From an optimization exercise on the open Yosys and OpenROAD flow, aimed at small area and a short achievable clock period; shortcuts taken in it are not production practice.
Only simulation tests tie the RTL to the original design; equivalence was not proved.
The series may have gaps, and a smaller design here may also do less where the tests do not look.
Treat power and IR drop as tool artefacts here; the default activity estimate runs too high for this design.

Figure 1. Where the registers sit (run 1).
Scale bar: 50 um.
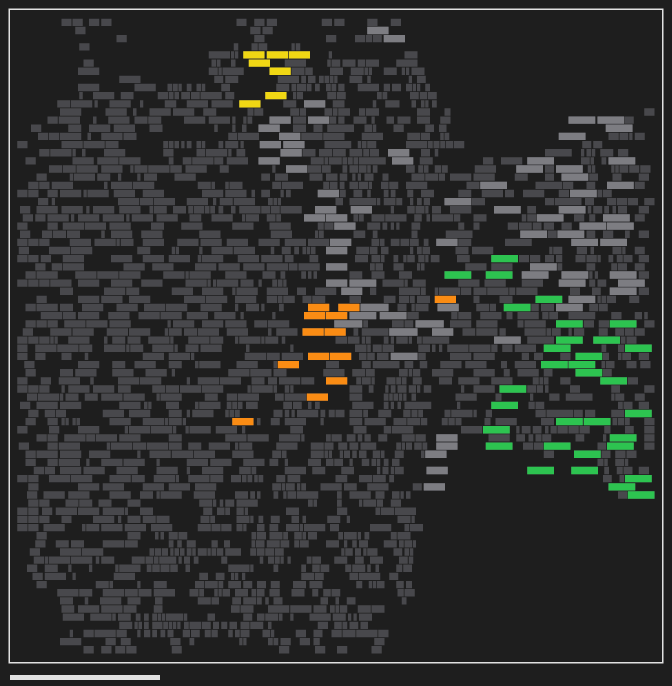
Figure 2. Routing congestion (run 1).
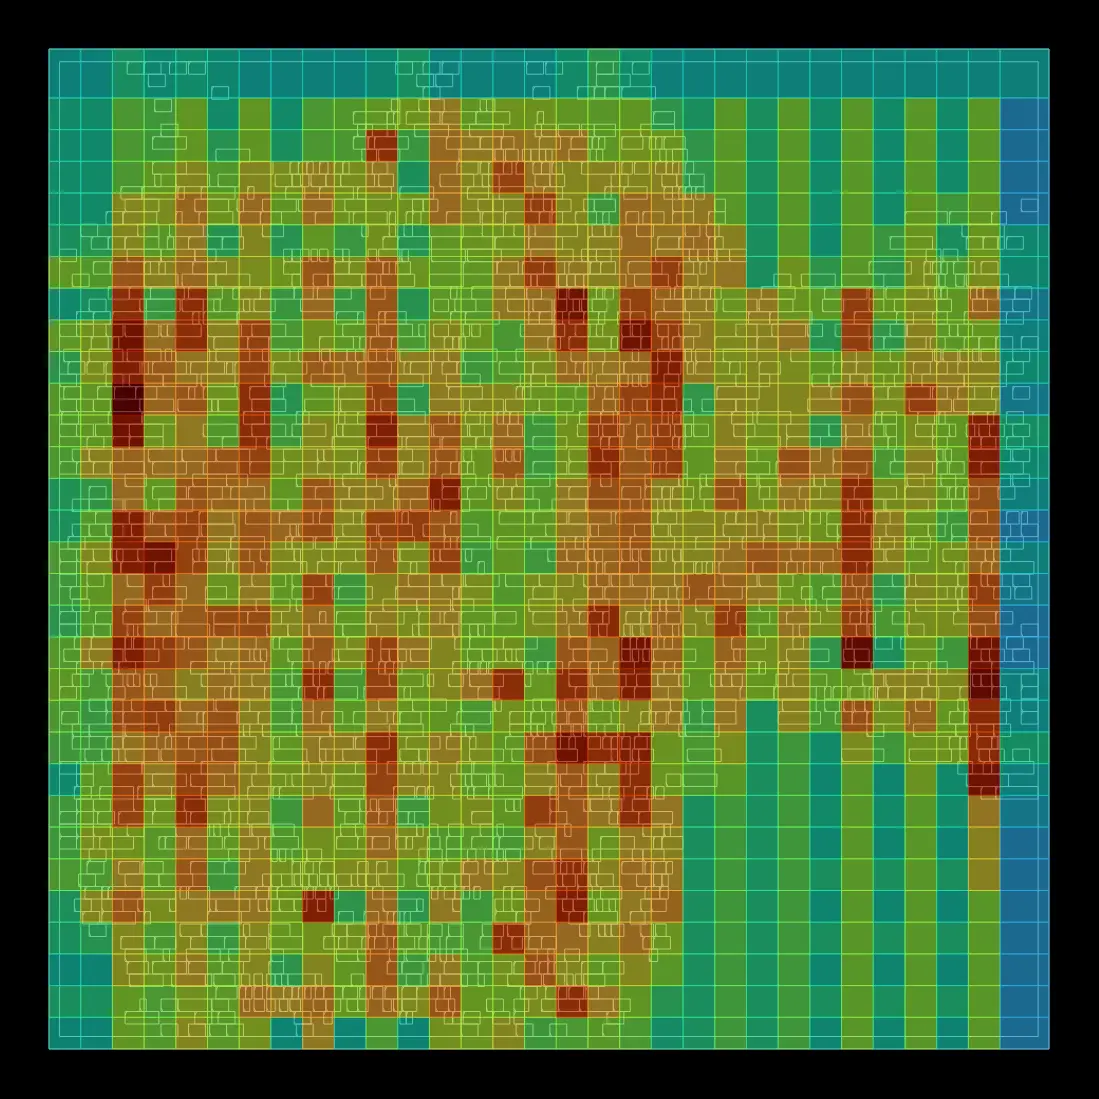
Figure 3. Static IR drop (run 1).
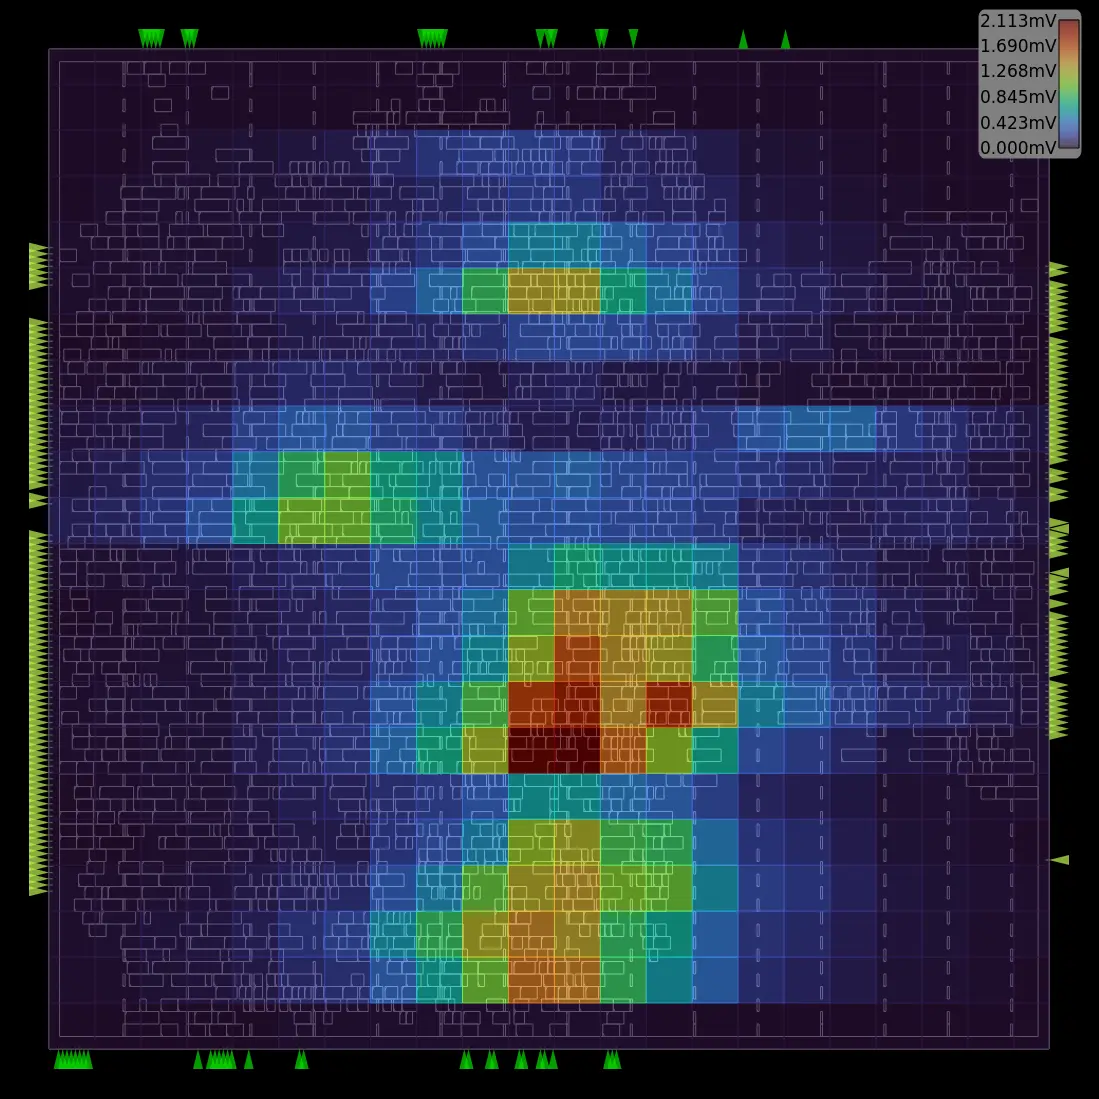
File: run.sh
#!/bin/bash
# synth_recipe.tcl (not shown) runs the flow's synth.tcl, then flattens the netlist and writes it again
# the make line also repeats each setting of config.mk as NAME=value (left out here)
make -C /OpenROAD-flow-scripts/flow DESIGN_CONFIG=/design/flow/config.mk WORK_HOME=/design/flow/orfs CLKGATE_MAP_FILE= SYNTH_SCRIPT=/design/flow/synth_recipe.tcl finish
File: config.mk
export PLATFORM = sky130hd
export DESIGN_NAME = day1_solver
export DESIGN_NICKNAME = day1_solver
export VERILOG_FILES = /design/flow/design.v
export SDC_FILE = /design/flow/constraint.sdc
export NUM_CORES = 4
export LEC_CHECK = 0
export CAP_MARGIN = 20
export CORE_MARGIN = 2
export CORE_UTILIZATION = 40
export SLEW_MARGIN = 20
export SYNTH_HIERARCHICAL = 1
File: constraint.sdc
create_clock -name core_clock -period 50.0 [get_ports {clk}]
set_input_delay 10.0000 -clock core_clock [delete_from_list [all_inputs] [get_ports {clk}]]
set_output_delay 10.0000 -clock core_clock [all_outputs]
set_load 0.01 [all_outputs]
File: design.v
module day1_solver #(
    parameter W = 8
) (
    input wire clk,
    input wire reset,
    input wire valid_in,
    input wire [W*17-1:0] flat_data,
    input wire [W-1:0] valid_mask,
    output wire [31:0] part1_count,
    output wire [31:0] part2_count
);
    reg [31:0] tot1;             
    reg [31:0] tot2;             
    reg        vld;              
    reg [6:0]  xm;               
    reg        wm;               
    reg [12:0] yq;               
    reg [6:0]  rbq4;           
    reg        dirq4;
    reg [6:0]  rbq5;           
    reg        dirq5;
    reg [6:0]  rbq6;           
    reg        dirq6;
    reg [6:0]  rbq7;           
    reg        dirq7;
    reg        zq0;             
    reg        cq0;             
    reg        zq1;             
    reg        cq1;             
    reg        zq2;             
    reg        cq2;             
    reg        zq3;             
    reg        cq3;             
    wire t_0, t_1;
    fa3 ut_0 (.a(flat_data[6]), .b(flat_data[8]), .c(flat_data[12]), .s(t_0), .co(t_1));
    wire t_2, t_3;
    fa3 ut_2 (.a(flat_data[3]), .b(flat_data[7]), .c(flat_data[9]), .s(t_2), .co(t_3));
    wire t_4 = flat_data[8] ^ flat_data[13];
    wire t_5 = flat_data[8] | flat_data[13];
    wire t_6, t_7;
    fa3 ut_6 (.a(flat_data[4]), .b(flat_data[7]), .c(flat_data[10]), .s(t_6), .co(t_7));
    wire t_8, t_9;
    ha2 ut_8 (.a(flat_data[11]), .b(t_6), .s(t_8), .co(t_9));
    wire t_10, t_11;
    fa3 ut_10 (.a(flat_data[6]), .b(flat_data[8]), .c(flat_data[15]), .s(t_10), .co(t_11));
    wire t_12, t_13;
    ha2 ut_12 (.a(flat_data[5]), .b(flat_data[11]), .s(t_12), .co(t_13));
    wire t_14, t_15;
    ha2 ut_14 (.a(flat_data[2]), .b(flat_data[7]), .s(t_14), .co(t_15));
    wire t_16, t_17;
    fa3 ut_16 (.a(flat_data[10]), .b(t_2), .c(t_4), .s(t_16), .co(t_17));
    wire t_18 = ~flat_data[14];
    wire t_19, t_20;
    fa3 ut_19 (.a(t_8), .b(t_3), .c(t_18), .s(t_19), .co(t_20));
    wire t_21, t_22;
    fa3 ut_21 (.a(t_12), .b(t_7), .c(t_9), .s(t_21), .co(t_22));
    wire t_23, t_24;
    ha2 ut_23 (.a(flat_data[9]), .b(t_14), .s(t_23), .co(t_24));
    wire t_25 = ~t_1;
    wire t_26, t_27;
    fa3 ut_26 (.a(t_16), .b(t_15), .c(t_25), .s(t_26), .co(t_27));
    wire t_28 = ~t_5;
    wire t_29, t_30;
    fa3 ut_29 (.a(t_19), .b(t_17), .c(t_28), .s(t_29), .co(t_30));
    wire t_31 = ~t_10;
    wire t_32, t_33;
    fa3 ut_32 (.a(t_21), .b(t_20), .c(t_31), .s(t_32), .co(t_33));
    wire t_34 = ~t_11;
    wire t_35, t_36;
    fa3 ut_35 (.a(t_13), .b(t_22), .c(t_34), .s(t_35), .co(t_36));
    wire [6:0] t_37 = {1'b0, t_36, t_35, t_32, t_29, t_26, ~t_0} + {1'b0, 1'b0, t_33, t_30, t_27, t_24, t_23};
    wire [6:0] s0 = {t_37[6], t_37[5], t_37[4], t_37[3], t_37[2], t_37[1], t_37[0]};
    wire g10_0 = (s0[6] | (s0[5] | (s0[4] | (s0[3] & (s0[2] | s0[1])))));
    wire g35_0 = (s0[6] | (s0[5] & (s0[4] | (s0[3] | (s0[2] | (s0[1] & s0[0]))))));
    wire g60_0 = (s0[6] | (s0[5] & (s0[4] & (s0[3] & s0[2]))));
    wire dir0 = flat_data[16];
    wire vz0 = ~(flat_data[1] | flat_data[0]);
    wire [4:0] km0 = {(g10_0 & ~g35_0 | g35_0 & ~g60_0), (~g10_0 | g35_0 & ~g60_0), (~g10_0 | g10_0 & ~g35_0 | g35_0 & ~g60_0 | g60_0), (~g10_0 | g10_0 & ~g35_0), (~g10_0 | g35_0 & ~g60_0)};
    wire [4:0] t_38 = {s0[4], s0[3], s0[2], s0[1], s0[0]} + {km0[4], km0[3], km0[2], km0[1], km0[0]};
    wire [4:0] m0 = {t_38[4], t_38[3], t_38[2], t_38[1], t_38[0]};
    wire [4:0] kr0 = {(g10_0 & ~g35_0 | g35_0 & ~g60_0), (~g10_0 | g35_0 & ~g60_0), (~g10_0 | g10_0 & ~g35_0 | g35_0 & ~g60_0 | g60_0), (~g10_0 | g10_0 & ~g35_0), (~g10_0 | g35_0 & ~g60_0)};
    wire [4:0] ka0 = {(g35_0 & ~g60_0 | g60_0), (~g10_0 | g35_0 & ~g60_0), (g10_0 & ~g35_0 | g35_0 & ~g60_0 | g60_0), (~g10_0 | g60_0), (~g10_0 | g35_0 & ~g60_0)};
    wire [4:0] kb0 = {(g35_0 & ~g60_0 | g60_0), (~g10_0 | g35_0 & ~g60_0), (g35_0 & ~g60_0 | g60_0), (~g10_0 | g10_0 & ~g35_0), (g10_0 & ~g35_0 | g60_0)};
    wire [4:0] kx0 = dir0 ? kr0 : (vz0 ? ka0 : kb0);
    wire [4:0] sx0 = s0[4:0] ^ {5{~dir0}};
    wire [4:0] t_39 = {sx0[4], sx0[3], sx0[2], sx0[1], sx0[0]} + {kx0[4], kx0[3], kx0[2], kx0[1], kx0[0]};
    wire [1:0] rl0 = {flat_data[1] ^ (~dir0 & flat_data[0]), flat_data[0]};
    wire [6:0] rb0 = {t_39[4], t_39[3], t_39[2], t_39[1], t_39[0], rl0[1], rl0[0]};
    wire t_40, t_41;
    fa3 ut_40 (.a(flat_data[23]), .b(flat_data[25]), .c(flat_data[29]), .s(t_40), .co(t_41));
    wire t_42, t_43;
    fa3 ut_42 (.a(flat_data[20]), .b(flat_data[24]), .c(flat_data[26]), .s(t_42), .co(t_43));
    wire t_44 = flat_data[25] ^ flat_data[30];
    wire t_45 = flat_data[25] | flat_data[30];
    wire t_46, t_47;
    fa3 ut_46 (.a(flat_data[21]), .b(flat_data[24]), .c(flat_data[27]), .s(t_46), .co(t_47));
    wire t_48, t_49;
    ha2 ut_48 (.a(flat_data[28]), .b(t_46), .s(t_48), .co(t_49));
    wire t_50, t_51;
    fa3 ut_50 (.a(flat_data[23]), .b(flat_data[25]), .c(flat_data[32]), .s(t_50), .co(t_51));
    wire t_52, t_53;
    ha2 ut_52 (.a(flat_data[22]), .b(flat_data[28]), .s(t_52), .co(t_53));
    wire t_54, t_55;
    ha2 ut_54 (.a(flat_data[19]), .b(flat_data[24]), .s(t_54), .co(t_55));
    wire t_56, t_57;
    fa3 ut_56 (.a(flat_data[27]), .b(t_42), .c(t_44), .s(t_56), .co(t_57));
    wire t_58 = ~flat_data[31];
    wire t_59, t_60;
    fa3 ut_59 (.a(t_48), .b(t_43), .c(t_58), .s(t_59), .co(t_60));
    wire t_61, t_62;
    fa3 ut_61 (.a(t_52), .b(t_47), .c(t_49), .s(t_61), .co(t_62));
    wire t_63, t_64;
    ha2 ut_63 (.a(flat_data[26]), .b(t_54), .s(t_63), .co(t_64));
    wire t_65 = ~t_41;
    wire t_66, t_67;
    fa3 ut_66 (.a(t_56), .b(t_55), .c(t_65), .s(t_66), .co(t_67));
    wire t_68 = ~t_45;
    wire t_69, t_70;
    fa3 ut_69 (.a(t_59), .b(t_57), .c(t_68), .s(t_69), .co(t_70));
    wire t_71 = ~t_50;
    wire t_72, t_73;
    fa3 ut_72 (.a(t_61), .b(t_60), .c(t_71), .s(t_72), .co(t_73));
    wire t_74 = ~t_51;
    wire t_75, t_76;
    fa3 ut_75 (.a(t_53), .b(t_62), .c(t_74), .s(t_75), .co(t_76));
    wire [6:0] t_77 = {1'b0, t_76, t_75, t_72, t_69, t_66, ~t_40} + {1'b0, 1'b0, t_73, t_70, t_67, t_64, t_63};
    wire [6:0] s1 = {t_77[6], t_77[5], t_77[4], t_77[3], t_77[2], t_77[1], t_77[0]};
    wire g10_1 = (s1[6] | (s1[5] | (s1[4] | (s1[3] & (s1[2] | s1[1])))));
    wire g35_1 = (s1[6] | (s1[5] & (s1[4] | (s1[3] | (s1[2] | (s1[1] & s1[0]))))));
    wire g60_1 = (s1[6] | (s1[5] & (s1[4] & (s1[3] & s1[2]))));
    wire dir1 = flat_data[33];
    wire vz1 = ~(flat_data[18] | flat_data[17]);
    wire [4:0] km1 = {(g10_1 & ~g35_1 | g35_1 & ~g60_1), (~g10_1 | g35_1 & ~g60_1), (~g10_1 | g10_1 & ~g35_1 | g35_1 & ~g60_1 | g60_1), (~g10_1 | g10_1 & ~g35_1), (~g10_1 | g35_1 & ~g60_1)};
    wire [4:0] t_78 = {s1[4], s1[3], s1[2], s1[1], s1[0]} + {km1[4], km1[3], km1[2], km1[1], km1[0]};
    wire [4:0] m1 = {t_78[4], t_78[3], t_78[2], t_78[1], t_78[0]};
    wire [4:0] kr1 = {(g10_1 & ~g35_1 | g35_1 & ~g60_1), (~g10_1 | g35_1 & ~g60_1), (~g10_1 | g10_1 & ~g35_1 | g35_1 & ~g60_1 | g60_1), (~g10_1 | g10_1 & ~g35_1), (~g10_1 | g35_1 & ~g60_1)};
    wire [4:0] ka1 = {(g35_1 & ~g60_1 | g60_1), (~g10_1 | g35_1 & ~g60_1), (g10_1 & ~g35_1 | g35_1 & ~g60_1 | g60_1), (~g10_1 | g60_1), (~g10_1 | g35_1 & ~g60_1)};
    wire [4:0] kb1 = {(g35_1 & ~g60_1 | g60_1), (~g10_1 | g35_1 & ~g60_1), (g35_1 & ~g60_1 | g60_1), (~g10_1 | g10_1 & ~g35_1), (g10_1 & ~g35_1 | g60_1)};
    wire [4:0] kx1 = dir1 ? kr1 : (vz1 ? ka1 : kb1);
    wire [4:0] sx1 = s1[4:0] ^ {5{~dir1}};
    wire [4:0] t_79 = {sx1[4], sx1[3], sx1[2], sx1[1], sx1[0]} + {kx1[4], kx1[3], kx1[2], kx1[1], kx1[0]};
    wire [1:0] rl1 = {flat_data[18] ^ (~dir1 & flat_data[17]), flat_data[17]};
    wire [6:0] rb1 = {t_79[4], t_79[3], t_79[2], t_79[1], t_79[0], rl1[1], rl1[0]};
    wire t_80, t_81;
    fa3 ut_80 (.a(flat_data[40]), .b(flat_data[42]), .c(flat_data[46]), .s(t_80), .co(t_81));
    wire t_82, t_83;
    fa3 ut_82 (.a(flat_data[37]), .b(flat_data[41]), .c(flat_data[43]), .s(t_82), .co(t_83));
    wire t_84 = flat_data[42] ^ flat_data[47];
    wire t_85 = flat_data[42] | flat_data[47];
    wire t_86, t_87;
    fa3 ut_86 (.a(flat_data[38]), .b(flat_data[41]), .c(flat_data[44]), .s(t_86), .co(t_87));
    wire t_88, t_89;
    ha2 ut_88 (.a(flat_data[45]), .b(t_86), .s(t_88), .co(t_89));
    wire t_90, t_91;
    fa3 ut_90 (.a(flat_data[40]), .b(flat_data[42]), .c(flat_data[49]), .s(t_90), .co(t_91));
    wire t_92, t_93;
    ha2 ut_92 (.a(flat_data[39]), .b(flat_data[45]), .s(t_92), .co(t_93));
    wire t_94, t_95;
    ha2 ut_94 (.a(flat_data[36]), .b(flat_data[41]), .s(t_94), .co(t_95));
    wire t_96, t_97;
    fa3 ut_96 (.a(flat_data[44]), .b(t_82), .c(t_84), .s(t_96), .co(t_97));
    wire t_98 = ~flat_data[48];
    wire t_99, t_100;
    fa3 ut_99 (.a(t_88), .b(t_83), .c(t_98), .s(t_99), .co(t_100));
    wire t_101, t_102;
    fa3 ut_101 (.a(t_92), .b(t_87), .c(t_89), .s(t_101), .co(t_102));
    wire t_103, t_104;
    ha2 ut_103 (.a(flat_data[43]), .b(t_94), .s(t_103), .co(t_104));
    wire t_105 = ~t_81;
    wire t_106, t_107;
    fa3 ut_106 (.a(t_96), .b(t_95), .c(t_105), .s(t_106), .co(t_107));
    wire t_108 = ~t_85;
    wire t_109, t_110;
    fa3 ut_109 (.a(t_99), .b(t_97), .c(t_108), .s(t_109), .co(t_110));
    wire t_111 = ~t_90;
    wire t_112, t_113;
    fa3 ut_112 (.a(t_101), .b(t_100), .c(t_111), .s(t_112), .co(t_113));
    wire t_114 = ~t_91;
    wire t_115, t_116;
    fa3 ut_115 (.a(t_93), .b(t_102), .c(t_114), .s(t_115), .co(t_116));
    wire t_117 = ~t_103;
    wire t_118 = t_80 ^ t_117;
    wire t_119 = t_80 | t_117;
    wire t_120 = ~t_119;
    wire t_121, t_122;
    fa3 ut_121 (.a(t_106), .b(t_104), .c(t_120), .s(t_121), .co(t_122));
    wire t_123, t_124;
    fa3 ut_123 (.a(t_109), .b(t_107), .c(t_122), .s(t_123), .co(t_124));
    wire t_125, t_126;
    fa3 ut_125 (.a(t_112), .b(t_110), .c(t_124), .s(t_125), .co(t_126));
    wire t_127, t_128;
    fa3 ut_127 (.a(t_115), .b(t_113), .c(t_126), .s(t_127), .co(t_128));
    wire t_129, t_130;
    ha2 ut_129 (.a(t_116), .b(t_128), .s(t_129), .co(t_130));
    wire [6:0] s2 = {t_130, t_129, t_127, t_125, t_123, t_121, t_118};
    wire g10_2 = (s2[6] | (s2[5] | (s2[4] | (s2[3] & (s2[2] | s2[1])))));
    wire g35_2 = (s2[6] | (s2[5] & (s2[4] | (s2[3] | (s2[2] | (s2[1] & s2[0]))))));
    wire g60_2 = (s2[6] | (s2[5] & (s2[4] & (s2[3] & s2[2]))));
    wire dir2 = flat_data[50];
    wire vz2 = ~(flat_data[35] | flat_data[34]);
    wire [4:0] km2 = {(g10_2 & ~g35_2 | g35_2 & ~g60_2), (~g10_2 | g35_2 & ~g60_2), (~g10_2 | g10_2 & ~g35_2 | g35_2 & ~g60_2 | g60_2), (~g10_2 | g10_2 & ~g35_2), (~g10_2 | g35_2 & ~g60_2)};
    wire t_131, t_132;
    ha2 ut_131 (.a(s2[0]), .b(km2[0]), .s(t_131), .co(t_132));
    wire t_133, t_134;
    fa3 ut_133 (.a(s2[1]), .b(km2[1]), .c(t_132), .s(t_133), .co(t_134));
    wire t_135, t_136;
    fa3 ut_135 (.a(s2[2]), .b(km2[2]), .c(t_134), .s(t_135), .co(t_136));
    wire t_137, t_138;
    fa3 ut_137 (.a(s2[3]), .b(km2[3]), .c(t_136), .s(t_137), .co(t_138));
    wire t_139, t_140;
    fa3 ut_139 (.a(s2[4]), .b(km2[4]), .c(t_138), .s(t_139), .co(t_140));
    wire [4:0] m2 = {t_139, t_137, t_135, t_133, t_131};
    wire [4:0] kr2 = {(g10_2 & ~g35_2 | g35_2 & ~g60_2), (~g10_2 | g35_2 & ~g60_2), (~g10_2 | g10_2 & ~g35_2 | g35_2 & ~g60_2 | g60_2), (~g10_2 | g10_2 & ~g35_2), (~g10_2 | g35_2 & ~g60_2)};
    wire [4:0] ka2 = {(g35_2 & ~g60_2 | g60_2), (~g10_2 | g35_2 & ~g60_2), (g10_2 & ~g35_2 | g35_2 & ~g60_2 | g60_2), (~g10_2 | g60_2), (~g10_2 | g35_2 & ~g60_2)};
    wire [4:0] kb2 = {(g35_2 & ~g60_2 | g60_2), (~g10_2 | g35_2 & ~g60_2), (g35_2 & ~g60_2 | g60_2), (~g10_2 | g10_2 & ~g35_2), (g10_2 & ~g35_2 | g60_2)};
    wire [4:0] kx2 = dir2 ? kr2 : (vz2 ? ka2 : kb2);
    wire [4:0] sx2 = s2[4:0] ^ {5{~dir2}};
    wire t_141, t_142;
    ha2 ut_141 (.a(sx2[0]), .b(kx2[0]), .s(t_141), .co(t_142));
    wire t_143, t_144;
    fa3 ut_143 (.a(sx2[1]), .b(kx2[1]), .c(t_142), .s(t_143), .co(t_144));
    wire t_145, t_146;
    fa3 ut_145 (.a(sx2[2]), .b(kx2[2]), .c(t_144), .s(t_145), .co(t_146));
    wire t_147, t_148;
    fa3 ut_147 (.a(sx2[3]), .b(kx2[3]), .c(t_146), .s(t_147), .co(t_148));
    wire t_149, t_150;
    fa3 ut_149 (.a(sx2[4]), .b(kx2[4]), .c(t_148), .s(t_149), .co(t_150));
    wire [1:0] rl2 = {flat_data[35] ^ (~dir2 & flat_data[34]), flat_data[34]};
    wire [6:0] rb2 = {t_149, t_147, t_145, t_143, t_141, rl2[1], rl2[0]};
    wire t_151, t_152;
    fa3 ut_151 (.a(flat_data[57]), .b(flat_data[59]), .c(flat_data[63]), .s(t_151), .co(t_152));
    wire t_153, t_154;
    fa3 ut_153 (.a(flat_data[54]), .b(flat_data[58]), .c(flat_data[60]), .s(t_153), .co(t_154));
    wire t_155 = flat_data[59] ^ flat_data[64];
    wire t_156 = flat_data[59] | flat_data[64];
    wire t_157, t_158;
    fa3 ut_157 (.a(flat_data[55]), .b(flat_data[58]), .c(flat_data[61]), .s(t_157), .co(t_158));
    wire t_159, t_160;
    ha2 ut_159 (.a(flat_data[62]), .b(t_157), .s(t_159), .co(t_160));
    wire t_161, t_162;
    fa3 ut_161 (.a(flat_data[57]), .b(flat_data[59]), .c(flat_data[66]), .s(t_161), .co(t_162));
    wire t_163, t_164;
    ha2 ut_163 (.a(flat_data[56]), .b(flat_data[62]), .s(t_163), .co(t_164));
    wire t_165, t_166;
    ha2 ut_165 (.a(flat_data[53]), .b(flat_data[58]), .s(t_165), .co(t_166));
    wire t_167, t_168;
    fa3 ut_167 (.a(flat_data[61]), .b(t_153), .c(t_155), .s(t_167), .co(t_168));
    wire t_169 = ~flat_data[65];
    wire t_170, t_171;
    fa3 ut_170 (.a(t_159), .b(t_154), .c(t_169), .s(t_170), .co(t_171));
    wire t_172, t_173;
    fa3 ut_172 (.a(t_163), .b(t_158), .c(t_160), .s(t_172), .co(t_173));
    wire t_174, t_175;
    ha2 ut_174 (.a(flat_data[60]), .b(t_165), .s(t_174), .co(t_175));
    wire t_176 = ~t_152;
    wire t_177, t_178;
    fa3 ut_177 (.a(t_167), .b(t_166), .c(t_176), .s(t_177), .co(t_178));
    wire t_179 = ~t_156;
    wire t_180, t_181;
    fa3 ut_180 (.a(t_170), .b(t_168), .c(t_179), .s(t_180), .co(t_181));
    wire t_182 = ~t_161;
    wire t_183, t_184;
    fa3 ut_183 (.a(t_172), .b(t_171), .c(t_182), .s(t_183), .co(t_184));
    wire t_185 = ~t_162;
    wire t_186, t_187;
    fa3 ut_186 (.a(t_164), .b(t_173), .c(t_185), .s(t_186), .co(t_187));
    wire t_188 = ~t_174;
    wire t_189 = t_151 ^ t_188;
    wire t_190 = t_151 | t_188;
    wire t_191 = ~t_190;
    wire t_192, t_193;
    fa3 ut_192 (.a(t_177), .b(t_175), .c(t_191), .s(t_192), .co(t_193));
    wire t_194, t_195;
    fa3 ut_194 (.a(t_180), .b(t_178), .c(t_193), .s(t_194), .co(t_195));
    wire t_196, t_197;
    fa3 ut_196 (.a(t_183), .b(t_181), .c(t_195), .s(t_196), .co(t_197));
    wire t_198, t_199;
    fa3 ut_198 (.a(t_186), .b(t_184), .c(t_197), .s(t_198), .co(t_199));
    wire t_200, t_201;
    ha2 ut_200 (.a(t_187), .b(t_199), .s(t_200), .co(t_201));
    wire [6:0] s3 = {t_201, t_200, t_198, t_196, t_194, t_192, t_189};
    wire g10_3 = (s3[6] | (s3[5] | (s3[4] | (s3[3] & (s3[2] | s3[1])))));
    wire g35_3 = (s3[6] | (s3[5] & (s3[4] | (s3[3] | (s3[2] | (s3[1] & s3[0]))))));
    wire g60_3 = (s3[6] | (s3[5] & (s3[4] & (s3[3] & s3[2]))));
    wire dir3 = flat_data[67];
    wire vz3 = ~(flat_data[52] | flat_data[51]);
    wire [4:0] km3 = {(g10_3 & ~g35_3 | g35_3 & ~g60_3), (~g10_3 | g35_3 & ~g60_3), (~g10_3 | g10_3 & ~g35_3 | g35_3 & ~g60_3 | g60_3), (~g10_3 | g10_3 & ~g35_3), (~g10_3 | g35_3 & ~g60_3)};
    wire t_202, t_203;
    ha2 ut_202 (.a(s3[0]), .b(km3[0]), .s(t_202), .co(t_203));
    wire t_204, t_205;
    fa3 ut_204 (.a(s3[1]), .b(km3[1]), .c(t_203), .s(t_204), .co(t_205));
    wire t_206, t_207;
    fa3 ut_206 (.a(s3[2]), .b(km3[2]), .c(t_205), .s(t_206), .co(t_207));
    wire t_208, t_209;
    fa3 ut_208 (.a(s3[3]), .b(km3[3]), .c(t_207), .s(t_208), .co(t_209));
    wire t_210, t_211;
    fa3 ut_210 (.a(s3[4]), .b(km3[4]), .c(t_209), .s(t_210), .co(t_211));
    wire [4:0] m3 = {t_210, t_208, t_206, t_204, t_202};
    wire [4:0] kr3 = {(g10_3 & ~g35_3 | g35_3 & ~g60_3), (~g10_3 | g35_3 & ~g60_3), (~g10_3 | g10_3 & ~g35_3 | g35_3 & ~g60_3 | g60_3), (~g10_3 | g10_3 & ~g35_3), (~g10_3 | g35_3 & ~g60_3)};
    wire [4:0] ka3 = {(g35_3 & ~g60_3 | g60_3), (~g10_3 | g35_3 & ~g60_3), (g10_3 & ~g35_3 | g35_3 & ~g60_3 | g60_3), (~g10_3 | g60_3), (~g10_3 | g35_3 & ~g60_3)};
    wire [4:0] kb3 = {(g35_3 & ~g60_3 | g60_3), (~g10_3 | g35_3 & ~g60_3), (g35_3 & ~g60_3 | g60_3), (~g10_3 | g10_3 & ~g35_3), (g10_3 & ~g35_3 | g60_3)};
    wire [4:0] kx3 = dir3 ? kr3 : (vz3 ? ka3 : kb3);
    wire [4:0] sx3 = s3[4:0] ^ {5{~dir3}};
    wire t_212, t_213;
    ha2 ut_212 (.a(sx3[0]), .b(kx3[0]), .s(t_212), .co(t_213));
    wire t_214, t_215;
    fa3 ut_214 (.a(sx3[1]), .b(kx3[1]), .c(t_213), .s(t_214), .co(t_215));
    wire t_216, t_217;
    fa3 ut_216 (.a(sx3[2]), .b(kx3[2]), .c(t_215), .s(t_216), .co(t_217));
    wire t_218, t_219;
    fa3 ut_218 (.a(sx3[3]), .b(kx3[3]), .c(t_217), .s(t_218), .co(t_219));
    wire t_220, t_221;
    fa3 ut_220 (.a(sx3[4]), .b(kx3[4]), .c(t_219), .s(t_220), .co(t_221));
    wire [1:0] rl3 = {flat_data[52] ^ (~dir3 & flat_data[51]), flat_data[51]};
    wire [6:0] rb3 = {t_220, t_218, t_216, t_214, t_212, rl3[1], rl3[0]};
    wire t_222, t_223;
    fa3 ut_222 (.a(flat_data[74]), .b(flat_data[76]), .c(flat_data[80]), .s(t_222), .co(t_223));
    wire t_224, t_225;
    fa3 ut_224 (.a(flat_data[71]), .b(flat_data[75]), .c(flat_data[77]), .s(t_224), .co(t_225));
    wire t_226 = flat_data[76] ^ flat_data[81];
    wire t_227 = flat_data[76] | flat_data[81];
    wire t_228, t_229;
    fa3 ut_228 (.a(flat_data[72]), .b(flat_data[75]), .c(flat_data[78]), .s(t_228), .co(t_229));
    wire t_230, t_231;
    ha2 ut_230 (.a(flat_data[79]), .b(t_228), .s(t_230), .co(t_231));
    wire t_232, t_233;
    fa3 ut_232 (.a(flat_data[74]), .b(flat_data[76]), .c(flat_data[83]), .s(t_232), .co(t_233));
    wire t_234, t_235;
    ha2 ut_234 (.a(flat_data[73]), .b(flat_data[79]), .s(t_234), .co(t_235));
    wire t_236, t_237;
    ha2 ut_236 (.a(flat_data[70]), .b(flat_data[75]), .s(t_236), .co(t_237));
    wire t_238, t_239;
    fa3 ut_238 (.a(flat_data[78]), .b(t_224), .c(t_226), .s(t_238), .co(t_239));
    wire t_240 = ~flat_data[82];
    wire t_241, t_242;
    fa3 ut_241 (.a(t_230), .b(t_225), .c(t_240), .s(t_241), .co(t_242));
    wire t_243, t_244;
    fa3 ut_243 (.a(t_234), .b(t_229), .c(t_231), .s(t_243), .co(t_244));
    wire t_245, t_246;
    ha2 ut_245 (.a(flat_data[77]), .b(t_236), .s(t_245), .co(t_246));
    wire t_247 = ~t_223;
    wire t_248, t_249;
    fa3 ut_248 (.a(t_238), .b(t_237), .c(t_247), .s(t_248), .co(t_249));
    wire t_250 = ~t_227;
    wire t_251, t_252;
    fa3 ut_251 (.a(t_241), .b(t_239), .c(t_250), .s(t_251), .co(t_252));
    wire t_253 = ~t_232;
    wire t_254, t_255;
    fa3 ut_254 (.a(t_243), .b(t_242), .c(t_253), .s(t_254), .co(t_255));
    wire t_256 = ~t_233;
    wire t_257, t_258;
    fa3 ut_257 (.a(t_235), .b(t_244), .c(t_256), .s(t_257), .co(t_258));
    wire t_259 = ~t_245;
    wire t_260 = t_222 ^ t_259;
    wire t_261 = t_222 | t_259;
    wire t_262 = ~t_261;
    wire t_263, t_264;
    fa3 ut_263 (.a(t_248), .b(t_246), .c(t_262), .s(t_263), .co(t_264));
    wire t_265, t_266;
    fa3 ut_265 (.a(t_251), .b(t_249), .c(t_264), .s(t_265), .co(t_266));
    wire t_267, t_268;
    fa3 ut_267 (.a(t_254), .b(t_252), .c(t_266), .s(t_267), .co(t_268));
    wire t_269, t_270;
    fa3 ut_269 (.a(t_257), .b(t_255), .c(t_268), .s(t_269), .co(t_270));
    wire t_271, t_272;
    ha2 ut_271 (.a(t_258), .b(t_270), .s(t_271), .co(t_272));
    wire [6:0] s4 = {t_272, t_271, t_269, t_267, t_265, t_263, t_260};
    wire g10_4 = (s4[6] | (s4[5] | (s4[4] | (s4[3] & (s4[2] | s4[1])))));
    wire g35_4 = (s4[6] | (s4[5] & (s4[4] | (s4[3] | (s4[2] | (s4[1] & s4[0]))))));
    wire g60_4 = (s4[6] | (s4[5] & (s4[4] & (s4[3] & s4[2]))));
    wire dir4 = flat_data[84];
    wire vz4 = ~(flat_data[69] | flat_data[68]);
    wire [4:0] km4 = {(g10_4 & ~g35_4 | g35_4 & ~g60_4), (~g10_4 | g35_4 & ~g60_4), (~g10_4 | g10_4 & ~g35_4 | g35_4 & ~g60_4 | g60_4), (~g10_4 | g10_4 & ~g35_4), (~g10_4 | g35_4 & ~g60_4)};
    wire t_273, t_274;
    ha2 ut_273 (.a(s4[0]), .b(km4[0]), .s(t_273), .co(t_274));
    wire t_275, t_276;
    fa3 ut_275 (.a(s4[1]), .b(km4[1]), .c(t_274), .s(t_275), .co(t_276));
    wire t_277, t_278;
    fa3 ut_277 (.a(s4[2]), .b(km4[2]), .c(t_276), .s(t_277), .co(t_278));
    wire t_279, t_280;
    fa3 ut_279 (.a(s4[3]), .b(km4[3]), .c(t_278), .s(t_279), .co(t_280));
    wire t_281, t_282;
    fa3 ut_281 (.a(s4[4]), .b(km4[4]), .c(t_280), .s(t_281), .co(t_282));
    wire [4:0] m4 = {t_281, t_279, t_277, t_275, t_273};
    wire [4:0] kr4 = {(g10_4 & ~g35_4 | g35_4 & ~g60_4), (~g10_4 | g35_4 & ~g60_4), (~g10_4 | g10_4 & ~g35_4 | g35_4 & ~g60_4 | g60_4), (~g10_4 | g10_4 & ~g35_4), (~g10_4 | g35_4 & ~g60_4)};
    wire [4:0] ka4 = {(g35_4 & ~g60_4 | g60_4), (~g10_4 | g35_4 & ~g60_4), (g10_4 & ~g35_4 | g35_4 & ~g60_4 | g60_4), (~g10_4 | g60_4), (~g10_4 | g35_4 & ~g60_4)};
    wire [4:0] kb4 = {(g35_4 & ~g60_4 | g60_4), (~g10_4 | g35_4 & ~g60_4), (g35_4 & ~g60_4 | g60_4), (~g10_4 | g10_4 & ~g35_4), (g10_4 & ~g35_4 | g60_4)};
    wire [4:0] kx4 = dir4 ? kr4 : (vz4 ? ka4 : kb4);
    wire [4:0] sx4 = s4[4:0] ^ {5{~dir4}};
    wire t_283, t_284;
    ha2 ut_283 (.a(sx4[0]), .b(kx4[0]), .s(t_283), .co(t_284));
    wire t_285, t_286;
    fa3 ut_285 (.a(sx4[1]), .b(kx4[1]), .c(t_284), .s(t_285), .co(t_286));
    wire t_287, t_288;
    fa3 ut_287 (.a(sx4[2]), .b(kx4[2]), .c(t_286), .s(t_287), .co(t_288));
    wire t_289, t_290;
    fa3 ut_289 (.a(sx4[3]), .b(kx4[3]), .c(t_288), .s(t_289), .co(t_290));
    wire t_291, t_292;
    fa3 ut_291 (.a(sx4[4]), .b(kx4[4]), .c(t_290), .s(t_291), .co(t_292));
    wire [1:0] rl4 = {flat_data[69] ^ (~dir4 & flat_data[68]), flat_data[68]};
    wire [6:0] rb4 = {t_291, t_289, t_287, t_285, t_283, rl4[1], rl4[0]};
    wire t_293, t_294;
    fa3 ut_293 (.a(flat_data[91]), .b(flat_data[93]), .c(flat_data[97]), .s(t_293), .co(t_294));
    wire t_295, t_296;
    fa3 ut_295 (.a(flat_data[88]), .b(flat_data[92]), .c(flat_data[94]), .s(t_295), .co(t_296));
    wire t_297 = flat_data[93] ^ flat_data[98];
    wire t_298 = flat_data[93] | flat_data[98];
    wire t_299, t_300;
    fa3 ut_299 (.a(flat_data[89]), .b(flat_data[92]), .c(flat_data[95]), .s(t_299), .co(t_300));
    wire t_301, t_302;
    ha2 ut_301 (.a(flat_data[96]), .b(t_299), .s(t_301), .co(t_302));
    wire t_303, t_304;
    fa3 ut_303 (.a(flat_data[91]), .b(flat_data[93]), .c(flat_data[100]), .s(t_303), .co(t_304));
    wire t_305, t_306;
    ha2 ut_305 (.a(flat_data[90]), .b(flat_data[96]), .s(t_305), .co(t_306));
    wire t_307, t_308;
    ha2 ut_307 (.a(flat_data[87]), .b(flat_data[92]), .s(t_307), .co(t_308));
    wire t_309, t_310;
    fa3 ut_309 (.a(flat_data[95]), .b(t_295), .c(t_297), .s(t_309), .co(t_310));
    wire t_311 = ~flat_data[99];
    wire t_312, t_313;
    fa3 ut_312 (.a(t_301), .b(t_296), .c(t_311), .s(t_312), .co(t_313));
    wire t_314, t_315;
    fa3 ut_314 (.a(t_305), .b(t_300), .c(t_302), .s(t_314), .co(t_315));
    wire t_316, t_317;
    ha2 ut_316 (.a(flat_data[94]), .b(t_307), .s(t_316), .co(t_317));
    wire t_318 = ~t_294;
    wire t_319, t_320;
    fa3 ut_319 (.a(t_309), .b(t_308), .c(t_318), .s(t_319), .co(t_320));
    wire t_321 = ~t_298;
    wire t_322, t_323;
    fa3 ut_322 (.a(t_312), .b(t_310), .c(t_321), .s(t_322), .co(t_323));
    wire t_324 = ~t_303;
    wire t_325, t_326;
    fa3 ut_325 (.a(t_314), .b(t_313), .c(t_324), .s(t_325), .co(t_326));
    wire t_327 = ~t_304;
    wire t_328, t_329;
    fa3 ut_328 (.a(t_306), .b(t_315), .c(t_327), .s(t_328), .co(t_329));
    wire t_330 = ~t_316;
    wire t_331 = t_293 ^ t_330;
    wire t_332 = t_293 | t_330;
    wire t_333 = ~t_332;
    wire t_334, t_335;
    fa3 ut_334 (.a(t_319), .b(t_317), .c(t_333), .s(t_334), .co(t_335));
    wire t_336, t_337;
    fa3 ut_336 (.a(t_322), .b(t_320), .c(t_335), .s(t_336), .co(t_337));
    wire t_338, t_339;
    fa3 ut_338 (.a(t_325), .b(t_323), .c(t_337), .s(t_338), .co(t_339));
    wire t_340, t_341;
    fa3 ut_340 (.a(t_328), .b(t_326), .c(t_339), .s(t_340), .co(t_341));
    wire t_342, t_343;
    ha2 ut_342 (.a(t_329), .b(t_341), .s(t_342), .co(t_343));
    wire [6:0] s5 = {t_343, t_342, t_340, t_338, t_336, t_334, t_331};
    wire g10_5 = (s5[6] | (s5[5] | (s5[4] | (s5[3] & (s5[2] | s5[1])))));
    wire g35_5 = (s5[6] | (s5[5] & (s5[4] | (s5[3] | (s5[2] | (s5[1] & s5[0]))))));
    wire g60_5 = (s5[6] | (s5[5] & (s5[4] & (s5[3] & s5[2]))));
    wire dir5 = flat_data[101];
    wire vz5 = ~(flat_data[86] | flat_data[85]);
    wire [4:0] km5 = {(g10_5 & ~g35_5 | g35_5 & ~g60_5), (~g10_5 | g35_5 & ~g60_5), (~g10_5 | g10_5 & ~g35_5 | g35_5 & ~g60_5 | g60_5), (~g10_5 | g10_5 & ~g35_5), (~g10_5 | g35_5 & ~g60_5)};
    wire t_344, t_345;
    ha2 ut_344 (.a(s5[0]), .b(km5[0]), .s(t_344), .co(t_345));
    wire t_346, t_347;
    fa3 ut_346 (.a(s5[1]), .b(km5[1]), .c(t_345), .s(t_346), .co(t_347));
    wire t_348, t_349;
    fa3 ut_348 (.a(s5[2]), .b(km5[2]), .c(t_347), .s(t_348), .co(t_349));
    wire t_350, t_351;
    fa3 ut_350 (.a(s5[3]), .b(km5[3]), .c(t_349), .s(t_350), .co(t_351));
    wire t_352, t_353;
    fa3 ut_352 (.a(s5[4]), .b(km5[4]), .c(t_351), .s(t_352), .co(t_353));
    wire [4:0] m5 = {t_352, t_350, t_348, t_346, t_344};
    wire [4:0] kr5 = {(g10_5 & ~g35_5 | g35_5 & ~g60_5), (~g10_5 | g35_5 & ~g60_5), (~g10_5 | g10_5 & ~g35_5 | g35_5 & ~g60_5 | g60_5), (~g10_5 | g10_5 & ~g35_5), (~g10_5 | g35_5 & ~g60_5)};
    wire [4:0] ka5 = {(g35_5 & ~g60_5 | g60_5), (~g10_5 | g35_5 & ~g60_5), (g10_5 & ~g35_5 | g35_5 & ~g60_5 | g60_5), (~g10_5 | g60_5), (~g10_5 | g35_5 & ~g60_5)};
    wire [4:0] kb5 = {(g35_5 & ~g60_5 | g60_5), (~g10_5 | g35_5 & ~g60_5), (g35_5 & ~g60_5 | g60_5), (~g10_5 | g10_5 & ~g35_5), (g10_5 & ~g35_5 | g60_5)};
    wire [4:0] kx5 = dir5 ? kr5 : (vz5 ? ka5 : kb5);
    wire [4:0] sx5 = s5[4:0] ^ {5{~dir5}};
    wire t_354, t_355;
    ha2 ut_354 (.a(sx5[0]), .b(kx5[0]), .s(t_354), .co(t_355));
    wire t_356, t_357;
    fa3 ut_356 (.a(sx5[1]), .b(kx5[1]), .c(t_355), .s(t_356), .co(t_357));
    wire t_358, t_359;
    fa3 ut_358 (.a(sx5[2]), .b(kx5[2]), .c(t_357), .s(t_358), .co(t_359));
    wire t_360, t_361;
    fa3 ut_360 (.a(sx5[3]), .b(kx5[3]), .c(t_359), .s(t_360), .co(t_361));
    wire t_362, t_363;
    fa3 ut_362 (.a(sx5[4]), .b(kx5[4]), .c(t_361), .s(t_362), .co(t_363));
    wire [1:0] rl5 = {flat_data[86] ^ (~dir5 & flat_data[85]), flat_data[85]};
    wire [6:0] rb5 = {t_362, t_360, t_358, t_356, t_354, rl5[1], rl5[0]};
    wire t_364, t_365;
    fa3 ut_364 (.a(flat_data[108]), .b(flat_data[110]), .c(flat_data[114]), .s(t_364), .co(t_365));
    wire t_366, t_367;
    fa3 ut_366 (.a(flat_data[105]), .b(flat_data[109]), .c(flat_data[111]), .s(t_366), .co(t_367));
    wire t_368 = flat_data[110] ^ flat_data[115];
    wire t_369 = flat_data[110] | flat_data[115];
    wire t_370, t_371;
    fa3 ut_370 (.a(flat_data[106]), .b(flat_data[109]), .c(flat_data[112]), .s(t_370), .co(t_371));
    wire t_372, t_373;
    ha2 ut_372 (.a(flat_data[113]), .b(t_370), .s(t_372), .co(t_373));
    wire t_374, t_375;
    fa3 ut_374 (.a(flat_data[108]), .b(flat_data[110]), .c(flat_data[117]), .s(t_374), .co(t_375));
    wire t_376, t_377;
    ha2 ut_376 (.a(flat_data[107]), .b(flat_data[113]), .s(t_376), .co(t_377));
    wire t_378, t_379;
    ha2 ut_378 (.a(flat_data[104]), .b(flat_data[109]), .s(t_378), .co(t_379));
    wire t_380, t_381;
    fa3 ut_380 (.a(flat_data[112]), .b(t_366), .c(t_368), .s(t_380), .co(t_381));
    wire t_382 = ~flat_data[116];
    wire t_383, t_384;
    fa3 ut_383 (.a(t_372), .b(t_367), .c(t_382), .s(t_383), .co(t_384));
    wire t_385, t_386;
    fa3 ut_385 (.a(t_376), .b(t_371), .c(t_373), .s(t_385), .co(t_386));
    wire t_387, t_388;
    ha2 ut_387 (.a(flat_data[111]), .b(t_378), .s(t_387), .co(t_388));
    wire t_389 = ~t_365;
    wire t_390, t_391;
    fa3 ut_390 (.a(t_380), .b(t_379), .c(t_389), .s(t_390), .co(t_391));
    wire t_392 = ~t_369;
    wire t_393, t_394;
    fa3 ut_393 (.a(t_383), .b(t_381), .c(t_392), .s(t_393), .co(t_394));
    wire t_395 = ~t_374;
    wire t_396, t_397;
    fa3 ut_396 (.a(t_385), .b(t_384), .c(t_395), .s(t_396), .co(t_397));
    wire t_398 = ~t_375;
    wire t_399, t_400;
    fa3 ut_399 (.a(t_377), .b(t_386), .c(t_398), .s(t_399), .co(t_400));
    wire t_401 = ~t_387;
    wire t_402 = t_364 ^ t_401;
    wire t_403 = t_364 | t_401;
    wire t_404 = ~t_403;
    wire t_405, t_406;
    fa3 ut_405 (.a(t_390), .b(t_388), .c(t_404), .s(t_405), .co(t_406));
    wire t_407, t_408;
    fa3 ut_407 (.a(t_393), .b(t_391), .c(t_406), .s(t_407), .co(t_408));
    wire t_409, t_410;
    fa3 ut_409 (.a(t_396), .b(t_394), .c(t_408), .s(t_409), .co(t_410));
    wire t_411, t_412;
    fa3 ut_411 (.a(t_399), .b(t_397), .c(t_410), .s(t_411), .co(t_412));
    wire t_413, t_414;
    ha2 ut_413 (.a(t_400), .b(t_412), .s(t_413), .co(t_414));
    wire [6:0] s6 = {t_414, t_413, t_411, t_409, t_407, t_405, t_402};
    wire g10_6 = (s6[6] | (s6[5] | (s6[4] | (s6[3] & (s6[2] | s6[1])))));
    wire g35_6 = (s6[6] | (s6[5] & (s6[4] | (s6[3] | (s6[2] | (s6[1] & s6[0]))))));
    wire g60_6 = (s6[6] | (s6[5] & (s6[4] & (s6[3] & s6[2]))));
    wire dir6 = flat_data[118];
    wire vz6 = ~(flat_data[103] | flat_data[102]);
    wire [4:0] km6 = {(g10_6 & ~g35_6 | g35_6 & ~g60_6), (~g10_6 | g35_6 & ~g60_6), (~g10_6 | g10_6 & ~g35_6 | g35_6 & ~g60_6 | g60_6), (~g10_6 | g10_6 & ~g35_6), (~g10_6 | g35_6 & ~g60_6)};
    wire t_415, t_416;
    ha2 ut_415 (.a(s6[0]), .b(km6[0]), .s(t_415), .co(t_416));
    wire t_417, t_418;
    fa3 ut_417 (.a(s6[1]), .b(km6[1]), .c(t_416), .s(t_417), .co(t_418));
    wire t_419, t_420;
    fa3 ut_419 (.a(s6[2]), .b(km6[2]), .c(t_418), .s(t_419), .co(t_420));
    wire t_421, t_422;
    fa3 ut_421 (.a(s6[3]), .b(km6[3]), .c(t_420), .s(t_421), .co(t_422));
    wire t_423, t_424;
    fa3 ut_423 (.a(s6[4]), .b(km6[4]), .c(t_422), .s(t_423), .co(t_424));
    wire [4:0] m6 = {t_423, t_421, t_419, t_417, t_415};
    wire [4:0] kr6 = {(g10_6 & ~g35_6 | g35_6 & ~g60_6), (~g10_6 | g35_6 & ~g60_6), (~g10_6 | g10_6 & ~g35_6 | g35_6 & ~g60_6 | g60_6), (~g10_6 | g10_6 & ~g35_6), (~g10_6 | g35_6 & ~g60_6)};
    wire [4:0] ka6 = {(g35_6 & ~g60_6 | g60_6), (~g10_6 | g35_6 & ~g60_6), (g10_6 & ~g35_6 | g35_6 & ~g60_6 | g60_6), (~g10_6 | g60_6), (~g10_6 | g35_6 & ~g60_6)};
    wire [4:0] kb6 = {(g35_6 & ~g60_6 | g60_6), (~g10_6 | g35_6 & ~g60_6), (g35_6 & ~g60_6 | g60_6), (~g10_6 | g10_6 & ~g35_6), (g10_6 & ~g35_6 | g60_6)};
    wire [4:0] kx6 = dir6 ? kr6 : (vz6 ? ka6 : kb6);
    wire [4:0] sx6 = s6[4:0] ^ {5{~dir6}};
    wire t_425, t_426;
    ha2 ut_425 (.a(sx6[0]), .b(kx6[0]), .s(t_425), .co(t_426));
    wire t_427, t_428;
    fa3 ut_427 (.a(sx6[1]), .b(kx6[1]), .c(t_426), .s(t_427), .co(t_428));
    wire t_429, t_430;
    fa3 ut_429 (.a(sx6[2]), .b(kx6[2]), .c(t_428), .s(t_429), .co(t_430));
    wire t_431, t_432;
    fa3 ut_431 (.a(sx6[3]), .b(kx6[3]), .c(t_430), .s(t_431), .co(t_432));
    wire t_433, t_434;
    fa3 ut_433 (.a(sx6[4]), .b(kx6[4]), .c(t_432), .s(t_433), .co(t_434));
    wire [1:0] rl6 = {flat_data[103] ^ (~dir6 & flat_data[102]), flat_data[102]};
    wire [6:0] rb6 = {t_433, t_431, t_429, t_427, t_425, rl6[1], rl6[0]};
    wire t_435, t_436;
    fa3 ut_435 (.a(flat_data[125]), .b(flat_data[127]), .c(flat_data[131]), .s(t_435), .co(t_436));
    wire t_437, t_438;
    fa3 ut_437 (.a(flat_data[122]), .b(flat_data[126]), .c(flat_data[128]), .s(t_437), .co(t_438));
    wire t_439 = flat_data[127] ^ flat_data[132];
    wire t_440 = flat_data[127] | flat_data[132];
    wire t_441, t_442;
    fa3 ut_441 (.a(flat_data[123]), .b(flat_data[126]), .c(flat_data[129]), .s(t_441), .co(t_442));
    wire t_443, t_444;
    ha2 ut_443 (.a(flat_data[130]), .b(t_441), .s(t_443), .co(t_444));
    wire t_445, t_446;
    fa3 ut_445 (.a(flat_data[125]), .b(flat_data[127]), .c(flat_data[134]), .s(t_445), .co(t_446));
    wire t_447, t_448;
    ha2 ut_447 (.a(flat_data[124]), .b(flat_data[130]), .s(t_447), .co(t_448));
    wire t_449, t_450;
    ha2 ut_449 (.a(flat_data[121]), .b(flat_data[126]), .s(t_449), .co(t_450));
    wire t_451, t_452;
    fa3 ut_451 (.a(flat_data[129]), .b(t_437), .c(t_439), .s(t_451), .co(t_452));
    wire t_453 = ~flat_data[133];
    wire t_454, t_455;
    fa3 ut_454 (.a(t_443), .b(t_438), .c(t_453), .s(t_454), .co(t_455));
    wire t_456, t_457;
    fa3 ut_456 (.a(t_447), .b(t_442), .c(t_444), .s(t_456), .co(t_457));
    wire t_458, t_459;
    ha2 ut_458 (.a(flat_data[128]), .b(t_449), .s(t_458), .co(t_459));
    wire t_460 = ~t_436;
    wire t_461, t_462;
    fa3 ut_461 (.a(t_451), .b(t_450), .c(t_460), .s(t_461), .co(t_462));
    wire t_463 = ~t_440;
    wire t_464, t_465;
    fa3 ut_464 (.a(t_454), .b(t_452), .c(t_463), .s(t_464), .co(t_465));
    wire t_466 = ~t_445;
    wire t_467, t_468;
    fa3 ut_467 (.a(t_456), .b(t_455), .c(t_466), .s(t_467), .co(t_468));
    wire t_469 = ~t_446;
    wire t_470, t_471;
    fa3 ut_470 (.a(t_448), .b(t_457), .c(t_469), .s(t_470), .co(t_471));
    wire t_472 = ~t_458;
    wire t_473 = t_435 ^ t_472;
    wire t_474 = t_435 | t_472;
    wire t_475 = ~t_474;
    wire t_476, t_477;
    fa3 ut_476 (.a(t_461), .b(t_459), .c(t_475), .s(t_476), .co(t_477));
    wire t_478, t_479;
    fa3 ut_478 (.a(t_464), .b(t_462), .c(t_477), .s(t_478), .co(t_479));
    wire t_480, t_481;
    fa3 ut_480 (.a(t_467), .b(t_465), .c(t_479), .s(t_480), .co(t_481));
    wire t_482, t_483;
    fa3 ut_482 (.a(t_470), .b(t_468), .c(t_481), .s(t_482), .co(t_483));
    wire t_484, t_485;
    ha2 ut_484 (.a(t_471), .b(t_483), .s(t_484), .co(t_485));
    wire [6:0] s7 = {t_485, t_484, t_482, t_480, t_478, t_476, t_473};
    wire g10_7 = (s7[6] | (s7[5] | (s7[4] | (s7[3] & (s7[2] | s7[1])))));
    wire g35_7 = (s7[6] | (s7[5] & (s7[4] | (s7[3] | (s7[2] | (s7[1] & s7[0]))))));
    wire g60_7 = (s7[6] | (s7[5] & (s7[4] & (s7[3] & s7[2]))));
    wire dir7 = flat_data[135];
    wire vz7 = ~(flat_data[120] | flat_data[119]);
    wire [4:0] km7 = {(g10_7 & ~g35_7 | g35_7 & ~g60_7), (~g10_7 | g35_7 & ~g60_7), (~g10_7 | g10_7 & ~g35_7 | g35_7 & ~g60_7 | g60_7), (~g10_7 | g10_7 & ~g35_7), (~g10_7 | g35_7 & ~g60_7)};
    wire t_486, t_487;
    ha2 ut_486 (.a(s7[0]), .b(km7[0]), .s(t_486), .co(t_487));
    wire t_488, t_489;
    fa3 ut_488 (.a(s7[1]), .b(km7[1]), .c(t_487), .s(t_488), .co(t_489));
    wire t_490, t_491;
    fa3 ut_490 (.a(s7[2]), .b(km7[2]), .c(t_489), .s(t_490), .co(t_491));
    wire t_492, t_493;
    fa3 ut_492 (.a(s7[3]), .b(km7[3]), .c(t_491), .s(t_492), .co(t_493));
    wire t_494, t_495;
    fa3 ut_494 (.a(s7[4]), .b(km7[4]), .c(t_493), .s(t_494), .co(t_495));
    wire [4:0] m7 = {t_494, t_492, t_490, t_488, t_486};
    wire [4:0] kr7 = {(g10_7 & ~g35_7 | g35_7 & ~g60_7), (~g10_7 | g35_7 & ~g60_7), (~g10_7 | g10_7 & ~g35_7 | g35_7 & ~g60_7 | g60_7), (~g10_7 | g10_7 & ~g35_7), (~g10_7 | g35_7 & ~g60_7)};
    wire [4:0] ka7 = {(g35_7 & ~g60_7 | g60_7), (~g10_7 | g35_7 & ~g60_7), (g10_7 & ~g35_7 | g35_7 & ~g60_7 | g60_7), (~g10_7 | g60_7), (~g10_7 | g35_7 & ~g60_7)};
    wire [4:0] kb7 = {(g35_7 & ~g60_7 | g60_7), (~g10_7 | g35_7 & ~g60_7), (g35_7 & ~g60_7 | g60_7), (~g10_7 | g10_7 & ~g35_7), (g10_7 & ~g35_7 | g60_7)};
    wire [4:0] kx7 = dir7 ? kr7 : (vz7 ? ka7 : kb7);
    wire [4:0] sx7 = s7[4:0] ^ {5{~dir7}};
    wire t_496, t_497;
    ha2 ut_496 (.a(sx7[0]), .b(kx7[0]), .s(t_496), .co(t_497));
    wire t_498, t_499;
    fa3 ut_498 (.a(sx7[1]), .b(kx7[1]), .c(t_497), .s(t_498), .co(t_499));
    wire t_500, t_501;
    fa3 ut_500 (.a(sx7[2]), .b(kx7[2]), .c(t_499), .s(t_500), .co(t_501));
    wire t_502, t_503;
    fa3 ut_502 (.a(sx7[3]), .b(kx7[3]), .c(t_501), .s(t_502), .co(t_503));
    wire t_504, t_505;
    fa3 ut_504 (.a(sx7[4]), .b(kx7[4]), .c(t_503), .s(t_504), .co(t_505));
    wire [1:0] rl7 = {flat_data[120] ^ (~dir7 & flat_data[119]), flat_data[119]};
    wire [6:0] rb7 = {t_504, t_502, t_500, t_498, t_496, rl7[1], rl7[0]};
    wire t_506, t_507;
    fa3 ut_506 (.a(m0[0]), .b(m1[0]), .c(m2[0]), .s(t_506), .co(t_507));
    wire t_508, t_509;
    ha2 ut_508 (.a(flat_data[2]), .b(flat_data[19]), .s(t_508), .co(t_509));
    wire t_510, t_511;
    fa3 ut_510 (.a(m0[1]), .b(m1[1]), .c(m2[1]), .s(t_510), .co(t_511));
    wire t_512, t_513;
    fa3 ut_512 (.a(flat_data[3]), .b(flat_data[20]), .c(flat_data[37]), .s(t_512), .co(t_513));
    wire t_514 = m3[1] ^ m4[1];
    wire t_515 = m3[1] | m4[1];
    wire t_516, t_517;
    fa3 ut_516 (.a(m0[2]), .b(m1[2]), .c(m2[2]), .s(t_516), .co(t_517));
    wire t_518, t_519;
    fa3 ut_518 (.a(flat_data[4]), .b(flat_data[21]), .c(flat_data[38]), .s(t_518), .co(t_519));
    wire t_520, t_521;
    fa3 ut_520 (.a(m3[2]), .b(m4[2]), .c(m5[2]), .s(t_520), .co(t_521));
    wire t_522, t_523;
    fa3 ut_522 (.a(m0[3]), .b(m1[3]), .c(m2[3]), .s(t_522), .co(t_523));
    wire t_524, t_525;
    fa3 ut_524 (.a(flat_data[5]), .b(flat_data[22]), .c(flat_data[39]), .s(t_524), .co(t_525));
    wire t_526, t_527;
    fa3 ut_526 (.a(m3[3]), .b(m4[3]), .c(m5[3]), .s(t_526), .co(t_527));
    wire t_528, t_529;
    ha2 ut_528 (.a(flat_data[56]), .b(flat_data[73]), .s(t_528), .co(t_529));
    wire t_530, t_531;
    fa3 ut_530 (.a(m0[4]), .b(m1[4]), .c(m2[4]), .s(t_530), .co(t_531));
    wire t_532, t_533;
    fa3 ut_532 (.a(flat_data[6]), .b(flat_data[23]), .c(flat_data[40]), .s(t_532), .co(t_533));
    wire t_534, t_535;
    fa3 ut_534 (.a(m3[4]), .b(m4[4]), .c(m5[4]), .s(t_534), .co(t_535));
    wire t_536, t_537;
    ha2 ut_536 (.a(flat_data[57]), .b(flat_data[74]), .s(t_536), .co(t_537));
    wire t_538, t_539;
    fa3 ut_538 (.a(flat_data[36]), .b(flat_data[53]), .c(flat_data[70]), .s(t_538), .co(t_539));
    wire t_540, t_541;
    fa3 ut_540 (.a(m3[0]), .b(m4[0]), .c(m5[0]), .s(t_540), .co(t_541));
    wire t_542, t_543;
    fa3 ut_542 (.a(flat_data[54]), .b(flat_data[71]), .c(flat_data[88]), .s(t_542), .co(t_543));
    wire t_544, t_545;
    fa3 ut_544 (.a(flat_data[105]), .b(flat_data[122]), .c(t_512), .s(t_544), .co(t_545));
    wire t_546, t_547;
    fa3 ut_546 (.a(m5[1]), .b(m6[1]), .c(m7[1]), .s(t_546), .co(t_547));
    wire t_548, t_549;
    fa3 ut_548 (.a(flat_data[55]), .b(flat_data[72]), .c(flat_data[89]), .s(t_548), .co(t_549));
    wire t_550, t_551;
    fa3 ut_550 (.a(m6[2]), .b(m7[2]), .c(t_516), .s(t_550), .co(t_551));
    wire t_552, t_553;
    fa3 ut_552 (.a(flat_data[106]), .b(flat_data[123]), .c(t_518), .s(t_552), .co(t_553));
    wire t_554 = t_520 ^ t_511;
    wire t_555 = t_520 | t_511;
    wire t_556, t_557;
    ha2 ut_556 (.a(m6[3]), .b(m7[3]), .s(t_556), .co(t_557));
    wire t_558, t_559;
    fa3 ut_558 (.a(flat_data[90]), .b(flat_data[107]), .c(flat_data[124]), .s(t_558), .co(t_559));
    wire t_560, t_561;
    fa3 ut_560 (.a(t_522), .b(t_526), .c(t_517), .s(t_560), .co(t_561));
    wire t_562, t_563;
    fa3 ut_562 (.a(t_524), .b(t_528), .c(t_519), .s(t_562), .co(t_563));
    wire t_564, t_565;
    fa3 ut_564 (.a(flat_data[91]), .b(flat_data[108]), .c(flat_data[125]), .s(t_564), .co(t_565));
    wire t_566, t_567;
    fa3 ut_566 (.a(m6[4]), .b(m7[4]), .c(t_530), .s(t_566), .co(t_567));
    wire t_568, t_569;
    fa3 ut_568 (.a(t_532), .b(t_536), .c(t_525), .s(t_568), .co(t_569));
    wire t_570, t_571;
    fa3 ut_570 (.a(t_534), .b(t_523), .c(t_527), .s(t_570), .co(t_571));
    wire t_572, t_573;
    fa3 ut_572 (.a(flat_data[7]), .b(flat_data[24]), .c(flat_data[41]), .s(t_572), .co(t_573));
    wire t_574, t_575;
    fa3 ut_574 (.a(flat_data[58]), .b(flat_data[75]), .c(flat_data[92]), .s(t_574), .co(t_575));
    wire t_576, t_577;
    fa3 ut_576 (.a(flat_data[109]), .b(flat_data[126]), .c(t_533), .s(t_576), .co(t_577));
    wire t_578, t_579;
    ha2 ut_578 (.a(t_537), .b(t_572), .s(t_578), .co(t_579));
    wire t_580, t_581;
    fa3 ut_580 (.a(flat_data[8]), .b(flat_data[25]), .c(flat_data[42]), .s(t_580), .co(t_581));
    wire t_582, t_583;
    ha2 ut_582 (.a(flat_data[59]), .b(flat_data[76]), .s(t_582), .co(t_583));
    wire t_584, t_585;
    ha2 ut_584 (.a(flat_data[9]), .b(flat_data[26]), .s(t_584), .co(t_585));
    wire t_586, t_587;
    ha2 ut_586 (.a(flat_data[10]), .b(flat_data[27]), .s(t_586), .co(t_587));
    wire t_588, t_589;
    ha2 ut_588 (.a(flat_data[11]), .b(flat_data[28]), .s(t_588), .co(t_589));
    wire t_590, t_591;
    ha2 ut_590 (.a(flat_data[12]), .b(flat_data[29]), .s(t_590), .co(t_591));
    wire t_592, t_593;
    ha2 ut_592 (.a(flat_data[13]), .b(flat_data[30]), .s(t_592), .co(t_593));
    wire t_594, t_595;
    ha2 ut_594 (.a(flat_data[14]), .b(flat_data[31]), .s(t_594), .co(t_595));
    wire t_596, t_597;
    fa3 ut_596 (.a(flat_data[87]), .b(flat_data[104]), .c(flat_data[121]), .s(t_596), .co(t_597));
    wire t_598 = m6[0] ^ m7[0];
    wire t_599 = m6[0] | m7[0];
    wire t_600, t_601;
    fa3 ut_600 (.a(t_514), .b(t_509), .c(t_542), .s(t_600), .co(t_601));
    wire t_602, t_603;
    fa3 ut_602 (.a(t_510), .b(t_507), .c(t_546), .s(t_602), .co(t_603));
    wire t_604, t_605;
    ha2 ut_604 (.a(t_544), .b(t_539), .s(t_604), .co(t_605));
    wire t_606, t_607;
    fa3 ut_606 (.a(t_513), .b(t_548), .c(t_552), .s(t_606), .co(t_607));
    wire t_608, t_609;
    fa3 ut_608 (.a(t_554), .b(t_543), .c(t_545), .s(t_608), .co(t_609));
    wire t_610, t_611;
    fa3 ut_610 (.a(t_515), .b(t_550), .c(t_547), .s(t_610), .co(t_611));
    wire t_612, t_613;
    fa3 ut_612 (.a(t_521), .b(t_556), .c(t_560), .s(t_612), .co(t_613));
    wire t_614, t_615;
    fa3 ut_614 (.a(t_558), .b(t_562), .c(t_549), .s(t_614), .co(t_615));
    wire t_616, t_617;
    fa3 ut_616 (.a(t_551), .b(t_555), .c(t_612), .s(t_616), .co(t_617));
    wire t_618, t_619;
    fa3 ut_618 (.a(t_529), .b(t_564), .c(t_568), .s(t_618), .co(t_619));
    wire t_620, t_621;
    fa3 ut_620 (.a(t_566), .b(t_570), .c(t_557), .s(t_620), .co(t_621));
    wire t_622, t_623;
    fa3 ut_622 (.a(t_559), .b(t_563), .c(t_618), .s(t_622), .co(t_623));
    wire t_624, t_625;
    fa3 ut_624 (.a(t_574), .b(t_576), .c(t_578), .s(t_624), .co(t_625));
    wire t_626, t_627;
    fa3 ut_626 (.a(t_531), .b(t_535), .c(t_567), .s(t_626), .co(t_627));
    wire t_628, t_629;
    fa3 ut_628 (.a(t_565), .b(t_569), .c(t_624), .s(t_628), .co(t_629));
    wire t_630, t_631;
    fa3 ut_630 (.a(flat_data[93]), .b(flat_data[110]), .c(flat_data[127]), .s(t_630), .co(t_631));
    wire t_632, t_633;
    fa3 ut_632 (.a(t_580), .b(t_582), .c(t_573), .s(t_632), .co(t_633));
    wire t_634, t_635;
    fa3 ut_634 (.a(t_575), .b(t_577), .c(t_579), .s(t_634), .co(t_635));
    wire t_636, t_637;
    fa3 ut_636 (.a(flat_data[43]), .b(flat_data[60]), .c(flat_data[77]), .s(t_636), .co(t_637));
    wire t_638, t_639;
    fa3 ut_638 (.a(flat_data[94]), .b(flat_data[111]), .c(flat_data[128]), .s(t_638), .co(t_639));
    wire t_640, t_641;
    fa3 ut_640 (.a(t_584), .b(t_581), .c(t_583), .s(t_640), .co(t_641));
    wire t_642, t_643;
    fa3 ut_642 (.a(flat_data[44]), .b(flat_data[61]), .c(flat_data[78]), .s(t_642), .co(t_643));
    wire t_644, t_645;
    fa3 ut_644 (.a(flat_data[95]), .b(flat_data[112]), .c(flat_data[129]), .s(t_644), .co(t_645));
    wire t_646, t_647;
    fa3 ut_646 (.a(t_586), .b(t_585), .c(t_642), .s(t_646), .co(t_647));
    wire t_648, t_649;
    fa3 ut_648 (.a(flat_data[45]), .b(flat_data[62]), .c(flat_data[79]), .s(t_648), .co(t_649));
    wire t_650, t_651;
    fa3 ut_650 (.a(flat_data[96]), .b(flat_data[113]), .c(flat_data[130]), .s(t_650), .co(t_651));
    wire t_652, t_653;
    fa3 ut_652 (.a(t_588), .b(t_587), .c(t_648), .s(t_652), .co(t_653));
    wire t_654, t_655;
    fa3 ut_654 (.a(flat_data[46]), .b(flat_data[63]), .c(flat_data[80]), .s(t_654), .co(t_655));
    wire t_656, t_657;
    fa3 ut_656 (.a(flat_data[97]), .b(flat_data[114]), .c(flat_data[131]), .s(t_656), .co(t_657));
    wire t_658, t_659;
    fa3 ut_658 (.a(t_590), .b(t_589), .c(t_654), .s(t_658), .co(t_659));
    wire t_660, t_661;
    fa3 ut_660 (.a(flat_data[47]), .b(flat_data[64]), .c(flat_data[81]), .s(t_660), .co(t_661));
    wire t_662, t_663;
    fa3 ut_662 (.a(flat_data[98]), .b(flat_data[115]), .c(flat_data[132]), .s(t_662), .co(t_663));
    wire t_664, t_665;
    fa3 ut_664 (.a(t_592), .b(t_591), .c(t_660), .s(t_664), .co(t_665));
    wire t_666, t_667;
    fa3 ut_666 (.a(flat_data[48]), .b(flat_data[65]), .c(flat_data[82]), .s(t_666), .co(t_667));
    wire t_668, t_669;
    fa3 ut_668 (.a(flat_data[99]), .b(flat_data[116]), .c(flat_data[133]), .s(t_668), .co(t_669));
    wire t_670, t_671;
    fa3 ut_670 (.a(t_594), .b(t_593), .c(t_666), .s(t_670), .co(t_671));
    wire t_672, t_673;
    fa3 ut_672 (.a(t_508), .b(t_538), .c(t_596), .s(t_672), .co(t_673));
    wire t_674, t_675;
    fa3 ut_674 (.a(t_541), .b(t_602), .c(t_599), .s(t_674), .co(t_675));
    wire t_676, t_677;
    ha2 ut_676 (.a(t_600), .b(t_604), .s(t_676), .co(t_677));
    wire t_678, t_679;
    fa3 ut_678 (.a(t_606), .b(t_608), .c(t_601), .s(t_678), .co(t_679));
    wire t_680 = ~t_610;
    wire t_681, t_682;
    fa3 ut_681 (.a(t_605), .b(t_678), .c(t_680), .s(t_681), .co(t_682));
    wire t_683, t_684;
    fa3 ut_683 (.a(t_553), .b(t_614), .c(t_607), .s(t_683), .co(t_684));
    wire t_685 = ~t_616;
    wire t_686, t_687;
    fa3 ut_686 (.a(t_609), .b(t_683), .c(t_685), .s(t_686), .co(t_687));
    wire t_688, t_689;
    fa3 ut_688 (.a(t_561), .b(t_620), .c(t_613), .s(t_688), .co(t_689));
    wire t_690 = ~t_617;
    wire t_691, t_692;
    fa3 ut_691 (.a(t_622), .b(t_615), .c(t_690), .s(t_691), .co(t_692));
    wire t_693, t_694;
    fa3 ut_693 (.a(t_571), .b(t_626), .c(t_621), .s(t_693), .co(t_694));
    wire t_695, t_696;
    fa3 ut_695 (.a(t_628), .b(t_619), .c(t_623), .s(t_695), .co(t_696));
    wire t_697, t_698;
    fa3 ut_697 (.a(t_630), .b(t_632), .c(t_634), .s(t_697), .co(t_698));
    wire t_699, t_700;
    fa3 ut_699 (.a(t_625), .b(t_629), .c(t_697), .s(t_699), .co(t_700));
    wire t_701, t_702;
    fa3 ut_701 (.a(t_636), .b(t_638), .c(t_640), .s(t_701), .co(t_702));
    wire t_703, t_704;
    fa3 ut_703 (.a(t_631), .b(t_633), .c(t_635), .s(t_703), .co(t_704));
    wire t_705, t_706;
    fa3 ut_705 (.a(t_644), .b(t_646), .c(t_637), .s(t_705), .co(t_706));
    wire t_707, t_708;
    fa3 ut_707 (.a(t_639), .b(t_641), .c(t_705), .s(t_707), .co(t_708));
    wire t_709, t_710;
    fa3 ut_709 (.a(t_650), .b(t_652), .c(t_643), .s(t_709), .co(t_710));
    wire t_711, t_712;
    fa3 ut_711 (.a(t_645), .b(t_647), .c(t_709), .s(t_711), .co(t_712));
    wire t_713, t_714;
    fa3 ut_713 (.a(t_656), .b(t_658), .c(t_649), .s(t_713), .co(t_714));
    wire t_715, t_716;
    fa3 ut_715 (.a(t_651), .b(t_653), .c(t_713), .s(t_715), .co(t_716));
    wire t_717, t_718;
    fa3 ut_717 (.a(t_662), .b(t_664), .c(t_655), .s(t_717), .co(t_718));
    wire t_719, t_720;
    fa3 ut_719 (.a(t_657), .b(t_659), .c(t_717), .s(t_719), .co(t_720));
    wire t_721, t_722;
    fa3 ut_721 (.a(t_668), .b(t_670), .c(t_661), .s(t_721), .co(t_722));
    wire t_723, t_724;
    fa3 ut_723 (.a(t_663), .b(t_665), .c(t_721), .s(t_723), .co(t_724));
    wire t_725 = t_506 ^ t_540;
    wire t_726 = t_506 | t_540;
    wire t_727, t_728;
    fa3 ut_727 (.a(t_597), .b(t_676), .c(t_673), .s(t_727), .co(t_728));
    wire t_729 = ~t_603;
    wire t_730, t_731;
    fa3 ut_730 (.a(t_681), .b(t_677), .c(t_729), .s(t_730), .co(t_731));
    wire t_732, t_733;
    fa3 ut_732 (.a(t_686), .b(t_679), .c(t_682), .s(t_732), .co(t_733));
    wire t_734, t_735;
    fa3 ut_734 (.a(t_691), .b(t_684), .c(t_687), .s(t_734), .co(t_735));
    wire t_736 = ~t_693;
    wire t_737, t_738;
    fa3 ut_737 (.a(t_695), .b(t_692), .c(t_736), .s(t_737), .co(t_738));
    wire t_739 = ~t_627;
    wire t_740, t_741;
    fa3 ut_740 (.a(t_699), .b(t_696), .c(t_739), .s(t_740), .co(t_741));
    wire t_742, t_743;
    fa3 ut_742 (.a(t_701), .b(t_703), .c(t_698), .s(t_742), .co(t_743));
    wire t_744, t_745;
    fa3 ut_744 (.a(t_707), .b(t_702), .c(t_704), .s(t_744), .co(t_745));
    wire t_746, t_747;
    fa3 ut_746 (.a(t_711), .b(t_706), .c(t_708), .s(t_746), .co(t_747));
    wire t_748, t_749;
    fa3 ut_748 (.a(t_715), .b(t_710), .c(t_712), .s(t_748), .co(t_749));
    wire t_750, t_751;
    fa3 ut_750 (.a(t_719), .b(t_714), .c(t_716), .s(t_750), .co(t_751));
    wire t_752, t_753;
    fa3 ut_752 (.a(t_723), .b(t_718), .c(t_720), .s(t_752), .co(t_753));
    wire t_754, t_755;
    ha2 ut_754 (.a(t_598), .b(t_672), .s(t_754), .co(t_755));
    wire t_756 = ~t_727;
    wire t_757, t_758;
    fa3 ut_757 (.a(t_674), .b(t_726), .c(t_756), .s(t_757), .co(t_758));
    wire t_759 = ~t_675;
    wire t_760, t_761;
    fa3 ut_760 (.a(t_730), .b(t_728), .c(t_759), .s(t_760), .co(t_761));
    wire t_762 = ~t_611;
    wire t_763, t_764;
    fa3 ut_763 (.a(t_732), .b(t_731), .c(t_762), .s(t_763), .co(t_764));
    wire t_765 = ~t_688;
    wire t_766, t_767;
    fa3 ut_766 (.a(t_734), .b(t_733), .c(t_765), .s(t_766), .co(t_767));
    wire t_768 = ~t_689;
    wire t_769, t_770;
    fa3 ut_769 (.a(t_737), .b(t_735), .c(t_768), .s(t_769), .co(t_770));
    wire t_771 = ~t_694;
    wire t_772, t_773;
    fa3 ut_772 (.a(t_740), .b(t_738), .c(t_771), .s(t_772), .co(t_773));
    wire t_774, t_775;
    fa3 ut_774 (.a(t_700), .b(t_742), .c(t_741), .s(t_774), .co(t_775));
    wire t_776 = t_744 ^ t_743;
    wire t_777 = t_744 | t_743;
    wire t_778 = t_746 ^ t_745;
    wire t_779 = t_746 | t_745;
    wire t_780 = t_748 ^ t_747;
    wire t_781 = t_748 | t_747;
    wire t_782 = t_750 ^ t_749;
    wire t_783 = t_750 | t_749;
    wire t_784 = t_752 ^ t_751;
    wire t_785 = t_752 | t_751;
    wire t_786, t_787;
    ha2 ut_786 (.a(t_725), .b(t_754), .s(t_786), .co(t_787));
    wire t_788 = ~t_757;
    wire t_789, t_790;
    fa3 ut_789 (.a(t_788), .b(t_755), .c(t_787), .s(t_789), .co(t_790));
    wire t_791 = ~t_758;
    wire t_792, t_793;
    fa3 ut_792 (.a(t_760), .b(t_791), .c(t_790), .s(t_792), .co(t_793));
    wire t_794, t_795;
    fa3 ut_794 (.a(t_763), .b(t_761), .c(t_793), .s(t_794), .co(t_795));
    wire t_796, t_797;
    fa3 ut_796 (.a(t_766), .b(t_764), .c(t_795), .s(t_796), .co(t_797));
    wire t_798, t_799;
    fa3 ut_798 (.a(t_769), .b(t_767), .c(t_797), .s(t_798), .co(t_799));
    wire t_800, t_801;
    fa3 ut_800 (.a(t_772), .b(t_770), .c(t_799), .s(t_800), .co(t_801));
    wire t_802, t_803;
    fa3 ut_802 (.a(t_774), .b(t_773), .c(t_801), .s(t_802), .co(t_803));
    wire t_804 = ~t_776;
    wire t_805, t_806;
    fa3 ut_805 (.a(t_804), .b(t_775), .c(t_803), .s(t_805), .co(t_806));
    wire t_807 = ~t_778;
    wire t_808, t_809;
    fa3 ut_808 (.a(t_807), .b(t_777), .c(t_806), .s(t_808), .co(t_809));
    wire t_810 = ~t_780;
    wire t_811, t_812;
    fa3 ut_811 (.a(t_810), .b(t_779), .c(t_809), .s(t_811), .co(t_812));
    wire t_813 = ~t_782;
    wire t_814, t_815;
    fa3 ut_814 (.a(t_813), .b(t_781), .c(t_812), .s(t_814), .co(t_815));
    wire t_816 = ~t_784;
    wire t_817, t_818;
    fa3 ut_817 (.a(t_816), .b(t_783), .c(t_815), .s(t_817), .co(t_818));
    wire [12:0] y = {t_817, t_814, t_811, t_808, t_805, t_802, t_800, t_798, t_796, t_794, t_792, t_789, t_786};
    wire zm = wm ? (xm == 7'd0) : (xm == 7'd28);
    wire t_819, t_820;
    ha2 ut_819 (.a(xm[2]), .b(rbq4[2]), .s(t_819), .co(t_820));
    wire t_821, t_822;
    fa3 ut_821 (.a(xm[3]), .b(rbq4[3]), .c(wm), .s(t_821), .co(t_822));
    wire t_823, t_824;
    fa3 ut_823 (.a(xm[4]), .b(rbq4[4]), .c(wm), .s(t_823), .co(t_824));
    wire t_825, t_826;
    ha2 ut_825 (.a(xm[5]), .b(rbq4[5]), .s(t_825), .co(t_826));
    wire t_827, t_828;
    ha2 ut_827 (.a(xm[6]), .b(rbq4[6]), .s(t_827), .co(t_828));
    wire [7:0] t_829 = {t_828, t_827, t_825, t_823, t_821, wm, xm[1], xm[0]} + {1'b0, t_826, t_824, t_822, t_820, t_819, rbq4[1], rbq4[0]};
    wire [7:0] oX4 = {t_829[7], t_829[6], t_829[5], t_829[4], t_829[3], t_829[2], t_829[1], t_829[0]};
    wire [6:0] ox5 = oX4[6:0];
    wire ow5 = oX4[7];
    wire oz5 = ow5 ? (ox5 == 7'd0) : (ox5 == 7'd28);
    wire oc4 = dirq4 ? ow5 : (~zm & (~ow5 | oz5));
    wire t_830, t_831;
    ha2 ut_830 (.a(ox5[2]), .b(rbq5[2]), .s(t_830), .co(t_831));
    wire t_832, t_833;
    fa3 ut_832 (.a(ox5[3]), .b(rbq5[3]), .c(ow5), .s(t_832), .co(t_833));
    wire t_834, t_835;
    fa3 ut_834 (.a(ox5[4]), .b(rbq5[4]), .c(ow5), .s(t_834), .co(t_835));
    wire t_836, t_837;
    ha2 ut_836 (.a(ox5[5]), .b(rbq5[5]), .s(t_836), .co(t_837));
    wire t_838, t_839;
    ha2 ut_838 (.a(ox5[6]), .b(rbq5[6]), .s(t_838), .co(t_839));
    wire [7:0] t_840 = {t_839, t_838, t_836, t_834, t_832, ow5, ox5[1], ox5[0]} + {1'b0, t_837, t_835, t_833, t_831, t_830, rbq5[1], rbq5[0]};
    wire [7:0] oX5 = {t_840[7], t_840[6], t_840[5], t_840[4], t_840[3], t_840[2], t_840[1], t_840[0]};
    wire [6:0] ox6 = oX5[6:0];
    wire ow6 = oX5[7];
    wire oz6 = ow6 ? (ox6 == 7'd0) : (ox6 == 7'd28);
    wire oc5 = dirq5 ? ow6 : (~oz5 & (~ow6 | oz6));
    wire t_841, t_842;
    ha2 ut_841 (.a(ox6[2]), .b(rbq6[2]), .s(t_841), .co(t_842));
    wire t_843, t_844;
    fa3 ut_843 (.a(ox6[3]), .b(rbq6[3]), .c(ow6), .s(t_843), .co(t_844));
    wire t_845, t_846;
    fa3 ut_845 (.a(ox6[4]), .b(rbq6[4]), .c(ow6), .s(t_845), .co(t_846));
    wire t_847, t_848;
    ha2 ut_847 (.a(ox6[5]), .b(rbq6[5]), .s(t_847), .co(t_848));
    wire t_849, t_850;
    ha2 ut_849 (.a(ox6[6]), .b(rbq6[6]), .s(t_849), .co(t_850));
    wire [7:0] t_851 = {t_850, t_849, t_847, t_845, t_843, ow6, ox6[1], ox6[0]} + {1'b0, t_848, t_846, t_844, t_842, t_841, rbq6[1], rbq6[0]};
    wire [7:0] oX6 = {t_851[7], t_851[6], t_851[5], t_851[4], t_851[3], t_851[2], t_851[1], t_851[0]};
    wire [6:0] ox7 = oX6[6:0];
    wire ow7 = oX6[7];
    wire oz7 = ow7 ? (ox7 == 7'd0) : (ox7 == 7'd28);
    wire oc6 = dirq6 ? ow7 : (~oz6 & (~ow7 | oz7));
    wire t_852, t_853;
    ha2 ut_852 (.a(ox7[2]), .b(rbq7[2]), .s(t_852), .co(t_853));
    wire t_854, t_855;
    fa3 ut_854 (.a(ox7[3]), .b(rbq7[3]), .c(ow7), .s(t_854), .co(t_855));
    wire t_856, t_857;
    fa3 ut_856 (.a(ox7[4]), .b(rbq7[4]), .c(ow7), .s(t_856), .co(t_857));
    wire t_858, t_859;
    ha2 ut_858 (.a(ox7[5]), .b(rbq7[5]), .s(t_858), .co(t_859));
    wire t_860, t_861;
    ha2 ut_860 (.a(ox7[6]), .b(rbq7[6]), .s(t_860), .co(t_861));
    wire [7:0] t_862 = {t_861, t_860, t_858, t_856, t_854, ow7, ox7[1], ox7[0]} + {1'b0, t_859, t_857, t_855, t_853, t_852, rbq7[1], rbq7[0]};
    wire [7:0] oX7 = {t_862[7], t_862[6], t_862[5], t_862[4], t_862[3], t_862[2], t_862[1], t_862[0]};
    wire [6:0] ox8 = oX7[6:0];
    wire ow8 = oX7[7];
    wire oz8 = ow8 ? (ox8 == 7'd0) : (ox8 == 7'd28);
    wire oc7 = dirq7 ? ow8 : (~oz7 & (~ow8 | oz8));
    wire [6:0] xc = vld ? ox8 : xm;
    wire wc = vld ? ow8 : wm;
    wire zc = vld ? oz8 : zm;
    wire t_863, t_864;
    ha2 ut_863 (.a(xc[2]), .b(rb0[2]), .s(t_863), .co(t_864));
    wire t_865, t_866;
    fa3 ut_865 (.a(xc[3]), .b(rb0[3]), .c(wc), .s(t_865), .co(t_866));
    wire t_867, t_868;
    fa3 ut_867 (.a(xc[4]), .b(rb0[4]), .c(wc), .s(t_867), .co(t_868));
    wire t_869, t_870;
    ha2 ut_869 (.a(xc[5]), .b(rb0[5]), .s(t_869), .co(t_870));
    wire t_871, t_872;
    ha2 ut_871 (.a(xc[6]), .b(rb0[6]), .s(t_871), .co(t_872));
    wire [7:0] t_873 = {t_872, t_871, t_869, t_867, t_865, wc, xc[1], xc[0]} + {1'b0, t_870, t_868, t_866, t_864, t_863, rb0[1], rb0[0]};
    wire [7:0] iX0 = {t_873[7], t_873[6], t_873[5], t_873[4], t_873[3], t_873[2], t_873[1], t_873[0]};
    wire [6:0] ix1 = iX0[6:0];
    wire iw1 = iX0[7];
    wire iz1 = iw1 ? (ix1 == 7'd0) : (ix1 == 7'd28);
    wire ic0 = dir0 ? iw1 : (~zc & (~iw1 | iz1));
    wire t_874, t_875;
    ha2 ut_874 (.a(ix1[2]), .b(rb1[2]), .s(t_874), .co(t_875));
    wire t_876, t_877;
    fa3 ut_876 (.a(ix1[3]), .b(rb1[3]), .c(iw1), .s(t_876), .co(t_877));
    wire t_878, t_879;
    fa3 ut_878 (.a(ix1[4]), .b(rb1[4]), .c(iw1), .s(t_878), .co(t_879));
    wire t_880, t_881;
    ha2 ut_880 (.a(ix1[5]), .b(rb1[5]), .s(t_880), .co(t_881));
    wire t_882, t_883;
    ha2 ut_882 (.a(ix1[6]), .b(rb1[6]), .s(t_882), .co(t_883));
    wire [7:0] t_884 = {t_883, t_882, t_880, t_878, t_876, iw1, ix1[1], ix1[0]} + {1'b0, t_881, t_879, t_877, t_875, t_874, rb1[1], rb1[0]};
    wire [7:0] iX1 = {t_884[7], t_884[6], t_884[5], t_884[4], t_884[3], t_884[2], t_884[1], t_884[0]};
    wire [6:0] ix2 = iX1[6:0];
    wire iw2 = iX1[7];
    wire iz2 = iw2 ? (ix2 == 7'd0) : (ix2 == 7'd28);
    wire ic1 = dir1 ? iw2 : (~iz1 & (~iw2 | iz2));
    wire t_885, t_886;
    ha2 ut_885 (.a(ix2[2]), .b(rb2[2]), .s(t_885), .co(t_886));
    wire t_887, t_888;
    fa3 ut_887 (.a(ix2[3]), .b(rb2[3]), .c(iw2), .s(t_887), .co(t_888));
    wire t_889, t_890;
    fa3 ut_889 (.a(ix2[4]), .b(rb2[4]), .c(iw2), .s(t_889), .co(t_890));
    wire t_891, t_892;
    ha2 ut_891 (.a(ix2[5]), .b(rb2[5]), .s(t_891), .co(t_892));
    wire t_893, t_894;
    ha2 ut_893 (.a(ix2[6]), .b(rb2[6]), .s(t_893), .co(t_894));
    wire [7:0] t_895 = {t_894, t_893, t_891, t_889, t_887, iw2, ix2[1], ix2[0]} + {1'b0, t_892, t_890, t_888, t_886, t_885, rb2[1], rb2[0]};
    wire [7:0] iX2 = {t_895[7], t_895[6], t_895[5], t_895[4], t_895[3], t_895[2], t_895[1], t_895[0]};
    wire [6:0] ix3 = iX2[6:0];
    wire iw3 = iX2[7];
    wire iz3 = iw3 ? (ix3 == 7'd0) : (ix3 == 7'd28);
    wire ic2 = dir2 ? iw3 : (~iz2 & (~iw3 | iz3));
    wire t_896, t_897;
    ha2 ut_896 (.a(ix3[2]), .b(rb3[2]), .s(t_896), .co(t_897));
    wire t_898, t_899;
    fa3 ut_898 (.a(ix3[3]), .b(rb3[3]), .c(iw3), .s(t_898), .co(t_899));
    wire t_900, t_901;
    fa3 ut_900 (.a(ix3[4]), .b(rb3[4]), .c(iw3), .s(t_900), .co(t_901));
    wire t_902, t_903;
    ha2 ut_902 (.a(ix3[5]), .b(rb3[5]), .s(t_902), .co(t_903));
    wire t_904, t_905;
    ha2 ut_904 (.a(ix3[6]), .b(rb3[6]), .s(t_904), .co(t_905));
    wire [7:0] t_906 = {t_905, t_904, t_902, t_900, t_898, iw3, ix3[1], ix3[0]} + {1'b0, t_903, t_901, t_899, t_897, t_896, rb3[1], rb3[0]};
    wire [7:0] iX3 = {t_906[7], t_906[6], t_906[5], t_906[4], t_906[3], t_906[2], t_906[1], t_906[0]};
    wire [6:0] ix4 = iX3[6:0];
    wire iw4 = iX3[7];
    wire iz4 = iw4 ? (ix4 == 7'd0) : (ix4 == 7'd28);
    wire ic3 = dir3 ? iw4 : (~iz3 & (~iw4 | iz4));
    wire t_907, t_908;
    ha2 ut_907 (.a(yq[10]), .b(yq[7]), .s(t_907), .co(t_908));
    wire t_909, t_910;
    ha2 ut_909 (.a(yq[11]), .b(yq[8]), .s(t_909), .co(t_910));
    wire t_911, t_912;
    ha2 ut_911 (.a(yq[12]), .b(yq[9]), .s(t_911), .co(t_912));
    wire t_913, t_914;
    fa3 ut_913 (.a(yq[6]), .b(t_909), .c(t_908), .s(t_913), .co(t_914));
    wire t_915, t_916;
    fa3 ut_915 (.a(yq[7]), .b(t_911), .c(t_910), .s(t_915), .co(t_916));
    wire t_917, t_918;
    ha2 ut_917 (.a(yq[5]), .b(yq[2]), .s(t_917), .co(t_918));
    wire t_919, t_920;
    fa3 ut_919 (.a(yq[6]), .b(yq[3]), .c(yq[1]), .s(t_919), .co(t_920));
    wire t_921, t_922;
    fa3 ut_921 (.a(yq[7]), .b(yq[4]), .c(yq[2]), .s(t_921), .co(t_922));
    wire t_923, t_924;
    fa3 ut_923 (.a(yq[8]), .b(yq[5]), .c(yq[3]), .s(t_923), .co(t_924));
    wire t_925, t_926;
    fa3 ut_925 (.a(yq[9]), .b(yq[6]), .c(yq[4]), .s(t_925), .co(t_926));
    wire t_927, t_928;
    fa3 ut_927 (.a(yq[5]), .b(t_907), .c(yq[0]), .s(t_927), .co(t_928));
    wire t_929 = ~t_913;
    wire t_930, t_931;
    fa3 ut_930 (.a(yq[1]), .b(yq[0]), .c(t_929), .s(t_930), .co(t_931));
    wire t_932 = ~yq[2];
    wire t_933, t_934;
    fa3 ut_933 (.a(t_915), .b(t_914), .c(t_932), .s(t_933), .co(t_934));
    wire t_935, t_936;
    ha2 ut_935 (.a(yq[3]), .b(yq[0]), .s(t_935), .co(t_936));
    wire t_937, t_938;
    fa3 ut_937 (.a(yq[4]), .b(yq[1]), .c(t_936), .s(t_937), .co(t_938));
    wire t_939, t_940;
    fa3 ut_939 (.a(yq[0]), .b(t_917), .c(t_938), .s(t_939), .co(t_940));
    wire t_941, t_942;
    fa3 ut_941 (.a(t_919), .b(t_918), .c(t_940), .s(t_941), .co(t_942));
    wire t_943, t_944;
    fa3 ut_943 (.a(t_921), .b(t_920), .c(t_942), .s(t_943), .co(t_944));
    wire t_945, t_946;
    fa3 ut_945 (.a(t_923), .b(t_922), .c(t_944), .s(t_945), .co(t_946));
    wire t_947, t_948;
    fa3 ut_947 (.a(t_925), .b(t_924), .c(t_946), .s(t_947), .co(t_948));
    wire t_949, t_950;
    fa3 ut_949 (.a(t_927), .b(t_926), .c(t_948), .s(t_949), .co(t_950));
    wire t_951 = ~t_930;
    wire t_952, t_953;
    fa3 ut_952 (.a(t_951), .b(t_928), .c(t_950), .s(t_952), .co(t_953));
    wire t_954 = ~t_931;
    wire t_955, t_956;
    fa3 ut_955 (.a(t_933), .b(t_954), .c(t_953), .s(t_955), .co(t_956));
    wire [12:0] qsum = {t_955, t_952, t_949, t_947, t_945, t_943, t_941, t_939, t_937, t_935, yq[2], yq[1], yq[0]};
    wire [12:0] qv = vld ? qsum : 13'd0;
    wire t_957, t_958;
    ha2 ut_957 (.a(tot2[0]), .b(qv[0]), .s(t_957), .co(t_958));
    wire t_959, t_960;
    fa3 ut_959 (.a(tot2[1]), .b(qv[1]), .c(t_958), .s(t_959), .co(t_960));
    wire t_961, t_962;
    fa3 ut_961 (.a(tot2[2]), .b(qv[2]), .c(t_960), .s(t_961), .co(t_962));
    wire t_963, t_964;
    fa3 ut_963 (.a(tot2[3]), .b(qv[3]), .c(t_962), .s(t_963), .co(t_964));
    wire t_965, t_966;
    fa3 ut_965 (.a(tot2[4]), .b(qv[4]), .c(t_964), .s(t_965), .co(t_966));
    wire t_967, t_968;
    fa3 ut_967 (.a(tot2[5]), .b(qv[5]), .c(t_966), .s(t_967), .co(t_968));
    wire t_969, t_970;
    fa3 ut_969 (.a(tot2[6]), .b(qv[6]), .c(t_968), .s(t_969), .co(t_970));
    wire t_971, t_972;
    fa3 ut_971 (.a(tot2[7]), .b(qv[7]), .c(t_970), .s(t_971), .co(t_972));
    wire t_973, t_974;
    fa3 ut_973 (.a(tot2[8]), .b(qv[8]), .c(t_972), .s(t_973), .co(t_974));
    wire t_975, t_976;
    fa3 ut_975 (.a(tot2[9]), .b(qv[9]), .c(t_974), .s(t_975), .co(t_976));
    wire t_977, t_978;
    fa3 ut_977 (.a(tot2[10]), .b(qv[10]), .c(t_976), .s(t_977), .co(t_978));
    wire t_979, t_980;
    fa3 ut_979 (.a(tot2[11]), .b(qv[11]), .c(t_978), .s(t_979), .co(t_980));
    wire t_981, t_982;
    fa3 ut_981 (.a(tot2[12]), .b(qv[12]), .c(t_980), .s(t_981), .co(t_982));
    wire [18:0] tq_all;       
    assign tq_all[0] = 1'b1;
    genvar tq_i;
    generate for (tq_i = 1; tq_i < 19; tq_i = tq_i + 1) begin : tq_g
        assign tq_all[tq_i] = tq_all[tq_i - 1] & tot2[13 + tq_i - 1];
    end endgenerate
    wire [31:0] tq = {tot2[31:13] ^ (tq_all & {19{t_982}}), {t_981, t_979, t_977, t_975, t_973, t_971, t_969, t_967, t_965, t_963, t_961, t_959, t_957}};
    wire [7:0] cv = {oc7, oc6, oc5, oc4, cq3, cq2, cq1, cq0} & {8{vld}};
    wire [7:0] zv = {oz8, oz7, oz6, oz5, zq3, zq2, zq1, zq0} & {8{vld}};
    wire t_983, t_984;
    fa3 ut_983 (.a(tq[0]), .b(cv[0]), .c(cv[1]), .s(t_983), .co(t_984));
    wire t_985, t_986;
    ha2 ut_985 (.a(cv[2]), .b(cv[3]), .s(t_985), .co(t_986));
    wire t_987, t_988;
    fa3 ut_987 (.a(cv[4]), .b(cv[5]), .c(cv[6]), .s(t_987), .co(t_988));
    wire t_989, t_990;
    ha2 ut_989 (.a(cv[7]), .b(t_983), .s(t_989), .co(t_990));
    wire t_991, t_992;
    fa3 ut_991 (.a(tq[1]), .b(t_984), .c(t_986), .s(t_991), .co(t_992));
    wire t_993, t_994;
    ha2 ut_993 (.a(t_985), .b(t_987), .s(t_993), .co(t_994));
    wire t_995, t_996;
    fa3 ut_995 (.a(t_988), .b(t_991), .c(t_990), .s(t_995), .co(t_996));
    wire t_997, t_998;
    ha2 ut_997 (.a(tq[2]), .b(t_992), .s(t_997), .co(t_998));
    wire t_999, t_1000;
    ha2 ut_999 (.a(t_989), .b(t_993), .s(t_999), .co(t_1000));
    wire t_1001, t_1002;
    fa3 ut_1001 (.a(t_995), .b(t_994), .c(t_1000), .s(t_1001), .co(t_1002));
    wire t_1003, t_1004;
    fa3 ut_1003 (.a(t_997), .b(t_996), .c(t_1002), .s(t_1003), .co(t_1004));
    wire t_1005, t_1006;
    fa3 ut_1005 (.a(tq[3]), .b(t_998), .c(t_1004), .s(t_1005), .co(t_1006));
    wire [27:0] p2_all;
    assign p2_all[0] = 1'b1;
    genvar p2_i;
    generate for (p2_i = 1; p2_i < 28; p2_i = p2_i + 1) begin : p2_g
        assign p2_all[p2_i] = p2_all[p2_i - 1] & tq[4 + p2_i - 1];
    end endgenerate
    assign part2_count = {tq[31:4] ^ (p2_all & {28{t_1006}}), {t_1005, t_1003, t_1001, t_999}};
    wire t_1007, t_1008;
    fa3 ut_1007 (.a(tot1[0]), .b(zv[0]), .c(zv[1]), .s(t_1007), .co(t_1008));
    wire t_1009, t_1010;
    ha2 ut_1009 (.a(zv[2]), .b(zv[3]), .s(t_1009), .co(t_1010));
    wire t_1011, t_1012;
    fa3 ut_1011 (.a(zv[4]), .b(zv[5]), .c(zv[6]), .s(t_1011), .co(t_1012));
    wire t_1013, t_1014;
    ha2 ut_1013 (.a(zv[7]), .b(t_1007), .s(t_1013), .co(t_1014));
    wire t_1015, t_1016;
    fa3 ut_1015 (.a(tot1[1]), .b(t_1008), .c(t_1010), .s(t_1015), .co(t_1016));
    wire t_1017, t_1018;
    ha2 ut_1017 (.a(t_1009), .b(t_1011), .s(t_1017), .co(t_1018));
    wire t_1019, t_1020;
    fa3 ut_1019 (.a(t_1012), .b(t_1015), .c(t_1014), .s(t_1019), .co(t_1020));
    wire t_1021, t_1022;
    ha2 ut_1021 (.a(tot1[2]), .b(t_1016), .s(t_1021), .co(t_1022));
    wire t_1023, t_1024;
    ha2 ut_1023 (.a(t_1013), .b(t_1017), .s(t_1023), .co(t_1024));
    wire t_1025, t_1026;
    fa3 ut_1025 (.a(t_1019), .b(t_1018), .c(t_1024), .s(t_1025), .co(t_1026));
    wire t_1027, t_1028;
    fa3 ut_1027 (.a(t_1021), .b(t_1020), .c(t_1026), .s(t_1027), .co(t_1028));
    wire t_1029, t_1030;
    fa3 ut_1029 (.a(tot1[3]), .b(t_1022), .c(t_1028), .s(t_1029), .co(t_1030));
    wire [27:0] p1_all;
    assign p1_all[0] = 1'b1;
    genvar p1_i;
    generate for (p1_i = 1; p1_i < 28; p1_i = p1_i + 1) begin : p1_g
        assign p1_all[p1_i] = p1_all[p1_i - 1] & tot1[4 + p1_i - 1];
    end endgenerate
    assign part1_count = {tot1[31:4] ^ (p1_all & {28{t_1030}}), {t_1029, t_1027, t_1025, t_1023}};
    always @(posedge clk or posedge reset) begin
        if (reset) begin
            tot1 <= 32'd0;
            tot2 <= 32'd0;
            vld <= 1'b0;
            xm <= 7'd78;
            wm <= 1'b0;
        end else begin
            tot1 <= part1_count;
            tot2 <= part2_count;
            vld <= valid_in;
            xm <= valid_in ? ix4 : xc;
            wm <= valid_in ? iw4 : wc;
        end
    end
    always @(posedge clk) begin
        yq <= y;
        rbq4 <= rb4;
        dirq4 <= dir4;
        rbq5 <= rb5;
        dirq5 <= dir5;
        rbq6 <= rb6;
        dirq6 <= dir6;
        rbq7 <= rb7;
        dirq7 <= dir7;
        zq0 <= iz1;
        cq0 <= ic0;
        zq1 <= iz2;
        cq1 <= ic1;
        zq2 <= iz3;
        cq2 <= ic2;
        zq3 <= iz4;
        cq3 <= ic3;
    end
endmodule
module fa3 (input wire a, input wire b, input wire c, output wire s, output wire co);
    assign s = a ^ b ^ c;
    assign co = (a & b) | (a & c) | (b & c);
endmodule
module ha2 (input wire a, input wire b, output wire s, output wire co);
    assign s = a ^ b;
    assign co = a & b;
endmodule
==> results_dict.tcl, run 1 <==
set metrics [dict create \
    cts_root_buffer "clkbuf_16" \
    synthFlopType "dfrtp_1" \
    grt.met1_usage_pct 25.7 \
    io_pins 211 \
    cts_hold_buf 0 \
    die_h_um 218 \
    min_to "tot2[31]" \
    synth_most_common_cell "fa_1" \
    min_period_ns 24.23 \
    dp_hpwl_um 39400 \
    antenna_found_initial 0 \
    path_common_cell "fa_1" \
    stdcell_count 2429 \
    critPathKind "primary input to flip-flop" \
    synth_area_sq_um 18300 \
    crit_path_max_incr_delay_ns 0.67 \
    setup_viol_count_final 0 \
    synthCells 1610 \
    track_usage_pct 19.4 \
    gp_congestion 0.905 \
    post_drt_wl_per_cell_um 18.1 \
    final.setup_skew_ns 0.0181 \
    core_sq_um 45200 \
    fmax_ghz 0.0413 \
    final.setup.tns_ns 0 \
    grt_overflow 0 \
    ant_nets 0 \
    drv_slew 0 \
    grt_max_degree 74 \
    required_ns 50.30 \
    finalCritPeriodShare_pct 48.5 \
    busiest_layer "met2" \
    post_cts_buffers 0 \
    cts_buffers 17 \
    syn_area_per_cell_sq_um 11.3 \
    yosys_warnings 7 \
    first_iter_violations 530 \
    clockBufferDepth 2 \
    cp.depth 33 \
    via_count 12302 \
    numPortBuffers 202 \
    reg2reg_setup_slack_ns 32.92 \
    dieWidth_um 218 \
    cts.repair.resized 0 \
    syn_to_final_growth_pct 17.7 \
    first_pass_iters 5 \
    max_cap_viol_count 0 \
    dpl_cell_area_sq_um 21000 \
    die-area_sq_um 47400 \
    hp-start "tot2[31]" \
    critPathMaxFanout 5 \
    synthTopCellsByCount "356 x fa_1, 213 x ha_1, 160 x inv_1, 120 x xnor2_1, 76 x nor2_1" \
    worst_pin_slew_ns 0.934 \
    synth-edff-count 0 \
    hold_viol 0 \
    ys_types 75 \
    hold_path_depth 1 \
    grt_use_met2_pct 32.7 \
    nNetsFinal 2532 \
    synthArstFlopShare_pct 57.9 \
    outcome "no timing/DRC/antenna violations" \
    start_util_pct 40.4 \
    critPathTopFamily "adder cells" \
    clock_sinks 126 \
    r2r_cells 53 \
    hold_path.class "flip-flop to flip-flop" \
    postLayoutCellArea_sq_um 21500 \
    rsz0062_at_grt "no" \
    drive_gt1_share_pct 3.66 \
    synth_area_leaders "fa_1 39%, ha_1 15%, dfrtp_1 9.5%" \
    synth_seq_cells 126 \
    path_buf_inv 2 \
    grt_pass1_vias 13456 \
    n_antenna_cell 0 \
    synth_top_area_cell "fa_1" \
    critPathLaunchType "primary input" \
    htreeDepth 4 \
    final_common_cell "fa_1" \
    drt-vias-per-instance 5.06 \
    final_cell_mix "356 x fa_1, 213 x ha_1, 202 x clkdlybuf4s50_1, 159 x inv_1, 120 x xnor2_1" \
    drc 0 \
    ys_seq_area_share_pct 15.8 \
    clk_pin_slew_worst_paths_ns 0.06 \
    rr_startpoint "xm[3]" \
    relSlewSlack_pct 37.7 \
    clk_latency_ns 0.43 \
    grt_first_pass_wirelength_um 71200 \
    crit_path_top_delay_cell "clkdlybuf4s50_1" \
    regToRegEndpoint "cq3" \
    synth_top_area_share_pct 39.0 \
    critical_path_arrival_ns 24.54 \
    dpl.cell_count 2397 \
    wirelength_um 44000 \
    rows 78 \
    cts_tree "built" \
    cp-end-kind "flip-flop" \
]
## Picture notes: Figure 1
legend:
  yellow:
    name_in_the_netlist: `rbq6`
    flops: 7
    where: north
  orange:
    name_in_the_netlist: `yq`
    flops: 13
    where: center
  green:
    name_in_the_netlist: `tot2`
    flops: 32
    where: east
not colored: 74
Storage cell area: 2890 sq um
Seq/total area: 13.5%

## Picture notes: Figure 2
routing usage on met3: 2.51%
post-layout util: 47.6%

## Picture notes: Figure 3

==> run 1: stage by stage <==
step / setup slack [ns] / hold WS [ns] / utilization [%]
5_1_grt: 25.26 / 0.504 / 47.6
6_report: 25.77 / 0.468 / 47.6
2_1_floorplan: 26.76 / 0.509 / -
3_5_place_dp: 25.29 / 0.463 / 46.4
3_3_place_gp: 25.39 / 0.458 / 46.4
4_1_cts: 25.69 / 0.473 / 47.6
==> run 1: cells by family after synthesis <==
logic type	share of synthesized area (%)
XOR/XNOR	8.25
other	0.0205
AO/OA/AOI/OAI	7.99
buffers and inverters	3.97
multiplexers	1.25
adder cells (fa/ha/maj)	53.7
AND/OR/NAND/NOR	8.99
flip-flops	15.8
==> run 1: Yosys stat by module, one instance, submodules excluded <==
module	flops+latches	cell area [sq um]
day1_solver	126	10100
fa3	0	20.0
ha2	0	12.5
==> run 1: worst max-delay path by stage <==
stage | startpoint | endpoint
finish | flat_data[58] | yq[12]
global route | flat_data[58] | yq[12]
CTS | flat_data[58] | yq[12]
detailed placement | flat_data[58] | yq[12]
global placement | flat_data[58] | yq[12]
floorplan | flat_data[54] | yq[12]
==> run 1: state kept, by name, indices dropped and copies added, names as in the netlist, 7 cells and up <==
register	count
rbq6	7
yq	13
rbq5	7
tot1	32
rbq7	7
rbq4	7
tot2	32
xm	7
==> run 1: cell type report <==
| type | count | area (sq um) |
|---|---|---|
| Sequential cell | 126 | 2890 |
| Clock inverter | 14 | 106 |
| Fill cell | 4124 | 23700 |
| Inverter | 160 | 601 |
| Timing Repair Buffer | 205 | 2040 |
| Tap cell | 600 | 751 |
| Clock buffer | 18 | 429 |
| Multi-Input combinational cell | 1306 | 14700 |
==> run 1: routing by layer <==
metal / routed length, um / up-vias
li1: - / 5777
met1: 19600 / 6116
met2: 20800 / 352
met3: 2130 / 57
met4: 1470 / 0
met5: 0 / -
==> run 1: worst reg2reg max path: cells and delay by family, from the launching register on <==
family | cells | cell delay, ns
xor+xnor | 7 | 3.10
fa+ha+maj | 16 | 7.12
flops | 1 | 0.57
compound gates | 24 | 4.91
simple gates | 5 | 1.06
mux | 1 | 0.23
Figure 4. M1 wires (run 1).
Supply wires on this layer in gray.
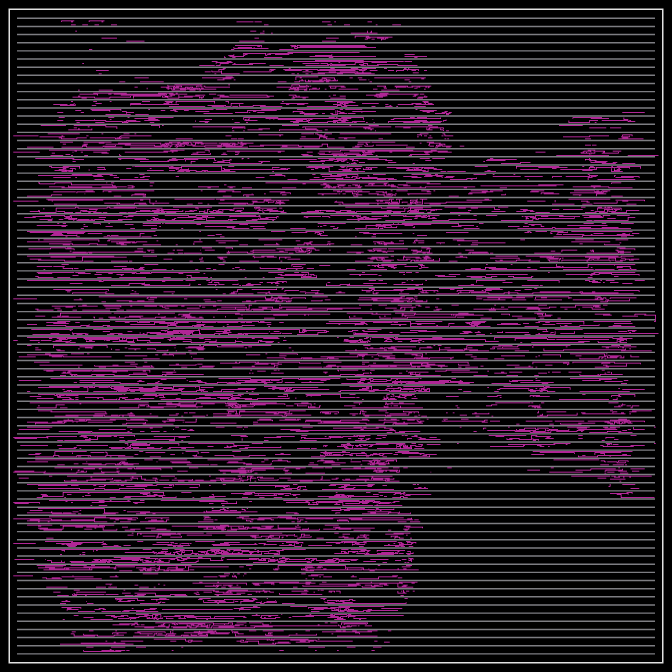

==> run 2: a larger rewrite; changed files in full <==
removed: run.sh
==> design.v <==
module day1_solver #(
    parameter W = 8
) (
    input wire clk,
    input wire reset,
    input wire valid_in,
    input wire [W*17-1:0] flat_data,
    input wire [W-1:0] valid_mask,
    output wire [31:0] part1_count,
    output wire [31:0] part2_count
);
    reg [31:0] tot1;             
    reg [31:0] tot2;             
    reg        vld;              
    reg [6:0]  pm;               
    reg [12:0] yq;               
    reg [6:0]  rbq4;           
    reg        dirq4;
    reg [6:0]  rbq5;           
    reg        dirq5;
    reg [6:0]  rbq6;           
    reg        dirq6;
    reg [6:0]  rbq7;           
    reg        dirq7;
    reg        zq0;             
    reg        cq0;             
    reg        zq1;             
    reg        cq1;             
    reg        zq2;             
    reg        cq2;             
    reg        zq3;             
    reg        cq3;             
    wire t_0 = ~flat_data[6];
    wire t_1, t_2;
    fa3 ut_1 (.a(flat_data[2]), .b(t_0), .c(flat_data[7]), .s(t_1), .co(t_2));
    wire t_3 = ~flat_data[9];
    wire t_4, t_5;
    fa3 ut_4 (.a(flat_data[8]), .b(t_3), .c(flat_data[12]), .s(t_4), .co(t_5));
    wire t_6, t_7;
    fa3 ut_6 (.a(flat_data[3]), .b(flat_data[7]), .c(flat_data[9]), .s(t_6), .co(t_7));
    wire t_8 = ~flat_data[10];
    wire t_9, t_10;
    fa3 ut_9 (.a(flat_data[8]), .b(t_8), .c(flat_data[13]), .s(t_9), .co(t_10));
    wire t_11 = ~t_5;
    wire t_12, t_13;
    fa3 ut_12 (.a(t_6), .b(t_2), .c(t_11), .s(t_12), .co(t_13));
    wire t_14, t_15;
    fa3 ut_14 (.a(flat_data[4]), .b(flat_data[7]), .c(flat_data[10]), .s(t_14), .co(t_15));
    wire t_16, t_17;
    fa3 ut_16 (.a(flat_data[11]), .b(t_7), .c(t_14), .s(t_16), .co(t_17));
    wire t_18 = ~t_16;
    wire t_19, t_20;
    fa3 ut_19 (.a(flat_data[14]), .b(t_10), .c(t_18), .s(t_19), .co(t_20));
    wire t_21 = ~flat_data[5];
    wire t_22, t_23;
    fa3 ut_22 (.a(t_21), .b(flat_data[6]), .c(flat_data[8]), .s(t_22), .co(t_23));
    wire t_24 = ~flat_data[15];
    wire t_25, t_26;
    fa3 ut_25 (.a(flat_data[11]), .b(t_24), .c(t_15), .s(t_25), .co(t_26));
    wire t_27 = ~t_22;
    wire t_28, t_29;
    fa3 ut_28 (.a(t_27), .b(t_17), .c(t_25), .s(t_28), .co(t_29));
    wire t_30 = ~t_23;
    wire t_31, t_32;
    fa3 ut_31 (.a(t_30), .b(t_26), .c(t_29), .s(t_31), .co(t_32));
    wire [6:0] s0 = {1'b0, t_32, t_31, ~t_20, t_13, ~t_9, t_1} + {1'b0, 1'b0, 1'b0, t_28, ~t_19, t_12, ~t_4};
    wire g10_0 = (s0[6] | (s0[5] | (s0[4] | (s0[3] & (s0[2] | s0[1])))));
    wire g35_0 = (s0[6] | (s0[5] & (s0[4] | (s0[3] | (s0[2] | (s0[1] & s0[0]))))));
    wire g60_0 = (s0[6] | (s0[5] & (s0[4] & (s0[3] & s0[2]))));
    wire dir0 = flat_data[16];
    wire vz0 = ~(flat_data[1] | flat_data[0]);
    wire [4:0] km0 = {(g10_0 & ~g35_0 | g35_0 & ~g60_0), (~g10_0 | g35_0 & ~g60_0), (~g10_0 | g10_0 & ~g35_0 | g35_0 & ~g60_0 | g60_0), (~g10_0 | g10_0 & ~g35_0), (~g10_0 | g35_0 & ~g60_0)};
    wire [4:0] m0 = {s0[4], s0[3], s0[2], s0[1], s0[0]} + {km0[4], km0[3], km0[2], km0[1], km0[0]};
    wire [4:0] kr0 = {(g10_0 & ~g35_0 | g35_0 & ~g60_0), (~g10_0 | g35_0 & ~g60_0), (~g10_0 | g10_0 & ~g35_0 | g35_0 & ~g60_0 | g60_0), (~g10_0 | g10_0 & ~g35_0), (~g10_0 | g35_0 & ~g60_0)};
    wire [4:0] ka0 = {(g35_0 & ~g60_0 | g60_0), (~g10_0 | g35_0 & ~g60_0), (g10_0 & ~g35_0 | g35_0 & ~g60_0 | g60_0), (~g10_0 | g60_0), (~g10_0 | g35_0 & ~g60_0)};
    wire [4:0] kb0 = {(g35_0 & ~g60_0 | g60_0), (~g10_0 | g35_0 & ~g60_0), (g35_0 & ~g60_0 | g60_0), (~g10_0 | g10_0 & ~g35_0), (g10_0 & ~g35_0 | g60_0)};
    wire [4:0] kx0 = dir0 ? kr0 : (vz0 ? ka0 : kb0);
    wire [4:0] sx0 = s0[4:0] ^ {5{~dir0}};
    wire [4:0] rh0 = {sx0[4], sx0[3], sx0[2], sx0[1], sx0[0]} + {kx0[4], kx0[3], kx0[2], kx0[1], kx0[0]};
    wire [1:0] rl0 = {flat_data[1] ^ (~dir0 & flat_data[0]), flat_data[0]};
    wire [6:0] rb0 = {rh0, rl0};    
    wire t_33 = ~flat_data[23];
    wire t_34, t_35;
    fa3 ut_34 (.a(flat_data[19]), .b(t_33), .c(flat_data[24]), .s(t_34), .co(t_35));
    wire t_36 = ~flat_data[26];
    wire t_37, t_38;
    fa3 ut_37 (.a(flat_data[25]), .b(t_36), .c(flat_data[29]), .s(t_37), .co(t_38));
    wire t_39, t_40;
    fa3 ut_39 (.a(flat_data[20]), .b(flat_data[24]), .c(flat_data[26]), .s(t_39), .co(t_40));
    wire t_41 = ~flat_data[27];
    wire t_42, t_43;
    fa3 ut_42 (.a(flat_data[25]), .b(t_41), .c(flat_data[30]), .s(t_42), .co(t_43));
    wire t_44 = ~t_38;
    wire t_45, t_46;
    fa3 ut_45 (.a(t_39), .b(t_35), .c(t_44), .s(t_45), .co(t_46));
    wire t_47, t_48;
    fa3 ut_47 (.a(flat_data[21]), .b(flat_data[24]), .c(flat_data[27]), .s(t_47), .co(t_48));
    wire t_49, t_50;
    fa3 ut_49 (.a(flat_data[28]), .b(t_40), .c(t_47), .s(t_49), .co(t_50));
    wire t_51 = ~t_49;
    wire t_52, t_53;
    fa3 ut_52 (.a(flat_data[31]), .b(t_43), .c(t_51), .s(t_52), .co(t_53));
    wire t_54 = ~flat_data[22];
    wire t_55, t_56;
    fa3 ut_55 (.a(t_54), .b(flat_data[23]), .c(flat_data[25]), .s(t_55), .co(t_56));
    wire t_57 = ~flat_data[32];
    wire t_58, t_59;
    fa3 ut_58 (.a(flat_data[28]), .b(t_57), .c(t_48), .s(t_58), .co(t_59));
    wire t_60 = ~t_55;
    wire t_61, t_62;
    fa3 ut_61 (.a(t_60), .b(t_50), .c(t_58), .s(t_61), .co(t_62));
    wire t_63 = ~t_56;
    wire t_64, t_65;
    fa3 ut_64 (.a(t_63), .b(t_59), .c(t_62), .s(t_64), .co(t_65));
    wire [6:0] s1 = {1'b0, t_65, t_64, ~t_53, t_46, ~t_42, t_34} + {1'b0, 1'b0, 1'b0, t_61, ~t_52, t_45, ~t_37};
    wire g10_1 = (s1[6] | (s1[5] | (s1[4] | (s1[3] & (s1[2] | s1[1])))));
    wire g35_1 = (s1[6] | (s1[5] & (s1[4] | (s1[3] | (s1[2] | (s1[1] & s1[0]))))));
    wire g60_1 = (s1[6] | (s1[5] & (s1[4] & (s1[3] & s1[2]))));
    wire dir1 = flat_data[33];
    wire vz1 = ~(flat_data[18] | flat_data[17]);
    wire [4:0] km1 = {(g10_1 & ~g35_1 | g35_1 & ~g60_1), (~g10_1 | g35_1 & ~g60_1), (~g10_1 | g10_1 & ~g35_1 | g35_1 & ~g60_1 | g60_1), (~g10_1 | g10_1 & ~g35_1), (~g10_1 | g35_1 & ~g60_1)};
    wire [4:0] m1 = {s1[4], s1[3], s1[2], s1[1], s1[0]} + {km1[4], km1[3], km1[2], km1[1], km1[0]};
    wire [4:0] kr1 = {(g10_1 & ~g35_1 | g35_1 & ~g60_1), (~g10_1 | g35_1 & ~g60_1), (~g10_1 | g10_1 & ~g35_1 | g35_1 & ~g60_1 | g60_1), (~g10_1 | g10_1 & ~g35_1), (~g10_1 | g35_1 & ~g60_1)};
    wire [4:0] ka1 = {(g35_1 & ~g60_1 | g60_1), (~g10_1 | g35_1 & ~g60_1), (g10_1 & ~g35_1 | g35_1 & ~g60_1 | g60_1), (~g10_1 | g60_1), (~g10_1 | g35_1 & ~g60_1)};
    wire [4:0] kb1 = {(g35_1 & ~g60_1 | g60_1), (~g10_1 | g35_1 & ~g60_1), (g35_1 & ~g60_1 | g60_1), (~g10_1 | g10_1 & ~g35_1), (g10_1 & ~g35_1 | g60_1)};
    wire [4:0] kx1 = dir1 ? kr1 : (vz1 ? ka1 : kb1);
    wire [4:0] sx1 = s1[4:0] ^ {5{~dir1}};
    wire [4:0] rh1 = {sx1[4], sx1[3], sx1[2], sx1[1], sx1[0]} + {kx1[4], kx1[3], kx1[2], kx1[1], kx1[0]};
    wire [1:0] rl1 = {flat_data[18] ^ (~dir1 & flat_data[17]), flat_data[17]};
    wire [6:0] rb1 = {rh1, rl1};    
    wire t_66 = ~flat_data[40];
    wire t_67, t_68;
    fa3 ut_67 (.a(flat_data[36]), .b(t_66), .c(flat_data[41]), .s(t_67), .co(t_68));
    wire t_69 = ~flat_data[43];
    wire t_70, t_71;
    fa3 ut_70 (.a(flat_data[42]), .b(t_69), .c(flat_data[46]), .s(t_70), .co(t_71));
    wire t_72, t_73;
    fa3 ut_72 (.a(flat_data[37]), .b(flat_data[41]), .c(flat_data[43]), .s(t_72), .co(t_73));
    wire t_74 = ~flat_data[44];
    wire t_75, t_76;
    fa3 ut_75 (.a(flat_data[42]), .b(t_74), .c(flat_data[47]), .s(t_75), .co(t_76));
    wire t_77 = ~t_71;
    wire t_78, t_79;
    fa3 ut_78 (.a(t_72), .b(t_68), .c(t_77), .s(t_78), .co(t_79));
    wire t_80, t_81;
    fa3 ut_80 (.a(flat_data[38]), .b(flat_data[41]), .c(flat_data[44]), .s(t_80), .co(t_81));
    wire t_82, t_83;
    fa3 ut_82 (.a(flat_data[45]), .b(t_73), .c(t_80), .s(t_82), .co(t_83));
    wire t_84 = ~t_82;
    wire t_85, t_86;
    fa3 ut_85 (.a(flat_data[48]), .b(t_76), .c(t_84), .s(t_85), .co(t_86));
    wire t_87 = ~flat_data[39];
    wire t_88, t_89;
    fa3 ut_88 (.a(t_87), .b(flat_data[40]), .c(flat_data[42]), .s(t_88), .co(t_89));
    wire t_90 = ~flat_data[49];
    wire t_91, t_92;
    fa3 ut_91 (.a(flat_data[45]), .b(t_90), .c(t_81), .s(t_91), .co(t_92));
    wire t_93 = ~t_88;
    wire t_94, t_95;
    fa3 ut_94 (.a(t_93), .b(t_83), .c(t_91), .s(t_94), .co(t_95));
    wire t_96 = ~t_89;
    wire t_97, t_98;
    fa3 ut_97 (.a(t_96), .b(t_92), .c(t_95), .s(t_97), .co(t_98));
    wire [6:0] s2 = {1'b0, t_98, t_97, ~t_86, t_79, ~t_75, t_67} + {1'b0, 1'b0, 1'b0, t_94, ~t_85, t_78, ~t_70};
    wire g10_2 = (s2[6] | (s2[5] | (s2[4] | (s2[3] & (s2[2] | s2[1])))));
    wire g35_2 = (s2[6] | (s2[5] & (s2[4] | (s2[3] | (s2[2] | (s2[1] & s2[0]))))));
    wire g60_2 = (s2[6] | (s2[5] & (s2[4] & (s2[3] & s2[2]))));
    wire dir2 = flat_data[50];
    wire vz2 = ~(flat_data[35] | flat_data[34]);
    wire [4:0] km2 = {(g10_2 & ~g35_2 | g35_2 & ~g60_2), (~g10_2 | g35_2 & ~g60_2), (~g10_2 | g10_2 & ~g35_2 | g35_2 & ~g60_2 | g60_2), (~g10_2 | g10_2 & ~g35_2), (~g10_2 | g35_2 & ~g60_2)};
    wire [4:0] m2 = {s2[4], s2[3], s2[2], s2[1], s2[0]} + {km2[4], km2[3], km2[2], km2[1], km2[0]};
    wire [4:0] kr2 = {(g10_2 & ~g35_2 | g35_2 & ~g60_2), (~g10_2 | g35_2 & ~g60_2), (~g10_2 | g10_2 & ~g35_2 | g35_2 & ~g60_2 | g60_2), (~g10_2 | g10_2 & ~g35_2), (~g10_2 | g35_2 & ~g60_2)};
    wire [4:0] ka2 = {(g35_2 & ~g60_2 | g60_2), (~g10_2 | g35_2 & ~g60_2), (g10_2 & ~g35_2 | g35_2 & ~g60_2 | g60_2), (~g10_2 | g60_2), (~g10_2 | g35_2 & ~g60_2)};
    wire [4:0] kb2 = {(g35_2 & ~g60_2 | g60_2), (~g10_2 | g35_2 & ~g60_2), (g35_2 & ~g60_2 | g60_2), (~g10_2 | g10_2 & ~g35_2), (g10_2 & ~g35_2 | g60_2)};
    wire [4:0] kx2 = dir2 ? kr2 : (vz2 ? ka2 : kb2);
    wire [4:0] sx2 = s2[4:0] ^ {5{~dir2}};
    wire [4:0] rh2 = {sx2[4], sx2[3], sx2[2], sx2[1], sx2[0]} + {kx2[4], kx2[3], kx2[2], kx2[1], kx2[0]};
    wire [1:0] rl2 = {flat_data[35] ^ (~dir2 & flat_data[34]), flat_data[34]};
    wire [6:0] rb2 = {rh2, rl2};    
    wire t_99 = ~flat_data[57];
    wire t_100, t_101;
    fa3 ut_100 (.a(flat_data[53]), .b(t_99), .c(flat_data[58]), .s(t_100), .co(t_101));
    wire t_102 = ~flat_data[60];
    wire t_103, t_104;
    fa3 ut_103 (.a(flat_data[59]), .b(t_102), .c(flat_data[63]), .s(t_103), .co(t_104));
    wire t_105, t_106;
    fa3 ut_105 (.a(flat_data[54]), .b(flat_data[58]), .c(flat_data[60]), .s(t_105), .co(t_106));
    wire t_107 = ~flat_data[61];
    wire t_108, t_109;
    fa3 ut_108 (.a(flat_data[59]), .b(t_107), .c(flat_data[64]), .s(t_108), .co(t_109));
    wire t_110 = ~t_104;
    wire t_111, t_112;
    fa3 ut_111 (.a(t_105), .b(t_101), .c(t_110), .s(t_111), .co(t_112));
    wire t_113, t_114;
    fa3 ut_113 (.a(flat_data[55]), .b(flat_data[58]), .c(flat_data[61]), .s(t_113), .co(t_114));
    wire t_115, t_116;
    fa3 ut_115 (.a(flat_data[62]), .b(t_106), .c(t_113), .s(t_115), .co(t_116));
    wire t_117 = ~t_115;
    wire t_118, t_119;
    fa3 ut_118 (.a(flat_data[65]), .b(t_109), .c(t_117), .s(t_118), .co(t_119));
    wire t_120 = ~flat_data[56];
    wire t_121, t_122;
    fa3 ut_121 (.a(t_120), .b(flat_data[57]), .c(flat_data[59]), .s(t_121), .co(t_122));
    wire t_123 = ~flat_data[66];
    wire t_124, t_125;
    fa3 ut_124 (.a(flat_data[62]), .b(t_123), .c(t_114), .s(t_124), .co(t_125));
    wire t_126 = ~t_121;
    wire t_127, t_128;
    fa3 ut_127 (.a(t_126), .b(t_116), .c(t_124), .s(t_127), .co(t_128));
    wire t_129 = ~t_122;
    wire t_130, t_131;
    fa3 ut_130 (.a(t_129), .b(t_125), .c(t_128), .s(t_130), .co(t_131));
    wire [6:0] s3 = {1'b0, t_131, t_130, ~t_119, t_112, ~t_108, t_100} + {1'b0, 1'b0, 1'b0, t_127, ~t_118, t_111, ~t_103};
    wire g10_3 = (s3[6] | (s3[5] | (s3[4] | (s3[3] & (s3[2] | s3[1])))));
    wire g35_3 = (s3[6] | (s3[5] & (s3[4] | (s3[3] | (s3[2] | (s3[1] & s3[0]))))));
    wire g60_3 = (s3[6] | (s3[5] & (s3[4] & (s3[3] & s3[2]))));
    wire dir3 = flat_data[67];
    wire vz3 = ~(flat_data[52] | flat_data[51]);
    wire [4:0] km3 = {(g10_3 & ~g35_3 | g35_3 & ~g60_3), (~g10_3 | g35_3 & ~g60_3), (~g10_3 | g10_3 & ~g35_3 | g35_3 & ~g60_3 | g60_3), (~g10_3 | g10_3 & ~g35_3), (~g10_3 | g35_3 & ~g60_3)};
    wire [4:0] m3 = {s3[4], s3[3], s3[2], s3[1], s3[0]} + {km3[4], km3[3], km3[2], km3[1], km3[0]};
    wire [4:0] kr3 = {(g10_3 & ~g35_3 | g35_3 & ~g60_3), (~g10_3 | g35_3 & ~g60_3), (~g10_3 | g10_3 & ~g35_3 | g35_3 & ~g60_3 | g60_3), (~g10_3 | g10_3 & ~g35_3), (~g10_3 | g35_3 & ~g60_3)};
    wire [4:0] ka3 = {(g35_3 & ~g60_3 | g60_3), (~g10_3 | g35_3 & ~g60_3), (g10_3 & ~g35_3 | g35_3 & ~g60_3 | g60_3), (~g10_3 | g60_3), (~g10_3 | g35_3 & ~g60_3)};
    wire [4:0] kb3 = {(g35_3 & ~g60_3 | g60_3), (~g10_3 | g35_3 & ~g60_3), (g35_3 & ~g60_3 | g60_3), (~g10_3 | g10_3 & ~g35_3), (g10_3 & ~g35_3 | g60_3)};
    wire [4:0] kx3 = dir3 ? kr3 : (vz3 ? ka3 : kb3);
    wire [4:0] sx3 = s3[4:0] ^ {5{~dir3}};
    wire [4:0] rh3 = {sx3[4], sx3[3], sx3[2], sx3[1], sx3[0]} + {kx3[4], kx3[3], kx3[2], kx3[1], kx3[0]};
    wire [1:0] rl3 = {flat_data[52] ^ (~dir3 & flat_data[51]), flat_data[51]};
    wire [6:0] rb3 = {rh3, rl3};    
    wire t_132 = ~flat_data[74];
    wire t_133, t_134;
    fa3 ut_133 (.a(flat_data[70]), .b(t_132), .c(flat_data[75]), .s(t_133), .co(t_134));
    wire t_135 = ~flat_data[77];
    wire t_136, t_137;
    fa3 ut_136 (.a(flat_data[76]), .b(t_135), .c(flat_data[80]), .s(t_136), .co(t_137));
    wire t_138, t_139;
    fa3 ut_138 (.a(flat_data[71]), .b(flat_data[75]), .c(flat_data[77]), .s(t_138), .co(t_139));
    wire t_140 = ~flat_data[78];
    wire t_141, t_142;
    fa3 ut_141 (.a(flat_data[76]), .b(t_140), .c(flat_data[81]), .s(t_141), .co(t_142));
    wire t_143 = ~t_137;
    wire t_144, t_145;
    fa3 ut_144 (.a(t_138), .b(t_134), .c(t_143), .s(t_144), .co(t_145));
    wire t_146, t_147;
    fa3 ut_146 (.a(flat_data[72]), .b(flat_data[75]), .c(flat_data[78]), .s(t_146), .co(t_147));
    wire t_148, t_149;
    fa3 ut_148 (.a(flat_data[79]), .b(t_139), .c(t_146), .s(t_148), .co(t_149));
    wire t_150 = ~t_148;
    wire t_151, t_152;
    fa3 ut_151 (.a(flat_data[82]), .b(t_142), .c(t_150), .s(t_151), .co(t_152));
    wire t_153 = ~flat_data[73];
    wire t_154, t_155;
    fa3 ut_154 (.a(t_153), .b(flat_data[74]), .c(flat_data[76]), .s(t_154), .co(t_155));
    wire t_156 = ~flat_data[83];
    wire t_157, t_158;
    fa3 ut_157 (.a(flat_data[79]), .b(t_156), .c(t_147), .s(t_157), .co(t_158));
    wire t_159 = ~t_154;
    wire t_160, t_161;
    fa3 ut_160 (.a(t_159), .b(t_149), .c(t_157), .s(t_160), .co(t_161));
    wire t_162 = ~t_155;
    wire t_163, t_164;
    fa3 ut_163 (.a(t_162), .b(t_158), .c(t_161), .s(t_163), .co(t_164));
    wire [6:0] s4 = {1'b0, t_164, t_163, ~t_152, t_145, ~t_141, t_133} + {1'b0, 1'b0, 1'b0, t_160, ~t_151, t_144, ~t_136};
    wire g10_4 = (s4[6] | (s4[5] | (s4[4] | (s4[3] & (s4[2] | s4[1])))));
    wire g35_4 = (s4[6] | (s4[5] & (s4[4] | (s4[3] | (s4[2] | (s4[1] & s4[0]))))));
    wire g60_4 = (s4[6] | (s4[5] & (s4[4] & (s4[3] & s4[2]))));
    wire dir4 = flat_data[84];
    wire vz4 = ~(flat_data[69] | flat_data[68]);
    wire [4:0] km4 = {(g10_4 & ~g35_4 | g35_4 & ~g60_4), (~g10_4 | g35_4 & ~g60_4), (~g10_4 | g10_4 & ~g35_4 | g35_4 & ~g60_4 | g60_4), (~g10_4 | g10_4 & ~g35_4), (~g10_4 | g35_4 & ~g60_4)};
    wire [4:0] m4 = {s4[4], s4[3], s4[2], s4[1], s4[0]} + {km4[4], km4[3], km4[2], km4[1], km4[0]};
    wire [4:0] kr4 = {(g10_4 & ~g35_4 | g35_4 & ~g60_4), (~g10_4 | g35_4 & ~g60_4), (~g10_4 | g10_4 & ~g35_4 | g35_4 & ~g60_4 | g60_4), (~g10_4 | g10_4 & ~g35_4), (~g10_4 | g35_4 & ~g60_4)};
    wire [4:0] ka4 = {(g35_4 & ~g60_4 | g60_4), (~g10_4 | g35_4 & ~g60_4), (g10_4 & ~g35_4 | g35_4 & ~g60_4 | g60_4), (~g10_4 | g60_4), (~g10_4 | g35_4 & ~g60_4)};
    wire [4:0] kb4 = {(g35_4 & ~g60_4 | g60_4), (~g10_4 | g35_4 & ~g60_4), (g35_4 & ~g60_4 | g60_4), (~g10_4 | g10_4 & ~g35_4), (g10_4 & ~g35_4 | g60_4)};
    wire [4:0] kx4 = dir4 ? kr4 : (vz4 ? ka4 : kb4);
    wire [4:0] sx4 = s4[4:0] ^ {5{~dir4}};
    wire [4:0] rh4 = {sx4[4], sx4[3], sx4[2], sx4[1], sx4[0]} + {kx4[4], kx4[3], kx4[2], kx4[1], kx4[0]};
    wire [1:0] rl4 = {flat_data[69] ^ (~dir4 & flat_data[68]), flat_data[68]};
    wire [6:0] rb4 = {rh4, rl4};    
    wire t_165 = ~flat_data[91];
    wire t_166, t_167;
    fa3 ut_166 (.a(flat_data[87]), .b(t_165), .c(flat_data[92]), .s(t_166), .co(t_167));
    wire t_168 = ~flat_data[94];
    wire t_169, t_170;
    fa3 ut_169 (.a(flat_data[93]), .b(t_168), .c(flat_data[97]), .s(t_169), .co(t_170));
    wire t_171, t_172;
    fa3 ut_171 (.a(flat_data[88]), .b(flat_data[92]), .c(flat_data[94]), .s(t_171), .co(t_172));
    wire t_173 = ~flat_data[95];
    wire t_174, t_175;
    fa3 ut_174 (.a(flat_data[93]), .b(t_173), .c(flat_data[98]), .s(t_174), .co(t_175));
    wire t_176 = ~t_170;
    wire t_177, t_178;
    fa3 ut_177 (.a(t_171), .b(t_167), .c(t_176), .s(t_177), .co(t_178));
    wire t_179, t_180;
    fa3 ut_179 (.a(flat_data[89]), .b(flat_data[92]), .c(flat_data[95]), .s(t_179), .co(t_180));
    wire t_181, t_182;
    fa3 ut_181 (.a(flat_data[96]), .b(t_172), .c(t_179), .s(t_181), .co(t_182));
    wire t_183 = ~t_181;
    wire t_184, t_185;
    fa3 ut_184 (.a(flat_data[99]), .b(t_175), .c(t_183), .s(t_184), .co(t_185));
    wire t_186 = ~flat_data[90];
    wire t_187, t_188;
    fa3 ut_187 (.a(t_186), .b(flat_data[91]), .c(flat_data[93]), .s(t_187), .co(t_188));
    wire t_189 = ~flat_data[100];
    wire t_190, t_191;
    fa3 ut_190 (.a(flat_data[96]), .b(t_189), .c(t_180), .s(t_190), .co(t_191));
    wire t_192 = ~t_187;
    wire t_193, t_194;
    fa3 ut_193 (.a(t_192), .b(t_182), .c(t_190), .s(t_193), .co(t_194));
    wire t_195 = ~t_188;
    wire t_196, t_197;
    fa3 ut_196 (.a(t_195), .b(t_191), .c(t_194), .s(t_196), .co(t_197));
    wire [6:0] s5 = {1'b0, t_197, t_196, ~t_185, t_178, ~t_174, t_166} + {1'b0, 1'b0, 1'b0, t_193, ~t_184, t_177, ~t_169};
    wire g10_5 = (s5[6] | (s5[5] | (s5[4] | (s5[3] & (s5[2] | s5[1])))));
    wire g35_5 = (s5[6] | (s5[5] & (s5[4] | (s5[3] | (s5[2] | (s5[1] & s5[0]))))));
    wire g60_5 = (s5[6] | (s5[5] & (s5[4] & (s5[3] & s5[2]))));
    wire dir5 = flat_data[101];
    wire vz5 = ~(flat_data[86] | flat_data[85]);
    wire [4:0] km5 = {(g10_5 & ~g35_5 | g35_5 & ~g60_5), (~g10_5 | g35_5 & ~g60_5), (~g10_5 | g10_5 & ~g35_5 | g35_5 & ~g60_5 | g60_5), (~g10_5 | g10_5 & ~g35_5), (~g10_5 | g35_5 & ~g60_5)};
    wire [4:0] m5 = {s5[4], s5[3], s5[2], s5[1], s5[0]} + {km5[4], km5[3], km5[2], km5[1], km5[0]};
    wire [4:0] kr5 = {(g10_5 & ~g35_5 | g35_5 & ~g60_5), (~g10_5 | g35_5 & ~g60_5), (~g10_5 | g10_5 & ~g35_5 | g35_5 & ~g60_5 | g60_5), (~g10_5 | g10_5 & ~g35_5), (~g10_5 | g35_5 & ~g60_5)};
    wire [4:0] ka5 = {(g35_5 & ~g60_5 | g60_5), (~g10_5 | g35_5 & ~g60_5), (g10_5 & ~g35_5 | g35_5 & ~g60_5 | g60_5), (~g10_5 | g60_5), (~g10_5 | g35_5 & ~g60_5)};
    wire [4:0] kb5 = {(g35_5 & ~g60_5 | g60_5), (~g10_5 | g35_5 & ~g60_5), (g35_5 & ~g60_5 | g60_5), (~g10_5 | g10_5 & ~g35_5), (g10_5 & ~g35_5 | g60_5)};
    wire [4:0] kx5 = dir5 ? kr5 : (vz5 ? ka5 : kb5);
    wire [4:0] sx5 = s5[4:0] ^ {5{~dir5}};
    wire [4:0] rh5 = {sx5[4], sx5[3], sx5[2], sx5[1], sx5[0]} + {kx5[4], kx5[3], kx5[2], kx5[1], kx5[0]};
    wire [1:0] rl5 = {flat_data[86] ^ (~dir5 & flat_data[85]), flat_data[85]};
    wire [6:0] rb5 = {rh5, rl5};    
    wire t_198 = ~flat_data[108];
    wire t_199, t_200;
    fa3 ut_199 (.a(flat_data[104]), .b(t_198), .c(flat_data[109]), .s(t_199), .co(t_200));
    wire t_201 = ~flat_data[111];
    wire t_202, t_203;
    fa3 ut_202 (.a(flat_data[110]), .b(t_201), .c(flat_data[114]), .s(t_202), .co(t_203));
    wire t_204, t_205;
    fa3 ut_204 (.a(flat_data[105]), .b(flat_data[109]), .c(flat_data[111]), .s(t_204), .co(t_205));
    wire t_206 = ~flat_data[112];
    wire t_207, t_208;
    fa3 ut_207 (.a(flat_data[110]), .b(t_206), .c(flat_data[115]), .s(t_207), .co(t_208));
    wire t_209 = ~t_203;
    wire t_210, t_211;
    fa3 ut_210 (.a(t_204), .b(t_200), .c(t_209), .s(t_210), .co(t_211));
    wire t_212, t_213;
    fa3 ut_212 (.a(flat_data[106]), .b(flat_data[109]), .c(flat_data[112]), .s(t_212), .co(t_213));
    wire t_214, t_215;
    fa3 ut_214 (.a(flat_data[113]), .b(t_205), .c(t_212), .s(t_214), .co(t_215));
    wire t_216 = ~t_214;
    wire t_217, t_218;
    fa3 ut_217 (.a(flat_data[116]), .b(t_208), .c(t_216), .s(t_217), .co(t_218));
    wire t_219 = ~flat_data[107];
    wire t_220, t_221;
    fa3 ut_220 (.a(t_219), .b(flat_data[108]), .c(flat_data[110]), .s(t_220), .co(t_221));
    wire t_222 = ~flat_data[117];
    wire t_223, t_224;
    fa3 ut_223 (.a(flat_data[113]), .b(t_222), .c(t_213), .s(t_223), .co(t_224));
    wire t_225 = ~t_220;
    wire t_226, t_227;
    fa3 ut_226 (.a(t_225), .b(t_215), .c(t_223), .s(t_226), .co(t_227));
    wire t_228 = ~t_221;
    wire t_229, t_230;
    fa3 ut_229 (.a(t_228), .b(t_224), .c(t_227), .s(t_229), .co(t_230));
    wire [6:0] s6 = {1'b0, t_230, t_229, ~t_218, t_211, ~t_207, t_199} + {1'b0, 1'b0, 1'b0, t_226, ~t_217, t_210, ~t_202};
    wire g10_6 = (s6[6] | (s6[5] | (s6[4] | (s6[3] & (s6[2] | s6[1])))));
    wire g35_6 = (s6[6] | (s6[5] & (s6[4] | (s6[3] | (s6[2] | (s6[1] & s6[0]))))));
    wire g60_6 = (s6[6] | (s6[5] & (s6[4] & (s6[3] & s6[2]))));
    wire dir6 = flat_data[118];
    wire vz6 = ~(flat_data[103] | flat_data[102]);
    wire [4:0] km6 = {(g10_6 & ~g35_6 | g35_6 & ~g60_6), (~g10_6 | g35_6 & ~g60_6), (~g10_6 | g10_6 & ~g35_6 | g35_6 & ~g60_6 | g60_6), (~g10_6 | g10_6 & ~g35_6), (~g10_6 | g35_6 & ~g60_6)};
    wire [4:0] m6 = {s6[4], s6[3], s6[2], s6[1], s6[0]} + {km6[4], km6[3], km6[2], km6[1], km6[0]};
    wire [4:0] kr6 = {(g10_6 & ~g35_6 | g35_6 & ~g60_6), (~g10_6 | g35_6 & ~g60_6), (~g10_6 | g10_6 & ~g35_6 | g35_6 & ~g60_6 | g60_6), (~g10_6 | g10_6 & ~g35_6), (~g10_6 | g35_6 & ~g60_6)};
    wire [4:0] ka6 = {(g35_6 & ~g60_6 | g60_6), (~g10_6 | g35_6 & ~g60_6), (g10_6 & ~g35_6 | g35_6 & ~g60_6 | g60_6), (~g10_6 | g60_6), (~g10_6 | g35_6 & ~g60_6)};
    wire [4:0] kb6 = {(g35_6 & ~g60_6 | g60_6), (~g10_6 | g35_6 & ~g60_6), (g35_6 & ~g60_6 | g60_6), (~g10_6 | g10_6 & ~g35_6), (g10_6 & ~g35_6 | g60_6)};
    wire [4:0] kx6 = dir6 ? kr6 : (vz6 ? ka6 : kb6);
    wire [4:0] sx6 = s6[4:0] ^ {5{~dir6}};
    wire [4:0] rh6 = {sx6[4], sx6[3], sx6[2], sx6[1], sx6[0]} + {kx6[4], kx6[3], kx6[2], kx6[1], kx6[0]};
    wire [1:0] rl6 = {flat_data[103] ^ (~dir6 & flat_data[102]), flat_data[102]};
    wire [6:0] rb6 = {rh6, rl6};    
    wire t_231 = ~flat_data[125];
    wire t_232, t_233;
    fa3 ut_232 (.a(flat_data[121]), .b(t_231), .c(flat_data[126]), .s(t_232), .co(t_233));
    wire t_234 = ~flat_data[128];
    wire t_235, t_236;
    fa3 ut_235 (.a(flat_data[127]), .b(t_234), .c(flat_data[131]), .s(t_235), .co(t_236));
    wire t_237, t_238;
    fa3 ut_237 (.a(flat_data[122]), .b(flat_data[126]), .c(flat_data[128]), .s(t_237), .co(t_238));
    wire t_239 = ~flat_data[129];
    wire t_240, t_241;
    fa3 ut_240 (.a(flat_data[127]), .b(t_239), .c(flat_data[132]), .s(t_240), .co(t_241));
    wire t_242 = ~t_236;
    wire t_243, t_244;
    fa3 ut_243 (.a(t_237), .b(t_233), .c(t_242), .s(t_243), .co(t_244));
    wire t_245, t_246;
    fa3 ut_245 (.a(flat_data[123]), .b(flat_data[126]), .c(flat_data[129]), .s(t_245), .co(t_246));
    wire t_247, t_248;
    fa3 ut_247 (.a(flat_data[130]), .b(t_238), .c(t_245), .s(t_247), .co(t_248));
    wire t_249 = ~t_247;
    wire t_250, t_251;
    fa3 ut_250 (.a(flat_data[133]), .b(t_241), .c(t_249), .s(t_250), .co(t_251));
    wire t_252 = ~flat_data[124];
    wire t_253, t_254;
    fa3 ut_253 (.a(t_252), .b(flat_data[125]), .c(flat_data[127]), .s(t_253), .co(t_254));
    wire t_255 = ~flat_data[134];
    wire t_256, t_257;
    fa3 ut_256 (.a(flat_data[130]), .b(t_255), .c(t_246), .s(t_256), .co(t_257));
    wire t_258 = ~t_253;
    wire t_259, t_260;
    fa3 ut_259 (.a(t_258), .b(t_248), .c(t_256), .s(t_259), .co(t_260));
    wire t_261 = ~t_254;
    wire t_262, t_263;
    fa3 ut_262 (.a(t_261), .b(t_257), .c(t_260), .s(t_262), .co(t_263));
    wire [6:0] s7 = {1'b0, t_263, t_262, ~t_251, t_244, ~t_240, t_232} + {1'b0, 1'b0, 1'b0, t_259, ~t_250, t_243, ~t_235};
    wire g10_7 = (s7[6] | (s7[5] | (s7[4] | (s7[3] & (s7[2] | s7[1])))));
    wire g35_7 = (s7[6] | (s7[5] & (s7[4] | (s7[3] | (s7[2] | (s7[1] & s7[0]))))));
    wire g60_7 = (s7[6] | (s7[5] & (s7[4] & (s7[3] & s7[2]))));
    wire dir7 = flat_data[135];
    wire vz7 = ~(flat_data[120] | flat_data[119]);
    wire [4:0] km7 = {(g10_7 & ~g35_7 | g35_7 & ~g60_7), (~g10_7 | g35_7 & ~g60_7), (~g10_7 | g10_7 & ~g35_7 | g35_7 & ~g60_7 | g60_7), (~g10_7 | g10_7 & ~g35_7), (~g10_7 | g35_7 & ~g60_7)};
    wire [4:0] m7 = {s7[4], s7[3], s7[2], s7[1], s7[0]} + {km7[4], km7[3], km7[2], km7[1], km7[0]};
    wire [4:0] kr7 = {(g10_7 & ~g35_7 | g35_7 & ~g60_7), (~g10_7 | g35_7 & ~g60_7), (~g10_7 | g10_7 & ~g35_7 | g35_7 & ~g60_7 | g60_7), (~g10_7 | g10_7 & ~g35_7), (~g10_7 | g35_7 & ~g60_7)};
    wire [4:0] ka7 = {(g35_7 & ~g60_7 | g60_7), (~g10_7 | g35_7 & ~g60_7), (g10_7 & ~g35_7 | g35_7 & ~g60_7 | g60_7), (~g10_7 | g60_7), (~g10_7 | g35_7 & ~g60_7)};
    wire [4:0] kb7 = {(g35_7 & ~g60_7 | g60_7), (~g10_7 | g35_7 & ~g60_7), (g35_7 & ~g60_7 | g60_7), (~g10_7 | g10_7 & ~g35_7), (g10_7 & ~g35_7 | g60_7)};
    wire [4:0] kx7 = dir7 ? kr7 : (vz7 ? ka7 : kb7);
    wire [4:0] sx7 = s7[4:0] ^ {5{~dir7}};
    wire [4:0] rh7 = {sx7[4], sx7[3], sx7[2], sx7[1], sx7[0]} + {kx7[4], kx7[3], kx7[2], kx7[1], kx7[0]};
    wire [1:0] rl7 = {flat_data[120] ^ (~dir7 & flat_data[119]), flat_data[119]};
    wire [6:0] rb7 = {rh7, rl7};    
    wire t_264, t_265;
    fa3 ut_264 (.a(flat_data[2]), .b(flat_data[19]), .c(flat_data[36]), .s(t_264), .co(t_265));
    wire t_266, t_267;
    fa3 ut_266 (.a(flat_data[53]), .b(flat_data[70]), .c(flat_data[87]), .s(t_266), .co(t_267));
    wire t_268, t_269;
    fa3 ut_268 (.a(flat_data[104]), .b(flat_data[121]), .c(t_264), .s(t_268), .co(t_269));
    wire t_270 = ~m0[0];
    wire t_271, t_272;
    fa3 ut_271 (.a(t_266), .b(t_268), .c(t_270), .s(t_271), .co(t_272));
    wire t_273, t_274;
    fa3 ut_273 (.a(m1[0]), .b(m2[0]), .c(m3[0]), .s(t_273), .co(t_274));
    wire t_275, t_276;
    fa3 ut_275 (.a(m4[0]), .b(m5[0]), .c(m6[0]), .s(t_275), .co(t_276));
    wire t_277, t_278;
    fa3 ut_277 (.a(m7[0]), .b(t_273), .c(t_275), .s(t_277), .co(t_278));
    wire t_279, t_280;
    fa3 ut_279 (.a(flat_data[3]), .b(flat_data[20]), .c(flat_data[37]), .s(t_279), .co(t_280));
    wire t_281, t_282;
    fa3 ut_281 (.a(flat_data[54]), .b(flat_data[71]), .c(flat_data[88]), .s(t_281), .co(t_282));
    wire t_283, t_284;
    fa3 ut_283 (.a(flat_data[105]), .b(flat_data[122]), .c(t_265), .s(t_283), .co(t_284));
    wire t_285, t_286;
    fa3 ut_285 (.a(t_267), .b(t_279), .c(t_281), .s(t_285), .co(t_286));
    wire t_287, t_288;
    fa3 ut_287 (.a(t_269), .b(t_283), .c(t_285), .s(t_287), .co(t_288));
    wire t_289, t_290;
    fa3 ut_289 (.a(m0[1]), .b(m1[1]), .c(m2[1]), .s(t_289), .co(t_290));
    wire t_291, t_292;
    fa3 ut_291 (.a(m3[1]), .b(m4[1]), .c(m5[1]), .s(t_291), .co(t_292));
    wire t_293 = ~t_287;
    wire t_294, t_295;
    fa3 ut_294 (.a(t_293), .b(m6[1]), .c(m7[1]), .s(t_294), .co(t_295));
    wire t_296, t_297;
    fa3 ut_296 (.a(t_274), .b(t_276), .c(t_289), .s(t_296), .co(t_297));
    wire t_298 = ~t_272;
    wire t_299, t_300;
    fa3 ut_299 (.a(t_291), .b(t_294), .c(t_298), .s(t_299), .co(t_300));
    wire t_301, t_302;
    fa3 ut_301 (.a(t_278), .b(t_296), .c(t_299), .s(t_301), .co(t_302));
    wire t_303, t_304;
    fa3 ut_303 (.a(flat_data[4]), .b(flat_data[21]), .c(flat_data[38]), .s(t_303), .co(t_304));
    wire t_305, t_306;
    fa3 ut_305 (.a(flat_data[55]), .b(flat_data[72]), .c(flat_data[89]), .s(t_305), .co(t_306));
    wire t_307, t_308;
    fa3 ut_307 (.a(flat_data[106]), .b(flat_data[123]), .c(t_280), .s(t_307), .co(t_308));
    wire t_309, t_310;
    fa3 ut_309 (.a(t_282), .b(t_303), .c(t_305), .s(t_309), .co(t_310));
    wire t_311, t_312;
    fa3 ut_311 (.a(t_284), .b(t_286), .c(t_307), .s(t_311), .co(t_312));
    wire t_313, t_314;
    fa3 ut_313 (.a(t_309), .b(t_288), .c(t_311), .s(t_313), .co(t_314));
    wire t_315, t_316;
    fa3 ut_315 (.a(m0[2]), .b(m1[2]), .c(m2[2]), .s(t_315), .co(t_316));
    wire t_317, t_318;
    fa3 ut_317 (.a(m3[2]), .b(m4[2]), .c(m5[2]), .s(t_317), .co(t_318));
    wire t_319 = ~t_313;
    wire t_320, t_321;
    fa3 ut_320 (.a(t_319), .b(m6[2]), .c(m7[2]), .s(t_320), .co(t_321));
    wire t_322, t_323;
    fa3 ut_322 (.a(t_290), .b(t_292), .c(t_295), .s(t_322), .co(t_323));
    wire t_324, t_325;
    fa3 ut_324 (.a(t_315), .b(t_317), .c(t_320), .s(t_324), .co(t_325));
    wire t_326, t_327;
    fa3 ut_326 (.a(t_297), .b(t_322), .c(t_324), .s(t_326), .co(t_327));
    wire t_328, t_329;
    fa3 ut_328 (.a(t_300), .b(t_326), .c(t_302), .s(t_328), .co(t_329));
    wire t_330 = flat_data[5] ^ flat_data[22];
    wire t_331 = flat_data[5] | flat_data[22];
    wire t_332, t_333;
    fa3 ut_332 (.a(flat_data[39]), .b(flat_data[56]), .c(flat_data[73]), .s(t_332), .co(t_333));
    wire t_334, t_335;
    fa3 ut_334 (.a(flat_data[90]), .b(flat_data[107]), .c(flat_data[124]), .s(t_334), .co(t_335));
    wire t_336, t_337;
    fa3 ut_336 (.a(t_304), .b(t_306), .c(t_332), .s(t_336), .co(t_337));
    wire t_338, t_339;
    fa3 ut_338 (.a(t_334), .b(t_308), .c(t_310), .s(t_338), .co(t_339));
    wire t_340, t_341;
    fa3 ut_340 (.a(t_336), .b(t_312), .c(t_338), .s(t_340), .co(t_341));
    wire t_342 = ~t_330;
    wire t_343, t_344;
    fa3 ut_343 (.a(t_342), .b(t_314), .c(t_340), .s(t_343), .co(t_344));
    wire t_345, t_346;
    fa3 ut_345 (.a(m0[3]), .b(m1[3]), .c(m2[3]), .s(t_345), .co(t_346));
    wire t_347, t_348;
    fa3 ut_347 (.a(m3[3]), .b(m4[3]), .c(m5[3]), .s(t_347), .co(t_348));
    wire t_349 = ~t_343;
    wire t_350, t_351;
    fa3 ut_350 (.a(t_349), .b(m6[3]), .c(m7[3]), .s(t_350), .co(t_351));
    wire t_352, t_353;
    fa3 ut_352 (.a(t_316), .b(t_318), .c(t_321), .s(t_352), .co(t_353));
    wire t_354, t_355;
    fa3 ut_354 (.a(t_345), .b(t_347), .c(t_350), .s(t_354), .co(t_355));
    wire t_356, t_357;
    fa3 ut_356 (.a(t_323), .b(t_325), .c(t_352), .s(t_356), .co(t_357));
    wire t_358, t_359;
    fa3 ut_358 (.a(t_354), .b(t_327), .c(t_356), .s(t_358), .co(t_359));
    wire t_360, t_361;
    fa3 ut_360 (.a(flat_data[6]), .b(flat_data[23]), .c(flat_data[40]), .s(t_360), .co(t_361));
    wire t_362, t_363;
    fa3 ut_362 (.a(flat_data[57]), .b(flat_data[74]), .c(flat_data[91]), .s(t_362), .co(t_363));
    wire t_364, t_365;
    fa3 ut_364 (.a(flat_data[108]), .b(flat_data[125]), .c(t_331), .s(t_364), .co(t_365));
    wire t_366, t_367;
    fa3 ut_366 (.a(t_333), .b(t_335), .c(t_360), .s(t_366), .co(t_367));
    wire t_368, t_369;
    fa3 ut_368 (.a(t_362), .b(t_364), .c(t_337), .s(t_368), .co(t_369));
    wire t_370, t_371;
    fa3 ut_370 (.a(t_366), .b(t_339), .c(t_368), .s(t_370), .co(t_371));
    wire t_372, t_373;
    fa3 ut_372 (.a(t_341), .b(t_370), .c(t_344), .s(t_372), .co(t_373));
    wire t_374, t_375;
    fa3 ut_374 (.a(m0[4]), .b(m1[4]), .c(m2[4]), .s(t_374), .co(t_375));
    wire t_376, t_377;
    fa3 ut_376 (.a(m3[4]), .b(m4[4]), .c(m5[4]), .s(t_376), .co(t_377));
    wire t_378 = ~t_372;
    wire t_379, t_380;
    fa3 ut_379 (.a(t_378), .b(m6[4]), .c(m7[4]), .s(t_379), .co(t_380));
    wire t_381, t_382;
    fa3 ut_381 (.a(t_346), .b(t_348), .c(t_351), .s(t_381), .co(t_382));
    wire t_383, t_384;
    fa3 ut_383 (.a(t_374), .b(t_376), .c(t_379), .s(t_383), .co(t_384));
    wire t_385, t_386;
    fa3 ut_385 (.a(t_353), .b(t_355), .c(t_381), .s(t_385), .co(t_386));
    wire t_387, t_388;
    fa3 ut_387 (.a(t_383), .b(t_357), .c(t_385), .s(t_387), .co(t_388));
    wire t_389, t_390;
    fa3 ut_389 (.a(flat_data[7]), .b(flat_data[24]), .c(flat_data[41]), .s(t_389), .co(t_390));
    wire t_391, t_392;
    fa3 ut_391 (.a(flat_data[58]), .b(flat_data[75]), .c(flat_data[92]), .s(t_391), .co(t_392));
    wire t_393, t_394;
    fa3 ut_393 (.a(flat_data[109]), .b(flat_data[126]), .c(t_361), .s(t_393), .co(t_394));
    wire t_395, t_396;
    fa3 ut_395 (.a(t_363), .b(t_389), .c(t_391), .s(t_395), .co(t_396));
    wire t_397, t_398;
    fa3 ut_397 (.a(t_365), .b(t_367), .c(t_393), .s(t_397), .co(t_398));
    wire t_399, t_400;
    fa3 ut_399 (.a(t_395), .b(t_369), .c(t_397), .s(t_399), .co(t_400));
    wire t_401, t_402;
    fa3 ut_401 (.a(t_371), .b(t_399), .c(t_373), .s(t_401), .co(t_402));
    wire t_403, t_404;
    fa3 ut_403 (.a(t_375), .b(t_377), .c(t_380), .s(t_403), .co(t_404));
    wire t_405, t_406;
    fa3 ut_405 (.a(t_382), .b(t_384), .c(t_403), .s(t_405), .co(t_406));
    wire t_407 = ~t_401;
    wire t_408, t_409;
    fa3 ut_408 (.a(t_407), .b(t_386), .c(t_405), .s(t_408), .co(t_409));
    wire t_410, t_411;
    fa3 ut_410 (.a(flat_data[8]), .b(flat_data[25]), .c(flat_data[42]), .s(t_410), .co(t_411));
    wire t_412, t_413;
    fa3 ut_412 (.a(flat_data[59]), .b(flat_data[76]), .c(flat_data[93]), .s(t_412), .co(t_413));
    wire t_414, t_415;
    fa3 ut_414 (.a(flat_data[110]), .b(flat_data[127]), .c(t_390), .s(t_414), .co(t_415));
    wire t_416, t_417;
    fa3 ut_416 (.a(t_392), .b(t_410), .c(t_412), .s(t_416), .co(t_417));
    wire t_418, t_419;
    fa3 ut_418 (.a(t_394), .b(t_396), .c(t_414), .s(t_418), .co(t_419));
    wire t_420, t_421;
    fa3 ut_420 (.a(t_416), .b(t_398), .c(t_418), .s(t_420), .co(t_421));
    wire t_422, t_423;
    fa3 ut_422 (.a(t_400), .b(t_420), .c(t_402), .s(t_422), .co(t_423));
    wire t_424 = ~t_422;
    wire t_425, t_426;
    fa3 ut_425 (.a(t_424), .b(t_404), .c(t_406), .s(t_425), .co(t_426));
    wire t_427, t_428;
    fa3 ut_427 (.a(flat_data[9]), .b(flat_data[26]), .c(flat_data[43]), .s(t_427), .co(t_428));
    wire t_429, t_430;
    fa3 ut_429 (.a(flat_data[60]), .b(flat_data[77]), .c(flat_data[94]), .s(t_429), .co(t_430));
    wire t_431, t_432;
    fa3 ut_431 (.a(flat_data[111]), .b(flat_data[128]), .c(t_411), .s(t_431), .co(t_432));
    wire t_433, t_434;
    fa3 ut_433 (.a(t_413), .b(t_427), .c(t_429), .s(t_433), .co(t_434));
    wire t_435, t_436;
    fa3 ut_435 (.a(t_415), .b(t_417), .c(t_431), .s(t_435), .co(t_436));
    wire t_437, t_438;
    fa3 ut_437 (.a(t_433), .b(t_419), .c(t_435), .s(t_437), .co(t_438));
    wire t_439, t_440;
    fa3 ut_439 (.a(t_421), .b(t_437), .c(t_423), .s(t_439), .co(t_440));
    wire t_441 = flat_data[10] ^ flat_data[27];
    wire t_442 = flat_data[10] | flat_data[27];
    wire t_443, t_444;
    fa3 ut_443 (.a(flat_data[44]), .b(flat_data[61]), .c(flat_data[78]), .s(t_443), .co(t_444));
    wire t_445, t_446;
    fa3 ut_445 (.a(flat_data[95]), .b(flat_data[112]), .c(flat_data[129]), .s(t_445), .co(t_446));
    wire t_447, t_448;
    fa3 ut_447 (.a(t_428), .b(t_430), .c(t_443), .s(t_447), .co(t_448));
    wire t_449, t_450;
    fa3 ut_449 (.a(t_445), .b(t_432), .c(t_434), .s(t_449), .co(t_450));
    wire t_451, t_452;
    fa3 ut_451 (.a(t_447), .b(t_436), .c(t_449), .s(t_451), .co(t_452));
    wire t_453 = ~t_441;
    wire t_454, t_455;
    fa3 ut_454 (.a(t_453), .b(t_438), .c(t_451), .s(t_454), .co(t_455));
    wire t_456 = flat_data[11] ^ flat_data[28];
    wire t_457 = flat_data[11] | flat_data[28];
    wire t_458, t_459;
    fa3 ut_458 (.a(flat_data[45]), .b(flat_data[62]), .c(flat_data[79]), .s(t_458), .co(t_459));
    wire t_460, t_461;
    fa3 ut_460 (.a(flat_data[96]), .b(flat_data[113]), .c(flat_data[130]), .s(t_460), .co(t_461));
    wire t_462, t_463;
    fa3 ut_462 (.a(t_442), .b(t_444), .c(t_446), .s(t_462), .co(t_463));
    wire t_464 = ~t_456;
    wire t_465, t_466;
    fa3 ut_465 (.a(t_464), .b(t_458), .c(t_460), .s(t_465), .co(t_466));
    wire t_467, t_468;
    fa3 ut_467 (.a(t_448), .b(t_462), .c(t_465), .s(t_467), .co(t_468));
    wire t_469, t_470;
    fa3 ut_469 (.a(t_450), .b(t_467), .c(t_452), .s(t_469), .co(t_470));
    wire t_471 = flat_data[12] ^ flat_data[29];
    wire t_472 = flat_data[12] | flat_data[29];
    wire t_473, t_474;
    fa3 ut_473 (.a(flat_data[46]), .b(flat_data[63]), .c(flat_data[80]), .s(t_473), .co(t_474));
    wire t_475, t_476;
    fa3 ut_475 (.a(flat_data[97]), .b(flat_data[114]), .c(flat_data[131]), .s(t_475), .co(t_476));
    wire t_477, t_478;
    fa3 ut_477 (.a(t_457), .b(t_459), .c(t_461), .s(t_477), .co(t_478));
    wire t_479 = ~t_471;
    wire t_480, t_481;
    fa3 ut_480 (.a(t_479), .b(t_473), .c(t_475), .s(t_480), .co(t_481));
    wire t_482, t_483;
    fa3 ut_482 (.a(t_463), .b(t_466), .c(t_477), .s(t_482), .co(t_483));
    wire t_484, t_485;
    fa3 ut_484 (.a(t_480), .b(t_468), .c(t_482), .s(t_484), .co(t_485));
    wire t_486 = flat_data[13] ^ flat_data[30];
    wire t_487 = flat_data[13] | flat_data[30];
    wire t_488, t_489;
    fa3 ut_488 (.a(flat_data[47]), .b(flat_data[64]), .c(flat_data[81]), .s(t_488), .co(t_489));
    wire t_490, t_491;
    fa3 ut_490 (.a(flat_data[98]), .b(flat_data[115]), .c(flat_data[132]), .s(t_490), .co(t_491));
    wire t_492, t_493;
    fa3 ut_492 (.a(t_472), .b(t_474), .c(t_476), .s(t_492), .co(t_493));
    wire t_494 = ~t_486;
    wire t_495, t_496;
    fa3 ut_495 (.a(t_494), .b(t_488), .c(t_490), .s(t_495), .co(t_496));
    wire t_497, t_498;
    fa3 ut_497 (.a(t_478), .b(t_481), .c(t_492), .s(t_497), .co(t_498));
    wire t_499, t_500;
    fa3 ut_499 (.a(t_495), .b(t_483), .c(t_497), .s(t_499), .co(t_500));
    wire t_501 = flat_data[14] ^ flat_data[31];
    wire t_502 = flat_data[14] | flat_data[31];
    wire t_503, t_504;
    fa3 ut_503 (.a(flat_data[48]), .b(flat_data[65]), .c(flat_data[82]), .s(t_503), .co(t_504));
    wire t_505, t_506;
    fa3 ut_505 (.a(flat_data[99]), .b(flat_data[116]), .c(flat_data[133]), .s(t_505), .co(t_506));
    wire t_507, t_508;
    fa3 ut_507 (.a(t_487), .b(t_489), .c(t_491), .s(t_507), .co(t_508));
    wire t_509 = ~t_501;
    wire t_510, t_511;
    fa3 ut_510 (.a(t_509), .b(t_503), .c(t_505), .s(t_510), .co(t_511));
    wire t_512, t_513;
    fa3 ut_512 (.a(t_493), .b(t_496), .c(t_507), .s(t_512), .co(t_513));
    wire t_514, t_515;
    fa3 ut_514 (.a(t_510), .b(t_498), .c(t_512), .s(t_514), .co(t_515));
    wire [12:0] y = {t_500, t_485, t_470, t_455, t_440, ~t_426, ~t_409, ~t_388, ~t_359, ~t_329, ~t_328, ~t_301, t_271} + {t_514, t_499, t_484, t_469, t_454, t_439, ~t_425, ~t_408, ~t_387, ~t_358, 1'b0, 1'b0, ~t_277};
    wire zm = (pm == 7'd0);
    wire [8:0] ou1 = {1'b0, 1'b0, pm[6], pm[5], pm[4], pm[3], pm[2], pm[1], pm[0]} + {1'b0, 1'b0, rbq4[6], rbq4[5], rbq4[4], rbq4[3], rbq4[2], rbq4[1], rbq4[0]};
    wire ot1_1 = (ou1[8] | (ou1[7] | (ou1[6] & (ou1[5] & (ou1[4] | (ou1[3] | ou1[2]))))));
    wire ot1_2 = 1'b0;
    wire ot1_3 = 1'b0;
    wire ot1_4 = 1'b0;
    wire oz1 = (~ou1[0] & ~ou1[1] & ~ou1[2] & ~ou1[3] & ~ou1[4] & ~ou1[5] & ~ou1[6] & ~ou1[7] & ~ou1[8]) | (~ou1[0] & ~ou1[1] & ou1[2] & ~ou1[3] & ~ou1[4] & ou1[5] & ou1[6] & ~ou1[7] & ~ou1[8]);
    wire ok0 = (ot1_1 & ~1'b0);
    wire oc0 = dirq4 ? ok0 : (~zm & (~ok0 | oz1));
    wire t_516, t_517;
    fa3 ut_516 (.a(pm[0]), .b(rbq4[0]), .c(rbq5[0]), .s(t_516), .co(t_517));
    wire t_518, t_519;
    fa3 ut_518 (.a(pm[1]), .b(rbq4[1]), .c(rbq5[1]), .s(t_518), .co(t_519));
    wire t_520, t_521;
    fa3 ut_520 (.a(pm[2]), .b(rbq4[2]), .c(rbq5[2]), .s(t_520), .co(t_521));
    wire t_522, t_523;
    fa3 ut_522 (.a(pm[3]), .b(rbq4[3]), .c(rbq5[3]), .s(t_522), .co(t_523));
    wire t_524, t_525;
    fa3 ut_524 (.a(pm[4]), .b(rbq4[4]), .c(rbq5[4]), .s(t_524), .co(t_525));
    wire t_526, t_527;
    fa3 ut_526 (.a(pm[5]), .b(rbq4[5]), .c(rbq5[5]), .s(t_526), .co(t_527));
    wire t_528, t_529;
    fa3 ut_528 (.a(pm[6]), .b(rbq4[6]), .c(rbq5[6]), .s(t_528), .co(t_529));
    wire [8:0] ou2 = {1'b0, t_529, t_527, t_525, t_523, t_521, t_519, t_517, t_516} + {1'b0, 1'b0, t_528, t_526, t_524, t_522, t_520, t_518, 1'b0};
    wire ot2_1 = (ou2[8] | (ou2[7] | (ou2[6] & (ou2[5] & (ou2[4] | (ou2[3] | ou2[2]))))));
    wire ot2_2 = (ou2[8] | (ou2[7] & (ou2[6] & (ou2[5] | (ou2[4] | ou2[3])))));
    wire ot2_3 = 1'b0;
    wire ot2_4 = 1'b0;
    wire oz2 = (~ou2[0] & ~ou2[1] & ~ou2[2] & ~ou2[3] & ~ou2[4] & ~ou2[5] & ~ou2[6] & ~ou2[7] & ~ou2[8]) | (~ou2[0] & ~ou2[1] & ou2[2] & ~ou2[3] & ~ou2[4] & ou2[5] & ou2[6] & ~ou2[7] & ~ou2[8]) | (~ou2[0] & ~ou2[1] & ~ou2[2] & ou2[3] & ~ou2[4] & ~ou2[5] & ou2[6] & ou2[7] & ~ou2[8]);
    wire ok1 = (ot2_1 & ~ot1_1) | (ot2_2 & ~ot1_2);
    wire oc1 = dirq5 ? ok1 : (~oz1 & (~ok1 | oz2));
    wire t_530, t_531;
    fa3 ut_530 (.a(rbq6[1]), .b(t_517), .c(t_518), .s(t_530), .co(t_531));
    wire t_532, t_533;
    fa3 ut_532 (.a(rbq6[2]), .b(t_519), .c(t_520), .s(t_532), .co(t_533));
    wire t_534, t_535;
    fa3 ut_534 (.a(rbq6[3]), .b(t_521), .c(t_522), .s(t_534), .co(t_535));
    wire t_536, t_537;
    fa3 ut_536 (.a(rbq6[4]), .b(t_523), .c(t_524), .s(t_536), .co(t_537));
    wire t_538, t_539;
    fa3 ut_538 (.a(rbq6[5]), .b(t_525), .c(t_526), .s(t_538), .co(t_539));
    wire t_540, t_541;
    fa3 ut_540 (.a(rbq6[6]), .b(t_527), .c(t_528), .s(t_540), .co(t_541));
    wire [8:0] ou3 = {1'b0, t_529, t_539, t_537, t_535, t_533, t_531, t_530, t_516} + {1'b0, t_541, t_540, t_538, t_536, t_534, t_532, 1'b0, rbq6[0]};
    wire ot3_1 = (ou3[8] | (ou3[7] | (ou3[6] & (ou3[5] & (ou3[4] | (ou3[3] | ou3[2]))))));
    wire ot3_2 = (ou3[8] | (ou3[7] & (ou3[6] & (ou3[5] | (ou3[4] | ou3[3])))));
    wire ot3_3 = (ou3[8] & (ou3[7] | (ou3[6] | (ou3[5] & (ou3[4] | (ou3[3] & ou3[2]))))));
    wire ot3_4 = 1'b0;
    wire oz3 = (~ou3[0] & ~ou3[1] & ~ou3[2] & ~ou3[3] & ~ou3[4] & ~ou3[5] & ~ou3[6] & ~ou3[7] & ~ou3[8]) | (~ou3[0] & ~ou3[1] & ou3[2] & ~ou3[3] & ~ou3[4] & ou3[5] & ou3[6] & ~ou3[7] & ~ou3[8]) | (~ou3[0] & ~ou3[1] & ~ou3[2] & ou3[3] & ~ou3[4] & ~ou3[5] & ou3[6] & ou3[7] & ~ou3[8]) | (~ou3[0] & ~ou3[1] & ou3[2] & ou3[3] & ~ou3[4] & ou3[5] & ~ou3[6] & ~ou3[7] & ou3[8]);
    wire ok2 = (ot3_1 & ~ot2_1) | (ot3_2 & ~ot2_2) | (ot3_3 & ~ot2_3);
    wire oc2 = dirq6 ? ok2 : (~oz2 & (~ok2 | oz3));
    wire t_542, t_543;
    fa3 ut_542 (.a(rbq6[0]), .b(rbq7[0]), .c(t_516), .s(t_542), .co(t_543));
    wire t_544, t_545;
    fa3 ut_544 (.a(rbq7[1]), .b(t_543), .c(t_530), .s(t_544), .co(t_545));
    wire t_546, t_547;
    fa3 ut_546 (.a(rbq7[2]), .b(t_531), .c(t_532), .s(t_546), .co(t_547));
    wire t_548, t_549;
    fa3 ut_548 (.a(rbq7[3]), .b(t_533), .c(t_534), .s(t_548), .co(t_549));
    wire t_550, t_551;
    fa3 ut_550 (.a(rbq7[4]), .b(t_535), .c(t_536), .s(t_550), .co(t_551));
    wire t_552, t_553;
    fa3 ut_552 (.a(rbq7[5]), .b(t_537), .c(t_538), .s(t_552), .co(t_553));
    wire t_554, t_555;
    fa3 ut_554 (.a(rbq7[6]), .b(t_539), .c(t_540), .s(t_554), .co(t_555));
    wire t_556, t_557;
    fa3 ut_556 (.a(t_529), .b(t_541), .c(t_555), .s(t_556), .co(t_557));
    wire [8:0] ou4 = {t_557, t_556, t_553, t_551, t_549, t_547, t_545, t_544, t_542} + {1'b0, 1'b0, t_554, t_552, t_550, t_548, t_546, 1'b0, 1'b0};
    wire ot4_1 = (ou4[8] | (ou4[7] | (ou4[6] & (ou4[5] & (ou4[4] | (ou4[3] | ou4[2]))))));
    wire ot4_2 = (ou4[8] | (ou4[7] & (ou4[6] & (ou4[5] | (ou4[4] | ou4[3])))));
    wire ot4_3 = (ou4[8] & (ou4[7] | (ou4[6] | (ou4[5] & (ou4[4] | (ou4[3] & ou4[2]))))));
    wire ot4_4 = (ou4[8] & (ou4[7] & (ou4[6] | (ou4[5] | ou4[4]))));
    wire oz4 = (~ou4[0] & ~ou4[1] & ~ou4[2] & ~ou4[3] & ~ou4[4] & ~ou4[5] & ~ou4[6] & ~ou4[7] & ~ou4[8]) | (~ou4[0] & ~ou4[1] & ou4[2] & ~ou4[3] & ~ou4[4] & ou4[5] & ou4[6] & ~ou4[7] & ~ou4[8]) | (~ou4[0] & ~ou4[1] & ~ou4[2] & ou4[3] & ~ou4[4] & ~ou4[5] & ou4[6] & ou4[7] & ~ou4[8]) | (~ou4[0] & ~ou4[1] & ou4[2] & ou4[3] & ~ou4[4] & ou4[5] & ~ou4[6] & ~ou4[7] & ou4[8]) | (~ou4[0] & ~ou4[1] & ~ou4[2] & ~ou4[3] & ou4[4] & ~ou4[5] & ~ou4[6] & ou4[7] & ou4[8]);
    wire ok3 = (ot4_1 & ~ot3_1) | (ot4_2 & ~ot3_2) | (ot4_3 & ~ot3_3) | (ot4_4 & ~ot3_4);
    wire oc3 = dirq7 ? ok3 : (~oz3 & (~ok3 | oz4));
    wire [4:0] okf = {((ot4_3 & ~ot4_4) | (ot4_4)), ((ot4_2 & ~ot4_3) | (ot4_4)), ((ot4_1 & ~ot4_2) | (ot4_2 & ~ot4_3) | (ot4_3 & ~ot4_4) | (ot4_4)), ((ot4_1 & ~ot4_2) | (ot4_2 & ~ot4_3)), ((ot4_1 & ~ot4_2) | (ot4_3 & ~ot4_4))};
    wire [4:0] oph = {ou4[6], ou4[5], ou4[4], ou4[3], ou4[2]} + {okf[4], okf[3], okf[2], okf[1], okf[0]};
    wire [6:0] opf = {oph, ou4[1:0]};
    wire [6:0] pc = vld ? opf : pm;
    wire zc = (pc == 7'd0);
    wire [8:0] iu1 = {1'b0, 1'b0, pc[6], pc[5], pc[4], pc[3], pc[2], pc[1], pc[0]} + {1'b0, 1'b0, rb0[6], rb0[5], rb0[4], rb0[3], rb0[2], rb0[1], rb0[0]};
    wire it1_1 = (iu1[8] | (iu1[7] | (iu1[6] & (iu1[5] & (iu1[4] | (iu1[3] | iu1[2]))))));
    wire it1_2 = 1'b0;
    wire it1_3 = 1'b0;
    wire it1_4 = 1'b0;
    wire iz1 = (~iu1[0] & ~iu1[1] & ~iu1[2] & ~iu1[3] & ~iu1[4] & ~iu1[5] & ~iu1[6] & ~iu1[7] & ~iu1[8]) | (~iu1[0] & ~iu1[1] & iu1[2] & ~iu1[3] & ~iu1[4] & iu1[5] & iu1[6] & ~iu1[7] & ~iu1[8]);
    wire ik0 = (it1_1 & ~1'b0);
    wire ic0 = dir0 ? ik0 : (~zc & (~ik0 | iz1));
    wire t_558, t_559;
    fa3 ut_558 (.a(pc[0]), .b(rb0[0]), .c(rb1[0]), .s(t_558), .co(t_559));
    wire t_560, t_561;
    fa3 ut_560 (.a(pc[1]), .b(rb0[1]), .c(rb1[1]), .s(t_560), .co(t_561));
    wire t_562, t_563;
    fa3 ut_562 (.a(pc[2]), .b(rb0[2]), .c(rb1[2]), .s(t_562), .co(t_563));
    wire t_564, t_565;
    fa3 ut_564 (.a(pc[3]), .b(rb0[3]), .c(rb1[3]), .s(t_564), .co(t_565));
    wire t_566, t_567;
    fa3 ut_566 (.a(pc[4]), .b(rb0[4]), .c(rb1[4]), .s(t_566), .co(t_567));
    wire t_568, t_569;
    fa3 ut_568 (.a(pc[5]), .b(rb0[5]), .c(rb1[5]), .s(t_568), .co(t_569));
    wire t_570, t_571;
    fa3 ut_570 (.a(pc[6]), .b(rb0[6]), .c(rb1[6]), .s(t_570), .co(t_571));
    wire [8:0] iu2 = {1'b0, t_571, t_569, t_567, t_565, t_563, t_561, t_559, t_558} + {1'b0, 1'b0, t_570, t_568, t_566, t_564, t_562, t_560, 1'b0};
    wire it2_1 = (iu2[8] | (iu2[7] | (iu2[6] & (iu2[5] & (iu2[4] | (iu2[3] | iu2[2]))))));
    wire it2_2 = (iu2[8] | (iu2[7] & (iu2[6] & (iu2[5] | (iu2[4] | iu2[3])))));
    wire it2_3 = 1'b0;
    wire it2_4 = 1'b0;
    wire iz2 = (~iu2[0] & ~iu2[1] & ~iu2[2] & ~iu2[3] & ~iu2[4] & ~iu2[5] & ~iu2[6] & ~iu2[7] & ~iu2[8]) | (~iu2[0] & ~iu2[1] & iu2[2] & ~iu2[3] & ~iu2[4] & iu2[5] & iu2[6] & ~iu2[7] & ~iu2[8]) | (~iu2[0] & ~iu2[1] & ~iu2[2] & iu2[3] & ~iu2[4] & ~iu2[5] & iu2[6] & iu2[7] & ~iu2[8]);
    wire ik1 = (it2_1 & ~it1_1) | (it2_2 & ~it1_2);
    wire ic1 = dir1 ? ik1 : (~iz1 & (~ik1 | iz2));
    wire t_572, t_573;
    fa3 ut_572 (.a(rb2[1]), .b(t_559), .c(t_560), .s(t_572), .co(t_573));
    wire t_574, t_575;
    fa3 ut_574 (.a(rb2[2]), .b(t_561), .c(t_562), .s(t_574), .co(t_575));
    wire t_576, t_577;
    fa3 ut_576 (.a(rb2[3]), .b(t_563), .c(t_564), .s(t_576), .co(t_577));
    wire t_578, t_579;
    fa3 ut_578 (.a(rb2[4]), .b(t_565), .c(t_566), .s(t_578), .co(t_579));
    wire t_580, t_581;
    fa3 ut_580 (.a(rb2[5]), .b(t_567), .c(t_568), .s(t_580), .co(t_581));
    wire t_582, t_583;
    fa3 ut_582 (.a(rb2[6]), .b(t_569), .c(t_570), .s(t_582), .co(t_583));
    wire [8:0] iu3 = {1'b0, t_571, t_581, t_579, t_577, t_575, t_573, t_572, t_558} + {1'b0, t_583, t_582, t_580, t_578, t_576, t_574, 1'b0, rb2[0]};
    wire it3_1 = (iu3[8] | (iu3[7] | (iu3[6] & (iu3[5] & (iu3[4] | (iu3[3] | iu3[2]))))));
    wire it3_2 = (iu3[8] | (iu3[7] & (iu3[6] & (iu3[5] | (iu3[4] | iu3[3])))));
    wire it3_3 = (iu3[8] & (iu3[7] | (iu3[6] | (iu3[5] & (iu3[4] | (iu3[3] & iu3[2]))))));
    wire it3_4 = 1'b0;
    wire iz3 = (~iu3[0] & ~iu3[1] & ~iu3[2] & ~iu3[3] & ~iu3[4] & ~iu3[5] & ~iu3[6] & ~iu3[7] & ~iu3[8]) | (~iu3[0] & ~iu3[1] & iu3[2] & ~iu3[3] & ~iu3[4] & iu3[5] & iu3[6] & ~iu3[7] & ~iu3[8]) | (~iu3[0] & ~iu3[1] & ~iu3[2] & iu3[3] & ~iu3[4] & ~iu3[5] & iu3[6] & iu3[7] & ~iu3[8]) | (~iu3[0] & ~iu3[1] & iu3[2] & iu3[3] & ~iu3[4] & iu3[5] & ~iu3[6] & ~iu3[7] & iu3[8]);
    wire ik2 = (it3_1 & ~it2_1) | (it3_2 & ~it2_2) | (it3_3 & ~it2_3);
    wire ic2 = dir2 ? ik2 : (~iz2 & (~ik2 | iz3));
    wire t_584, t_585;
    fa3 ut_584 (.a(rb2[0]), .b(rb3[0]), .c(t_558), .s(t_584), .co(t_585));
    wire t_586, t_587;
    fa3 ut_586 (.a(rb3[1]), .b(t_585), .c(t_572), .s(t_586), .co(t_587));
    wire t_588, t_589;
    fa3 ut_588 (.a(rb3[2]), .b(t_573), .c(t_574), .s(t_588), .co(t_589));
    wire t_590, t_591;
    fa3 ut_590 (.a(rb3[3]), .b(t_575), .c(t_576), .s(t_590), .co(t_591));
    wire t_592, t_593;
    fa3 ut_592 (.a(rb3[4]), .b(t_577), .c(t_578), .s(t_592), .co(t_593));
    wire t_594, t_595;
    fa3 ut_594 (.a(rb3[5]), .b(t_579), .c(t_580), .s(t_594), .co(t_595));
    wire t_596, t_597;
    fa3 ut_596 (.a(rb3[6]), .b(t_581), .c(t_582), .s(t_596), .co(t_597));
    wire t_598, t_599;
    fa3 ut_598 (.a(t_571), .b(t_583), .c(t_597), .s(t_598), .co(t_599));
    wire [8:0] iu4 = {t_599, t_598, t_595, t_593, t_591, t_589, t_587, t_586, t_584} + {1'b0, 1'b0, t_596, t_594, t_592, t_590, t_588, 1'b0, 1'b0};
    wire it4_1 = (iu4[8] | (iu4[7] | (iu4[6] & (iu4[5] & (iu4[4] | (iu4[3] | iu4[2]))))));
    wire it4_2 = (iu4[8] | (iu4[7] & (iu4[6] & (iu4[5] | (iu4[4] | iu4[3])))));
    wire it4_3 = (iu4[8] & (iu4[7] | (iu4[6] | (iu4[5] & (iu4[4] | (iu4[3] & iu4[2]))))));
    wire it4_4 = (iu4[8] & (iu4[7] & (iu4[6] | (iu4[5] | iu4[4]))));
    wire iz4 = (~iu4[0] & ~iu4[1] & ~iu4[2] & ~iu4[3] & ~iu4[4] & ~iu4[5] & ~iu4[6] & ~iu4[7] & ~iu4[8]) | (~iu4[0] & ~iu4[1] & iu4[2] & ~iu4[3] & ~iu4[4] & iu4[5] & iu4[6] & ~iu4[7] & ~iu4[8]) | (~iu4[0] & ~iu4[1] & ~iu4[2] & iu4[3] & ~iu4[4] & ~iu4[5] & iu4[6] & iu4[7] & ~iu4[8]) | (~iu4[0] & ~iu4[1] & iu4[2] & iu4[3] & ~iu4[4] & iu4[5] & ~iu4[6] & ~iu4[7] & iu4[8]) | (~iu4[0] & ~iu4[1] & ~iu4[2] & ~iu4[3] & iu4[4] & ~iu4[5] & ~iu4[6] & iu4[7] & iu4[8]);
    wire ik3 = (it4_1 & ~it3_1) | (it4_2 & ~it3_2) | (it4_3 & ~it3_3) | (it4_4 & ~it3_4);
    wire ic3 = dir3 ? ik3 : (~iz3 & (~ik3 | iz4));
    wire [4:0] ikf = {((it4_3 & ~it4_4) | (it4_4)), ((it4_2 & ~it4_3) | (it4_4)), ((it4_1 & ~it4_2) | (it4_2 & ~it4_3) | (it4_3 & ~it4_4) | (it4_4)), ((it4_1 & ~it4_2) | (it4_2 & ~it4_3)), ((it4_1 & ~it4_2) | (it4_3 & ~it4_4))};
    wire [4:0] iph = {iu4[6], iu4[5], iu4[4], iu4[3], iu4[2]} + {ikf[4], ikf[3], ikf[2], ikf[1], ikf[0]};
    wire [6:0] ipf = {iph, iu4[1:0]};
    wire t_600, t_601;
    fa3 ut_600 (.a(yq[5]), .b(yq[2]), .c(yq[0]), .s(t_600), .co(t_601));
    wire t_602, t_603;
    fa3 ut_602 (.a(yq[6]), .b(yq[3]), .c(yq[1]), .s(t_602), .co(t_603));
    wire t_604, t_605;
    fa3 ut_604 (.a(yq[7]), .b(yq[4]), .c(yq[2]), .s(t_604), .co(t_605));
    wire t_606, t_607;
    fa3 ut_606 (.a(yq[8]), .b(yq[5]), .c(yq[3]), .s(t_606), .co(t_607));
    wire t_608, t_609;
    fa3 ut_608 (.a(yq[9]), .b(yq[6]), .c(yq[4]), .s(t_608), .co(t_609));
    wire t_610 = yq[10] ^ yq[7];
    wire t_611 = yq[10] | yq[7];
    wire t_612 = ~yq[5];
    wire t_613, t_614;
    fa3 ut_613 (.a(t_612), .b(yq[0]), .c(t_610), .s(t_613), .co(t_614));
    wire t_615, t_616;
    fa3 ut_615 (.a(yq[11]), .b(yq[8]), .c(yq[6]), .s(t_615), .co(t_616));
    wire t_617 = ~yq[1];
    wire t_618, t_619;
    fa3 ut_618 (.a(t_617), .b(t_611), .c(t_615), .s(t_618), .co(t_619));
    wire t_620, t_621;
    fa3 ut_620 (.a(yq[12]), .b(yq[9]), .c(yq[7]), .s(t_620), .co(t_621));
    wire t_622 = ~yq[2];
    wire t_623, t_624;
    fa3 ut_623 (.a(t_622), .b(t_616), .c(t_620), .s(t_623), .co(t_624));
    wire t_625, t_626;
    ha2 ut_625 (.a(yq[3]), .b(yq[0]), .s(t_625), .co(t_626));
    wire t_627, t_628;
    fa3 ut_627 (.a(yq[4]), .b(yq[1]), .c(t_626), .s(t_627), .co(t_628));
    wire t_629, t_630;
    ha2 ut_629 (.a(t_600), .b(t_628), .s(t_629), .co(t_630));
    wire t_631, t_632;
    fa3 ut_631 (.a(t_601), .b(t_602), .c(t_630), .s(t_631), .co(t_632));
    wire t_633, t_634;
    fa3 ut_633 (.a(t_603), .b(t_604), .c(t_632), .s(t_633), .co(t_634));
    wire t_635, t_636;
    fa3 ut_635 (.a(t_605), .b(t_606), .c(t_634), .s(t_635), .co(t_636));
    wire t_637, t_638;
    fa3 ut_637 (.a(t_607), .b(t_608), .c(t_636), .s(t_637), .co(t_638));
    wire t_639 = ~t_613;
    wire t_640, t_641;
    fa3 ut_640 (.a(t_609), .b(t_639), .c(t_638), .s(t_640), .co(t_641));
    wire t_642 = ~t_614;
    wire t_643, t_644;
    fa3 ut_643 (.a(t_642), .b(t_618), .c(t_641), .s(t_643), .co(t_644));
    wire t_645, t_646;
    fa3 ut_645 (.a(t_619), .b(t_623), .c(t_644), .s(t_645), .co(t_646));
    wire [12:0] qsum = {t_645, t_643, t_640, t_637, t_635, t_633, t_631, t_629, t_627, t_625, yq[2], yq[1], yq[0]};
    wire [12:0] qv = vld ? qsum : 13'd0;
    wire t_647, t_648;
    ha2 ut_647 (.a(tot2[0]), .b(qv[0]), .s(t_647), .co(t_648));
    wire t_649, t_650;
    fa3 ut_649 (.a(tot2[1]), .b(qv[1]), .c(t_648), .s(t_649), .co(t_650));
    wire t_651, t_652;
    fa3 ut_651 (.a(tot2[2]), .b(qv[2]), .c(t_650), .s(t_651), .co(t_652));
    wire t_653, t_654;
    fa3 ut_653 (.a(tot2[3]), .b(qv[3]), .c(t_652), .s(t_653), .co(t_654));
    wire t_655, t_656;
    fa3 ut_655 (.a(tot2[4]), .b(qv[4]), .c(t_654), .s(t_655), .co(t_656));
    wire t_657, t_658;
    fa3 ut_657 (.a(tot2[5]), .b(qv[5]), .c(t_656), .s(t_657), .co(t_658));
    wire t_659, t_660;
    fa3 ut_659 (.a(tot2[6]), .b(qv[6]), .c(t_658), .s(t_659), .co(t_660));
    wire t_661, t_662;
    fa3 ut_661 (.a(tot2[7]), .b(qv[7]), .c(t_660), .s(t_661), .co(t_662));
    wire t_663, t_664;
    fa3 ut_663 (.a(tot2[8]), .b(qv[8]), .c(t_662), .s(t_663), .co(t_664));
    wire t_665, t_666;
    fa3 ut_665 (.a(tot2[9]), .b(qv[9]), .c(t_664), .s(t_665), .co(t_666));
    wire t_667, t_668;
    fa3 ut_667 (.a(tot2[10]), .b(qv[10]), .c(t_666), .s(t_667), .co(t_668));
    wire t_669, t_670;
    fa3 ut_669 (.a(tot2[11]), .b(qv[11]), .c(t_668), .s(t_669), .co(t_670));
    wire t_671, t_672;
    fa3 ut_671 (.a(tot2[12]), .b(qv[12]), .c(t_670), .s(t_671), .co(t_672));
    wire [18:0] tq_all;       
    assign tq_all[0] = 1'b1;
    genvar tq_i;
    generate for (tq_i = 1; tq_i < 19; tq_i = tq_i + 1) begin : tq_g
        assign tq_all[tq_i] = tq_all[tq_i - 1] & tot2[13 + tq_i - 1];
    end endgenerate
    wire [31:0] tq = {tot2[31:13] ^ (tq_all & {19{t_672}}), {t_671, t_669, t_667, t_665, t_663, t_661, t_659, t_657, t_655, t_653, t_651, t_649, t_647}};
    wire [7:0] cv = {oc3, oc2, oc1, oc0, cq3, cq2, cq1, cq0} & {8{vld}};
    wire [7:0] zv = {oz4, oz3, oz2, oz1, zq3, zq2, zq1, zq0} & {8{vld}};
    wire t_673, t_674;
    fa3 ut_673 (.a(tq[0]), .b(cv[0]), .c(cv[1]), .s(t_673), .co(t_674));
    wire t_675, t_676;
    fa3 ut_675 (.a(cv[2]), .b(cv[3]), .c(cv[4]), .s(t_675), .co(t_676));
    wire t_677, t_678;
    fa3 ut_677 (.a(cv[5]), .b(cv[6]), .c(cv[7]), .s(t_677), .co(t_678));
    wire t_679, t_680;
    fa3 ut_679 (.a(t_673), .b(t_675), .c(t_677), .s(t_679), .co(t_680));
    wire t_681, t_682;
    fa3 ut_681 (.a(tq[1]), .b(t_674), .c(t_676), .s(t_681), .co(t_682));
    wire t_683, t_684;
    fa3 ut_683 (.a(t_678), .b(t_680), .c(t_681), .s(t_683), .co(t_684));
    wire t_685, t_686;
    fa3 ut_685 (.a(tq[2]), .b(t_682), .c(t_684), .s(t_685), .co(t_686));
    wire t_687, t_688;
    ha2 ut_687 (.a(tq[3]), .b(t_686), .s(t_687), .co(t_688));
    wire [27:0] p2_all;       
    assign p2_all[0] = 1'b1;
    genvar p2_i;
    generate for (p2_i = 1; p2_i < 28; p2_i = p2_i + 1) begin : p2_g
        assign p2_all[p2_i] = p2_all[p2_i - 1] & tq[4 + p2_i - 1];
    end endgenerate
    assign part2_count = {tq[31:4] ^ (p2_all & {28{t_688}}), {t_687, t_685, t_683, t_679}};
    wire t_689, t_690;
    fa3 ut_689 (.a(tot1[0]), .b(zv[0]), .c(zv[1]), .s(t_689), .co(t_690));
    wire t_691, t_692;
    fa3 ut_691 (.a(zv[2]), .b(zv[3]), .c(zv[4]), .s(t_691), .co(t_692));
    wire t_693, t_694;
    fa3 ut_693 (.a(zv[5]), .b(zv[6]), .c(zv[7]), .s(t_693), .co(t_694));
    wire t_695, t_696;
    fa3 ut_695 (.a(t_689), .b(t_691), .c(t_693), .s(t_695), .co(t_696));
    wire t_697, t_698;
    fa3 ut_697 (.a(tot1[1]), .b(t_690), .c(t_692), .s(t_697), .co(t_698));
    wire t_699, t_700;
    fa3 ut_699 (.a(t_694), .b(t_696), .c(t_697), .s(t_699), .co(t_700));
    wire t_701, t_702;
    fa3 ut_701 (.a(tot1[2]), .b(t_698), .c(t_700), .s(t_701), .co(t_702));
    wire t_703, t_704;
    ha2 ut_703 (.a(tot1[3]), .b(t_702), .s(t_703), .co(t_704));
    wire [27:0] p1_all;       
    assign p1_all[0] = 1'b1;
    genvar p1_i;
    generate for (p1_i = 1; p1_i < 28; p1_i = p1_i + 1) begin : p1_g
        assign p1_all[p1_i] = p1_all[p1_i - 1] & tot1[4 + p1_i - 1];
    end endgenerate
    assign part1_count = {tot1[31:4] ^ (p1_all & {28{t_704}}), {t_703, t_701, t_699, t_695}};
    always @(posedge clk or posedge reset) begin
        if (reset) begin
            tot1 <= 32'd0;
            tot2 <= 32'd0;
            vld <= 1'b0;
            pm <= 7'd50;
        end else begin
            tot1 <= part1_count;
            tot2 <= part2_count;
            vld <= valid_in;
            pm <= valid_in ? ipf : pc;
        end
    end
    always @(posedge clk) begin
        yq <= y;
        rbq4 <= rb4;
        dirq4 <= dir4;
        rbq5 <= rb5;
        dirq5 <= dir5;
        rbq6 <= rb6;
        dirq6 <= dir6;
        rbq7 <= rb7;
        dirq7 <= dir7;
        zq0 <= iz1;
        cq0 <= ic0;
        zq1 <= iz2;
        cq1 <= ic1;
        zq2 <= iz3;
        cq2 <= ic2;
        zq3 <= iz4;
        cq3 <= ic3;
    end
endmodule
module fa3 (input wire a, input wire b, input wire c, output wire s, output wire co);
    assign s = a ^ b ^ c;
    assign co = (a & b) | (a & c) | (b & c);
endmodule
module ha2 (input wire a, input wire b, output wire s, output wire co);
    assign s = a ^ b;
    assign co = a & b;
endmodule
==> flow/run.sh <==
#!/bin/bash
# Layout flow: the standard flow (standard.sh, with config.mk's settings),
# except that the port buffers use the smallest buffer cell
# (sky130_fd_sc_hd__buf_1) rather than the delay buffer buffer_ports picks.
# Every input and output port still gets its own buffer. The make output is
# kept in standard_flow.log; ORFS keeps each step's log under orfs/logs/.
set -euo pipefail
bash standard.sh "BUFFER_PORTS_ARGS=-buffer_cell sky130_fd_sc_hd__buf_1" finish > standard_flow.log 2>&1
==> standard.sh <==
#!/bin/bash
# synth_recipe.tcl (not shown) runs the flow's synth.tcl, then flattens the netlist and writes it again
# the make line also repeats each setting of config.mk as NAME=value (left out here)
make -C /OpenROAD-flow-scripts/flow DESIGN_CONFIG=/design/flow/config.mk WORK_HOME=/design/flow/orfs CLKGATE_MAP_FILE= SYNTH_SCRIPT=/design/flow/synth_recipe.tcl "${@:-finish}"
==> config.mk <==
export PLATFORM = sky130hd
export DESIGN_NAME = day1_solver
export DESIGN_NICKNAME = day1_solver
export VERILOG_FILES = /design/flow/design.v
export SDC_FILE = /design/flow/constraint.sdc
export NUM_CORES = 4
export LEC_CHECK = 0
export CAP_MARGIN = 20
export CORE_MARGIN = 2
export CORE_UTILIZATION = 40
export CTS_BUF_LIST = sky130_fd_sc_hd__clkbuf_8
export SLEW_MARGIN = 20
export SYNTH_HIERARCHICAL = 1
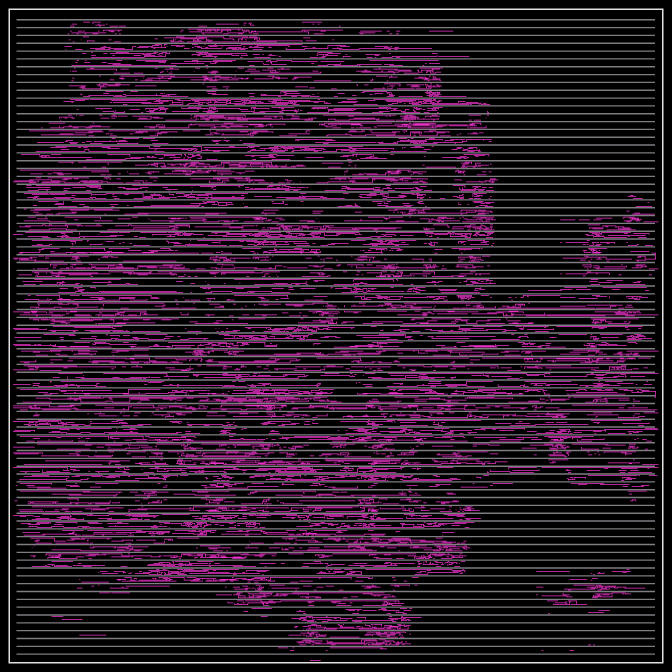
Figure 5: run 2, M1 wires.
Supply wires on this layer in gray.
nets with wire on the layer: 2622
wire length on this layer: 22.4 mm
main direction: horizontal
longest straight run: 40.9 um
met1 GRT Util: 25.8%
Vias: 14.2k

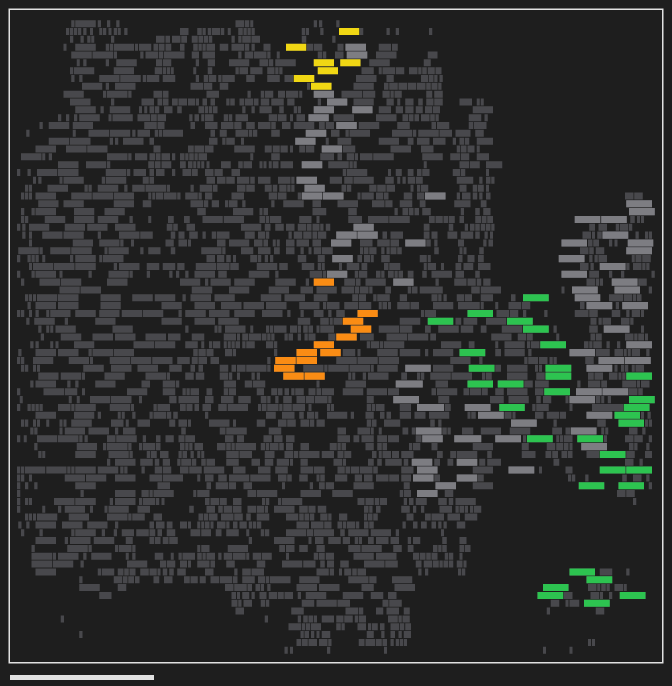
Figure 6: run 2, where the registers sit.
Scale bar: 50 um.
legend:
  yellow:
    name_in_the_netlist: `rbq6`
    flops: 7
    where: north
  green:
    name_in_the_netlist: `tot2`
    flops: 32
  orange:
    name_in_the_netlist: `yq`
    flops: 13
    where: center
not colored: 73
Storage cell area: 2870 sq um
Seq/total area: 13.2%

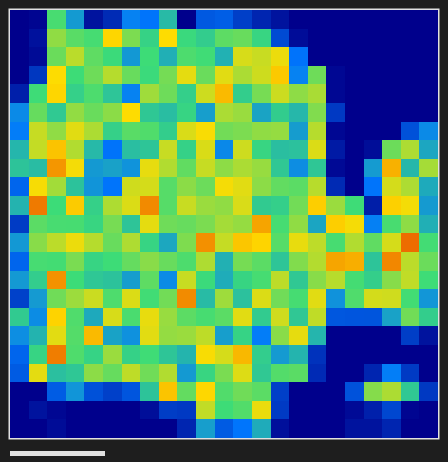
Figure 7: run 2, placement density heat map.
Scale bar: 50 um. The die is cut into 23 by 23 equal tiles; dark blue is low, red is high, 0 to 100% covered.
mean over tiles: 41%
nearly empty tiles: 18%
tiles over 75% full: 5.5%
fullest tile: 88%
densest ninth of the die: center
Initial Util: 40.5%
post-layout util: 44.3%
core box area: 48800 sq um

==> results_dict.tcl, run 2 <==
set metrics [dict create \
    rsz0062_at_grt "no" \
    critPathKind "primary input to flip-flop" \
    met3_usage_pct 2.16 \
    cts_tree "built" \
    critical_path_arrival_ns 20.25 \
    die-area_sq_um 51300 \
    drv_slew 0 \
    stdcell_count 2869 \
    grt_overflow 0 \
    synth_seq_cells 125 \
    setup_viol_count_final 0 \
    dpl.cell_count 2838 \
    synthFlopType "dfrtp_1" \
    ant_nets 0 \
    r2r_cells 40 \
    reg_top3 "tot1 x32, tot2 x32, yq x13" \
    outcome "no timing/DRC/antenna violations" \
    cts_root_buffer "clkbuf_8" \
    cts.repair.resized 0 \
    cp-end-kind "flip-flop" \
    critPathLaunchType "primary input" \
    worst_pin_slew_ns 0.909 \
    cp-startpoint "flat_data[7]" \
    path_common_cell "fa_1" \
    crit_path_max_incr_delay_ns 0.56 \
    syn_area_per_cell_sq_um 9.95 \
    grt_first_pass_wirelength_um 78600 \
    nNetsFinal 2845 \
    grt_pass1_vias 14885 \
    synthCells 1989 \
    htreeDepth 4 \
    io_pins 211 \
    synth_area_leaders "fa_1 33%, ha_1 11%, dfrtp_1 8.7%" \
    clock_sinks 125 \
    first_iter_violations 761 \
    min_period_ns 19.93 \
    first_pass_iters 6 \
    synthTopCellsByCount "327 x fa_1, 291 x inv_1, 178 x ha_1, 175 x xnor2_1, 112 x a21oi_1" \
    rr_startpoint "pm[2]" \
    gp_congestion 0.929 \
    clk_pin_slew_worst_paths_ns 0.08 \
    multi_input_area_sq_um 15700 \
    synth-edff-count 0 \
    fill_cells 4838 \
    grt_max_degree 73 \
    required_ns 50.32 \
    max_cap_viol_count 0 \
    synth_top_area_cell "fa_1" \
    drc 0 \
    relSlewSlack_pct 39.4 \
    dpl_cell_area_sq_um 21300 \
    n_antenna_cell 0 \
    drive_gt1_share_pct 3.63 \
    track_usage_pct 19.8 \
    ys_seq_area_share_pct 14.5 \
    synthArstFlopShare_pct 57.6 \
    antenna_found_initial 0 \
    post_cts_buffers 0 \
]
-- run 2: critical path: cells and delay by family --
| family | cells | cell delay [ns] |
|---|---|---|
| compound gates | 13 | 3.12 |
| buf+inv | 5 | 0.50 |
| fa+ha+maj | 12 | 4.67 |
| simple gates | 4 | 0.56 |
| xor+xnor | 5 | 1.40 |
-- run 2: logic make-up after synthesis --
kind of cell	count (synthesis)	synth area share (%)
fa+ha+maj	506	44.4
simple gates	429	11.2
compound gates	338	11.2
buf+inv	315	6.18
xor+xnor	255	11.5
flops	125	14.5
mux	20	1.09
other cells	1	0.0189
-- run 2: Yosys stat by module (local to each module, per instance) --
module / flip-flops and latches / cell area, sq um
day1_solver: 125 / 13800
ha2: 0 / 12.5
fa3: 0 / 20.0
-- run 2: worst min path at each step --
stage	from	to	slack, ns	cells past startpoint
detailed placement	tot1[31]	tot1[31]	0.46	1
global placement	tot2[31]	tot2[31]	0.46	1
CTS	tot1[31]	tot1[31]	0.48	1
floorplan	tot1[3]	tot1[3]	0.48	1
global route	tot1[8]	tot1[8]	0.50	1
finish	tot1[31]	tot1[31]	0.47	1
-- run 2: per-stage QoR --
step	hold slack, ns	setup slack [ns]
floorplan	0.478	31.30
global placement	0.458	30.04
detailed placement	0.463	29.66
CTS	0.476	30.13
global route	0.500	29.25
finish	0.473	30.07
-- run 2: area by class of cell --
class                   instances  share of cell area, %
multi-input cells            1554                   72.6
flip-flops and latches        125                   13.2
inverters                     291                   5.05
well taps                     664                   3.84
repair buffers                204                   3.57
clock buffers                  17                   1.08
clock inverters                14                  0.624
-- run 2: routing by layer --
metal / wire, um / vias up
li1: - / 6937
met1: 22400 / 6916
met3: 1700 / 59
met4: 1450 / 0
met2: 24100 / 320
met5: 0 / -
Figure 8. M3 wires (run 2).
Cells faint in the background.
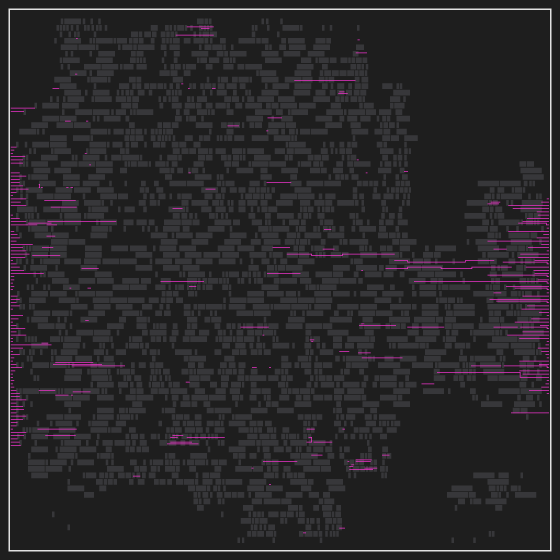

--- run 3: outline of the changes from run 2 ---
design.v: 1005 -> 1109 lines; modules unchanged: 2
  day1_solver: edited, 997 -> 1101 lines
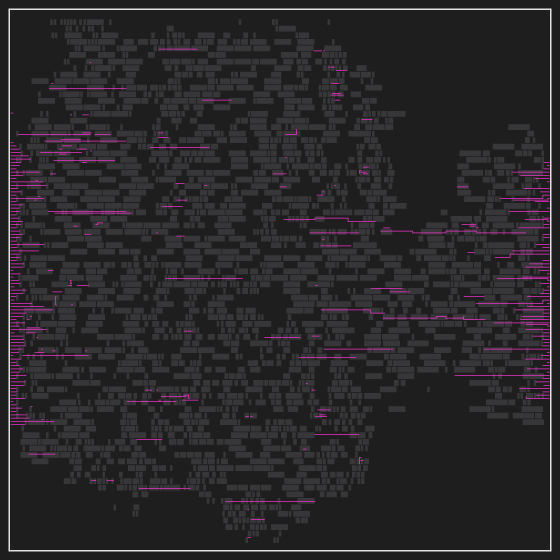
Figure 9: run 3, M3 wires.
Cells faint in the background.
wire length on this layer: 1940 um
main direction: horizontal
routing usage on met3: 2.15%
final WL: 48400 um
Vias: 13.8k

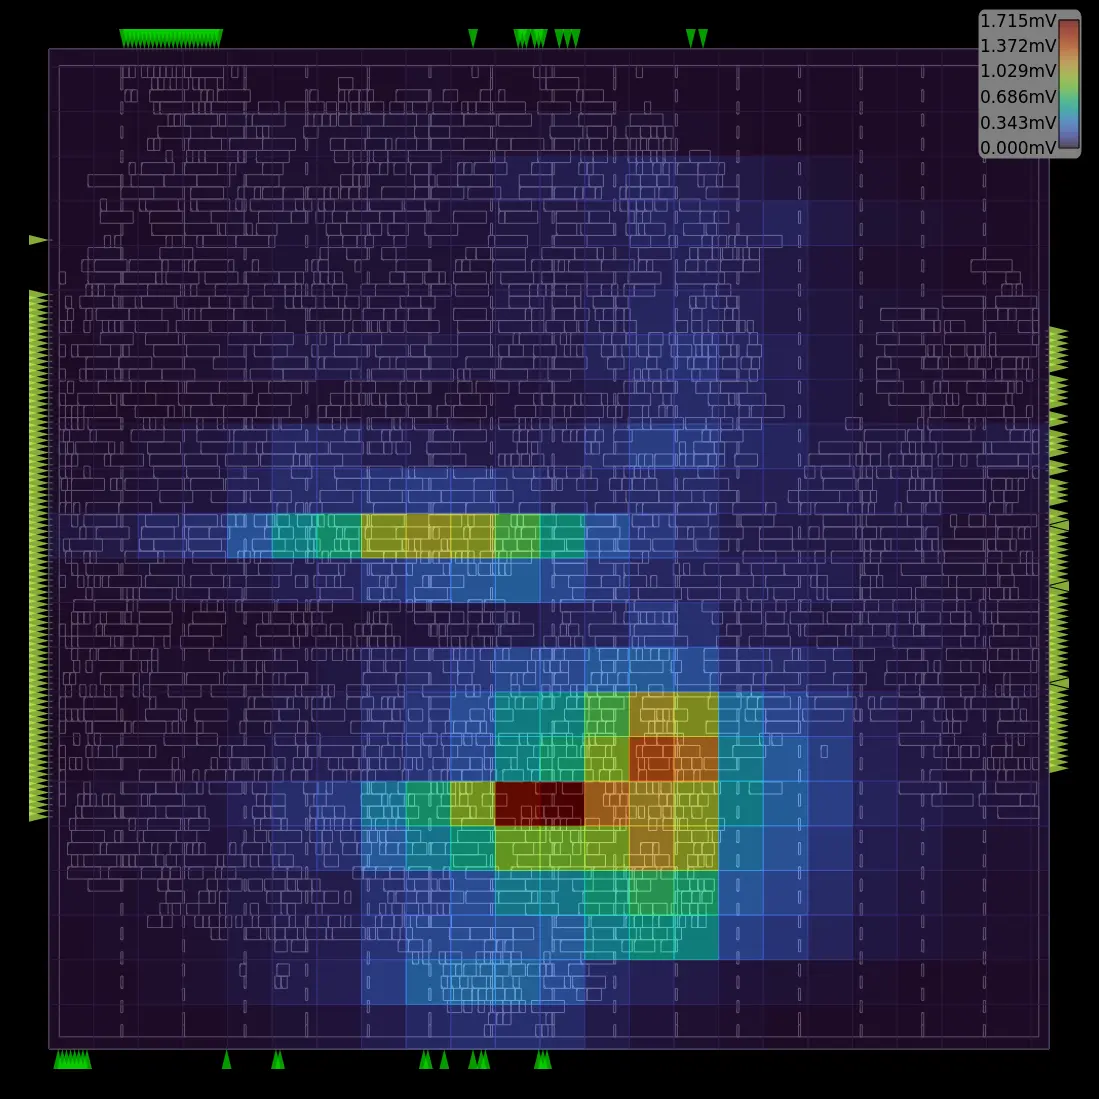
Figure 10: run 3, static IR drop.

==> results_dict.tcl, run 3 <==
set metrics [dict create \
    nNetsFinal 2748 \
    worst_pin_slew_ns 1.07 \
    die-area_sq_um 50200 \
    io_pins 211 \
    outcome "no timing/DRC/antenna violations" \
    yosys_warnings 7 \
    setup_viol_count_final 0 \
    critPathTopFamily "adder cells" \
    clk_pin_slew_worst_paths_ns 0.09 \
    grt_first_pass_wirelength_um 77000 \
    dieWidth_um 224 \
    final_common_cell "fa_1" \
    critPathKind "flip-flop to output port" \
    ys_types 84 \
    ys_seq_area_share_pct 14.8 \
    preCtsSetupSlack_ns 29.95 \
    path_common_cell "fa_1" \
    synthTopCellsByCount "346 x fa_1, 244 x inv_1, 164 x ha_1, 152 x xnor2_1, 97 x nor2_1" \
    grt_overflow 0 \
    crit_path_top_delay_cell "fa_1" \
    hp-start "tot1[31]" \
    path_buf_inv 2 \
    synth_most_common_cell "fa_1" \
    rsz0062_at_grt "no" \
    cts.repair.resized 0 \
    final_cell_mix "346 x fa_1, 243 x inv_1, 202 x buf_1, 164 x ha_1, 152 x xnor2_1" \
    hold_path.class "flip-flop to flip-flop" \
    critPathMaxFanout 11 \
    grt_pass1_vias 14469 \
    cts_hold_buf 0 \
    synth-edff-count 0 \
    dp_hpwl_um 43400 \
    gp_congestion 0.917 \
    drt-vias-per-instance 5.08 \
    critPathLaunchType "flip-flop" \
    drc 0 \
    track_usage_pct 19.7 \
    clockBufferDepth 2 \
    first_iter_violations 732 \
    hold_viol 0 \
    fin_ws_ns 30.17 \
    synthFlopType "dfrtp_1" \
    cp-end-kind "output port" \
    syn_area_per_cell_sq_um 10.2 \
    reg2reg_setup_slack_ns 39.01 \
    drive_gt1_share_pct 3.47 \
    synth_top_area_cell "fa_1" \
    htreeDepth 4 \
    first_pass_iters 6 \
    n_antenna_cell 0 \
    synth_seq_cells 125 \
    relSlewSlack_pct 28.0 \
    numPortBuffers 202 \
    rows 80 \
    r2r_cells 38 \
    min_period_ns 19.83 \
    min_to "tot1[31]" \
    final.setup.tns_ns 0 \
    final.setup_skew_ns 0.0162 \
    die_h_um 224 \
    syn_to_final_growth_pct 9.55 \
    clock_sinks 125 \
    max_cap_viol_count 0 \
    synth_area_sq_um 19400 \
    required_ns 40.00 \
    fmax_ghz 0.0504 \
    post_drt_wl_per_cell_um 17.8 \
    antenna_found_initial 1 \
    hold_path_depth 1 \
    regToRegEndpoint "pm[6]" \
    synth_area_leaders "fa_1 36%, ha_1 11%, dfrtp_1 8.9%" \
    clk_latency_ns 0.45 \
    synthArstFlopShare_pct 57.6 \
    ant_nets 0 \
    cts_root_buffer "clkbuf_8" \
    synth_top_area_share_pct 35.8 \
    cts_tree "built" \
    cts_buffers 17 \
    drv_slew 0 \
    synthCells 1889 \
    crit_path_max_incr_delay_ns 0.67 \
    reg_top3 "tot1 x32, tot2 x32, yq x13" \
    rr_startpoint "pm[2]" \
    grt_max_degree 63 \
    critical_path_arrival_ns 9.83 \
]
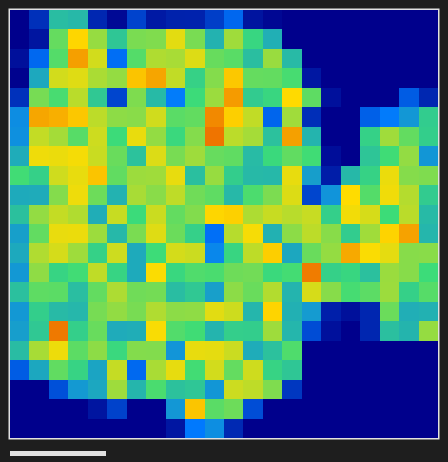
Figure 11: run 3, placement density heat map.
Scale bar: 50 um. The die is cut into 22 by 22 equal tiles; dark blue is low, red is high, 0 to 100% covered.
nearly empty tiles: 21%
mean over tiles: 41%
tiles over 75% full: 5.4%
emptiest ninth of the die: south-east
fullest tile: 87%
Initial Util: 40.6%
core box area: 47700 sq um

==> run 3: how the worst max path moves through the flow <==
stage	end	depth (start not counted)	slack, ns	startpoint
after global placement	pm[6]	40	29.97	flat_data[7]
final	part1_count[28]	33	30.17	pm[2]
after CTS	part1_count[28]	33	30.10	pm[2]
after detailed placement	pm[6]	40	29.95	flat_data[7]
after floorplan	pm[6]	39	31.28	flat_data[4]
after global routing	part1_count[31]	33	29.56	pm[2]
==> run 3: routing by layer <==
layer	GRT usage [%]	part of all wire, %
met5	0	0
met4	6.17	3.0
met3	2.15	4.0
met2	33.8	48
met1	26.1	45
==> run 3: final cells by class <==
type / count / area, sq um
Tap cell: 615 / 769
Sequential cell: 125 / 2870
Fill cell: 4558 / 26500
Inverter: 246 / 923
Clock buffer: 17 / 234
Multi-Input combinational cell: 1498 / 15500
Timing Repair Buffer: 203 / 766
Clock inverter: 15 / 200
==> run 3: logic make-up (layout without fill, tap and decap cells) <==
kind of cell               after synthesis  after routing  synth area share, %
AOI/OAI and AO/OA                      326            326                 11.3
xor gates and xnor gates               225            225                 10.2
adders and majority gates              511            511                 46.4
buffers and inverters                  272            481                 5.51
DFF                                    125            125                 14.8
muxes                                   16             16                0.892
other                                    1              7               0.0194
and+or+nand+nor                        413            413                 10.9
==> run 3: metrics by stage <==
step           cells  util [%]  instance area, sq um  hold slack, ns
6_report        2719      44.4                 21200           0.471
5_1_grt         2719      44.4                 21200           0.501
3_3_place_gp    2687      43.5                 20800           0.448
4_1_cts         2719      44.4                 21200           0.477
3_5_place_dp    2687      43.5                 20800           0.464
2_1_floorplan   1895         -                 19400           0.478
==> run 3: per-module statistics from Yosys (local to each module, per instance) <==
module,copies in the design,flip-flops and latches,cells,area [sq um]
day1_solver,1,125,1545,12600
fa3,323,0,1,20.0
ha2,21,0,1,12.5
Figure 12. Routing congestion (run 3).
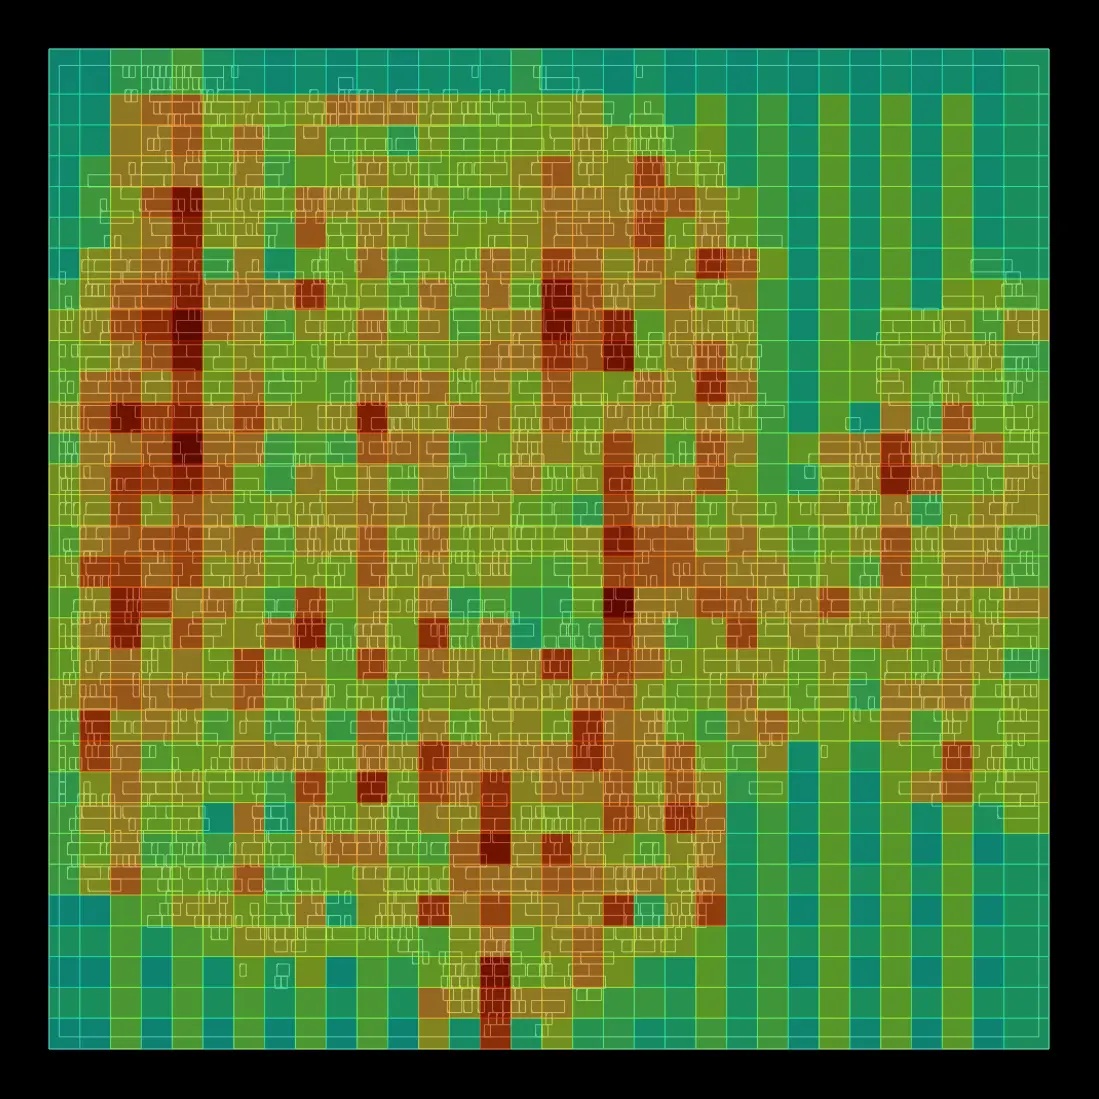

--- run 4: outline of the changes from run 3 ---
design.v: 1109 -> 1058 lines; modules unchanged: 2
  day1_solver: edited, 1101 -> 1050 lines
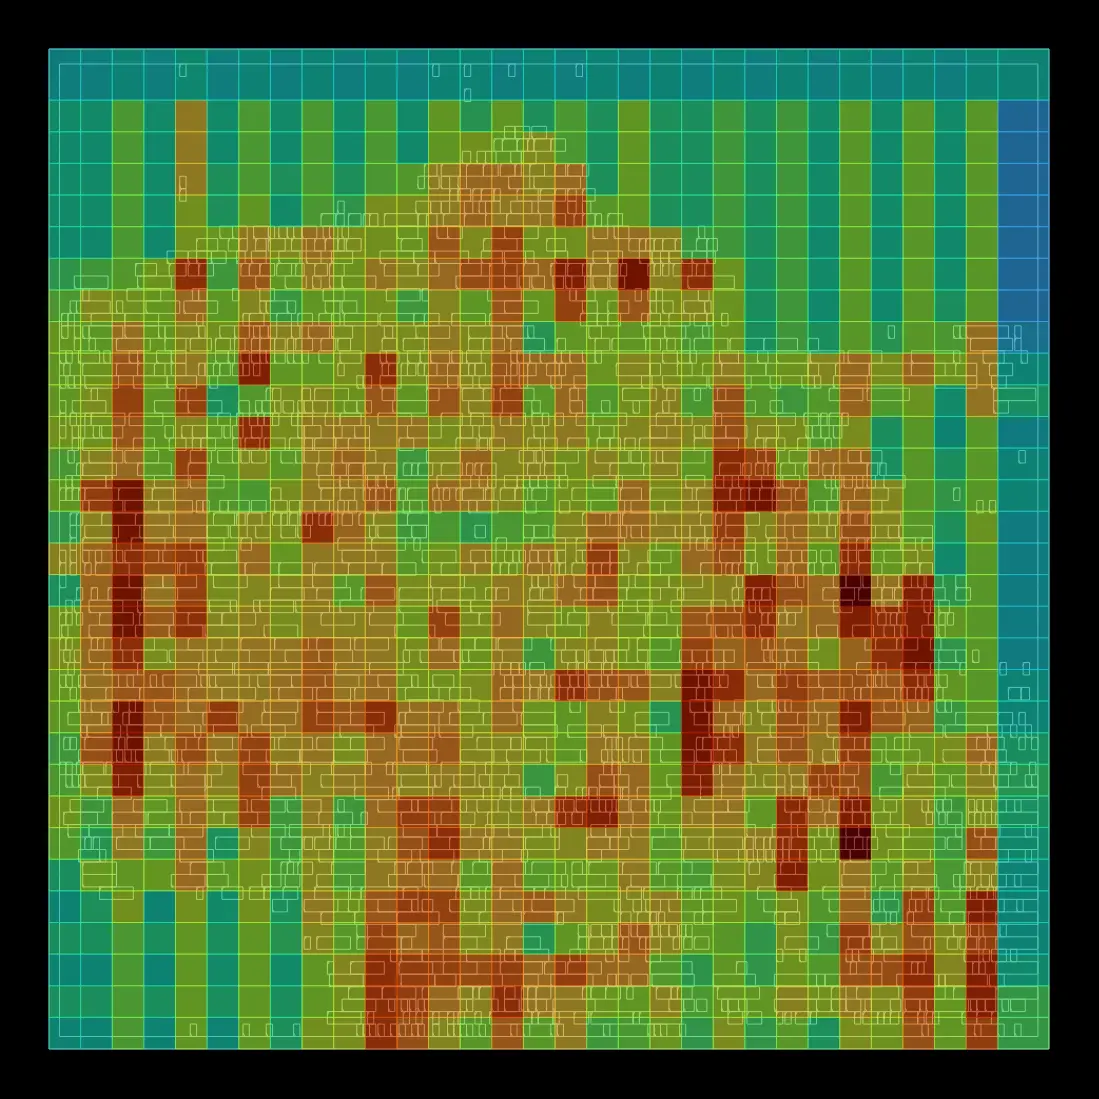
Figure 13: run 4, routing congestion.
Routed wire per std cell: 19.2 um
routing usage on met3: 2.76%
met2 usage: 35.1%
GRT busiest layer: met2

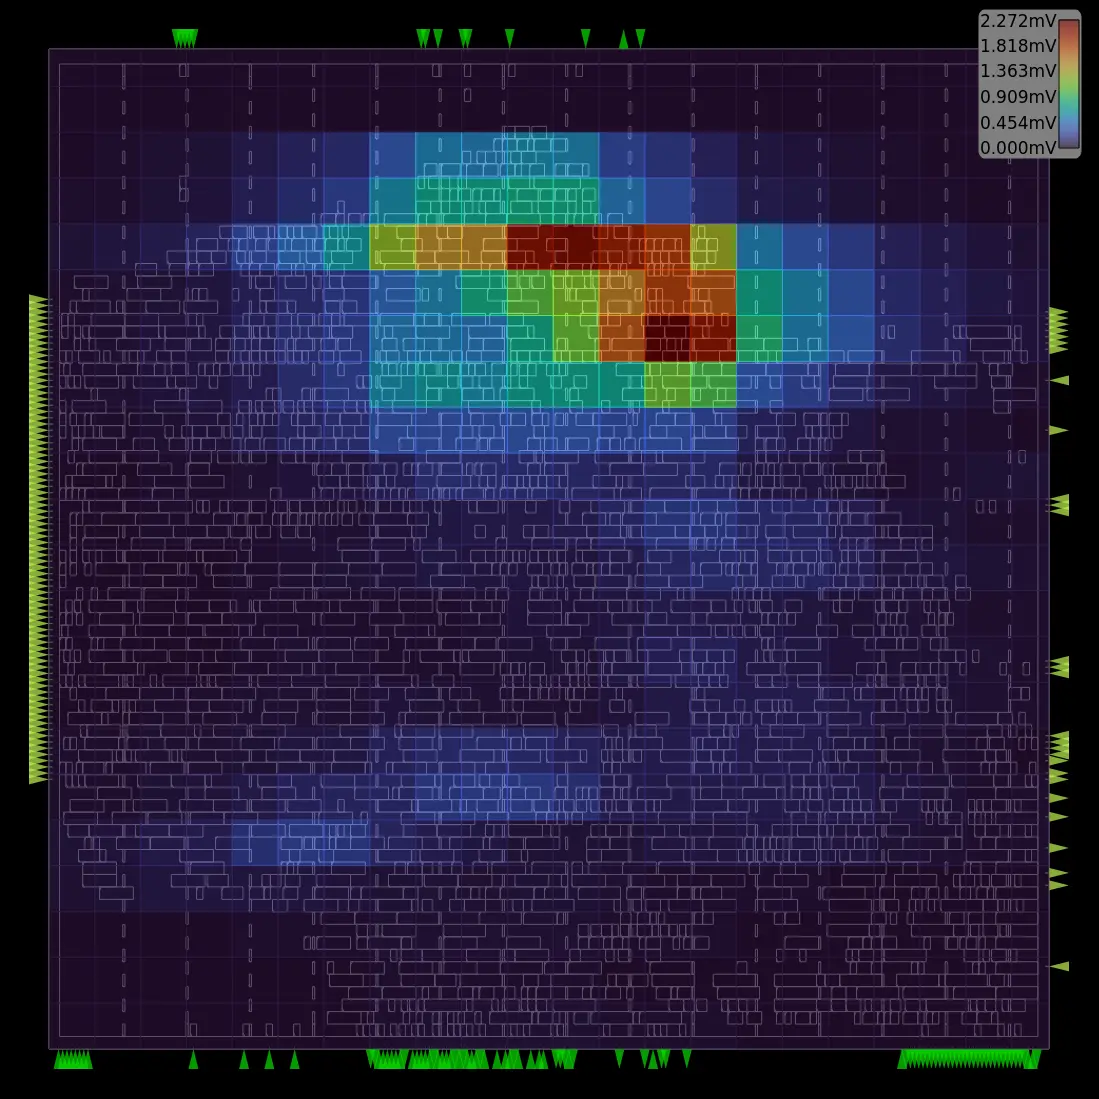
Figure 14: run 4, static IR drop.

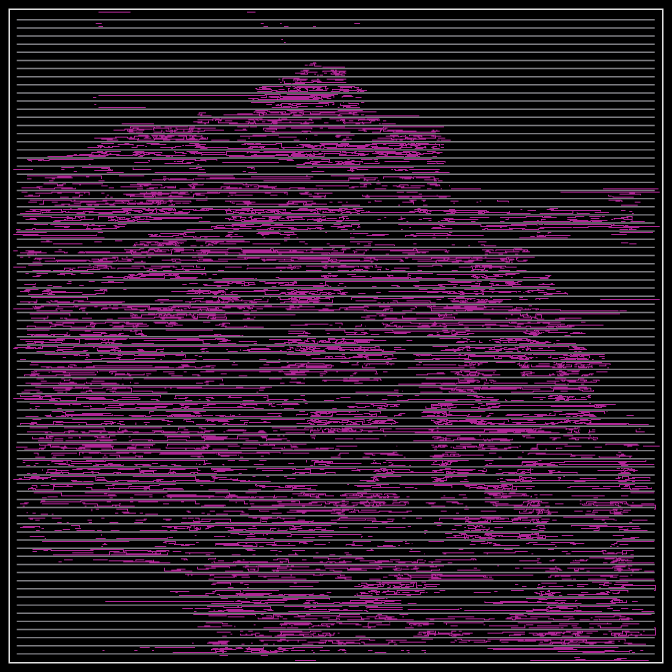
Figure 15: run 4, M1 wires.
Supply wires on this layer in gray.
nets with wire on the layer: 2292
share of all routed wire: 45%
longest straight run: 70.4 um
main direction: horizontal
final WL: 48400 um
Vias: 13.6k
met1 GRT Util: 28.4%

==> results_dict.tcl, run 4 <==
set metrics [dict create \
    htreeDepth 4 \
    grt_max_degree 73 \
    synthFlopType "dfrtp_1" \
    first_pass_iters 5 \
    cts_root_buffer "clkbuf_8" \
    clk_latency_ns 0.46 \
    drt-vias-per-instance 5.40 \
    grt_first_pass_wirelength_um 76600 \
    synth_most_common_cell "fa_1" \
    synth_top_area_cell "fa_1" \
    routed-wl-met3_um 2270 \
    top_layer "met4" \
    dpl_cell_area_sq_um 19700 \
    final.setup.tns_ns 0 \
    synthTopCellsByCount "343 x fa_1, 128 x ha_1, 119 x xnor2_1, 110 x inv_1, 99 x nor2_1" \
    cts_hold_buf 0 \
    ys_seq_area_share_pct 15.6 \
    antenna_found_initial 1 \
    path_common_cell "fa_1" \
    fmax_ghz 0.0507 \
    synth_area_leaders "fa_1 37%, dfrtp_1 9.4%, ha_1 8.7%" \
    whs_ns 0.477 \
    grt_pass1_vias 14014 \
    stdcell_count 2525 \
    track_usage_pct 20.9 \
    syn_area_per_cell_sq_um 10.7 \
    drv_slew 0 \
    outcome "no timing/DRC/antenna violations" \
    yosys_warnings 7 \
    fin_ws_ns 30.27 \
    ant_nets 0 \
    synth_seq_cells 125 \
    crit_path_top_delay_cell "fa_1" \
    drive_gt1_share_pct 4.16 \
    core_sq_um 45300 \
    post_cts_buffers 0 \
    wl_met2_um 23200 \
    syn_to_final_growth_pct 9.57 \
    required_ns 50.31 \
    synth-edff-count 0 \
    dieWidth_um 218 \
    hold_path.class "flip-flop to flip-flop" \
    critPathLaunchType "primary input" \
    clock_sinks 125 \
    start_util_pct 40.5 \
    synthArstFlopShare_pct 57.6 \
    rows 78 \
    cp-end-kind "flip-flop" \
    die-area_sq_um 47600 \
    grt_overflow 0 \
    reg_top3 "tot1 x32, tot2 x32, yq x13" \
    preCtsSetupSlack_ns 29.86 \
    rsz0062_at_grt "no" \
    relSlewSlack_pct 36.7 \
    worst_pin_slew_ns 0.949 \
    clk_pin_slew_worst_paths_ns 0.09 \
    first_iter_violations 817 \
    synth_top_area_share_pct 37.4 \
    critPathMaxFanout 5 \
    setup_viol_count_final 0 \
    path_buf_inv 4 \
    final_cell_mix "343 x fa_1, 202 x buf_1, 128 x ha_1, 119 x xnor2_1, 109 x inv_1" \
    cts_tree "built" \
    dp_hpwl_um 42700 \
    numPortBuffers 202 \
    crit_path_max_incr_delay_ns 0.62 \
    clockBufferDepth 2 \
    postLayoutCellArea_sq_um 20100 \
    nNetsFinal 2529 \
    gp_congestion 0.915 \
    dpl.cell_count 2492 \
    cts_buffers 17 \
    io_pins 211 \
    critPathTopFamily "adder cells" \
    finalCritPeriodShare_pct 39.5 \
    synth_area_sq_um 18300 \
    critical_path_arrival_ns 20.04 \
    cts.repair.resized 0 \
    critPathKind "primary input to flip-flop" \
    max_cap_viol_count 0 \
    final_common_cell "fa_1" \
    min_period_ns 19.73 \
    drc 0 \
    wl_met1_um 21700 \
    final.setup_skew_ns 0.0193 \
    synthCells 1719 \
    hold_viol 0 \
    die_h_um 218 \
    ys_types 83 \
]
==> run 4: cell types whose count changed after synthesis, sizes merged, moves of 10 or more <==
cell	previous run	this run
a31oi	10	26
a21o	48	30
a21oi	91	78
a211oi	5	15
inv	245	110
xnor2	152	119
ha	164	128
o21ai	69	59
==> run 4: path summary, 6_finish.rpt <==
check                                   start        to  slack (ns)  cells after the start
worst max-delay path            flat_data[27]     pm[6]       30.27                     36
worst min-delay path                 tot2[31]  tot2[31]        0.48                      1
worst max register to register          pm[2]     pm[6]       39.30                     37
worst min register to register       tot2[31]  tot2[31]        0.48                      1
max in group asynchronous               reset   tot2[2]       39.59                      3
min in group asynchronous               reset  tot2[31]        9.81                      3
==> run 4: cell type report <==
class,count,area [sq um]
Fill cell,4368,25200
Multi-Input combinational cell,1452,14900
Sequential cell,125,2870
Timing Repair Buffer,205,781
Tap cell,600,751
Inverter,110,414
Clock buffer,17,234
Clock inverter,15,146
Antenna cell,1,2.50
==> run 4: through the flow <==
step / utilization [%]
after floorplan: -
after global placement: 43.5
after detailed placement: 43.5
after CTS: 44.4
after global routing: 44.4
final: 44.4
==> run 4: worst register-to-register path, delay by kind of cell (launching register included) <==
kind | cells | cell delay (ns)
flops | 1 | 0.47
fa+ha+maj | 13 | 5.34
compound gates | 9 | 2.05
buf+inv | 4 | 0.34
simple gates | 6 | 1.26
xor+xnor | 3 | 0.76
mux | 2 | 0.37
==> run 4: modules after synthesis (local to each module, per instance) <==
module / times used / cell area (sq um) / flops+latches / cells inside
day1_solver: 1 / 11500 / 125 / 1373
fa3: 331 / 20.0 / 0 / 1
ha2: 15 / 12.5 / 0 / 1
==> run 4: cell families (layout without fill, tap and decap cells) <==
logic type                 count (synthesis)  after routing  synth area share (%)
buffers and inverters                    142            347                  3.12
AOI/OAI and AO/OA                        335            335                  12.6
other                                      0              1                     0
adders and majority gates                472            472                  46.2
DFF                                      125            125                  15.6
xor gates and xnor gates                 188            188                  9.06
and+or+nand+nor                          439            439                  12.4
muxes                                     18             18                  1.04

-- afterwards: timing with drivers on the ports --
Ports are ideal in the flow. The routed layouts listed here were re-timed in OpenROAD. Step 1 sets driving cells, clkbuf_16 on the clock port and buf_2 on the other inputs (assumed; they add their load-dependent delay and slew). Step 2, shift: input delay + t, output delay - t, t = (earliest + latest rising clock arrival at the registers) / 2. This alone moves slack from input paths to output paths. Three values: ideal ports, drivers, drivers and shift; two values: the first two.
run | shift t [ns] | slack for setup (ns) | pins driven straight from the clock port
run 1 | 0.473 | 25.766 / 25.793 / 25.321 | 1
run 2 | 0.487 | 30.071 / 30.086 / 29.599 | 1
run 3 | 0.476 | 30.171 / 30.139 / 29.862 | 1
run 4 | 0.493 | 30.269 / 30.293 / 29.800 | 1
After both steps every run listed still meets setup and hold. The setup slack of run 2, which loses most, moves by +0.015 ns with the drivers and by -0.472 ns with both steps.
